What follows belongs to an exercise in optimizing a design on an open flow for small area, a short achievable clock period and few clock cycles per item; a production flow would make more cautious choices.
The RTL was checked by simulation tests, not by an equivalence proof against the original design.
The series may have gaps, and a smaller design here may also do less where the tests do not look.

**flow/config.mk**
```make
export PLATFORM = sky130hd
export DESIGN_NAME = linear
export DESIGN_NICKNAME = linear
export VERILOG_FILES = /design/flow/design.v
export SDC_FILE = /design/flow/constraint.sdc
export NUM_CORES = 4
export LEC_CHECK = 0
export CAP_MARGIN = 30
export CORE_AREA = 5 5 555 555
export DIE_AREA = 0 0 560 560
export PLACE_DENSITY = 0.7
export SETUP_SLACK_MARGIN = 5
export SLEW_MARGIN = 30
export TNS_END_PERCENT = 100
```
**flow/constraint.sdc**
```tcl
create_clock -name core_clock -period 8.0 [get_ports {clk}]
set_input_delay 1.6000 -clock core_clock [delete_from_list [all_inputs] [get_ports {clk}]]
set_output_delay 1.6000 -clock core_clock [all_outputs]
set_load 0.01 [all_outputs]
```
**flow/design.v**
```verilog
module fadd_rsh (
  input  wire [3:0] f,
  input  wire [2:0] s,
  input  wire e,
  output wire [6:0] r,
  output wire sticky);
  wire [6:0] l3 = {1'b1, f, 2'b00} ^ {7{e}};
  wire [6:0] l2 = s[2] ? {{4{e}}, l3[6:4]} : l3;
  wire [6:0] l1 = s[1] ? {{2{e}}, l2[6:2]} : l2;
  assign r = s[0] ? {e, l1[6:1]} : l1;
  assign sticky = (s == 3'd3) ? f[0] :
                  (s == 3'd4) ? (f[1:0] != 2'd0) :
                  (s == 3'd5) ? (f[2:0] != 3'd0) :
                  (s == 3'd6) ? (f != 4'd0) :
                  (s == 3'd7);
endmodule
module fadd_s1 (
  input  wire [11:0] X,
  input  wire [11:0] Y,
  output wire [32:0] M);
  function [2:0] sub3(input [2:0] a, input [2:0] b);
    begin
      case ({a, b})
        6'd0: sub3 = 3'd0;
        6'd1: sub3 = 3'd7;
        6'd2: sub3 = 3'd6;
        6'd3: sub3 = 3'd5;
        6'd4: sub3 = 3'd4;
        6'd5: sub3 = 3'd3;
        6'd6: sub3 = 3'd2;
        6'd7: sub3 = 3'd1;
        6'd8: sub3 = 3'd1;
        6'd9: sub3 = 3'd0;
        6'd10: sub3 = 3'd7;
        6'd11: sub3 = 3'd6;
        6'd12: sub3 = 3'd5;
        6'd13: sub3 = 3'd4;
        6'd14: sub3 = 3'd3;
        6'd15: sub3 = 3'd2;
        6'd16: sub3 = 3'd2;
        6'd17: sub3 = 3'd1;
        6'd18: sub3 = 3'd0;
        6'd19: sub3 = 3'd7;
        6'd20: sub3 = 3'd6;
        6'd21: sub3 = 3'd5;
        6'd22: sub3 = 3'd4;
        6'd23: sub3 = 3'd3;
        6'd24: sub3 = 3'd3;
        6'd25: sub3 = 3'd2;
        6'd26: sub3 = 3'd1;
        6'd27: sub3 = 3'd0;
        6'd28: sub3 = 3'd7;
        6'd29: sub3 = 3'd6;
        6'd30: sub3 = 3'd5;
        6'd31: sub3 = 3'd4;
        6'd32: sub3 = 3'd4;
        6'd33: sub3 = 3'd3;
        6'd34: sub3 = 3'd2;
        6'd35: sub3 = 3'd1;
        6'd36: sub3 = 3'd0;
        6'd37: sub3 = 3'd7;
        6'd38: sub3 = 3'd6;
        6'd39: sub3 = 3'd5;
        6'd40: sub3 = 3'd5;
        6'd41: sub3 = 3'd4;
        6'd42: sub3 = 3'd3;
        6'd43: sub3 = 3'd2;
        6'd44: sub3 = 3'd1;
        6'd45: sub3 = 3'd0;
        6'd46: sub3 = 3'd7;
        6'd47: sub3 = 3'd6;
        6'd48: sub3 = 3'd6;
        6'd49: sub3 = 3'd5;
        6'd50: sub3 = 3'd4;
        6'd51: sub3 = 3'd3;
        6'd52: sub3 = 3'd2;
        6'd53: sub3 = 3'd1;
        6'd54: sub3 = 3'd0;
        6'd55: sub3 = 3'd7;
        6'd56: sub3 = 3'd7;
        6'd57: sub3 = 3'd6;
        6'd58: sub3 = 3'd5;
        6'd59: sub3 = 3'd4;
        6'd60: sub3 = 3'd3;
        6'd61: sub3 = 3'd2;
        6'd62: sub3 = 3'd1;
        6'd63: sub3 = 3'd0;
        default: sub3 = 3'd0;
      endcase
    end
  endfunction
  wire [1:0] exnX = X[11:10], exnY = Y[11:10];
  wire [5:0] dXY = {1'b0, X[8:4]} - {1'b0, Y[8:4]};
  wire [4:0] dYX = Y[8:4] - X[8:4];
  wire swap = ((exnX == exnY) & dXY[5]) | (exnX < exnY);
  wire [11:0] nX = swap ? Y : X;
  wire [11:0] nY = swap ? X : Y;
  wire [4:0] ed = swap ? dYX : dXY[4:0];
  wire ed0 = X[4] ^ Y[4];
  wire effSub = X[9] ^ Y[9];
  wire selClose = (ed[4:1] == 4'b0000) & effSub;
  wire [6:0] A  = {2'b01, X[3:0], 1'b0};
  wire [6:0] Bv = {2'b01, Y[3:0], 1'b0};
  wire [6:0] A1 = {3'b001, X[3:0]};
  wire [6:0] B1 = {3'b001, Y[3:0]};
  wire [6:0] amb = A - Bv;
  wire [6:0] bma = Bv - A;
  wire [6:0] amb1 = A - B1;
  wire [6:0] bma1 = Bv - A1;
  wire [5:0] frcE = amb[6] ? bma[5:0] : amb[5:0];
  wire fscE = swap ? bma[6] : amb[6];
  wire [6:0] dO = swap ? bma1 : amb1;
  wire [5:0] frc1 = ed0 ? dO[5:0] : frcE;
  wire fsc = ed0 ? dO[6] : fscE;
  wire [2:0] lXY = sub3(X[6:4], Y[6:4]);
  wire [2:0] lYX = sub3(Y[6:4], X[6:4]);
  wire oXY = dXY[4] | dXY[3];
  wire oYX = dYX[4] | dYX[3];
  wire [6:0] shY, shX;
  wire stY, stX;
  fadd_rsh rY (.f(Y[3:0]), .s(lXY), .e(effSub), .r(shY), .sticky(stY));
  fadd_rsh rX (.f(X[3:0]), .s(lYX), .e(effSub), .r(shX), .sticky(stX));
  wire [7:0] opY = oXY ? {8{effSub}} : {effSub, shY};
  wire [7:0] opX = oYX ? {8{effSub}} : {effSub, shX};
  wire sN = oXY | stY;
  wire sS = oYX | stX;
  wire [7:0] rN = {2'b01, X[3:0], 2'b00} + opY + {7'd0, effSub & ~sN};
  wire [7:0] rS = {2'b01, Y[3:0], 2'b00} + opX + {7'd0, effSub & ~sS};
  wire [7:0] r0 = swap ? rS : rN;
  wire sticky = swap ? sS : sN;
  assign M = {nX[11:10], nY[11:10], nX[9:0], nY[9], effSub, selClose, fsc, frc1, r0, sticky};
endmodule
module fadd_s2 (
  input  wire [32:0] M,
  output wire [11:0] R);
  wire [3:0] exnXY = M[32:29];
  wire [9:0] nX = M[28:19];
  wire nYs = M[18];
  wire effSub = M[17];
  wire selClose = M[16];
  wire fsc = M[15];
  wire [5:0] frc1 = M[14:9];
  wire [7:0] r0 = M[8:1];
  wire sticky = M[0];
  wire [6:0] E = {2'b00, nX[8:4]};
  wire c2 = (frc1[5:2] == 4'd0);
  wire [5:0] n2 = c2 ? {frc1[1:0], 4'b0000} : frc1;
  wire c1 = (n2[5:4] == 2'd0);
  wire [5:0] n1 = c1 ? {n2[3:0], 2'b00} : n2;
  wire c0 = ~n1[5];
  wire [5:0] n0 = c0 ? {n1[4:0], 1'b0} : n1;
  wire [2:0] nz = {c2, c1, c0};
  wire roundClose = n0[0] & n0[1];
  wire closeZero = (frc1 == 6'd0);
  wire [6:0] expClose = E - {4'b0000, nz};
  wire [4:0] fracC = {1'b0, n0[4:1]} + {4'd0, roundClose};
  wire [6:0] expC = expClose + {6'd0, fracC[4]};
  wire [1:0] lb = r0[7:6];
  wire [3:0] f1 = (lb == 2'b00) ? r0[4:1] : (lb == 2'b01) ? r0[5:2] : r0[6:3];
  wire rb = (lb == 2'b00) ? r0[0] : (lb == 2'b01) ? r0[1] : r0[2];
  wire sb = (lb == 2'b00) ? sticky : (lb == 2'b01) ? (r0[0] | sticky) : (r0[1] | r0[0] | sticky);
  wire roundFar = rb & (sb | f1[0]);
  wire [4:0] fracF = {1'b0, f1} + {4'd0, roundFar};
  wire [6:0] Em1 = E - 7'd1, Ep1 = E + 7'd1, Ep2 = E + 7'd2;
  wire cf = fracF[4];
  wire [6:0] expF = (lb == 2'b00) ? (cf ? E : Em1) :
                    (lb == 2'b01) ? (cf ? Ep1 : E) : (cf ? Ep2 : Ep1);
  wire [10:0] rr = selClose ? {expC, fracC[3:0]} : {expF, fracF[3:0]};
  wire zfc = selClose & closeZero;
  wire resSign = (selClose & closeZero) ? 1'b0 : (nX[9] ^ (selClose & fsc));
  wire [1:0] uo = rr[10:9];
  wire [1:0] exn2 = uo[1] ? 2'b00 : uo[0] ? {~zfc, 1'b0} : {1'b0, ~zfc};
  wire n0101 = (exnXY == 4'b0101);
  wire [1:0] exnR = (exnXY == 4'b1110) ? 2'b11 :
                    (exnXY == 4'b1010) ? {1'b1, effSub} :
                    n0101 ? exn2 : exnXY[3:2];
  wire sgnR = (exnXY == 4'b0000) ? (nX[9] & nYs) : n0101 ? resSign : nX[9];
  wire [8:0] es = n0101 ? rr[8:0] : nX[8:0];
  assign R = {exnR, sgnR, es};
endmodule
module fmul_s1 (
  input  wire [11:0] X,
  input  wire [11:0] Y,
  output wire [19:0] M);
  wire sign = X[9] ^ Y[9];
  wire [6:0] expSum = {2'b00, X[8:4]} + {2'b00, Y[8:4]} - 7'd15;
  wire [4:0] a = {1'b1, X[3:0]};
  wire [9:0] p0 = {5'd0, a & {5{Y[0]}}};
  wire [9:0] p1 = {4'd0, a & {5{Y[1]}}, 1'd0};
  wire [9:0] p2 = {3'd0, a & {5{Y[2]}}, 2'd0};
  wire [9:0] p3 = {2'd0, a & {5{Y[3]}}, 3'd0};
  wire [9:0] p4 = {1'd0, a, 4'd0};
  wire [9:0] s1 = p0 ^ p1 ^ p2;
  wire [9:0] c1 = {(p0[8:0] & p1[8:0]) | (p0[8:0] & p2[8:0]) | (p1[8:0] & p2[8:0]), 1'b0};
  wire [9:0] s2 = s1 ^ c1 ^ p3;
  wire [9:0] c2 = {(s1[8:0] & c1[8:0]) | (s1[8:0] & p3[8:0]) | (c1[8:0] & p3[8:0]), 1'b0};
  wire [9:0] s3 = s2 ^ c2 ^ p4;
  wire [9:0] c3 = {(s2[8:0] & c2[8:0]) | (s2[8:0] & p4[8:0]) | (c2[8:0] & p4[8:0]), 1'b0};
  wire [9:0] sigProd = s3 + c3;
  wire [3:0] es = {X[11:10], Y[11:10]};
  wire [1:0] exc = (es == 4'b0000 || es == 4'b0001 || es == 4'b0100) ? 2'b00 :
                   (es == 4'b0101) ? 2'b01 :
                   (es == 4'b0110 || es == 4'b1001 || es == 4'b1010) ? 2'b10 : 2'b11;
  assign M = {exc, sign, expSum, sigProd};
endmodule
module fmul_s2 (
  input  wire [19:0] M,
  output wire [11:0] R);
  wire [1:0] exc = M[19:18];
  wire sign = M[17];
  wire [6:0] expSum = M[16:10];
  wire [9:0] sigProd = M[9:0];
  wire norm = sigProd[9];
  wire [6:0] expPost = expSum + {6'd0, norm};
  wire [9:0] spe = norm ? {sigProd[8:0], 1'b0} : {sigProd[7:0], 2'b00};
  wire guard = (spe[4:0] != 5'd0);
  wire rnd = spe[5] & (guard | spe[6]);
  wire [10:0] esr = {expPost, spe[9:6]} + {10'd0, rnd};
  wire [1:0] excPost = (esr[10:9] == 2'b00) ? 2'b01 : (esr[10:9] == 2'b01) ? 2'b10 : 2'b00;
  wire [1:0] fexc = (exc == 2'b01) ? excPost : exc;
  assign R = {fexc, sign, esr[8:0]};
endmodule
`default_nettype none
module linear (
	clk,
	rst,
	start,
	ready,
	done,
	p__arg0_0_0,
	p__arg0_0_1,
	p__arg0_0_10,
	p__arg0_0_2,
	p__arg0_0_3,
	p__arg0_0_4,
	p__arg0_0_5,
	p__arg0_0_6,
	p__arg0_0_7,
	p__arg0_0_8,
	p__arg0_0_9,
	p___constant_11x11xf32_0_0,
	p___constant_11x11xf32_0_1,
	p___constant_11x11xf32_0_10,
	p___constant_11x11xf32_0_2,
	p___constant_11x11xf32_0_3,
	p___constant_11x11xf32_0_4,
	p___constant_11x11xf32_0_5,
	p___constant_11x11xf32_0_6,
	p___constant_11x11xf32_0_7,
	p___constant_11x11xf32_0_8,
	p___constant_11x11xf32_0_9,
	p___constant_11x11xf32_10_0,
	p___constant_11x11xf32_10_1,
	p___constant_11x11xf32_10_10,
	p___constant_11x11xf32_10_2,
	p___constant_11x11xf32_10_3,
	p___constant_11x11xf32_10_4,
	p___constant_11x11xf32_10_5,
	p___constant_11x11xf32_10_6,
	p___constant_11x11xf32_10_7,
	p___constant_11x11xf32_10_8,
	p___constant_11x11xf32_10_9,
	p___constant_11x11xf32_1_0,
	p___constant_11x11xf32_1_1,
	p___constant_11x11xf32_1_10,
	p___constant_11x11xf32_1_2,
	p___constant_11x11xf32_1_3,
	p___constant_11x11xf32_1_4,
	p___constant_11x11xf32_1_5,
	p___constant_11x11xf32_1_6,
	p___constant_11x11xf32_1_7,
	p___constant_11x11xf32_1_8,
	p___constant_11x11xf32_1_9,
	p___constant_11x11xf32_2_0,
	p___constant_11x11xf32_2_1,
	p___constant_11x11xf32_2_10,
	p___constant_11x11xf32_2_2,
	p___constant_11x11xf32_2_3,
	p___constant_11x11xf32_2_4,
	p___constant_11x11xf32_2_5,
	p___constant_11x11xf32_2_6,
	p___constant_11x11xf32_2_7,
	p___constant_11x11xf32_2_8,
	p___constant_11x11xf32_2_9,
	p___constant_11x11xf32_3_0,
	p___constant_11x11xf32_3_1,
	p___constant_11x11xf32_3_10,
	p___constant_11x11xf32_3_2,
	p___constant_11x11xf32_3_3,
	p___constant_11x11xf32_3_4,
	p___constant_11x11xf32_3_5,
	p___constant_11x11xf32_3_6,
	p___constant_11x11xf32_3_7,
	p___constant_11x11xf32_3_8,
	p___constant_11x11xf32_3_9,
	p___constant_11x11xf32_4_0,
	p___constant_11x11xf32_4_1,
	p___constant_11x11xf32_4_10,
	p___constant_11x11xf32_4_2,
	p___constant_11x11xf32_4_3,
	p___constant_11x11xf32_4_4,
	p___constant_11x11xf32_4_5,
	p___constant_11x11xf32_4_6,
	p___constant_11x11xf32_4_7,
	p___constant_11x11xf32_4_8,
	p___constant_11x11xf32_4_9,
	p___constant_11x11xf32_5_0,
	p___constant_11x11xf32_5_1,
	p___constant_11x11xf32_5_10,
	p___constant_11x11xf32_5_2,
	p___constant_11x11xf32_5_3,
	p___constant_11x11xf32_5_4,
	p___constant_11x11xf32_5_5,
	p___constant_11x11xf32_5_6,
	p___constant_11x11xf32_5_7,
	p___constant_11x11xf32_5_8,
	p___constant_11x11xf32_5_9,
	p___constant_11x11xf32_6_0,
	p___constant_11x11xf32_6_1,
	p___constant_11x11xf32_6_10,
	p___constant_11x11xf32_6_2,
	p___constant_11x11xf32_6_3,
	p___constant_11x11xf32_6_4,
	p___constant_11x11xf32_6_5,
	p___constant_11x11xf32_6_6,
	p___constant_11x11xf32_6_7,
	p___constant_11x11xf32_6_8,
	p___constant_11x11xf32_6_9,
	p___constant_11x11xf32_7_0,
	p___constant_11x11xf32_7_1,
	p___constant_11x11xf32_7_10,
	p___constant_11x11xf32_7_2,
	p___constant_11x11xf32_7_3,
	p___constant_11x11xf32_7_4,
	p___constant_11x11xf32_7_5,
	p___constant_11x11xf32_7_6,
	p___constant_11x11xf32_7_7,
	p___constant_11x11xf32_7_8,
	p___constant_11x11xf32_7_9,
	p___constant_11x11xf32_8_0,
	p___constant_11x11xf32_8_1,
	p___constant_11x11xf32_8_10,
	p___constant_11x11xf32_8_2,
	p___constant_11x11xf32_8_3,
	p___constant_11x11xf32_8_4,
	p___constant_11x11xf32_8_5,
	p___constant_11x11xf32_8_6,
	p___constant_11x11xf32_8_7,
	p___constant_11x11xf32_8_8,
	p___constant_11x11xf32_8_9,
	p___constant_11x11xf32_9_0,
	p___constant_11x11xf32_9_1,
	p___constant_11x11xf32_9_10,
	p___constant_11x11xf32_9_2,
	p___constant_11x11xf32_9_3,
	p___constant_11x11xf32_9_4,
	p___constant_11x11xf32_9_5,
	p___constant_11x11xf32_9_6,
	p___constant_11x11xf32_9_7,
	p___constant_11x11xf32_9_8,
	p___constant_11x11xf32_9_9,
	p___constant_11xf32_0,
	p___constant_11xf32_1,
	p___constant_11xf32_10,
	p___constant_11xf32_2,
	p___constant_11xf32_3,
	p___constant_11xf32_4,
	p___constant_11xf32_5,
	p___constant_11xf32_6,
	p___constant_11xf32_7,
	p___constant_11xf32_8,
	p___constant_11xf32_9,
	output_p_val_313
);
	input wire clk;
	input wire rst;
	input wire start;
	output wire ready;
	output wire done;
	input wire [11:0] p__arg0_0_0;
	input wire [11:0] p__arg0_0_1;
	input wire [11:0] p__arg0_0_10;
	input wire [11:0] p__arg0_0_2;
	input wire [11:0] p__arg0_0_3;
	input wire [11:0] p__arg0_0_4;
	input wire [11:0] p__arg0_0_5;
	input wire [11:0] p__arg0_0_6;
	input wire [11:0] p__arg0_0_7;
	input wire [11:0] p__arg0_0_8;
	input wire [11:0] p__arg0_0_9;
	input wire [11:0] p___constant_11x11xf32_0_0;
	input wire [11:0] p___constant_11x11xf32_0_1;
	input wire [11:0] p___constant_11x11xf32_0_10;
	input wire [11:0] p___constant_11x11xf32_0_2;
	input wire [11:0] p___constant_11x11xf32_0_3;
	input wire [11:0] p___constant_11x11xf32_0_4;
	input wire [11:0] p___constant_11x11xf32_0_5;
	input wire [11:0] p___constant_11x11xf32_0_6;
	input wire [11:0] p___constant_11x11xf32_0_7;
	input wire [11:0] p___constant_11x11xf32_0_8;
	input wire [11:0] p___constant_11x11xf32_0_9;
	input wire [11:0] p___constant_11x11xf32_10_0;
	input wire [11:0] p___constant_11x11xf32_10_1;
	input wire [11:0] p___constant_11x11xf32_10_10;
	input wire [11:0] p___constant_11x11xf32_10_2;
	input wire [11:0] p___constant_11x11xf32_10_3;
	input wire [11:0] p___constant_11x11xf32_10_4;
	input wire [11:0] p___constant_11x11xf32_10_5;
	input wire [11:0] p___constant_11x11xf32_10_6;
	input wire [11:0] p___constant_11x11xf32_10_7;
	input wire [11:0] p___constant_11x11xf32_10_8;
	input wire [11:0] p___constant_11x11xf32_10_9;
	input wire [11:0] p___constant_11x11xf32_1_0;
	input wire [11:0] p___constant_11x11xf32_1_1;
	input wire [11:0] p___constant_11x11xf32_1_10;
	input wire [11:0] p___constant_11x11xf32_1_2;
	input wire [11:0] p___constant_11x11xf32_1_3;
	input wire [11:0] p___constant_11x11xf32_1_4;
	input wire [11:0] p___constant_11x11xf32_1_5;
	input wire [11:0] p___constant_11x11xf32_1_6;
	input wire [11:0] p___constant_11x11xf32_1_7;
	input wire [11:0] p___constant_11x11xf32_1_8;
	input wire [11:0] p___constant_11x11xf32_1_9;
	input wire [11:0] p___constant_11x11xf32_2_0;
	input wire [11:0] p___constant_11x11xf32_2_1;
	input wire [11:0] p___constant_11x11xf32_2_10;
	input wire [11:0] p___constant_11x11xf32_2_2;
	input wire [11:0] p___constant_11x11xf32_2_3;
	input wire [11:0] p___constant_11x11xf32_2_4;
	input wire [11:0] p___constant_11x11xf32_2_5;
	input wire [11:0] p___constant_11x11xf32_2_6;
	input wire [11:0] p___constant_11x11xf32_2_7;
	input wire [11:0] p___constant_11x11xf32_2_8;
	input wire [11:0] p___constant_11x11xf32_2_9;
	input wire [11:0] p___constant_11x11xf32_3_0;
	input wire [11:0] p___constant_11x11xf32_3_1;
	input wire [11:0] p___constant_11x11xf32_3_10;
	input wire [11:0] p___constant_11x11xf32_3_2;
	input wire [11:0] p___constant_11x11xf32_3_3;
	input wire [11:0] p___constant_11x11xf32_3_4;
	input wire [11:0] p___constant_11x11xf32_3_5;
	input wire [11:0] p___constant_11x11xf32_3_6;
	input wire [11:0] p___constant_11x11xf32_3_7;
	input wire [11:0] p___constant_11x11xf32_3_8;
	input wire [11:0] p___constant_11x11xf32_3_9;
	input wire [11:0] p___constant_11x11xf32_4_0;
	input wire [11:0] p___constant_11x11xf32_4_1;
	input wire [11:0] p___constant_11x11xf32_4_10;
	input wire [11:0] p___constant_11x11xf32_4_2;
	input wire [11:0] p___constant_11x11xf32_4_3;
	input wire [11:0] p___constant_11x11xf32_4_4;
	input wire [11:0] p___constant_11x11xf32_4_5;
	input wire [11:0] p___constant_11x11xf32_4_6;
	input wire [11:0] p___constant_11x11xf32_4_7;
	input wire [11:0] p___constant_11x11xf32_4_8;
	input wire [11:0] p___constant_11x11xf32_4_9;
	input wire [11:0] p___constant_11x11xf32_5_0;
	input wire [11:0] p___constant_11x11xf32_5_1;
	input wire [11:0] p___constant_11x11xf32_5_10;
	input wire [11:0] p___constant_11x11xf32_5_2;
	input wire [11:0] p___constant_11x11xf32_5_3;
	input wire [11:0] p___constant_11x11xf32_5_4;
	input wire [11:0] p___constant_11x11xf32_5_5;
	input wire [11:0] p___constant_11x11xf32_5_6;
	input wire [11:0] p___constant_11x11xf32_5_7;
	input wire [11:0] p___constant_11x11xf32_5_8;
	input wire [11:0] p___constant_11x11xf32_5_9;
	input wire [11:0] p___constant_11x11xf32_6_0;
	input wire [11:0] p___constant_11x11xf32_6_1;
	input wire [11:0] p___constant_11x11xf32_6_10;
	input wire [11:0] p___constant_11x11xf32_6_2;
	input wire [11:0] p___constant_11x11xf32_6_3;
	input wire [11:0] p___constant_11x11xf32_6_4;
	input wire [11:0] p___constant_11x11xf32_6_5;
	input wire [11:0] p___constant_11x11xf32_6_6;
	input wire [11:0] p___constant_11x11xf32_6_7;
	input wire [11:0] p___constant_11x11xf32_6_8;
	input wire [11:0] p___constant_11x11xf32_6_9;
	input wire [11:0] p___constant_11x11xf32_7_0;
	input wire [11:0] p___constant_11x11xf32_7_1;
	input wire [11:0] p___constant_11x11xf32_7_10;
	input wire [11:0] p___constant_11x11xf32_7_2;
	input wire [11:0] p___constant_11x11xf32_7_3;
	input wire [11:0] p___constant_11x11xf32_7_4;
	input wire [11:0] p___constant_11x11xf32_7_5;
	input wire [11:0] p___constant_11x11xf32_7_6;
	input wire [11:0] p___constant_11x11xf32_7_7;
	input wire [11:0] p___constant_11x11xf32_7_8;
	input wire [11:0] p___constant_11x11xf32_7_9;
	input wire [11:0] p___constant_11x11xf32_8_0;
	input wire [11:0] p___constant_11x11xf32_8_1;
	input wire [11:0] p___constant_11x11xf32_8_10;
	input wire [11:0] p___constant_11x11xf32_8_2;
	input wire [11:0] p___constant_11x11xf32_8_3;
	input wire [11:0] p___constant_11x11xf32_8_4;
	input wire [11:0] p___constant_11x11xf32_8_5;
	input wire [11:0] p___constant_11x11xf32_8_6;
	input wire [11:0] p___constant_11x11xf32_8_7;
	input wire [11:0] p___constant_11x11xf32_8_8;
	input wire [11:0] p___constant_11x11xf32_8_9;
	input wire [11:0] p___constant_11x11xf32_9_0;
	input wire [11:0] p___constant_11x11xf32_9_1;
	input wire [11:0] p___constant_11x11xf32_9_10;
	input wire [11:0] p___constant_11x11xf32_9_2;
	input wire [11:0] p___constant_11x11xf32_9_3;
	input wire [11:0] p___constant_11x11xf32_9_4;
	input wire [11:0] p___constant_11x11xf32_9_5;
	input wire [11:0] p___constant_11x11xf32_9_6;
	input wire [11:0] p___constant_11x11xf32_9_7;
	input wire [11:0] p___constant_11x11xf32_9_8;
	input wire [11:0] p___constant_11x11xf32_9_9;
	input wire [11:0] p___constant_11xf32_0;
	input wire [11:0] p___constant_11xf32_1;
	input wire [11:0] p___constant_11xf32_10;
	input wire [11:0] p___constant_11xf32_2;
	input wire [11:0] p___constant_11xf32_3;
	input wire [11:0] p___constant_11xf32_4;
	input wire [11:0] p___constant_11xf32_5;
	input wire [11:0] p___constant_11xf32_6;
	input wire [11:0] p___constant_11xf32_7;
	input wire [11:0] p___constant_11xf32_8;
	input wire [11:0] p___constant_11xf32_9;
	output wire [11:0] output_p_val_313;
reg busy;
reg [5:0] cnt;
reg ready_r, done_r;
wire last = (cnt == 6'd36);
always @(posedge clk) begin
  if (rst) begin
    busy <= 1'b0;
    cnt <= 6'd0;
    ready_r <= 1'b1;
    done_r <= 1'b0;
  end else begin
    done_r <= busy & (cnt == 6'd35);
    if (!busy) begin
      if (start) begin
        busy <= 1'b1;
        cnt <= 6'd1;
        ready_r <= 1'b0;
      end
    end else if (last) begin
      busy <= 1'b0;
      cnt <= 6'd0;
      ready_r <= 1'b1;
    end else begin
      cnt <= cnt + 6'd1;
    end
  end
end
assign ready = ready_r;
assign done = done_r;
reg [21:0] oh;
always @(posedge clk) begin
  if (rst | (busy & last)) oh <= 22'd1;
  else if (busy | start) oh <= {oh[20:0], 1'b0};
end
reg [11:0] xr;
always @(posedge clk)
  xr <=
    ({12{(oh[0] | oh[1])}} & p__arg0_0_0) |
    ({12{(oh[2] | oh[3])}} & p__arg0_0_1) |
    ({12{(oh[4] | oh[5])}} & p__arg0_0_2) |
    ({12{(oh[6] | oh[7])}} & p__arg0_0_3) |
    ({12{(oh[8] | oh[9])}} & p__arg0_0_4) |
    ({12{(oh[10] | oh[11])}} & p__arg0_0_5) |
    ({12{(oh[12] | oh[13])}} & p__arg0_0_6) |
    ({12{(oh[14] | oh[15])}} & p__arg0_0_7) |
    ({12{(oh[16] | oh[17])}} & p__arg0_0_8) |
    ({12{(oh[18] | oh[19])}} & p__arg0_0_9) |
    ({12{(oh[20] | oh[21])}} & p__arg0_0_10);
reg q_zx;                 
reg q_yb0, q_yb1;         
reg q_t1, q_t2, q_t3, q_t4;   
reg q_ym;                 
reg q_xs, q_xs4, q_xs5;   
reg q_xh, q_xh4, q_xh5;   
always @(posedge clk) begin
  q_zx <= (cnt == 6'd1) | (cnt == 6'd2);
  q_yb0 <= (cnt == 6'd23);
  q_yb1 <= (cnt == 6'd24);
  q_t1 <= (cnt == 6'd26);
  q_t2 <= (cnt == 6'd28);
  q_t3 <= (cnt == 6'd30);
  q_t4 <= (cnt == 6'd32);
  q_ym <= ~((cnt == 6'd23) | (cnt == 6'd24) | (cnt == 6'd26) | (cnt == 6'd28) | (cnt == 6'd30) | (cnt == 6'd32));
  q_xh <= (cnt == 6'd26);
  q_xh4 <= (cnt == 6'd26) | (cnt == 6'd31);
  q_xh5 <= (cnt == 6'd26) | (cnt == 6'd27);
  q_xs <= ~((cnt == 6'd1) | (cnt == 6'd2) | (cnt == 6'd26));
  q_xs4 <= ~((cnt == 6'd1) | (cnt == 6'd2) | (cnt == 6'd26) | (cnt == 6'd31));
  q_xs5 <= ~((cnt == 6'd1) | (cnt == 6'd2) | (cnt == 6'd26) | (cnt == 6'd27));
end
reg [11:0] wr0;
always @(posedge clk)
  wr0 <=
    ({12{oh[0]}} & p___constant_11x11xf32_0_0) |
    ({12{oh[1]}} & p___constant_11x11xf32_1_0) |
    ({12{oh[2]}} & p___constant_11x11xf32_0_1) |
    ({12{oh[3]}} & p___constant_11x11xf32_1_1) |
    ({12{oh[4]}} & p___constant_11x11xf32_0_2) |
    ({12{oh[5]}} & p___constant_11x11xf32_1_2) |
    ({12{oh[6]}} & p___constant_11x11xf32_0_3) |
    ({12{oh[7]}} & p___constant_11x11xf32_1_3) |
    ({12{oh[8]}} & p___constant_11x11xf32_0_4) |
    ({12{oh[9]}} & p___constant_11x11xf32_1_4) |
    ({12{oh[10]}} & p___constant_11x11xf32_0_5) |
    ({12{oh[11]}} & p___constant_11x11xf32_1_5) |
    ({12{oh[12]}} & p___constant_11x11xf32_0_6) |
    ({12{oh[13]}} & p___constant_11x11xf32_1_6) |
    ({12{oh[14]}} & p___constant_11x11xf32_0_7) |
    ({12{oh[15]}} & p___constant_11x11xf32_1_7) |
    ({12{oh[16]}} & p___constant_11x11xf32_0_8) |
    ({12{oh[17]}} & p___constant_11x11xf32_1_8) |
    ({12{oh[18]}} & p___constant_11x11xf32_0_9) |
    ({12{oh[19]}} & p___constant_11x11xf32_1_9) |
    ({12{oh[20]}} & p___constant_11x11xf32_0_10) |
    ({12{oh[21]}} & p___constant_11x11xf32_1_10);
reg [19:0] mm0;
wire [19:0] mmd0;
wire [11:0] m0;
fmul_s1 mul1_0 (.X(xr), .Y(wr0), .M(mmd0));
always @(posedge clk) mm0 <= mmd0;
fmul_s2 mul2_0 (.M(mm0), .R(m0));
reg [11:0] ax0, ay0;
reg [32:0] am0;
wire [32:0] amd0;
wire [11:0] s0;
fadd_s1 add1_0 (.X(ax0), .Y(ay0), .M(amd0));
always @(posedge clk) am0 <= amd0;
fadd_s2 add2_0 (.M(am0), .R(s0));
reg [11:0] wr1;
always @(posedge clk)
  wr1 <=
    ({12{oh[0]}} & p___constant_11x11xf32_2_0) |
    ({12{oh[1]}} & p___constant_11x11xf32_3_0) |
    ({12{oh[2]}} & p___constant_11x11xf32_2_1) |
    ({12{oh[3]}} & p___constant_11x11xf32_3_1) |
    ({12{oh[4]}} & p___constant_11x11xf32_2_2) |
    ({12{oh[5]}} & p___constant_11x11xf32_3_2) |
    ({12{oh[6]}} & p___constant_11x11xf32_2_3) |
    ({12{oh[7]}} & p___constant_11x11xf32_3_3) |
    ({12{oh[8]}} & p___constant_11x11xf32_2_4) |
    ({12{oh[9]}} & p___constant_11x11xf32_3_4) |
    ({12{oh[10]}} & p___constant_11x11xf32_2_5) |
    ({12{oh[11]}} & p___constant_11x11xf32_3_5) |
    ({12{oh[12]}} & p___constant_11x11xf32_2_6) |
    ({12{oh[13]}} & p___constant_11x11xf32_3_6) |
    ({12{oh[14]}} & p___constant_11x11xf32_2_7) |
    ({12{oh[15]}} & p___constant_11x11xf32_3_7) |
    ({12{oh[16]}} & p___constant_11x11xf32_2_8) |
    ({12{oh[17]}} & p___constant_11x11xf32_3_8) |
    ({12{oh[18]}} & p___constant_11x11xf32_2_9) |
    ({12{oh[19]}} & p___constant_11x11xf32_3_9) |
    ({12{oh[20]}} & p___constant_11x11xf32_2_10) |
    ({12{oh[21]}} & p___constant_11x11xf32_3_10);
reg [19:0] mm1;
wire [19:0] mmd1;
wire [11:0] m1;
fmul_s1 mul1_1 (.X(xr), .Y(wr1), .M(mmd1));
always @(posedge clk) mm1 <= mmd1;
fmul_s2 mul2_1 (.M(mm1), .R(m1));
reg [11:0] ax1, ay1;
reg [32:0] am1;
wire [32:0] amd1;
wire [11:0] s1;
fadd_s1 add1_1 (.X(ax1), .Y(ay1), .M(amd1));
always @(posedge clk) am1 <= amd1;
fadd_s2 add2_1 (.M(am1), .R(s1));
reg [11:0] wr2;
always @(posedge clk)
  wr2 <=
    ({12{oh[0]}} & p___constant_11x11xf32_4_0) |
    ({12{oh[1]}} & p___constant_11x11xf32_5_0) |
    ({12{oh[2]}} & p___constant_11x11xf32_4_1) |
    ({12{oh[3]}} & p___constant_11x11xf32_5_1) |
    ({12{oh[4]}} & p___constant_11x11xf32_4_2) |
    ({12{oh[5]}} & p___constant_11x11xf32_5_2) |
    ({12{oh[6]}} & p___constant_11x11xf32_4_3) |
    ({12{oh[7]}} & p___constant_11x11xf32_5_3) |
    ({12{oh[8]}} & p___constant_11x11xf32_4_4) |
    ({12{oh[9]}} & p___constant_11x11xf32_5_4) |
    ({12{oh[10]}} & p___constant_11x11xf32_4_5) |
    ({12{oh[11]}} & p___constant_11x11xf32_5_5) |
    ({12{oh[12]}} & p___constant_11x11xf32_4_6) |
    ({12{oh[13]}} & p___constant_11x11xf32_5_6) |
    ({12{oh[14]}} & p___constant_11x11xf32_4_7) |
    ({12{oh[15]}} & p___constant_11x11xf32_5_7) |
    ({12{oh[16]}} & p___constant_11x11xf32_4_8) |
    ({12{oh[17]}} & p___constant_11x11xf32_5_8) |
    ({12{oh[18]}} & p___constant_11x11xf32_4_9) |
    ({12{oh[19]}} & p___constant_11x11xf32_5_9) |
    ({12{oh[20]}} & p___constant_11x11xf32_4_10) |
    ({12{oh[21]}} & p___constant_11x11xf32_5_10);
reg [19:0] mm2;
wire [19:0] mmd2;
wire [11:0] m2;
fmul_s1 mul1_2 (.X(xr), .Y(wr2), .M(mmd2));
always @(posedge clk) mm2 <= mmd2;
fmul_s2 mul2_2 (.M(mm2), .R(m2));
reg [11:0] ax2, ay2;
reg [32:0] am2;
wire [32:0] amd2;
wire [11:0] s2;
fadd_s1 add1_2 (.X(ax2), .Y(ay2), .M(amd2));
always @(posedge clk) am2 <= amd2;
fadd_s2 add2_2 (.M(am2), .R(s2));
reg [11:0] wr3;
always @(posedge clk)
  wr3 <=
    ({12{oh[0]}} & p___constant_11x11xf32_6_0) |
    ({12{oh[1]}} & p___constant_11x11xf32_7_0) |
    ({12{oh[2]}} & p___constant_11x11xf32_6_1) |
    ({12{oh[3]}} & p___constant_11x11xf32_7_1) |
    ({12{oh[4]}} & p___constant_11x11xf32_6_2) |
    ({12{oh[5]}} & p___constant_11x11xf32_7_2) |
    ({12{oh[6]}} & p___constant_11x11xf32_6_3) |
    ({12{oh[7]}} & p___constant_11x11xf32_7_3) |
    ({12{oh[8]}} & p___constant_11x11xf32_6_4) |
    ({12{oh[9]}} & p___constant_11x11xf32_7_4) |
    ({12{oh[10]}} & p___constant_11x11xf32_6_5) |
    ({12{oh[11]}} & p___constant_11x11xf32_7_5) |
    ({12{oh[12]}} & p___constant_11x11xf32_6_6) |
    ({12{oh[13]}} & p___constant_11x11xf32_7_6) |
    ({12{oh[14]}} & p___constant_11x11xf32_6_7) |
    ({12{oh[15]}} & p___constant_11x11xf32_7_7) |
    ({12{oh[16]}} & p___constant_11x11xf32_6_8) |
    ({12{oh[17]}} & p___constant_11x11xf32_7_8) |
    ({12{oh[18]}} & p___constant_11x11xf32_6_9) |
    ({12{oh[19]}} & p___constant_11x11xf32_7_9) |
    ({12{oh[20]}} & p___constant_11x11xf32_6_10) |
    ({12{oh[21]}} & p___constant_11x11xf32_7_10);
reg [19:0] mm3;
wire [19:0] mmd3;
wire [11:0] m3;
fmul_s1 mul1_3 (.X(xr), .Y(wr3), .M(mmd3));
always @(posedge clk) mm3 <= mmd3;
fmul_s2 mul2_3 (.M(mm3), .R(m3));
reg [11:0] ax3, ay3;
reg [32:0] am3;
wire [32:0] amd3;
wire [11:0] s3;
fadd_s1 add1_3 (.X(ax3), .Y(ay3), .M(amd3));
always @(posedge clk) am3 <= amd3;
fadd_s2 add2_3 (.M(am3), .R(s3));
reg [11:0] wr4;
always @(posedge clk)
  wr4 <=
    ({12{oh[0]}} & p___constant_11x11xf32_8_0) |
    ({12{oh[1]}} & p___constant_11x11xf32_9_0) |
    ({12{oh[2]}} & p___constant_11x11xf32_8_1) |
    ({12{oh[3]}} & p___constant_11x11xf32_9_1) |
    ({12{oh[4]}} & p___constant_11x11xf32_8_2) |
    ({12{oh[5]}} & p___constant_11x11xf32_9_2) |
    ({12{oh[6]}} & p___constant_11x11xf32_8_3) |
    ({12{oh[7]}} & p___constant_11x11xf32_9_3) |
    ({12{oh[8]}} & p___constant_11x11xf32_8_4) |
    ({12{oh[9]}} & p___constant_11x11xf32_9_4) |
    ({12{oh[10]}} & p___constant_11x11xf32_8_5) |
    ({12{oh[11]}} & p___constant_11x11xf32_9_5) |
    ({12{oh[12]}} & p___constant_11x11xf32_8_6) |
    ({12{oh[13]}} & p___constant_11x11xf32_9_6) |
    ({12{oh[14]}} & p___constant_11x11xf32_8_7) |
    ({12{oh[15]}} & p___constant_11x11xf32_9_7) |
    ({12{oh[16]}} & p___constant_11x11xf32_8_8) |
    ({12{oh[17]}} & p___constant_11x11xf32_9_8) |
    ({12{oh[18]}} & p___constant_11x11xf32_8_9) |
    ({12{oh[19]}} & p___constant_11x11xf32_9_9) |
    ({12{oh[20]}} & p___constant_11x11xf32_8_10) |
    ({12{oh[21]}} & p___constant_11x11xf32_9_10);
reg [19:0] mm4;
wire [19:0] mmd4;
wire [11:0] m4;
fmul_s1 mul1_4 (.X(xr), .Y(wr4), .M(mmd4));
always @(posedge clk) mm4 <= mmd4;
fmul_s2 mul2_4 (.M(mm4), .R(m4));
reg [11:0] ax4, ay4;
reg [32:0] am4;
wire [32:0] amd4;
wire [11:0] s4;
fadd_s1 add1_4 (.X(ax4), .Y(ay4), .M(amd4));
always @(posedge clk) am4 <= amd4;
fadd_s2 add2_4 (.M(am4), .R(s4));
reg [11:0] wr5;
always @(posedge clk)
  wr5 <=
    ({12{oh[0]}} & p___constant_11x11xf32_10_0) |
    ({12{oh[1]}} & p___constant_11x11xf32_10_0) |
    ({12{oh[2]}} & p___constant_11x11xf32_10_1) |
    ({12{oh[3]}} & p___constant_11x11xf32_10_1) |
    ({12{oh[4]}} & p___constant_11x11xf32_10_2) |
    ({12{oh[5]}} & p___constant_11x11xf32_10_2) |
    ({12{oh[6]}} & p___constant_11x11xf32_10_3) |
    ({12{oh[7]}} & p___constant_11x11xf32_10_3) |
    ({12{oh[8]}} & p___constant_11x11xf32_10_4) |
    ({12{oh[9]}} & p___constant_11x11xf32_10_4) |
    ({12{oh[10]}} & p___constant_11x11xf32_10_5) |
    ({12{oh[11]}} & p___constant_11x11xf32_10_5) |
    ({12{oh[12]}} & p___constant_11x11xf32_10_6) |
    ({12{oh[13]}} & p___constant_11x11xf32_10_6) |
    ({12{oh[14]}} & p___constant_11x11xf32_10_7) |
    ({12{oh[15]}} & p___constant_11x11xf32_10_7) |
    ({12{oh[16]}} & p___constant_11x11xf32_10_8) |
    ({12{oh[17]}} & p___constant_11x11xf32_10_8) |
    ({12{oh[18]}} & p___constant_11x11xf32_10_9) |
    ({12{oh[19]}} & p___constant_11x11xf32_10_9) |
    ({12{oh[20]}} & p___constant_11x11xf32_10_10) |
    ({12{oh[21]}} & p___constant_11x11xf32_10_10);
reg [19:0] mm5;
wire [19:0] mmd5;
wire [11:0] m5;
fmul_s1 mul1_5 (.X(xr), .Y(wr5), .M(mmd5));
always @(posedge clk) mm5 <= mmd5;
fmul_s2 mul2_5 (.M(mm5), .R(m5));
reg [11:0] ax5, ay5;
reg [32:0] am5;
wire [32:0] amd5;
wire [11:0] s5;
fadd_s1 add1_5 (.X(ax5), .Y(ay5), .M(amd5));
always @(posedge clk) am5 <= amd5;
fadd_s2 add2_5 (.M(am5), .R(s5));
always @(posedge clk) begin
  if (q_zx) ax0 <= 12'd0;
  else if (!q_xh) ax0 <= s0;
end
always @(posedge clk)
  ay0 <=
    ({12{q_ym}} & m0) |
    ({12{q_yb0}} & p___constant_11xf32_0) |
    ({12{q_yb1}} & p___constant_11xf32_1) |
    ({12{q_t1}} & s0) |
    ({12{q_t2}} & s1) |
    ({12{q_t3}} & s2) |
    ({12{q_t4}} & ax4);
always @(posedge clk) begin
  if (q_zx) ax1 <= 12'd0;
  else if (!q_xh) ax1 <= s1;
end
always @(posedge clk)
  ay1 <=
    ({12{q_ym}} & m1) |
    ({12{q_yb0}} & p___constant_11xf32_2) |
    ({12{q_yb1}} & p___constant_11xf32_3) |
    ({12{q_t1}} & s1);
always @(posedge clk) begin
  if (q_zx) ax2 <= 12'd0;
  else if (!q_xh) ax2 <= s2;
end
always @(posedge clk)
  ay2 <=
    ({12{q_ym}} & m2) |
    ({12{q_yb0}} & p___constant_11xf32_4) |
    ({12{q_yb1}} & p___constant_11xf32_5) |
    ({12{q_t1}} & s2) |
    ({12{q_t2}} & s3);
always @(posedge clk) begin
  if (q_zx) ax3 <= 12'd0;
  else if (!q_xh) ax3 <= s3;
end
always @(posedge clk)
  ay3 <=
    ({12{q_ym}} & m3) |
    ({12{q_yb0}} & p___constant_11xf32_6) |
    ({12{q_yb1}} & p___constant_11xf32_7) |
    ({12{q_t1}} & s3);
always @(posedge clk) begin
  if (q_zx) ax4 <= 12'd0;
  else if (!q_xh4) ax4 <= s4;
end
always @(posedge clk)
  ay4 <=
    ({12{q_ym}} & m4) |
    ({12{q_yb0}} & p___constant_11xf32_8) |
    ({12{q_yb1}} & p___constant_11xf32_9) |
    ({12{q_t1}} & s4) |
    ({12{q_t2}} & ax5);
always @(posedge clk) begin
  if (q_zx) ax5 <= 12'd0;
  else if (!q_xh5) ax5 <= s5;
end
always @(posedge clk)
  ay5 <=
    ({12{q_ym}} & m5) |
    ({12{q_yb0}} & p___constant_11xf32_10) |
    ({12{q_yb1}} & p___constant_11xf32_10) |
    ({12{q_t1}} & s5);
reg [11:0] out_r;
always @(posedge clk) out_r <= s0;
assign output_p_val_313 = out_r;
endmodule
```
**flow/flow/run.sh**
```bash
#!/bin/bash
# The standard layout, with the port buffers made of the smallest buffer
# cell (sky130_fd_sc_hd__buf_1) instead of the one buffer_ports picks itself.
set -euo pipefail
export BUFFER_PORTS_ARGS="-buffer_cell sky130_fd_sc_hd__buf_1"
bash standard.sh > standard_flow.log 2>&1
```
**flow/standard.sh**
```bash
#!/bin/bash
# synth_recipe.tcl (not shown) runs the flow's synth.tcl, then flattens the netlist and writes it again
# the make line also repeats each setting of config.mk as NAME=value (left out here)
make -C /OpenROAD-flow-scripts/flow DESIGN_CONFIG=/design/flow/config.mk WORK_HOME=/design/flow/orfs CLKGATE_MAP_FILE= SYNTH_SCRIPT=/design/flow/synth_recipe.tcl "${@:-finish}"
```
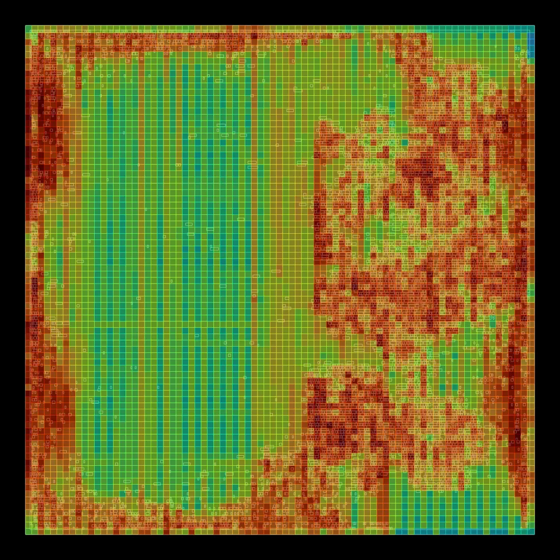
**Above:** run 1 (routing congestion map).
GRT met3 Usage: 0.0640
grt peak-use layer: met2
met1 GRT Util: 0.283
post-layout util: 0.255

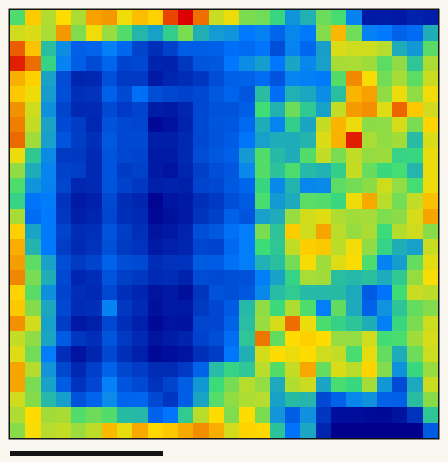
**Above:** run 1 (signal metal coverage by tile).
Scale bar: 200 um. The die is cut into 28 by 28 equal tiles; dark blue is low, red is high, scaled to the fullest tile. Values are wire area over tile area, all layers added.
densest ninth of the die: middle right
nearly empty tiles: 0.90%
fullest tile: 0.66
mean over tiles: 0.25
tiles over half the peak: 36%

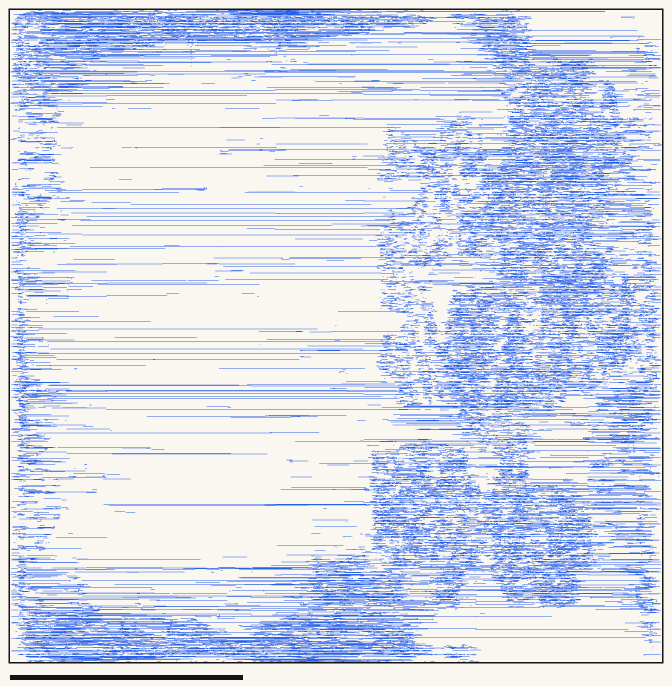
**Above:** run 1 (met1 routing).
Scale bar: 200 um.
wire length on this layer: 152 mm
longest straight run: 397 um

==> results.toml, run 1 <==
[finish]
n_all_inverters = 351
dominant_cells = "multi-input combinational cells"
clkbuf_count = 116
n_fill_cell = 32900
seq_cell_count = 599
seq_share = 0.160
final_layout_size_suffix_gt1_frac = 0.190
nNetsFinal = 10900

[worst_setup_path]
worst-path-stages = 18
critical_path.endpoint = "am5[8]"
r2r_cells = 18
cp_max_fo = 6

[drt]
routed-wl-met3_mm = 38.9
vias = 66900
wl_per_cell_um = 34.3
met2_length_mm = 211
wl_met1_mm = 152

[sta]
rsz0062_at_grt = "true"
worst_slew_pin_slew_ns = 1.10
fin_skew_ns = 0.0493

[floorplanning]
core_sq_um = 302000
fp-row-count = 202

[synth]
synth_xor_area_frac = 0.0729
yosysTopAreaCellShare = 0.222
ys_types = 110
synth_compound_area_frac = 0.289
synth_edf_count = 0

[placed_design]
dpl_cell_area_sq_um = 65900
dp_slack_ns = 3.33
dp_hpwl_mm = 361

[cts]
clk_latency_ns = 0.72
clock_path_buffers = 3
cts_made_buffers = 85
cts_hold_buf = 0
path_clk_slew_ns = 0.06

[grt]
grt_use_total = 0.264
antenna_found_initial = 208

[run_status]
run_status = "timing/DRC/antenna clean"
Testbench counts for the RTL of run 1, summed over its fixed seeds: cycles 29,600, items 800.
-- run 1: flip-flops by register name (all words and copies together) (netlist names), 20 cells and up --
register and flops:
mm0 20, mm3 20, am5 33, am2 33, mm4 20, mm2 20, am1 33, oh 22
mm1 20, am0 33, am3 33, mm5 20, am4 33
-- run 1: layout by cell type, fill, tap and decap left out, types with 48 or more instances in the layout --
cell type / instances
a22o_1: 158
xnor2_1: 257
fa_1: 74
and3_1: 62
mux2_2: 74
xor2_1: 110
nand3_1: 215
a22oi_1: 483
nand2b_1: 55
and2_1: 87
a211oi_1: 67
nand2_1: 514
nor3_1: 81
buf_4: 426
ha_4: 57
o21ai_1: 53
a21o_1: 62
buf_1: 1725
a21oi_1: 331
mux2i_1: 111
o211ai_1: 55
a221oi_1: 149
buf_6: 70
ha_1: 333
nand4_1: 91
nor2_1: 449
nor2b_1: 51
a21oi_2: 72
dfxtp_1: 477
diode_2: 237
o21bai_1: 48
a222oi_1: 80
clkbuf_16: 89
inv_1: 290
o21ai_0: 256
dfxtp_4: 78
-- run 1: repair_timing --
action	CTS	global route
cloned	2	2
pin swaps	329	298
gates resized for setup	570	403
endpoints found under the setup margin	212	180
buffers inserted	272	122
--- run 2 (diff from run 1) ---
--- a/flow/config.mk
+++ b/flow/config.mk
@@ -5,6 +5,7 @@
 export SDC_FILE = /design/flow/constraint.sdc
 export NUM_CORES = 4
 export LEC_CHECK = 0
+export ABC_AREA = 1
 export CAP_MARGIN = 30
 export CORE_AREA = 5 5 555 555
 export DIE_AREA = 0 0 560 560
==> run 2 against run 1 <==
Against the previous run:
- final area up 3.1%
- critical endpoint is now am4[7]
- cell count up 15%
==> results.toml, run 2 <==
[run_status]
run_status = "timing/DRC/antenna clean"

[finish]
final_common_cell = "nand2_1"
n_fill_cell = 33600
seq_cell_count = 599
nNetsFinal = 13000
seq_share = 0.155
buf_share = 0.144
n_all_inverters = 1001
final_layout_size_suffix_gt1_frac = 0.171
clkbuf_count = 99
multi_input_area_share = 0.546
dominant_cells = "multi-input combinational cells"
utilization = 0.262
regArea_sq_um = 12300

[cts]
clk_latency_ns = 0.74
post_cts_buffers = 251
cts_resized = 553
cts_made_buffers = 82
clock_path_buffers = 3
path_clk_slew_ns = 0.06
cts_hold_buf = 0

[drt]
wl_per_cell_um = 29.9
met2_length_mm = 205
vias = 74200
routed-wl-met3_mm = 41.3
first_iter_violations = 8039
wl_met1_mm = 167

[synth]
ys_types = 71
yosys_warnings = 2
synth_most_common_cell = "nand2_1"
yosysTopAreaCellShare = 0.213
synth_top_area_cell = "dfxtp_1"
synth_edf_count = 0

[floorplanning]
fp-row-count = 202
core_sq_um = 302000

[placed_design]
port_buffers = 1732
dpl_cell_area_sq_um = 67800
dp_hpwl_mm = 359
dp_slack_ns = 3.79
dp.cells = 14200

[worst_setup_path]
r2r-start = "ay4[4]"
required_ns = 8.63
worst-path-stages = 21
r2r_cells = 21
cp_max_fo = 5
startpoint_type = "register"
critical_path.endpoint = "am4[7]"
path_cells = "inv_4 -> ha_4 -> fa_2 -> nand3b_1 -> nand2_1 -> nand2_1 -> nand2_2 -> nand3_4 -> nor2_4 -> inv_2 -> o21ai_2 -> a31oi_1 -> ha_1 -> nand2_2 -> nand2_1 -> a21o_1 -> a21o_1 -> a21oi_2 -> xor2_1 -> nand2_1 -> o21ai_1"
cp-end-kind = "register"

[sta]
final_max_slew_viol_count = 0
finalSetupViolCount = 0
rsz0062_at_grt = "true"
fin_skew_ns = 0.0550
final.setup.tns_ns = 0
worst_slew_pin_slew_ns = 1.04

[grt]
grt_use_total = 0.266
top_usage_layer = "met2"
grt_max_degree = 58
antenna_found_initial = 203
## run 2: cell count changes in the layout (fill, tap and decap cells not counted), moves of 70 or more
| cell | previous run | this run |
|---|---|---|
| nand2_1 | 514 | 2463 |
| inv_1 | 290 | 798 |
| a22oi_1 | 483 | 41 |
| nand3_1 | 215 | 493 |
| xnor2_1 | 257 | 68 |
| nand4_1 | 91 | 279 |
| o21ai_0 | 256 | 406 |
| inv_2 | 31 | 141 |
| nand2_2 | 11 | 114 |
| mux2i_1 | 111 | 14 |
| and2_1 | 87 | 2 |
| a222oi_1 | 80 | 0 |
| mux2_2 | 74 | 0 |
| nor2_1 | 449 | 379 |
## run 2: cell families after synthesis
family | share of synthesized area
multiplexers | 0.00249
AO/OA/AOI/OAI | 0.194
flip-flops | 0.213
buffers and inverters | 0.0926
adder cells (fa/ha/maj) | 0.139
XOR/XNOR | 0.0440
AND/OR/NAND/NOR | 0.315
## run 2: tightest hold or removal path, delay by kind of cell (launching register included)
kind	cells	cell delay [ns]
and+or+nand+nor	1	0.05
AOI/OAI and AO/OA	1	0.06
DFF	1	0.33
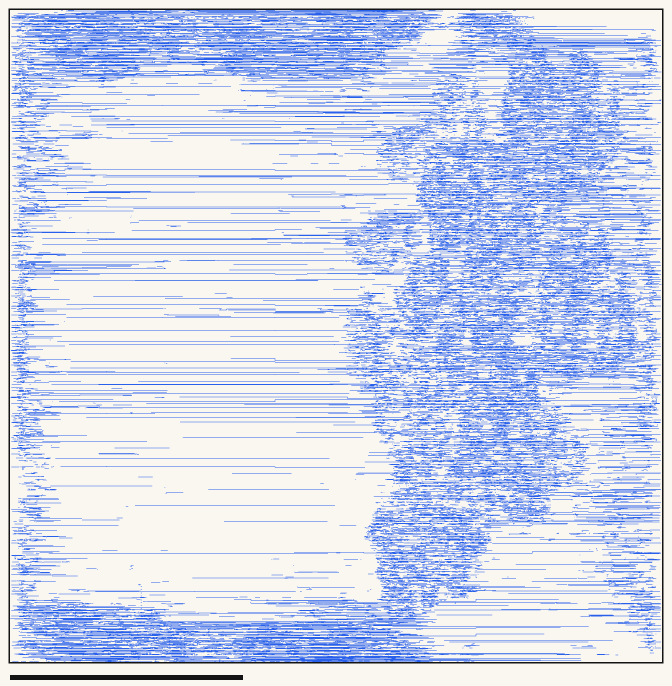
**Above:** run 2 (met1 routing).
Scale bar: 200 um.
longest straight run: 258 um
wire length on this layer: 167 mm
main direction: horizontal
nets with wire on the layer: 12167
share of all routed wire: 37%

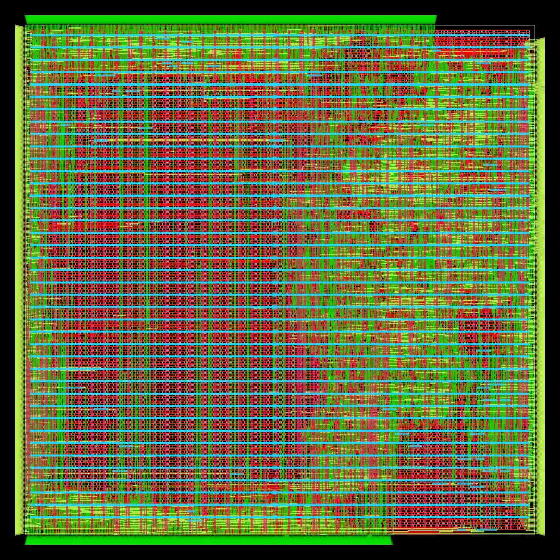
**Above:** run 2 (final layout).
final std cells w/o fill: 14900
num ports: 1733
final instance area: 79300 sq um
die span in y: 560 um

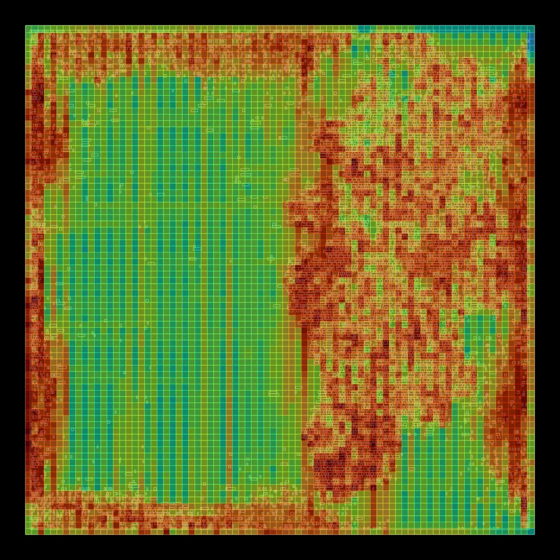
**Above:** run 2 (routing congestion map).
GRT met3 Usage: 0.0666
met1 GRT Util: 0.313
routing usage on met2: 0.429

--- run 3 (diff from run 2) ---
--- a/flow/config.mk
+++ b/flow/config.mk
@@ -7,9 +7,9 @@
 export LEC_CHECK = 0
 export ABC_AREA = 1
 export CAP_MARGIN = 30
-export CORE_AREA = 5 5 555 555
-export DIE_AREA = 0 0 560 560
-export PLACE_DENSITY = 0.7
+export CORE_AREA = 5 5 535 535
+export DIE_AREA = 0 0 540 540
+export PLACE_DENSITY = 0.8
 export SETUP_SLACK_MARGIN = 5
 export SLEW_MARGIN = 30
 export TNS_END_PERCENT = 100
==> run 3 against run 2 <==
Against the previous run:
- count of clock-buffer cells in the layout grew 10
- worst hold slack got worse by 0.016 ns
- utilization is 1.8 points higher
- non-clock buffer count shrank 19
- maximum frequency shrank 1.8%
- highest routed layer unchanged
==> results.toml, run 3 <==
[run_status]
run_status = "timing/DRC/antenna clean"

[grt]
grt_use_total = 0.294
antenna_found_initial = 251
top_usage_layer = "met2"
grt_max_degree = 77

[finish]
fin_area_sq_um = 78500
n_fill_cell = 30600
utilization = 0.281
regArea_sq_um = 12300
nNetsFinal = 13000
final_layout_size_suffix_gt1_frac = 0.163
final_common_cell = "nand2_1"

[drt]
wl_met1_mm = 154
avgViaCountPerCell = 5.15
wl_per_cell_um = 31.3
met2_length_mm = 218
routed-wl-met3_mm = 45.4
first_iter_violations = 9291
drt-pass1-iter-count = 11

[worst_setup_path]
r2r-start = "ay3[4]"
cp_max_fo = 5
startpoint_type = "register"
path_cells = "buf_4 -> ha_1 -> nand3_1 -> nand3_1 -> nand2_2 -> inv_4 -> nand2_2 -> o21ai_1 -> nand2_1 -> nand2_2 -> nor3_4 -> a211oi_2 -> ha_1 -> a21oi_2 -> and2_4 -> nor2_4 -> nor2_1 -> nor2_1 -> nor2_1 -> xnor2_1 -> o21ai_1"
required_ns = 8.62
ff2ff_setup_slack_ns = 4.65
worstPathArrival_ns = 3.98
r2r_cells = 21
worst-path-stages = 21
crit_slowest_cell = "ha_1"

[synth]
synth_ff_type = "dfxtp_1"
yosys_warnings = 2
yosysTopAreaCellShare = 0.213
ys_types = 71
synth_edf_count = 0
synth_top_area_cell = "dfxtp_1"
synth_most_common_cell = "nand2_1"

[sta]
worst_slew_pin_slew_ns = 1.10
finalSetupViolCount = 0
final_max_slew_viol_count = 0
final.setup.tns_ns = 0

[cts]
clk_latency_ns = 0.76
path_clk_slew_ns = 0.06
cts_resized = 577
post_cts_buffers = 253
clock_path_buffers = 3
cts_made_buffers = 81

[placed_design]
dp_slack_ns = 3.82
dp.cells = 13900
port_buffers = 1732
dpl_cell_area_sq_um = 67500

[floorplanning]
ios = 1733
core_sq_um = 280000
==> run 3: changes by cell type in the layout (fill, tap and decap cells not counted), sizes merged <==
cell / previous run / this run
buf: 2296 / 2276
inv: 984 / 985
clkinv: 37 / 33
diode: 169 / 208
clkinvlp: 21 / 16
bufinv: 13 / 6
clkbuf: 100 / 111
==> run 3: kinds of logic after synthesis <==
family	count (synthesis)	share of synthesized area
and+or+nand+nor	4144	0.315
DFF	599	0.213
xor gates and xnor gates	278	0.0440
adders and majority gates	556	0.139
buffers and inverters	1360	0.0926
muxes	14	0.00249
AOI/OAI and AO/OA	1748	0.194
==> run 3: worst max-delay path by stage <==
stage,from,end
floorplan,xr[3],mm3[8]
global placement,p___constant_11x11xf32_2_10[3],wr1[3]
detailed placement,p___constant_11x11xf32_2_5[1],wr1[1]
CTS,ax2[5],am2[7]
global route,ax0[4],am0[7]
finish,ay3[4],am3[7]
==> run 3: area by class of cell <==
class	instances	share of cell area
Timing Repair Buffer	2278	0.143
Multi-Input combinational cell	6742	0.549
Antenna cell	208	0.00663
Sequential cell	599	0.157
Clock inverter	39	0.00725
Tap cell	3724	0.0593
Clock buffer	109	0.0287
Inverter	1001	0.0498
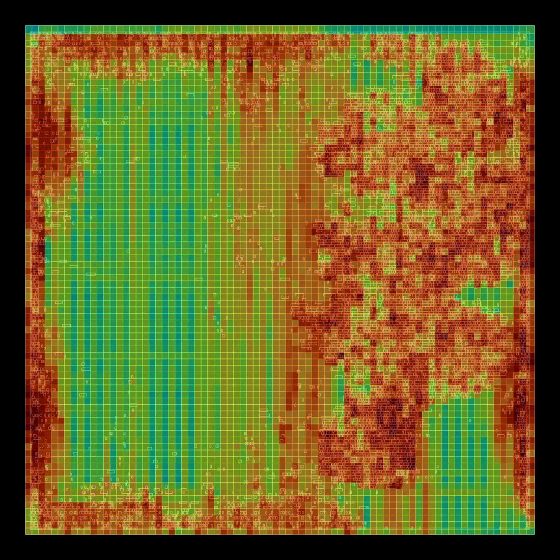
**Above:** run 3 (routing congestion map).
GRT met3 Usage: 0.0855
routing usage on met2: 0.497
met1 GRT Util: 0.310

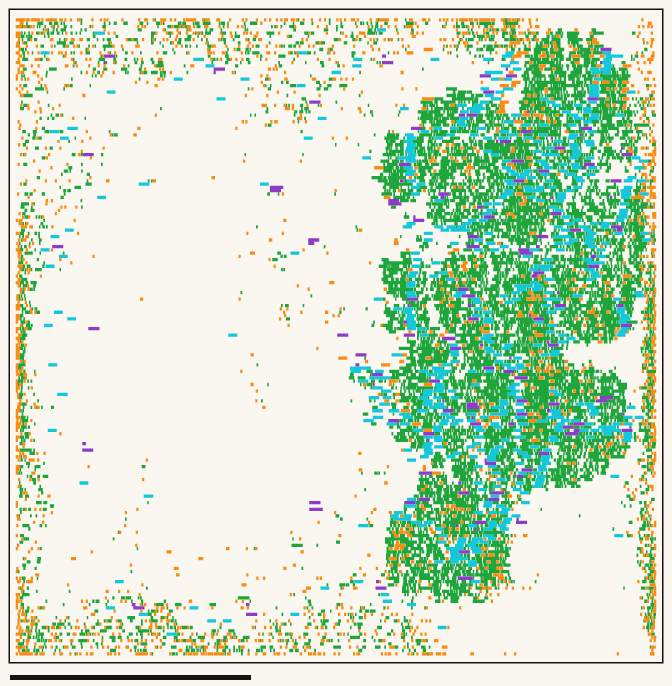
**Above:** run 3 (placed cells, one color a class).
Scale bar: 200 um.
legend:
  combinational and other logic:
    color: green
    cells: 7743
    share_of_their_area: 64%
  clock drivers and dummy loads:
    color: purple
    cells: 148
    share_of_their_area: 3.8%
  other buffers and delay cells:
    color: orange
    cells: 2278
    share_of_their_area: 15%
  flops:
    color: cyan
    cells: 599
    share_of_their_area: 17%

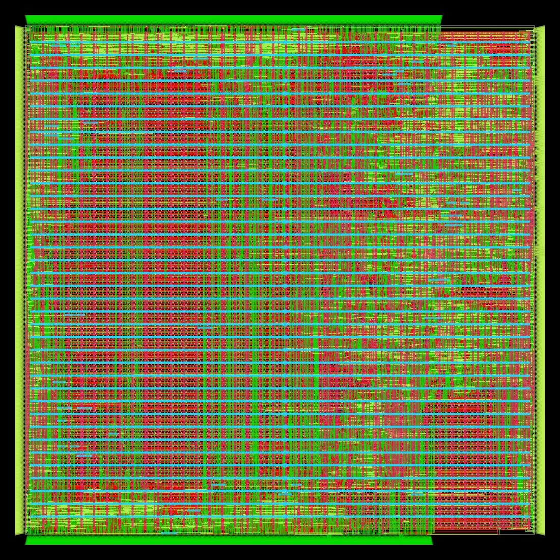
**Above:** run 3 (final layout).
row cnt: 194
Die ar.: 292000 sq um
Total Routed Length: 460 mm
width of the die: 540 um
final std cells w/o fill: 14700

--- run 4 (diff from run 3) ---
--- a/flow/design.v
+++ b/flow/design.v
@@ -18,6 +18,77 @@
   input  wire [11:0] X,
   input  wire [11:0] Y,
   output wire [32:0] M);
+  function ge3(input [2:0] b, input [2:0] a);
+    begin
+      case ({b, a})
+        6'd0: ge3 = 1'b1;
+        6'd1: ge3 = 1'b0;
+        6'd2: ge3 = 1'b0;
+        6'd3: ge3 = 1'b0;
+        6'd4: ge3 = 1'b0;
+        6'd5: ge3 = 1'b0;
+        6'd6: ge3 = 1'b0;
+        6'd7: ge3 = 1'b0;
+        6'd8: ge3 = 1'b1;
+        6'd9: ge3 = 1'b1;
+        6'd10: ge3 = 1'b0;
+        6'd11: ge3 = 1'b0;
+        6'd12: ge3 = 1'b0;
+        6'd13: ge3 = 1'b0;
+        6'd14: ge3 = 1'b0;
+        6'd15: ge3 = 1'b0;
+        6'd16: ge3 = 1'b1;
+        6'd17: ge3 = 1'b1;
+        6'd18: ge3 = 1'b1;
+        6'd19: ge3 = 1'b0;
+        6'd20: ge3 = 1'b0;
+        6'd21: ge3 = 1'b0;
+        6'd22: ge3 = 1'b0;
+        6'd23: ge3 = 1'b0;
+        6'd24: ge3 = 1'b1;
+        6'd25: ge3 = 1'b1;
+        6'd26: ge3 = 1'b1;
+        6'd27: ge3 = 1'b1;
+        6'd28: ge3 = 1'b0;
+        6'd29: ge3 = 1'b0;
+        6'd30: ge3 = 1'b0;
+        6'd31: ge3 = 1'b0;
+        6'd32: ge3 = 1'b1;
+        6'd33: ge3 = 1'b1;
+        6'd34: ge3 = 1'b1;
+        6'd35: ge3 = 1'b1;
+        6'd36: ge3 = 1'b1;
+        6'd37: ge3 = 1'b0;
+        6'd38: ge3 = 1'b0;
+        6'd39: ge3 = 1'b0;
+        6'd40: ge3 = 1'b1;
+        6'd41: ge3 = 1'b1;
+        6'd42: ge3 = 1'b1;
+        6'd43: ge3 = 1'b1;
+        6'd44: ge3 = 1'b1;
+        6'd45: ge3 = 1'b1;
+        6'd46: ge3 = 1'b0;
+        6'd47: ge3 = 1'b0;
+        6'd48: ge3 = 1'b1;
+        6'd49: ge3 = 1'b1;
+        6'd50: ge3 = 1'b1;
+        6'd51: ge3 = 1'b1;
+        6'd52: ge3 = 1'b1;
+        6'd53: ge3 = 1'b1;
+        6'd54: ge3 = 1'b1;
+        6'd55: ge3 = 1'b0;
+        6'd56: ge3 = 1'b1;
+        6'd57: ge3 = 1'b1;
+        6'd58: ge3 = 1'b1;
+        6'd59: ge3 = 1'b1;
+        6'd60: ge3 = 1'b1;
+        6'd61: ge3 = 1'b1;
+        6'd62: ge3 = 1'b1;
+        6'd63: ge3 = 1'b1;
+        default: ge3 = 1'b0;
+      endcase
+    end
+  endfunction
   function [2:0] sub3(input [2:0] a, input [2:0] b);
     begin
       case ({a, b})
@@ -92,7 +163,17 @@
   wire [1:0] exnX = X[11:10], exnY = Y[11:10];
   wire [5:0] dXY = {1'b0, X[8:4]} - {1'b0, Y[8:4]};
   wire [4:0] dYX = Y[8:4] - X[8:4];
-  wire swap = ((exnX == exnY) & dXY[5]) | (exnX < exnY);
+  wire [1:0] hX = X[8:7], hY = Y[8:7];
+  wire [2:0] lX = X[6:4], lY = Y[6:4];
+  wire geXY = ge3(lX, lY);
+  wire geYX = ge3(lY, lX);
+  wire hEq = (hX == hY);
+  wire hX1 = (hX == hY + 2'd1);
+  wire hY1 = (hY == hX + 2'd1);
+  wire xLtY = (hX < hY) | (hEq & ~geXY);
+  wire oXY = ~(geXY ? hEq : hX1);
+  wire oYX = ~(geYX ? hEq : hY1);
+  wire swap = ((exnX == exnY) & xLtY) | (exnX < exnY);
   wire [11:0] nX = swap ? Y : X;
   wire [11:0] nY = swap ? X : Y;
   wire [4:0] ed = swap ? dYX : dXY[4:0];
@@ -114,8 +195,6 @@
   wire fsc = ed0 ? dO[6] : fscE;
   wire [2:0] lXY = sub3(X[6:4], Y[6:4]);
   wire [2:0] lYX = sub3(Y[6:4], X[6:4]);
-  wire oXY = dXY[4] | dXY[3];
-  wire oYX = dYX[4] | dYX[3];
   wire [6:0] shY, shX;
   wire stY, stX;
   fadd_rsh rY (.f(Y[3:0]), .s(lXY), .e(effSub), .r(shY), .sticky(stY));
==> flow/config.mk (replaced) <==
export PLATFORM = sky130hd
export DESIGN_NAME = linear
export DESIGN_NICKNAME = linear
export VERILOG_FILES = /design/flow/design.v
export SDC_FILE = /design/flow/constraint.sdc
export NUM_CORES = 4
export LEC_CHECK = 0
export CAP_MARGIN = 30
export CORE_AREA = 5 5 555 555
export DIE_AREA = 0 0 560 560
export PLACE_DENSITY = 0.7
export SETUP_SLACK_MARGIN = 5
export SLEW_MARGIN = 30
export TNS_END_PERCENT = 100
==> run 4 against run 3 <==
Against the previous run:
- still clean
- via count is 9.9% lower
- utilization decreased by 2.2 points
- count of clock-buffer cells in the layout up 2
- register-to-register slack got worse by 1.0 ns
- sequential share of layout area is 0.11 points higher
- global-route usage down 2.7 points
- critical path depth fell by 2
- critical path type unchanged
==> results.toml, run 4 <==
[run_status]
run_status = "timing/DRC/antenna clean"

[worst_setup_path]
worstPathArrival_ns = 4.96
startpoint_type = "register"
cp-end-kind = "register"
worstSetupPathType = "reg2reg"
crit_slowest_cell = "dfxtp_4"
cp.buffers_inverters = 1
cp_max_fo = 15
required_ns = 8.57
path_cells = "buf_8 -> ha_2 -> nand2b_1 -> a31o_2 -> o31a_1 -> or2_4 -> o21ai_4 -> o31ai_2 -> a21oi_1 -> nor2_1 -> xnor2_1 -> ha_1 -> and3_4 -> and2_4 -> a311o_1 -> o31a_1 -> or3_4 -> a21oi_2 -> o32ai_2"

[sta]
worst_slew_pin_slew_ns = 1.07
slew_headroom = 0.285
setup_slack_ns = 3.61
final_max_slew_viol_count = 0
rsz0062_at_grt = "true"
final.setup.tns_ns = 0
fin_skew_ns = 0.0455
post-route-min-period_ns = 4.39
finalSetupViolCount = 0

[finish]
area_delta_synth_final_pct = 42.2
multi_input_area_share = 0.566
n_all_inverters = 339
final_layout_size_suffix_gt1_frac = 0.191
area_share_clock_buf_inv = 0.0381
buf_share = 0.152
final_cell_mix = "buf_1 (1727), nand2_1 (536), dfxtp_1 (483), a22oi_1 (478), buf_4 (478)"
final_common_cell = "buf_1"
clkbuf_count = 111
dominant_cells = "multi-input combinational cells"
regArea_sq_um = 12400
n_all_buffers = 2323
seq_cell_count = 599
nNetsFinal = 11100
n_antenna_cell = 119
multiInputCombCellCount = 5502
n_fill_cell = 32800
seq_share = 0.158
final_cells = 13000

[drt]
routed_wl_mm = 450
wl_per_cell_um = 34.6
vias = 68200
first_iter_violations = 8108
routed-wl-met3_mm = 40.6
avgViaCountPerCell = 5.24
met2_length_mm = 214
wl_met1_mm = 161
drt-pass1-iter-count = 12

[grt]
grt_first_pass_wirelength_mm = 573
antenna_found_initial = 239
gr-usage-met1 = 0.300
use_met2 = 0.453
grt_max_degree = 65
top_usage_layer = "met2"
grt_use_total = 0.267
use_met3 = 0.0649
overflow = 0

[placed_design]
dp.cells = 12300
dpl_cell_area_sq_um = 67100
gp_congestion = 1.07
dp_hpwl_mm = 358
dp_slack_ns = 3.34
port_buffers = 1732

[synth]
yosysTopAreaCellShare = 0.218
ys_ff_latch = 599
synth_most_common_cell = "dfxtp_1"
synthTopCellsByArea = "dfxtp_1 (22%), ha_1 (10%), a22oi_1 (6.7%), xnor2_1 (5.3%), fa_1 (4.4%)"
ys_types = 97
avgSynthCellArea_sq_um = 8.00
synth_edf_count = 0
synth.cell_area_sq_um = 55100
synth_ff_type = "dfxtp_1"
synth_top_area_cell = "dfxtp_1"
yosys_warnings = 2
syn_inst = 6882

[hold_path]
hold_path.class = "reg2reg"

[cts]
clk_latency_ns = 0.74
path_clk_slew_ns = 0.06
cts_hold_buf = 0
clock_path_buffers = 3
cts_resized = 573
cts_made_buffers = 85
post_cts_buffers = 282
clock_sinks = 599
cts_tree = "built"

[floorplanning]
die_h_um = 560
die_w_um = 560
ios = 1733
nWellTaps = 3978
core_sq_um = 302000
Testbench counts for the RTL of run 4, summed over its fixed seeds: cycles 29,600, items 800.
-- run 4: changes by cell type after synthesis, moves of 176 or more --
cell / previous run / this run
a22oi_1: 42 / 489
inv_1: 946 / 326
nand2_1: 2612 / 543
nand3_1: 540 / 255
nand4_1: 279 / 80
o21ai_0: 499 / 323
xnor2_1: 81 / 332
-- run 4: cell families after synthesis --
group	Yosys count	share of synthesized area
AO/OA/AOI/OAI	2236	0.288
adder cells (fa/ha/maj)	588	0.150
flip-flops	599	0.218
multiplexers	220	0.0415
XOR/XNOR	468	0.0746
AND/OR/NAND/NOR	1987	0.174
buffers and inverters	784	0.0546
-- run 4: final timing paths --
path | from | endpoint | slack (ns) | cells past startpoint
worst max-delay path | ax2[5] | am2[6] | 3.61 | 19
worst min-delay path | wr4[9] | mm4[17] | 0.44 | 1
worst max register to register | ax2[5] | am2[6] | 3.61 | 19
worst min register to register | wr4[9] | mm4[17] | 0.44 | 1
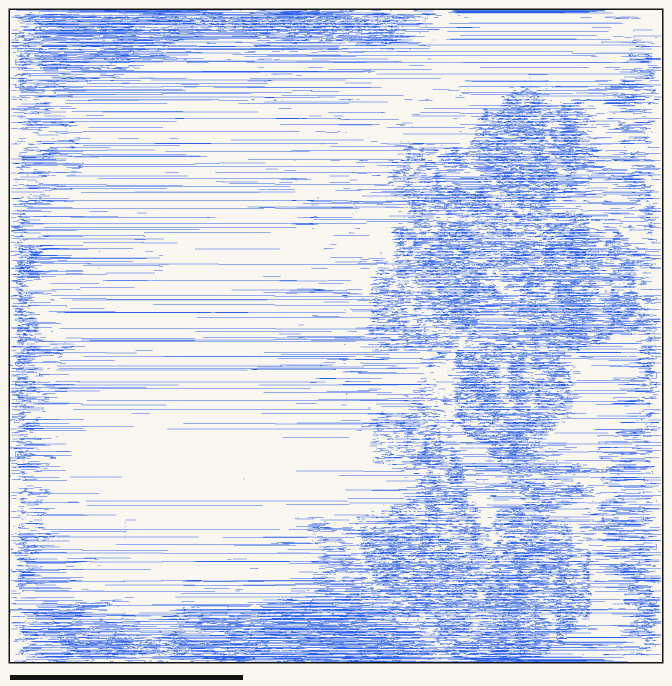
**Above:** run 4 (met1 routing).
Scale bar: 200 um.
nets with wire on the layer: 10306
wire length on this layer: 161 mm
longest straight run: 299 um
main direction: horizontal

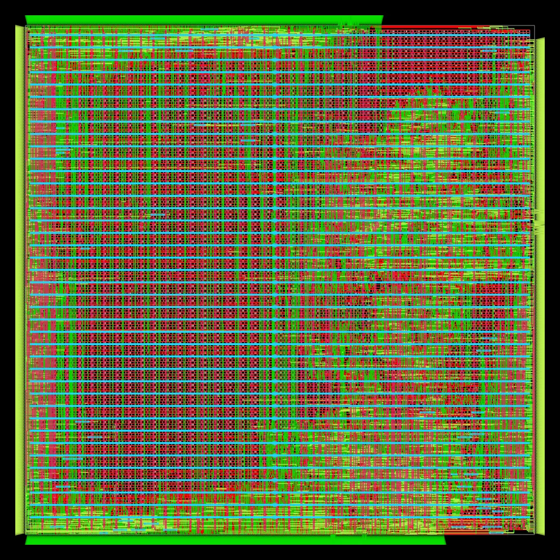
**Above:** run 4 (final layout).
Die ar.: 314000 sq um
final instance area: 78300 sq um
post-layout util: 0.259
row cnt: 202

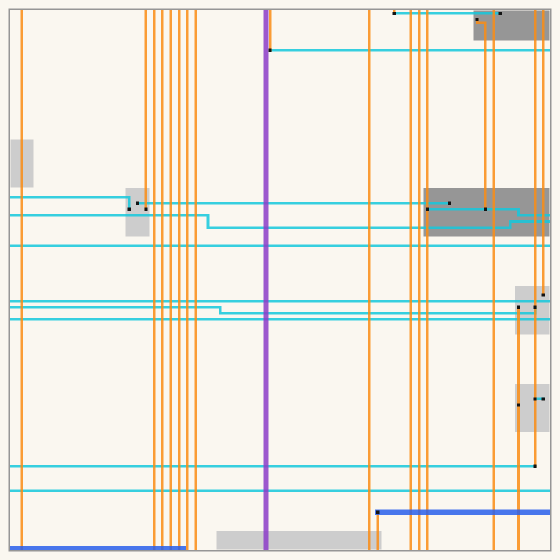
**Above:** run 4 (zoomed window).
Region (265, 377) to (295, 407) um. Cells in gray, sequential cells in the stronger gray; small squares are vias.
legend:
  metal 4:
    color: purple
  metal 1:
    color: cyan
  metal 2:
    color: orange
  metal 3:
    color: blue
most frequent: dfxtp_1 (2)
netlist names of flops here include: wr1 (1), wr5 (1)
cells with their middle in the window: 5
sequential cells in the window: 2

--- run 5 (diff from run 4) ---
--- a/flow/config.mk
+++ b/flow/config.mk
@@ -5,6 +5,7 @@
 export SDC_FILE = /design/flow/constraint.sdc
 export NUM_CORES = 4
 export LEC_CHECK = 0
+export ABC_AREA = 1
 export CAP_MARGIN = 30
 export CORE_AREA = 5 5 555 555
 export DIE_AREA = 0 0 560 560
==> run 5 against run 4 <==
Against the previous run:
- sequential cell count did not move
- global-route usage rose by 1.9 points
- clock skew rose by 0.014 ns
- synthesized cell count rose by 30%
- non-clock buffer count rose by 80
- worst hold slack improved by 0.0081 ns
- register-to-register slack improved by 1.1 ns
- still clean
- utilization rose by 1.8 points
- area after synthesis rose by 5.4%
- worst setup slack improved by 1.1 ns
- critical path type unchanged
==> results.toml, run 5 <==
[synth]
synth_xor_area_frac = 0.0425
synth_edf_count = 0
ys_ff_latch = 599
avgSynthCellArea_sq_um = 6.50
yosys_warnings = 2
synth_top_area_cell = "dfxtp_1"
synth_common_cells = "nand2_1 (2649), inv_1 (917), dfxtp_1 (599)"
synth_top_family_by_area = "simple AND/OR/NAND/NOR gates"
synthTopCellsByArea = "dfxtp_1 (21%), nand2_1 (17%), ha_1 (9.9%), inv_1 (5.9%), nand3_1 (5.0%)"
synth_compound_area_frac = 0.196
ys_types = 81
synth_mux_area_frac = 0.00103
synth-simple-area-share = 0.322
yosysTopAreaCellShare = 0.207
synth_most_common_cell = "nand2_1"
syn_inst = 8937
synth_ff_type = "dfxtp_1"
synth.cell_area_sq_um = 58100

[finish]
final_cells = 15300
area_delta_synth_final_pct = 44.1
nNetsFinal = 13400
n_fill_cell = 33100
final_layout_size_suffix_gt1_frac = 0.200
final_common_cell = "nand2_1"
final_cell_mix = "nand2_1 (2439), buf_1 (1723), inv_1 (789), buf_4 (546), dfxtp_1 (466)"

[sta]
slew_headroom = 0.253
final.setup.tns_ns = 0
worst_slew_pin_slew_ns = 1.12
fin_skew_ns = 0.0596
finalSetupViolCount = 0
final_max_slew_viol_count = 0
setup_slack_ns = 4.69
rsz0062_at_grt = "true"
post-route-min-period_ns = 3.31

[cts]
path_clk_slew_ns = 0.06
clk_latency_ns = 0.77
cts_tree = "built"
cts_resized = 814
clock_path_buffers = 3
cts_hold_buf = 0
clock_sinks = 599
clockRootBuffer = "clkbuf_16"
cts_made_buffers = 82

[worst_setup_path]
required_ns = 8.61
worstSetupPathType = "reg2reg"
critical_path.endpoint = "mm5[8]"
r2r_cells = 12
startpoint = "xr[2]"
path_cells = "buf_12 -> buf_6 -> nand2_4 -> inv_2 -> fa_2 -> fa_2 -> fa_2 -> ha_2 -> inv_2 -> fa_2 -> o21a_1 -> xor2_1"
cp.buffers_inverters = 4
worstPathArrival_ns = 3.93
crit_slowest_cell = "fa_2"
cp-end-kind = "register"
cp_max_fo = 5
worst-path-stages = 12
ff2ff_setup_slack_ns = 4.69
r2r-end = "mm5[8]"
startpoint_type = "register"
r2r-start = "xr[2]"

[drt]
met2_length_mm = 225
vias = 77400
drt-pass1-iter-count = 8
routed-wl-met3_mm = 48.2
avgViaCountPerCell = 5.06
first_iter_violations = 8611
wl_met1_mm = 173

[floorplanning]
fp-row-count = 202
dieArea_sq_um = 314000
core_sq_um = 302000
ios = 1733

[placed_design]
port_buffers = 1732
dp_hpwl_mm = 377
gp_congestion = 1.09
dpl_cell_area_sq_um = 69500
dp_slack_ns = 3.09
dp.cells = 14400

[hold_path]
min_path_cells = 2
hold_path.class = "reg2reg"

[grt]
gr-usage-met1 = 0.323
use_met3 = 0.0824
grt_first_pass_wirelength_mm = 614
antenna_found_initial = 218
grt_max_degree = 84
top_usage_layer = "met2"

[run_status]
run_status = "timing/DRC/antenna clean"
[run 5: final cells by class]
cell class                 instances  area, sq um  area share
antenna                          176          440     0.00526
clock buffer                     108         2400      0.0286
clock inverter                    43          581     0.00694
inverter                         986         4060      0.0485
multi-input combinational       6979        46400       0.554
sequential                       599        12400       0.148
tap                             3978         4980      0.0595
timing repair buffer            2403        12500       0.149
timing repair inverter             2         15.0    0.000179
[run 5: worst min path at each step]
stage / end / from / slack (ns)
6_report: ay1[9] / mm1[17] / 0.45
5_1_grt: ay1[9] / mm1[17] / 0.47
4_1_cts: ay1[9] / mm1[17] / 0.45
3_5_place_dp: ay1[9] / mm1[17] / 0.43
3_3_place_gp: ay1[9] / mm1[17] / 0.44
2_1_floorplan: mm5[19] / wr5[11] / 0.39
[run 5: worst reg2reg max path, cell delays in order, from the launching register on]
cell     delay (ns)
dfxtp_4        0.40
buf_12         0.17
buf_6          0.13
nand2_4        0.04
inv_2          0.04
fa_2           0.53
fa_2           0.44
fa_2           0.54
ha_2           0.18
inv_2          0.04
fa_2           0.34
o21a_1         0.19
xor2_1         0.13
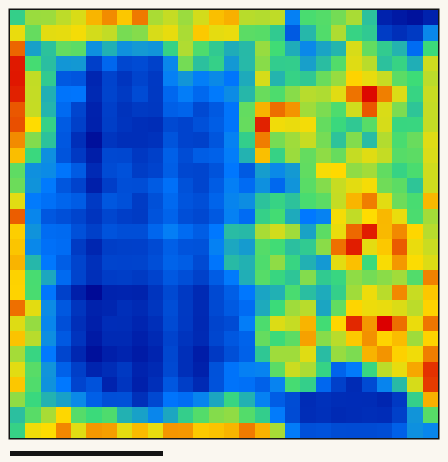
**Above:** run 5 (signal metal coverage by tile).
Scale bar: 200 um. The die is cut into 28 by 28 equal tiles; dark blue is low, red is high, scaled to the fullest tile. Values are wire area over tile area, all layers added.
mean over tiles: 0.27
densest ninth of the die: middle right
tiles over half the peak: 40%
emptiest ninth of the die: middle left

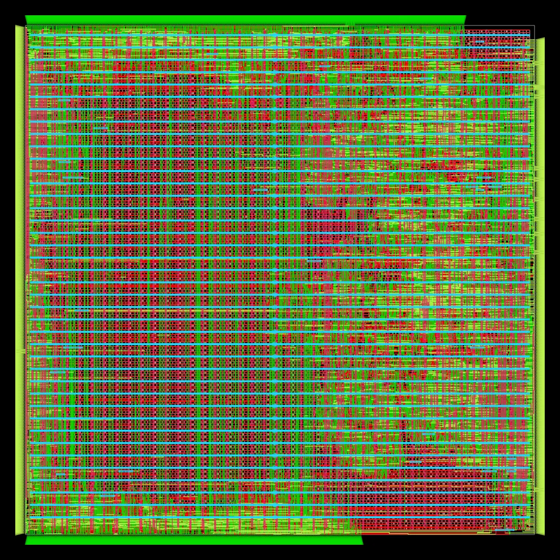
**Above:** run 5 (final layout).
width of the die: 560 um
post-layout util: 0.277
Total Routed Length: 482 mm
final instance area: 83700 sq um

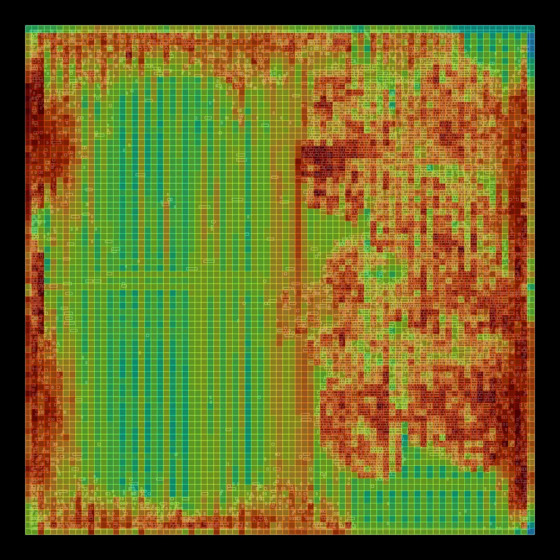
**Above:** run 5 (routing congestion map).
wire length per cell: 31.6 um
routing usage on met2: 0.480
Tot GR Track Use: 0.286

--- run 6 (diff from run 5) ---
--- a/flow/design.v
+++ b/flow/design.v
@@ -17,7 +17,31 @@
 module fadd_s1 (
   input  wire [11:0] X,
   input  wire [11:0] Y,
-  output wire [32:0] M);
+  output wire [24:0] M);
+  function [7:0] ks8(input [7:0] a, input [7:0] b, input cin);
+    reg [8:0] g0, p0, g1, p1, g2, p2, g3;
+    integer i;
+    begin
+      g0[0] = cin;
+      p0[0] = 1'b0;
+      for (i = 0; i < 8; i = i + 1) begin
+        g0[i+1] = a[i] & b[i];
+        p0[i+1] = a[i] ^ b[i];
+      end
+      for (i = 0; i < 9; i = i + 1) begin
+        g1[i] = (i >= 1) ? (g0[i] | (p0[i] & g0[i-1])) : g0[i];
+        p1[i] = (i >= 1) ? (p0[i] & p0[i-1]) : p0[i];
+      end
+      for (i = 0; i < 9; i = i + 1) begin
+        g2[i] = (i >= 2) ? (g1[i] | (p1[i] & g1[i-2])) : g1[i];
+        p2[i] = (i >= 2) ? (p1[i] & p1[i-2]) : p1[i];
+      end
+      for (i = 0; i < 9; i = i + 1)
+        g3[i] = (i >= 4) ? (g2[i] | (p2[i] & g2[i-4])) : g2[i];
+      for (i = 0; i < 8; i = i + 1)
+        ks8[i] = p0[i+1] ^ g3[i];
+    end
+  endfunction
   function ge3(input [2:0] b, input [2:0] a);
     begin
       case ({b, a})
@@ -203,25 +227,31 @@
   wire [7:0] opX = oYX ? {8{effSub}} : {effSub, shX};
   wire sN = oXY | stY;
   wire sS = oYX | stX;
-  wire [7:0] rN = {2'b01, X[3:0], 2'b00} + opY + {7'd0, effSub & ~sN};
-  wire [7:0] rS = {2'b01, Y[3:0], 2'b00} + opX + {7'd0, effSub & ~sS};
+  wire [7:0] rN = ks8({2'b01, X[3:0], 2'b00}, opY, effSub & ~sN);
+  wire [7:0] rS = ks8({2'b01, Y[3:0], 2'b00}, opX, effSub & ~sS);
   wire [7:0] r0 = swap ? rS : rN;
   wire sticky = swap ? sS : sN;
-  assign M = {nX[11:10], nY[11:10], nX[9:0], nY[9], effSub, selClose, fsc, frc1, r0, sticky};
+  wire [3:0] exnXY = {nX[11:10], nY[11:10]};
+  wire n0101 = (exnX == 2'b01) & (exnY == 2'b01);
+  wire [1:0] exnS = (exnXY == 4'b1110) ? 2'b11 :
+                    (exnXY == 4'b1010) ? {1'b1, effSub} : exnXY[3:2];
+  wire resSign = (selClose & (frc1 == 6'd0)) ? 1'b0 : (nX[9] ^ (selClose & fsc));
+  wire sgnR = (exnXY == 4'b0000) ? (nX[9] & nY[9]) : n0101 ? resSign : nX[9];
+  wire [5:0] frcM = n0101 ? frc1 : {2'b00, nX[3:0]};
+  assign M = {n0101, exnS, sgnR, nX[8:4], selClose, frcM, r0, sticky};
 endmodule
 module fadd_s2 (
-  input  wire [32:0] M,
+  input  wire [24:0] M,
   output wire [11:0] R);
-  wire [3:0] exnXY = M[32:29];
-  wire [9:0] nX = M[28:19];
-  wire nYs = M[18];
-  wire effSub = M[17];
-  wire selClose = M[16];
-  wire fsc = M[15];
+  wire n0101 = M[24];
+  wire [1:0] exnS = M[23:22];
+  wire sgnR = M[21];
+  wire [4:0] eN = M[20:16];
+  wire selClose = M[15];
   wire [5:0] frc1 = M[14:9];
   wire [7:0] r0 = M[8:1];
   wire sticky = M[0];
-  wire [6:0] E = {2'b00, nX[8:4]};
+  wire [6:0] E = {2'b00, eN};
   wire c2 = (frc1[5:2] == 4'd0);
   wire [5:0] n2 = c2 ? {frc1[1:0], 4'b0000} : frc1;
   wire c1 = (n2[5:4] == 2'd0);
@@ -233,7 +263,7 @@
   wire closeZero = (frc1 == 6'd0);
   wire [6:0] expClose = E - {4'b0000, nz};
   wire [4:0] fracC = {1'b0, n0[4:1]} + {4'd0, roundClose};
-  wire [6:0] expC = expClose + {6'd0, fracC[4]};
+  wire [6:0] expC = expClose;
   wire [1:0] lb = r0[7:6];
   wire [3:0] f1 = (lb == 2'b00) ? r0[4:1] : (lb == 2'b01) ? r0[5:2] : r0[6:3];
   wire rb = (lb == 2'b00) ? r0[0] : (lb == 2'b01) ? r0[1] : r0[2];
@@ -246,15 +276,10 @@
                     (lb == 2'b01) ? (cf ? Ep1 : E) : (cf ? Ep2 : Ep1);
   wire [10:0] rr = selClose ? {expC, fracC[3:0]} : {expF, fracF[3:0]};
   wire zfc = selClose & closeZero;
-  wire resSign = (selClose & closeZero) ? 1'b0 : (nX[9] ^ (selClose & fsc));
   wire [1:0] uo = rr[10:9];
   wire [1:0] exn2 = uo[1] ? 2'b00 : uo[0] ? {~zfc, 1'b0} : {1'b0, ~zfc};
-  wire n0101 = (exnXY == 4'b0101);
-  wire [1:0] exnR = (exnXY == 4'b1110) ? 2'b11 :
-                    (exnXY == 4'b1010) ? {1'b1, effSub} :
-                    n0101 ? exn2 : exnXY[3:2];
-  wire sgnR = (exnXY == 4'b0000) ? (nX[9] & nYs) : n0101 ? resSign : nX[9];
-  wire [8:0] es = n0101 ? rr[8:0] : nX[8:0];
+  wire [1:0] exnR = n0101 ? exn2 : exnS;
+  wire [8:0] es = n0101 ? rr[8:0] : {eN, frc1[3:0]};
   assign R = {exnR, sgnR, es};
 endmodule
 module fmul_s1 (
@@ -702,8 +727,8 @@
 always @(posedge clk) mm0 <= mmd0;
 fmul_s2 mul2_0 (.M(mm0), .R(m0));
 reg [11:0] ax0, ay0;
-reg [32:0] am0;
-wire [32:0] amd0;
+reg [24:0] am0;
+wire [24:0] amd0;
 wire [11:0] s0;
 fadd_s1 add1_0 (.X(ax0), .Y(ay0), .M(amd0));
 always @(posedge clk) am0 <= amd0;
@@ -740,8 +765,8 @@
 always @(posedge clk) mm1 <= mmd1;
 fmul_s2 mul2_1 (.M(mm1), .R(m1));
 reg [11:0] ax1, ay1;
-reg [32:0] am1;
-wire [32:0] amd1;
+reg [24:0] am1;
+wire [24:0] amd1;
 wire [11:0] s1;
 fadd_s1 add1_1 (.X(ax1), .Y(ay1), .M(amd1));
 always @(posedge clk) am1 <= amd1;
@@ -778,8 +803,8 @@
 always @(posedge clk) mm2 <= mmd2;
 fmul_s2 mul2_2 (.M(mm2), .R(m2));
 reg [11:0] ax2, ay2;
-reg [32:0] am2;
-wire [32:0] amd2;
+reg [24:0] am2;
+wire [24:0] amd2;
 wire [11:0] s2;
 fadd_s1 add1_2 (.X(ax2), .Y(ay2), .M(amd2));
 always @(posedge clk) am2 <= amd2;
@@ -816,8 +841,8 @@
 always @(posedge clk) mm3 <= mmd3;
 fmul_s2 mul2_3 (.M(mm3), .R(m3));
 reg [11:0] ax3, ay3;
-reg [32:0] am3;
-wire [32:0] amd3;
+reg [24:0] am3;
+wire [24:0] amd3;
 wire [11:0] s3;
 fadd_s1 add1_3 (.X(ax3), .Y(ay3), .M(amd3));
 always @(posedge clk) am3 <= amd3;
@@ -854,8 +879,8 @@
 always @(posedge clk) mm4 <= mmd4;
 fmul_s2 mul2_4 (.M(mm4), .R(m4));
 reg [11:0] ax4, ay4;
-reg [32:0] am4;
-wire [32:0] amd4;
+reg [24:0] am4;
+wire [24:0] amd4;
 wire [11:0] s4;
 fadd_s1 add1_4 (.X(ax4), .Y(ay4), .M(amd4));
 always @(posedge clk) am4 <= amd4;
@@ -892,8 +917,8 @@
 always @(posedge clk) mm5 <= mmd5;
 fmul_s2 mul2_5 (.M(mm5), .R(m5));
 reg [11:0] ax5, ay5;
-reg [32:0] am5;
-wire [32:0] amd5;
+reg [24:0] am5;
+wire [24:0] amd5;
 wire [11:0] s5;
 fadd_s1 add1_5 (.X(ax5), .Y(ay5), .M(amd5));
 always @(posedge clk) am5 <= amd5;
--- a/flow/config.mk
+++ b/flow/config.mk
@@ -5,7 +5,6 @@
 export SDC_FILE = /design/flow/constraint.sdc
 export NUM_CORES = 4
 export LEC_CHECK = 0
-export ABC_AREA = 1
 export CAP_MARGIN = 30
 export CORE_AREA = 5 5 555 555
 export DIE_AREA = 0 0 560 560
==> run 6 against run 5 <==
Against the previous run:
- critical endpoint is now am0[8]
- area after synthesis decreased by 4.0%
- synthesized cell count decreased by 20%
- still clean
- worst setup slack got worse by 0.42 ns
- worst hold slack got worse by 0.0046 ns
- highest routed layer unchanged
- wire length decreased by 6.0%
==> results.toml, run 6 <==
[sta]
final.setup.tns_ns = 0
final_max_slew_viol_count = 0
post-route-min-period_ns = 3.73

[synth]
synth_top_area_cell = "dfxtp_1"
synth.cell_area_sq_um = 55700
yosysTopAreaCellShare = 0.198
yosys_warnings = 2
synth_top_family_by_area = "compound AO/OA/AOI/OAI gates"
synth_edf_count = 0
synth_compound_area_frac = 0.301
synth_most_common_cell = "nand2_1"

[worst_setup_path]
r2r-start = "ay0[5]"
required_ns = 8.59
crit_slowest_cell = "dfxtp_4"
cp-end-kind = "register"
startpoint_type = "register"

[drt]
first_iter_violations = 9494
met2_length_mm = 215
wl_met1_mm = 154

[cts]
cts_hold_buf = 0
cts_tree = "built"
clock_sinks = 551
cts_made_buffers = 79

[finish]
fin_area_sq_um = 80200
dominant_cells = "multi-input combinational cells"
n_antenna_cell = 258
final_common_cell = "buf_1"
n_fill_cell = 32700
final_layout_size_suffix_gt1_frac = 0.197
nNetsFinal = 11400
buf_share = 0.155
area_share_clock_buf_inv = 0.0350

[grt]
overflow = 0
grt_first_pass_wirelength_mm = 582
antenna_found_initial = 221

[hold_path]
hold_path.class = "reg2reg"

[run_status]
run_status = "timing/DRC/antenna clean"

[floorplanning]
die_w_um = 560
die_h_um = 560
core_sq_um = 302000
ios = 1733
Testbench counts for the RTL of run 6, summed over its fixed seeds: cycles 29,600, items 800.
run 6: cell count changes after synthesis, sizes merged, moves of 90 or more:
cell | previous run | this run
a22oi | 45 | 503
inv | 981 | 350
nand4 | 283 | 99
xnor2 | 70 | 275
a21oi | 516 | 382
mux2i | 6 | 154
o21ai | 581 | 387
nand3 | 599 | 293
nor2b | 0 | 90
nand2 | 2715 | 572
clkbuf | 269 | 382
and2 | 5 | 139
run 6: timing repair:
action,in CTS,in global routing
buffers inserted,372,148
setup endpoints to repair,245,159
pin swaps,249,279
resized for setup,658,471
gates cloned,9,4
run 6: critical path, delay by kind of cell, from the launching register on:
| kind | cells | cell delay (ns) |
|---|---|---|
| buffers and inverters | 3 | 0.50 |
| DFF | 1 | 0.37 |
| adders and majority gates | 2 | 0.44 |
| AOI/OAI and AO/OA | 8 | 1.31 |
| and+or+nand+nor | 5 | 0.94 |
| xor gates and xnor gates | 1 | 0.09 |
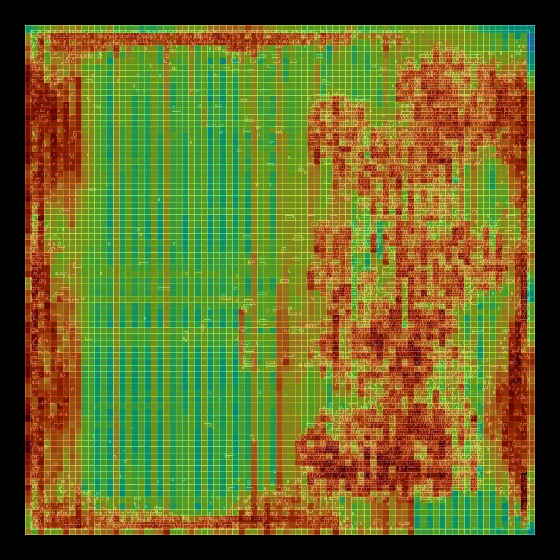
**Above:** run 6 (routing congestion map).
Tot GR Track Use: 0.269
routing usage on met2: 0.447
GRT met3 Usage: 0.0797

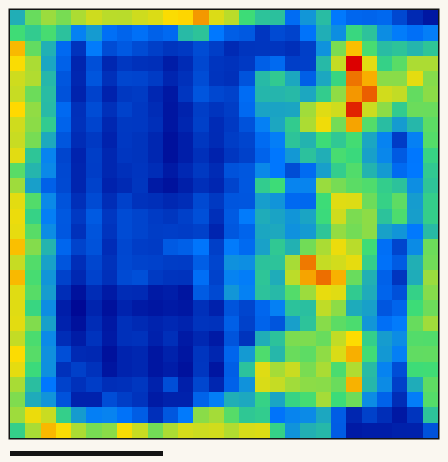
**Above:** run 6 (signal metal coverage by tile).
Scale bar: 200 um. The die is cut into 28 by 28 equal tiles; dark blue is low, red is high, scaled to the fullest tile. Values are wire area over tile area, all layers added.
mean over tiles: 0.25
tiles over half the peak: 26%
fullest tile: 0.78
nearly empty tiles: 0.10%

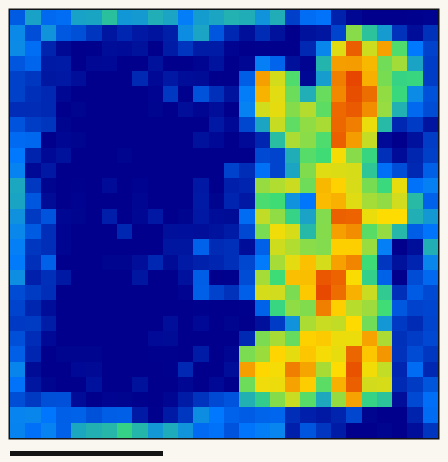
**Above:** run 6 (cell density map).
Scale bar: 200 um. The die is cut into 28 by 28 equal tiles; dark blue is low, red is high, 0 to 100% covered.
nearly empty tiles: 32%
emptiest ninth of the die: middle left
densest ninth of the die: middle right

--- run 7 (diff from run 6) ---
--- a/flow/config.mk
+++ b/flow/config.mk
@@ -5,6 +5,7 @@
 export SDC_FILE = /design/flow/constraint.sdc
 export NUM_CORES = 4
 export LEC_CHECK = 0
+export ABC_AREA = 1
 export CAP_MARGIN = 30
 export CORE_AREA = 5 5 555 555
 export DIE_AREA = 0 0 560 560
==> run 7 against run 6 <==
Against the previous run:
- area after synthesis grew 4.3%
- sequential share of layout area shrank 0.31 points
- via count grew 10%
- sequential cell count is the same
- critical endpoint is now wr1[4]
==> results.toml, run 7 <==
[run_status]
run_status = "timing/DRC/antenna clean"

[synth]
synthAdderAreaFrac = 0.140
synth_mux_area_frac = 0.000861
synth_most_common_cell = "nand2_1"
yosysTopAreaCellShare = 0.190
synth_top_area_cell = "dfxtp_1"
synth_xor_area_frac = 0.0430
syn_inst = 9163
synth.cell_area_sq_um = 58100
avgSynthCellArea_sq_um = 6.34
synth_common_cells = "nand2_1 (2863), inv_1 (894), nand3_1 (673)"
ys_types = 81
synth_ff_type = "dfxtp_1"
ys_ff_latch = 551
synth_edf_count = 0
synth-simple-area-share = 0.350
yosys_warnings = 2
synth_top_family_by_area = "simple AND/OR/NAND/NOR gates"
synth_compound_area_frac = 0.186
synthTopCellsByArea = "dfxtp_1 (19%), nand2_1 (18%), ha_1 (9.9%), nand3_1 (5.8%), inv_1 (5.8%)"

[floorplanning]
ios = 1733
nWellTaps = 3978
fp-row-count = 202
start_util = 0.192
die_w_um = 560
dieArea_sq_um = 314000
die_h_um = 560
core_sq_um = 302000

[drt]
routed-wl-met3_mm = 40.6
vias = 78200
routed_wl_mm = 513
wl_per_cell_um = 33.0
first_iter_violations = 7738
wl_met1_mm = 183
met2_length_mm = 238
drt-pass1-iter-count = 6
avgViaCountPerCell = 5.03

[cts]
clock_sinks = 551
cts_made_buffers = 80
cts_hold_buf = 0
path_clk_slew_ns = 0.06
clock_path_buffers = 3
clk_latency_ns = 0.76
clockRootBuffer = "clkbuf_16"
cts_tree = "built"

[placed_design]
dp_slack_ns = 3.43
port_buffers = 1732
dp_hpwl_mm = 416
gp_congestion = 1.06

[finish]
nNetsFinal = 13400
n_all_inverters = 953
multiInputGateArea_sq_um = 46100
seq_share = 0.140
buf_share = 0.137
area_share_clock_buf_inv = 0.0363
clkbuf_count = 102
regArea_sq_um = 11400
n_fill_cell = 33800
multi_input_area_share = 0.567
final_cell_mix = "nand2_1 (2687), buf_1 (1730), inv_1 (806), nand3_1 (611), nor2_1 (446)"
dominant_cells = "multi-input combinational cells"
final_layout_size_suffix_gt1_frac = 0.159
n_all_buffers = 2255
final_common_cell = "nand2_1"
area_delta_synth_final_pct = 40.0
n_antenna_cell = 367
multiInputCombCellCount = 7292
seq_cell_count = 551

[worst_setup_path]
required_ns = 8.56
cp.buffers_inverters = 2
cp-end-kind = "register"
cp_max_fo = 30
cp_top_family = "compound AO/OA/AOI/OAI gates"
path_cells = "buf_4 -> buf_4 -> a22o_2 -> a221oi_4 -> nand3_4 -> a221oi_4 -> nand4_1"
startpoint_type = "register"
worstSetupPathType = "reg2reg"
worstPathArrival_ns = 3.83
crit_slowest_cell = "a221oi_4"

[sta]
final.setup.tns_ns = 0
finalSetupViolCount = 0
fin_skew_ns = 0.0602
final_max_slew_viol_count = 0
rsz0062_at_grt = "true"
fmax_ghz = 0.306
worst_slew_pin_slew_ns = 1.19
setup_slack_ns = 4.73
slew_headroom = 0.201
post-route-min-period_ns = 3.27

[hold_path]
hold_path.class = "reg2reg"

[grt]
grt_use_total = 0.305
use_met2 = 0.508
grt_max_degree = 63
overflow = 0
top_usage_layer = "met2"
antenna_found_initial = 272
grt_first_pass_wirelength_mm = 647
grt_pass1_vias = 71000
-- run 7: cell families (layout without fill, tap and decap cells) --
logic type	after synthesis	count (layout)
simple gates	4687	4696
compound gates	1733	1733
buf+inv	1330	3357
fa+ha+maj	580	580
flops	551	551
xor+xnor	277	278
mux	5	5
other cells	0	367
-- run 7: timing repair --
action,in CTS,in global routing
setup endpoints to repair,206,164
pin swaps,128,378
cloned,6,8
buffers inserted,197,219
resized for setup,443,797
-- run 7: final timing paths --
path	from	to	slack (ns)	cells past startpoint
setup / recovery	oh[2]	wr1[4]	4.73	7
hold / removal	am0[21]	out_r[9]	0.43	0
setup reg to reg	oh[2]	wr1[4]	4.73	7
hold reg to reg	am0[21]	out_r[9]	0.43	0
-- run 7: per-stage QoR --
step | cell area [sq um] | util | std cells | hold slack, ns
after floorplan | 58400 | - | 9163 | 0.346
after global placement | 69100 | 0.229 | 14600 | 0.418
after detailed placement | 69100 | 0.229 | 14600 | 0.411
after CTS | 75400 | 0.250 | 15000 | 0.418
after global routing | 81200 | 0.269 | 15500 | 0.447
final | 81300 | 0.269 | 15500 | 0.433
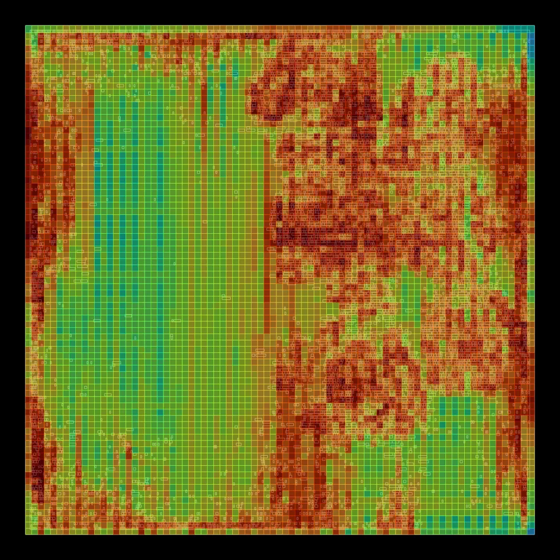
**Above:** run 7 (routing congestion map).
GRT met3 Usage: 0.0673
met1 GRT Util: 0.336
post-layout util: 0.269

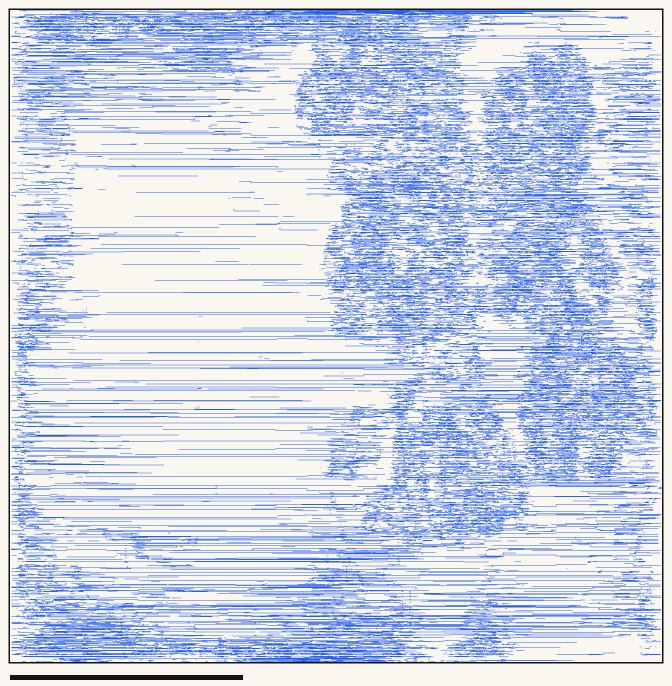
**Above:** run 7 (met1 routing).
Scale bar: 200 um.
nets with wire on the layer: 12477
wire length on this layer: 183 mm
longest straight run: 399 um

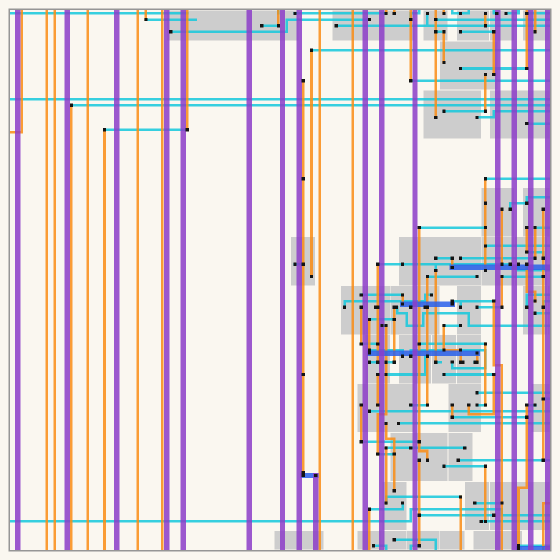
**Above:** run 7 (zoomed window).
Region (265, 377) to (295, 407) um. Cells in gray, sequential cells in the stronger gray; small squares are vias.
legend:
  metal 2:
    color: orange
  metal 1:
    color: cyan
  metal 4:
    color: purple
  metal 3:
    color: blue
sequential cells in the window: 0
cells with their middle in the window: 32
most frequent: nand2_1 (6), inv_1 (5)

--- run 8 (diff from run 7) ---
==> flow/config.mk (replaced) <==
export PLATFORM = sky130hd
export DESIGN_NAME = linear
export DESIGN_NICKNAME = linear
export VERILOG_FILES = /design/flow/design.v
export SDC_FILE = /design/flow/constraint.sdc
export NUM_CORES = 4
export LEC_CHECK = 0
export CAP_MARGIN = 10
export CORE_AREA = 5 5 555 555
export DIE_AREA = 0 0 560 560
export PLACE_DENSITY = 0.8
export SETUP_SLACK_MARGIN = 5
export SLEW_MARGIN = 10
export TNS_END_PERCENT = 100
==> run 8 against run 7 <==
Against the previous run:
- clock skew down 0.014 ns
- via count decreased by 7.7%
- wire length down 8.1%
- utilization decreased by 0.54 points
- synthesized cell count down 22%
- worst setup slack lost 0.63 ns
- sequential cell count is the same
- global-route usage decreased by 2.5 points
==> results.toml, run 8 <==
[run_status]
run_status = "timing/DRC/antenna clean"

[synth]
synthTopCellsByArea = "dfxtp_1 (20%), ha_1 (10%), a22oi_1 (6.8%), fa_1 (4.3%), xnor2_1 (4.3%)"
synth-simple-area-share = 0.188
synth_edf_count = 0
synth_ff_type = "dfxtp_1"
ys_types = 113
avgSynthCellArea_sq_um = 7.83
syn_inst = 7118
yosysTopAreaCellShare = 0.198
synth_most_common_cell = "nand2_1"
synth.cell_area_sq_um = 55700
synth_xor_area_frac = 0.0693
ys_ff_latch = 551
yosys_warnings = 2
synth_mux_area_frac = 0.0395
synthAdderAreaFrac = 0.147
synth_compound_area_frac = 0.301
synth_common_cells = "nand2_1 (571), dfxtp_1 (551), nor2_1 (517)"
synth_top_family_by_area = "compound AO/OA/AOI/OAI gates"

[cts]
cts_hold_buf = 0
clk_latency_ns = 0.69
cts_tree = "built"
cts_resized = 699
post_cts_buffers = 368
cts_made_buffers = 76
path_clk_slew_ns = 0.06
clock_path_buffers = 3

[placed_design]
dp.cells = 12500
dpl_cell_area_sq_um = 67700
gp_congestion = 1.07

[floorplanning]
die_w_um = 560
ios = 1733
dieArea_sq_um = 314000
fp-row-count = 202
core_sq_um = 302000
start_util = 0.184

[sta]
fmax_ghz = 0.256
final_max_slew_viol_count = 0
fin_skew_ns = 0.0460
slew_headroom = 0.0975
worst_slew_pin_slew_ns = 1.35
fin_hold_ws_ns = 0.419
final.setup.tns_ns = 0
setup_slack_ns = 4.10
post-route-min-period_ns = 3.90
rsz0062_at_grt = "true"

[hold_path]
hold_path.class = "reg2reg"
whs_endpoint = "out_r[9]"
min_path_cells = 0

[drt]
vias = 72200
routed_wl_mm = 471
routed-wl-met3_mm = 47.3
drt-pass1-iter-count = 9
avgViaCountPerCell = 5.39
met2_length_mm = 219
wl_met1_mm = 160
wl_per_cell_um = 35.2
first_iter_violations = 9217

[worst_setup_path]
worstPathArrival_ns = 4.44
worstSetupPathType = "reg2reg"
required_ns = 8.54
critical_path.endpoint = "am1[8]"
r2r_cells = 16
r2r-end = "am1[8]"
ff2ff_setup_slack_ns = 4.10
r2r-start = "ax1[6]"
cp_max_fo = 5
startpoint = "ax1[6]"

[finish]
final_common_cell = "buf_1"
fin_area_sq_um = 79700
area_delta_synth_final_pct = 43.1
regArea_sq_um = 11400
nNetsFinal = 11400
multiInputGateArea_sq_um = 46300
final_cell_mix = "buf_1 (1727), nand2_1 (546), buf_4 (520), a22oi_1 (484), nor2_1 (474)"
utilization = 0.264
final_cells = 13400
n_fill_cell = 32600

[grt]
top_usage_layer = "met2"
overflow = 0
use_met2 = 0.464
grt_pass1_vias = 67100
antenna_found_initial = 211
gr-usage-met1 = 0.300
grt_max_degree = 54
grt_first_pass_wirelength_mm = 600
==> run 8: cell count changes in the layout (fill, tap and decap cells not counted), sizes merged, moves of 115 or more <==
| cell | change |
|---|---|
| xnor2 | +150 |
| nand3 | -407 |
| a22oi | +459 |
| nand4 | -219 |
| nand2 | -2353 |
| and2 | +135 |
| diode | -134 |
| a21oi | -123 |
| o21ai | -181 |
| inv | -594 |
| buf | +115 |
| mux2i | +149 |
==> run 8: critical path: stages (launching register included) <==
cell and delay [ns]:
dfxtp_4 0.40, clkinv_8 0.06, ha_1 0.26, a31oi_1 0.16, a211oi_1 0.30, mux2_2 0.44, inv_4 0.10, nor2_2 0.05
o211ai_1 0.13, xnor2_1 0.16, ha_1 0.30, buf_4 0.16, nand4_1 0.09, nor3_1 0.06, o41a_1 0.39, or3_1 0.37
a211oi_2 0.34
==> run 8: final cells by class <==
| class | instances | area share |
|---|---|---|
| multi-input combinational | 5743 | 0.581 |
| antenna | 233 | 0.00732 |
| sequential | 551 | 0.144 |
| clock buffer | 97 | 0.0265 |
| tap | 3978 | 0.0624 |
| clock inverter | 40 | 0.00477 |
| timing repair buffer | 2378 | 0.156 |
| timing repair inverter | 1 | 0.0000628 |
| inverter | 356 | 0.0191 |
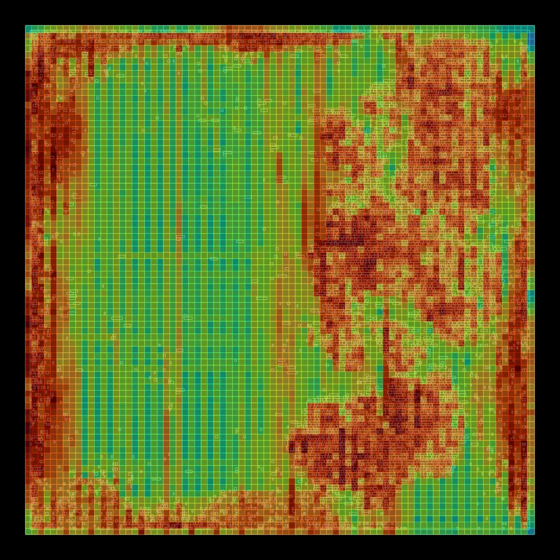
**Above:** run 8 (routing congestion map).
Tot GR Track Use: 0.279
GRT met3 Usage: 0.0826

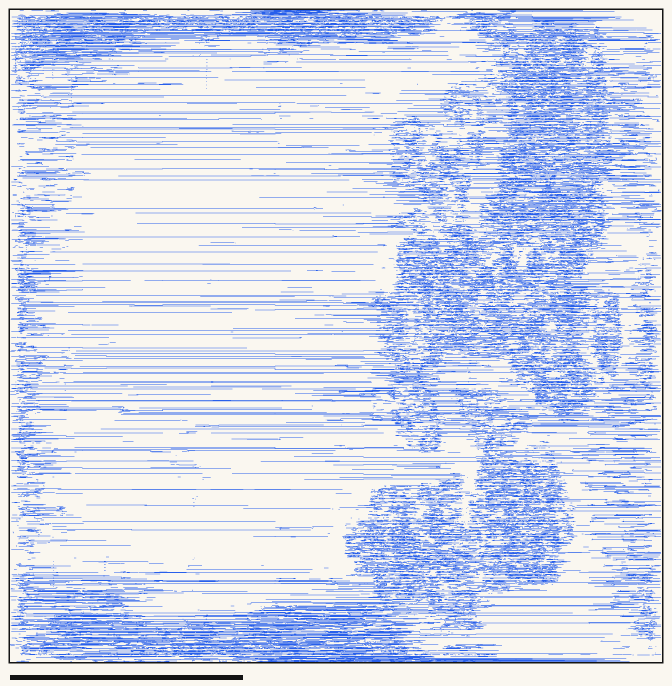
**Above:** run 8 (met1 routing).
Scale bar: 200 um.
wire length on this layer: 160 mm
share of all routed wire: 34%
main direction: horizontal
longest straight run: 281 um
nets with wire on the layer: 10462

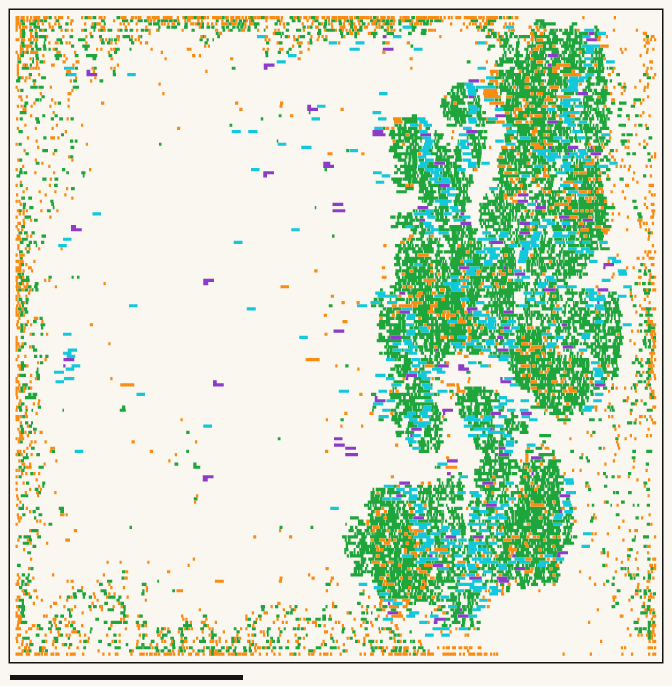
**Above:** run 8 (placed cells, one color a class).
Scale bar: 200 um.
legend:
  other buffers and delay cells:
    color: orange
    cells: 2378
    share_of_their_area: 17%
  flops:
    color: cyan
    cells: 551
    share_of_their_area: 15%
  combinational and other logic:
    color: green
    cells: 6100
    share_of_their_area: 64%
  clock drivers and dummy loads:
    color: purple
    cells: 137
    share_of_their_area: 3.4%

--- run 9 (diff from run 8) ---
--- a/flow/config.mk
+++ b/flow/config.mk
@@ -5,6 +5,7 @@
 export SDC_FILE = /design/flow/constraint.sdc
 export NUM_CORES = 4
 export LEC_CHECK = 0
+export ABC_AREA = 1
 export CAP_MARGIN = 10
 export CORE_AREA = 5 5 555 555
 export DIE_AREA = 0 0 560 560
==> run 9 against run 8 <==
Against the previous run:
- highest routed layer unchanged
- still clean
- maximum frequency grew 20%
- via count rose by 9.7%
- worst hold slack improved by 0.020 ns
- count of clock-buffer cells in the layout decreased by 6
- global-route usage rose by 1.4 points
- critical path depth up 3
- utilization rose by 0.32 points
- worst setup slack improved by 0.66 ns
- largest cell class unchanged
==> results.toml, run 9 <==
[run_status]
run_status = "timing/DRC/antenna clean"

[hold_path]
holdCritStartpoint = "wr4[9]"

[grt]
antenna_found_initial = 269
grt_max_degree = 72

[placed_design]
port_buffers = 1732
dp.cells = 14600
dp_hpwl_mm = 404

[worst_setup_path]
r2r-start = "ay4[5]"
path_cells = "buf_12 -> ha_4 -> nand4_1 -> buf_4 -> nand3_1 -> nand2_1 -> nand2_1 -> nand2_2 -> nor2_4 -> inv_1 -> nor2_1 -> a211oi_2 -> ha_1 -> a21oi_2 -> nor2_1 -> a211oi_2 -> nand3_1 -> nand2_1 -> o21ai_1"
required_ns = 8.60
r2r-end = "am4[7]"
path_common_cell = "nand2_1"
worstSetupPathType = "reg2reg"
startpoint = "ay4[5]"
cp.buffers_inverters = 3
cp-end-kind = "register"

[cts]
clockRootBuffer = "clkbuf_16"
clock_sinks = 551

[synth]
synth_ff_type = "dfxtp_1"
synth_edf_count = 0
synthAdderAreaFrac = 0.140
synth_mux_area_frac = 0.000861
synth_common_cells = "nand2_1 (2863), inv_1 (894), nand3_1 (673)"
synth_top_family_by_area = "simple AND/OR/NAND/NOR gates"
synth_compound_area_frac = 0.186
syn_inst = 9163
ys_types = 81

[sta]
setup_slack_ns = 4.76
final_max_slew_viol_count = 0
fin_skew_ns = 0.0389
post-route-min-period_ns = 3.24
worst_slew_pin_slew_ns = 1.19
rsz0062_at_grt = "true"
slew_headroom = 0.208
finalSetupViolCount = 0
fin_hold_ws_ns = 0.439

[floorplanning]
die_h_um = 560
core_sq_um = 302000

[finish]
n_fill_cell = 33600
multiInputGateArea_sq_um = 45900
fin_area_sq_um = 80700
final_cell_mix = "nand2_1 (2681), buf_1 (1729), inv_1 (808), nand3_1 (613), dfxtp_1 (446)"
utilization = 0.267
area_delta_synth_final_pct = 38.8
regArea_sq_um = 11300
final_common_cell = "nand2_1"

[drt]
first_iter_violations = 9260
wl_per_cell_um = 32.1
## run 9: changes by cell type after synthesis, moves of 148 or more
cell and change:
a22oi_1 -458, inv_1 +547, xnor2_1 -148, nand2_1 +2292, nand4_1 +218, nand3_1 +380
## run 9: how the worst max path moves through the flow
stage                         to  cells past startpoint
after floorplan           mm5[8]                     12
after global routing      am4[7]                     20
after CTS                 mm3[8]                     12
after detailed placement  wr3[2]                      7
after global placement    wr3[2]                      7
final                     am4[7]                     19
## run 9: area by class of cell
type | count | area share
Multi-Input combinational cell | 7293 | 0.569
Sequential cell | 551 | 0.141
Timing Repair Buffer | 2242 | 0.135
Tap cell | 3978 | 0.0617
Inverter | 952 | 0.0477
Clock buffer | 91 | 0.0263
Antenna cell | 338 | 0.0105
Clock inverter | 55 | 0.00893
Timing Repair inverter | 2 | 0.000140
## run 9: per-layer routing
metal / global-route usage / routed length [um]
met1: 0.313 / 167000
met2: 0.500 / 237000
met3: 0.0741 / 47400
met4: 0.216 / 44900
met5: 0 / 740
## run 9: timing repair
action / in CTS / in global routing
pin swaps: 135 / 397
endpoints found under the setup margin: 198 / 155
gates resized for setup: 444 / 767
buffers inserted: 179 / 219
gates cloned: 4 / 11
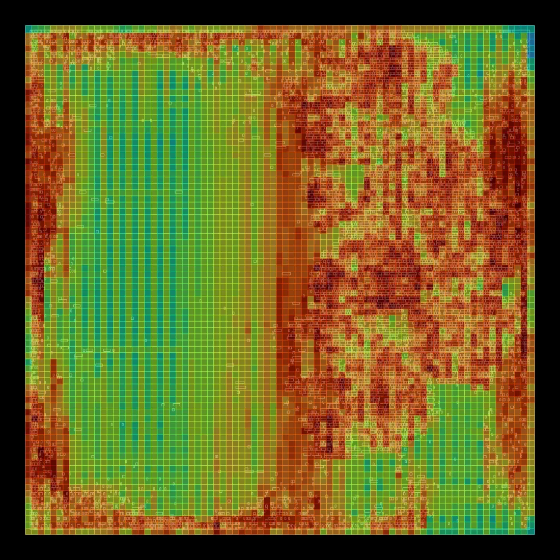
**Above:** run 9 (routing congestion map).
met1 GRT Util: 0.313
routing usage on met2: 0.500

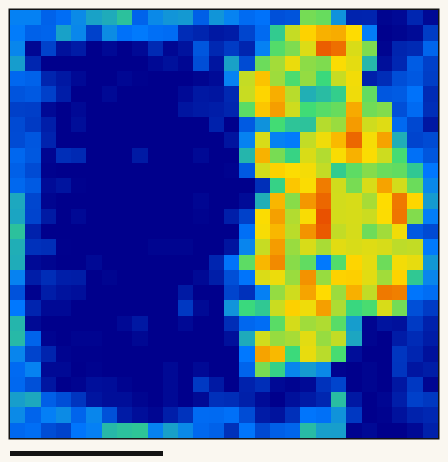
**Above:** run 9 (cell density map).
Scale bar: 200 um. The die is cut into 28 by 28 equal tiles; dark blue is low, red is high, 0 to 100% covered.
tiles over 75% full: 6.2%
fullest tile: 91%
mean over tiles: 24%
densest ninth of the die: middle right
nearly empty tiles: 35%

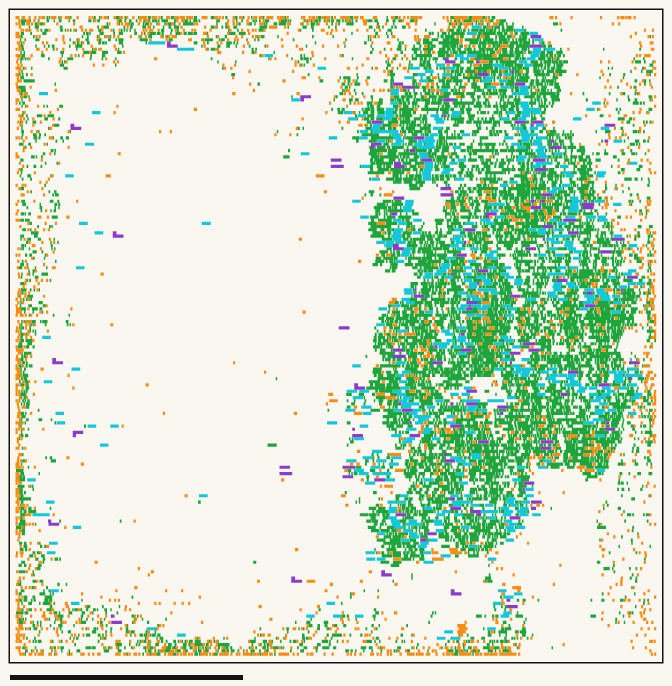
**Above:** run 9 (placed cells, one color a class).
Scale bar: 200 um.
legend:
  other buffers and delay cells:
    color: orange
    cells: 2242
    share_of_their_area: 15%
  combinational and other logic:
    color: green
    cells: 8247
    share_of_their_area: 66%
  clock drivers and dummy loads:
    color: purple
    cells: 146
    share_of_their_area: 3.8%
  flops:
    color: cyan
    cells: 551
    share_of_their_area: 15%

--- run 10 (diff from run 9) ---
--- a/flow/config.mk
+++ b/flow/config.mk
@@ -7,8 +7,8 @@
 export LEC_CHECK = 0
 export ABC_AREA = 1
 export CAP_MARGIN = 10
-export CORE_AREA = 5 5 555 555
-export DIE_AREA = 0 0 560 560
+export CORE_AREA = 5 5 535 535
+export DIE_AREA = 0 0 540 540
 export PLACE_DENSITY = 0.8
 export SETUP_SLACK_MARGIN = 5
 export SLEW_MARGIN = 10
==> run 10 against run 9 <==
Against the previous run:
- worst hold slack gained 0.037 ns
- count of clock-buffer cells in the layout is the same
- critical endpoint is now mm4[7]
==> results.toml, run 10 <==
[run_status]
run_status = "timing/DRC/antenna clean"

[worst_setup_path]
path_cells = "buf_4 -> buf_8 -> buf_12 -> buf_4 -> nand2_1 -> inv_1 -> ha_1 -> fa_1 -> fa_1 -> ha_1 -> nand2_2 -> nor2_2 -> a211oi_2 -> xor2_1"
r2r-end = "mm4[7]"
r2r-start = "xr[3]"
r2r_cells = 14
worstPathArrival_ns = 3.91
cp.buffers_inverters = 5
startpoint = "xr[3]"
required_ns = 8.67
ff2ff_setup_slack_ns = 4.76
cp_max_fo = 5
startpoint_type = "register"
worstSetupPathType = "reg2reg"
cp_top_family = "adder cells"

[grt]
use_met3 = 0.0683
grt_first_pass_wirelength_mm = 605
gr-usage-met1 = 0.321
antenna_found_initial = 247
grt_use_total = 0.303
grt_max_degree = 77
use_met2 = 0.508
grt_pass1_vias = 70600
overflow = 0

[drt]
wl_per_cell_um = 31.4
vias = 78900
routed-wl-met3_mm = 42.0
met2_length_mm = 225
avgViaCountPerCell = 5.19
first_iter_violations = 9070
routed_wl_mm = 477

[sta]
worst_slew_pin_slew_ns = 1.25
post-route-min-period_ns = 3.24
finalSetupViolCount = 0
fmax_ghz = 0.308
final.setup.tns_ns = 0
setup_slack_ns = 4.76
slew_headroom = 0.167
rsz0062_at_grt = "true"
fin_skew_ns = 0.0574
fin_hold_ws_ns = 0.476

[cts]
cts_resized = 395
clock_sinks = 551
clock_path_buffers = 3
clockRootBuffer = "clkbuf_16"
cts_made_buffers = 79
clk_latency_ns = 0.77
cts_tree = "built"
path_clk_slew_ns = 0.06
post_cts_buffers = 159

[synth]
synth_edf_count = 0
ys_types = 81
synthTopCellsByArea = "dfxtp_1 (19%), nand2_1 (18%), ha_1 (9.9%), nand3_1 (5.8%), inv_1 (5.8%)"
syn_inst = 9163
ys_ff_latch = 551
synth_most_common_cell = "nand2_1"
yosysTopAreaCellShare = 0.190
avgSynthCellArea_sq_um = 6.34
synth.cell_area_sq_um = 58100
yosys_warnings = 2
synth_ff_type = "dfxtp_1"

[hold_path]
hold_path.class = "reg2reg"
holdCritStartpoint = "ready_r"
min_path_cells = 2

[finish]
dominant_cells = "multi-input combinational cells"
multiInputCombCellCount = 7289
final_common_cell = "nand2_1"
seq_share = 0.142
clkbuf_count = 91
n_fill_cell = 30500
utilization = 0.286
buf_share = 0.136
n_all_inverters = 953
n_antenna_cell = 294
multi_input_area_share = 0.572
multiInputGateArea_sq_um = 45800
area_share_clock_buf_inv = 0.0348
final_layout_size_suffix_gt1_frac = 0.156
final_cell_mix = "nand2_1 (2692), buf_1 (1728), inv_1 (809), nand3_1 (611), dfxtp_1 (444)"
n_all_buffers = 2232

[floorplanning]
ios = 1733
fp-row-count = 194
nWellTaps = 3724
start_util = 0.208
die_w_um = 540
core_sq_um = 280000

[placed_design]
port_buffers = 1732
gp_congestion = 1.06
dp_slack_ns = 3.71
dp_hpwl_mm = 377
==> run 10: cell counts after synthesis <==
No cell type changed its count.
==> run 10: kinds of logic (layout without fill, tap and decap cells) <==
| family | Yosys count | after routing | synth area share |
|---|---|---|---|
| buffers and inverters | 1330 | 3331 | 0.0900 |
| AND/OR/NAND/NOR | 4687 | 4693 | 0.350 |
| XOR/XNOR | 277 | 278 | 0.0430 |
| multiplexers | 5 | 5 | 0.000861 |
| AO/OA/AOI/OAI | 1733 | 1733 | 0.186 |
| other | 0 | 294 | 0 |
| adder cells (fa/ha/maj) | 580 | 580 | 0.140 |
| flip-flops | 551 | 551 | 0.190 |
==> run 10: through the flow <==
stage	std cells	area, sq um
3_3_place_gp	14300	68800
4_1_cts	14700	74300
5_1_grt	15200	80000
2_1_floorplan	9163	58400
6_report	15200	80100
3_5_place_dp	14300	68800
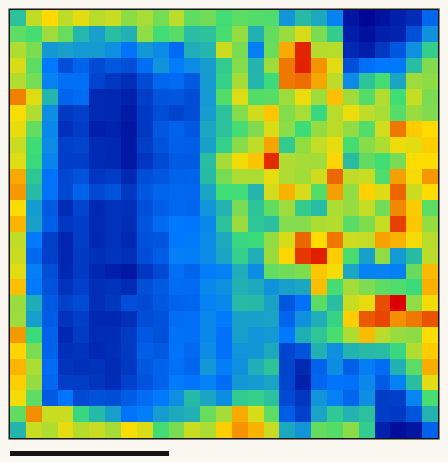
**Above:** run 10 (signal metal coverage by tile).
Scale bar: 200 um. The die is cut into 27 by 27 equal tiles; dark blue is low, red is high, scaled to the fullest tile. Values are wire area over tile area, all layers added.
fullest tile: 0.71
emptiest ninth of the die: middle left
tiles over half the peak: 39%
nearly empty tiles: 0.10%
densest ninth of the die: middle right

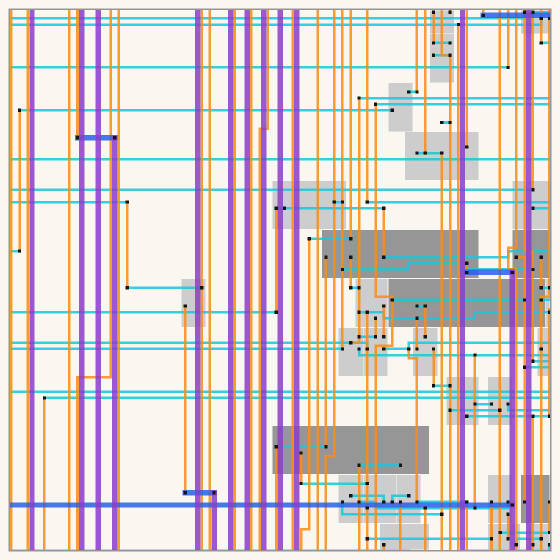
**Above:** run 10 (zoomed window).
Region (255, 363) to (285, 393) um. Cells in gray, sequential cells in the stronger gray; small squares are vias.
legend:
  metal 4:
    color: purple
  metal 3:
    color: blue
  metal 2:
    color: orange
  metal 1:
    color: cyan
netlist names of flops here include: oh (3)
most frequent: nand2_1 (7), a21oi_1 (4)
cells with their middle in the window: 22
sequential cells in the window: 3

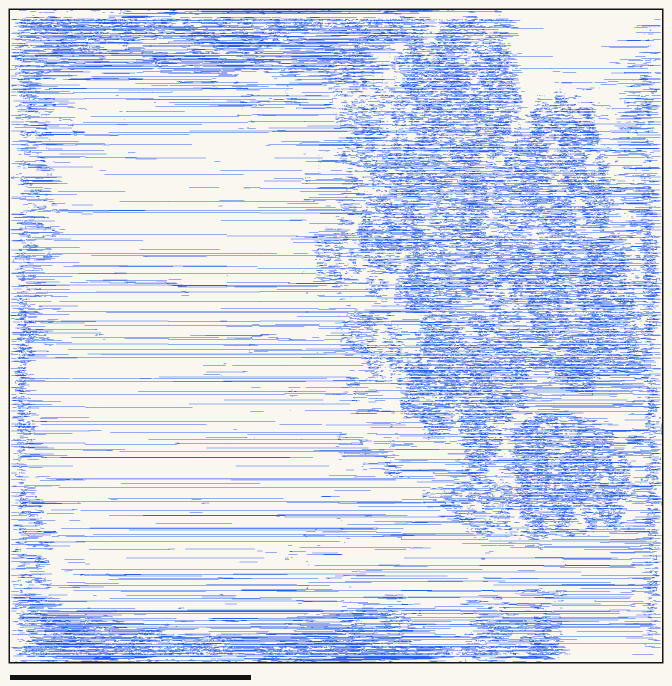
**Above:** run 10 (met1 routing).
Scale bar: 200 um.
longest straight run: 349 um
nets with wire on the layer: 12387
main direction: horizontal
share of all routed wire: 33%
wire length on this layer: 158 mm

--- run 11 (diff from run 10) ---
--- a/flow/config.mk
+++ b/flow/config.mk
@@ -6,10 +6,10 @@
 export NUM_CORES = 4
 export LEC_CHECK = 0
 export ABC_AREA = 1
-export CAP_MARGIN = 10
+export CAP_MARGIN = 30
 export CORE_AREA = 5 5 535 535
 export DIE_AREA = 0 0 540 540
 export PLACE_DENSITY = 0.8
 export SETUP_SLACK_MARGIN = 5
-export SLEW_MARGIN = 10
+export SLEW_MARGIN = 30
 export TNS_END_PERCENT = 100
==> run 11 against run 10 <==
Against the previous run:
- count of clock-buffer cells in the layout is 1 higher
- largest cell class unchanged
- clock skew is 0.0045 ns lower
- first-iteration DRC count is 4.5% higher
- via count is 0.13% lower
- synthesized cell count stayed put
- highest routed layer unchanged
- still clean
- utilization hardly changed
- area after synthesis stayed put
==> results.toml, run 11 <==
[run_status]
run_status = "timing/DRC/antenna clean"

[floorplanning]
fp-row-count = 194
core_sq_um = 280000
die_h_um = 540
ios = 1733
dieArea_sq_um = 292000
start_util = 0.208

[sta]
finalSetupViolCount = 0
final_max_slew_viol_count = 0
worst_slew_pin_slew_ns = 1.04
final.setup.tns_ns = 0
fin_skew_ns = 0.0529
post-route-min-period_ns = 3.22
slew_headroom = 0.304
rsz0062_at_grt = "true"
setup_slack_ns = 4.78

[synth]
synth_common_cells = "nand2_1 (2863), inv_1 (894), nand3_1 (673)"
synth.cell_area_sq_um = 58100
synth_top_family_by_area = "simple AND/OR/NAND/NOR gates"
synthAdderAreaFrac = 0.140
yosysTopAreaCellShare = 0.190
synth_mux_area_frac = 0.000861
synthTopCellsByArea = "dfxtp_1 (19%), nand2_1 (18%), ha_1 (9.9%), nand3_1 (5.8%), inv_1 (5.8%)"
avgSynthCellArea_sq_um = 6.34
synth_top_area_cell = "dfxtp_1"
synth_compound_area_frac = 0.186
ys_ff_latch = 551
syn_inst = 9163
synth_most_common_cell = "nand2_1"
yosys_warnings = 2
synth_xor_area_frac = 0.0430
synth_ff_type = "dfxtp_1"

[hold_path]
holdCritStartpoint = "am0[21]"
min_path_cells = 0
hold_path.class = "reg2reg"
whs_endpoint = "out_r[9]"

[finish]
fin_area_sq_um = 80200
final_cell_mix = "nand2_1 (2699), buf_1 (1729), inv_1 (818), nand3_1 (603), dfxtp_1 (444)"
final_layout_size_suffix_gt1_frac = 0.157
final_common_cell = "nand2_1"
final_cells = 15200

[drt]
avgViaCountPerCell = 5.18
drt-pass1-iter-count = 9
first_iter_violations = 9479
routed_wl_mm = 477
routed-wl-met3_mm = 41.9
met2_length_mm = 222
wl_per_cell_um = 31.3
top_layer = "met5"

[placed_design]
dpl_cell_area_sq_um = 68900
dp_hpwl_mm = 377
gp_congestion = 1.06

[worst_setup_path]
required_ns = 8.63
cp_max_fo = 7
cp.buffers_inverters = 5
path_cells = "buf_12 -> buf_12 -> nand2_4 -> inv_2 -> fa_2 -> fa_2 -> fa_2 -> ha_2 -> inv_2 -> fa_2 -> buf_4 -> xnor2_1"
cp-end-kind = "register"
ff2ff_setup_slack_ns = 4.78
startpoint = "xr[2]"
startpoint_type = "register"
r2r_cells = 12
worst-path-stages = 12
worstPathArrival_ns = 3.85
slowest_delay_ns = 0.55
crit_slowest_cell = "fa_2"
r2r-end = "mm2[6]"
path_common_cell = "fa_2"
cp_top_family = "adder cells"
worstSetupPathType = "reg2reg"
critical_path.endpoint = "mm2[6]"

[grt]
grt_use_total = 0.302
use_met3 = 0.0676
antenna_found_initial = 250
overflow = 0
grt_max_degree = 77
top_usage_layer = "met2"
gr-usage-met1 = 0.320
grt_first_pass_wirelength_mm = 604
use_met2 = 0.503
grt_pass1_vias = 70600

[cts]
clockRootBuffer = "clkbuf_16"
cts_made_buffers = 78
clock_sinks = 551
path_clk_slew_ns = 0.07
cts_hold_buf = 0
cts_tree = "built"
clock_path_buffers = 3
clk_latency_ns = 0.75

[power]
run 11: changes by cell type in the layout (fill, tap and decap cells not counted), sizes merged:
cell	delta
buf	+8
clkinvlp	-4
inv	+2
xor2	-1
dlymetal6s2s	-1
bufinv	-2
nand3	-1
diode	+20
clkbuf	+1
run 11: final cells by class:
type | count | area, sq um
inverter | 952 | 3870
antenna | 314 | 786
clock inverter | 51 | 574
timing repair buffer | 2239 | 11000
sequential | 551 | 11400
tap | 3724 | 4660
fill | 30600 | 199000
timing repair inverter | 1 | 5.00
multi-input combinational | 7287 | 45900
clock buffer | 92 | 2060
run 11: per-stage QoR:
stage / hold slack (ns) / util
after global placement: 0.455 / 0.246
after detailed placement: 0.463 / 0.246
after floorplan: 0.346 / -
after global routing: 0.410 / 0.287
after CTS: 0.448 / 0.265
final: 0.433 / 0.287
run 11: what timing repair did:
action                                  CTS  global route
resized for setup                       372           864
endpoints found under the setup margin  190           161
pin swaps                               114           425
setup buffers                           163           234
gates cloned                              1             6
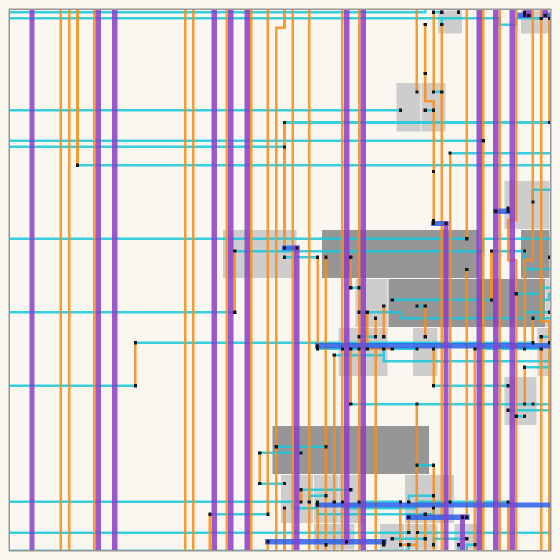
**Above:** run 11 (zoomed window).
Region (255, 363) to (285, 393) um. Cells in gray, sequential cells in the stronger gray; small squares are vias.
legend:
  metal 3:
    color: blue
  metal 2:
    color: orange
  metal 1:
    color: cyan
  metal 4:
    color: purple
sequential cells in the window: 3
netlist names of flops here include: oh (3)
most frequent: nand2_1 (7), a21oi_1 (4), dfxtp_4 (3)
cells with their middle in the window: 21

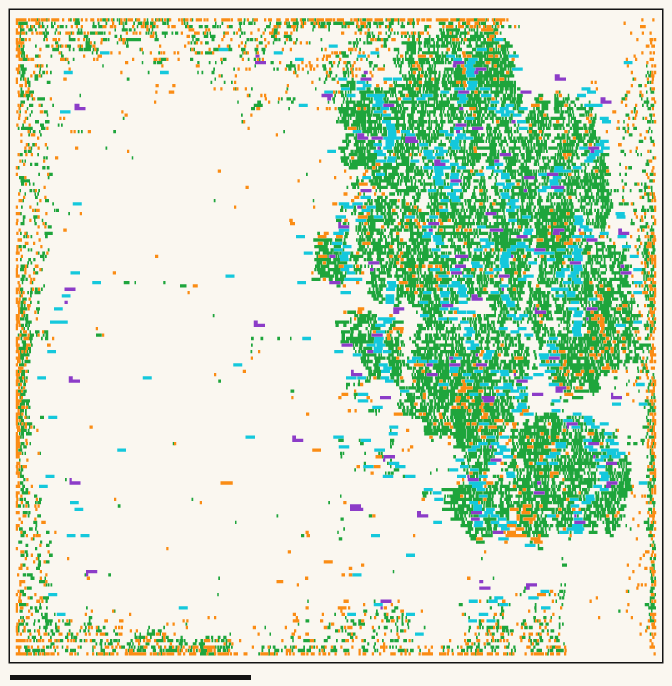
**Above:** run 11 (placed cells, one color a class).
Scale bar: 200 um.
legend:
  clock drivers and dummy loads:
    color: purple
    cells: 143
    share_of_their_area: 3.5%
  other buffers and delay cells:
    color: orange
    cells: 2239
    share_of_their_area: 15%
  flops:
    color: cyan
    cells: 551
    share_of_their_area: 15%
  combinational and other logic:
    color: green
    cells: 8240
    share_of_their_area: 67%

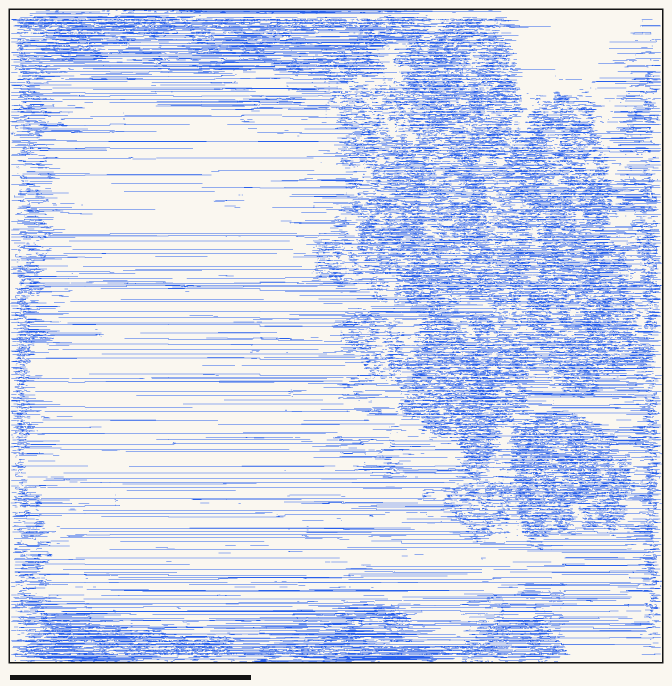
**Above:** run 11 (met1 routing).
Scale bar: 200 um.
longest straight run: 351 um
main direction: horizontal
wire length on this layer: 159 mm
share of all routed wire: 33%

==> static timing again, ports no longer ideal <==
No port has a modelled driver above. Below, the same layouts with a new extraction and two added sets of constraints.
Step 1 assumes that a clkbuf_16 drives the clock port and a buf_2 every other input.
Step 2 adds t to the input delays and takes it off the output delays; t is the mean of the earliest and latest rising clock arrival at the registers after step 1. Input paths then give back, and output paths get back, about the clock's delay inside the block.
a / b / c = ideal ports / drivers / drivers and shift; a / b = the first two.
| run | shift t [ns] | setup WS [ns] | hold slack, ns | latest minus earliest clock arrival (ns) |
|---|---|---|---|---|
| run 1 | 0.776 | 4.188 / 4.188 / 4.185 | 0.464 / 0.464 / 0.464 | 0.052 / 0.051 |
| run 2 | 0.827 | 4.708 / 4.708 / 4.444 | 0.464 / 0.464 / 0.464 | 0.069 / 0.069 |
| run 3 | 0.832 | 4.647 / 4.647 / 4.228 | 0.449 / 0.449 / 0.449 | 0.070 / 0.070 |
| run 4 | 0.791 | 3.609 / 3.609 / 3.609 | 0.439 / 0.439 / 0.439 | 0.047 / 0.047 |
| run 5 | 0.839 | 4.689 / 4.689 / 4.193 | 0.447 / 0.447 / 0.447 | 0.067 / 0.067 |
| run 6 | 0.804 | 4.272 / 4.272 / 4.023 | 0.442 / 0.442 / 0.442 | 0.064 / 0.064 |
| run 7 | 0.842 | 4.730 / 4.730 / 3.981 | 0.433 / 0.433 / 0.433 | 0.061 / 0.060 |
| run 8 | 0.770 | 4.098 / 4.098 / 4.098 | 0.419 / 0.419 / 0.419 | 0.048 / 0.049 |
| run 9 | 0.825 | 4.760 / 4.760 / 4.070 | 0.439 / 0.439 / 0.439 | 0.040 / 0.040 |
| run 10 | 0.845 | 4.756 / 4.756 / 4.371 | 0.476 / 0.476 / 0.476 | 0.061 / 0.061 |
| run 11 | 0.820 | 4.776 / 4.776 / 4.277 | 0.433 / 0.433 / 0.433 | 0.060 / 0.060 |
After both steps every run listed still meets setup and hold. The setup slack of run 7, which loses most, moves by 0.000 ns with the drivers and by -0.749 ns with both steps.
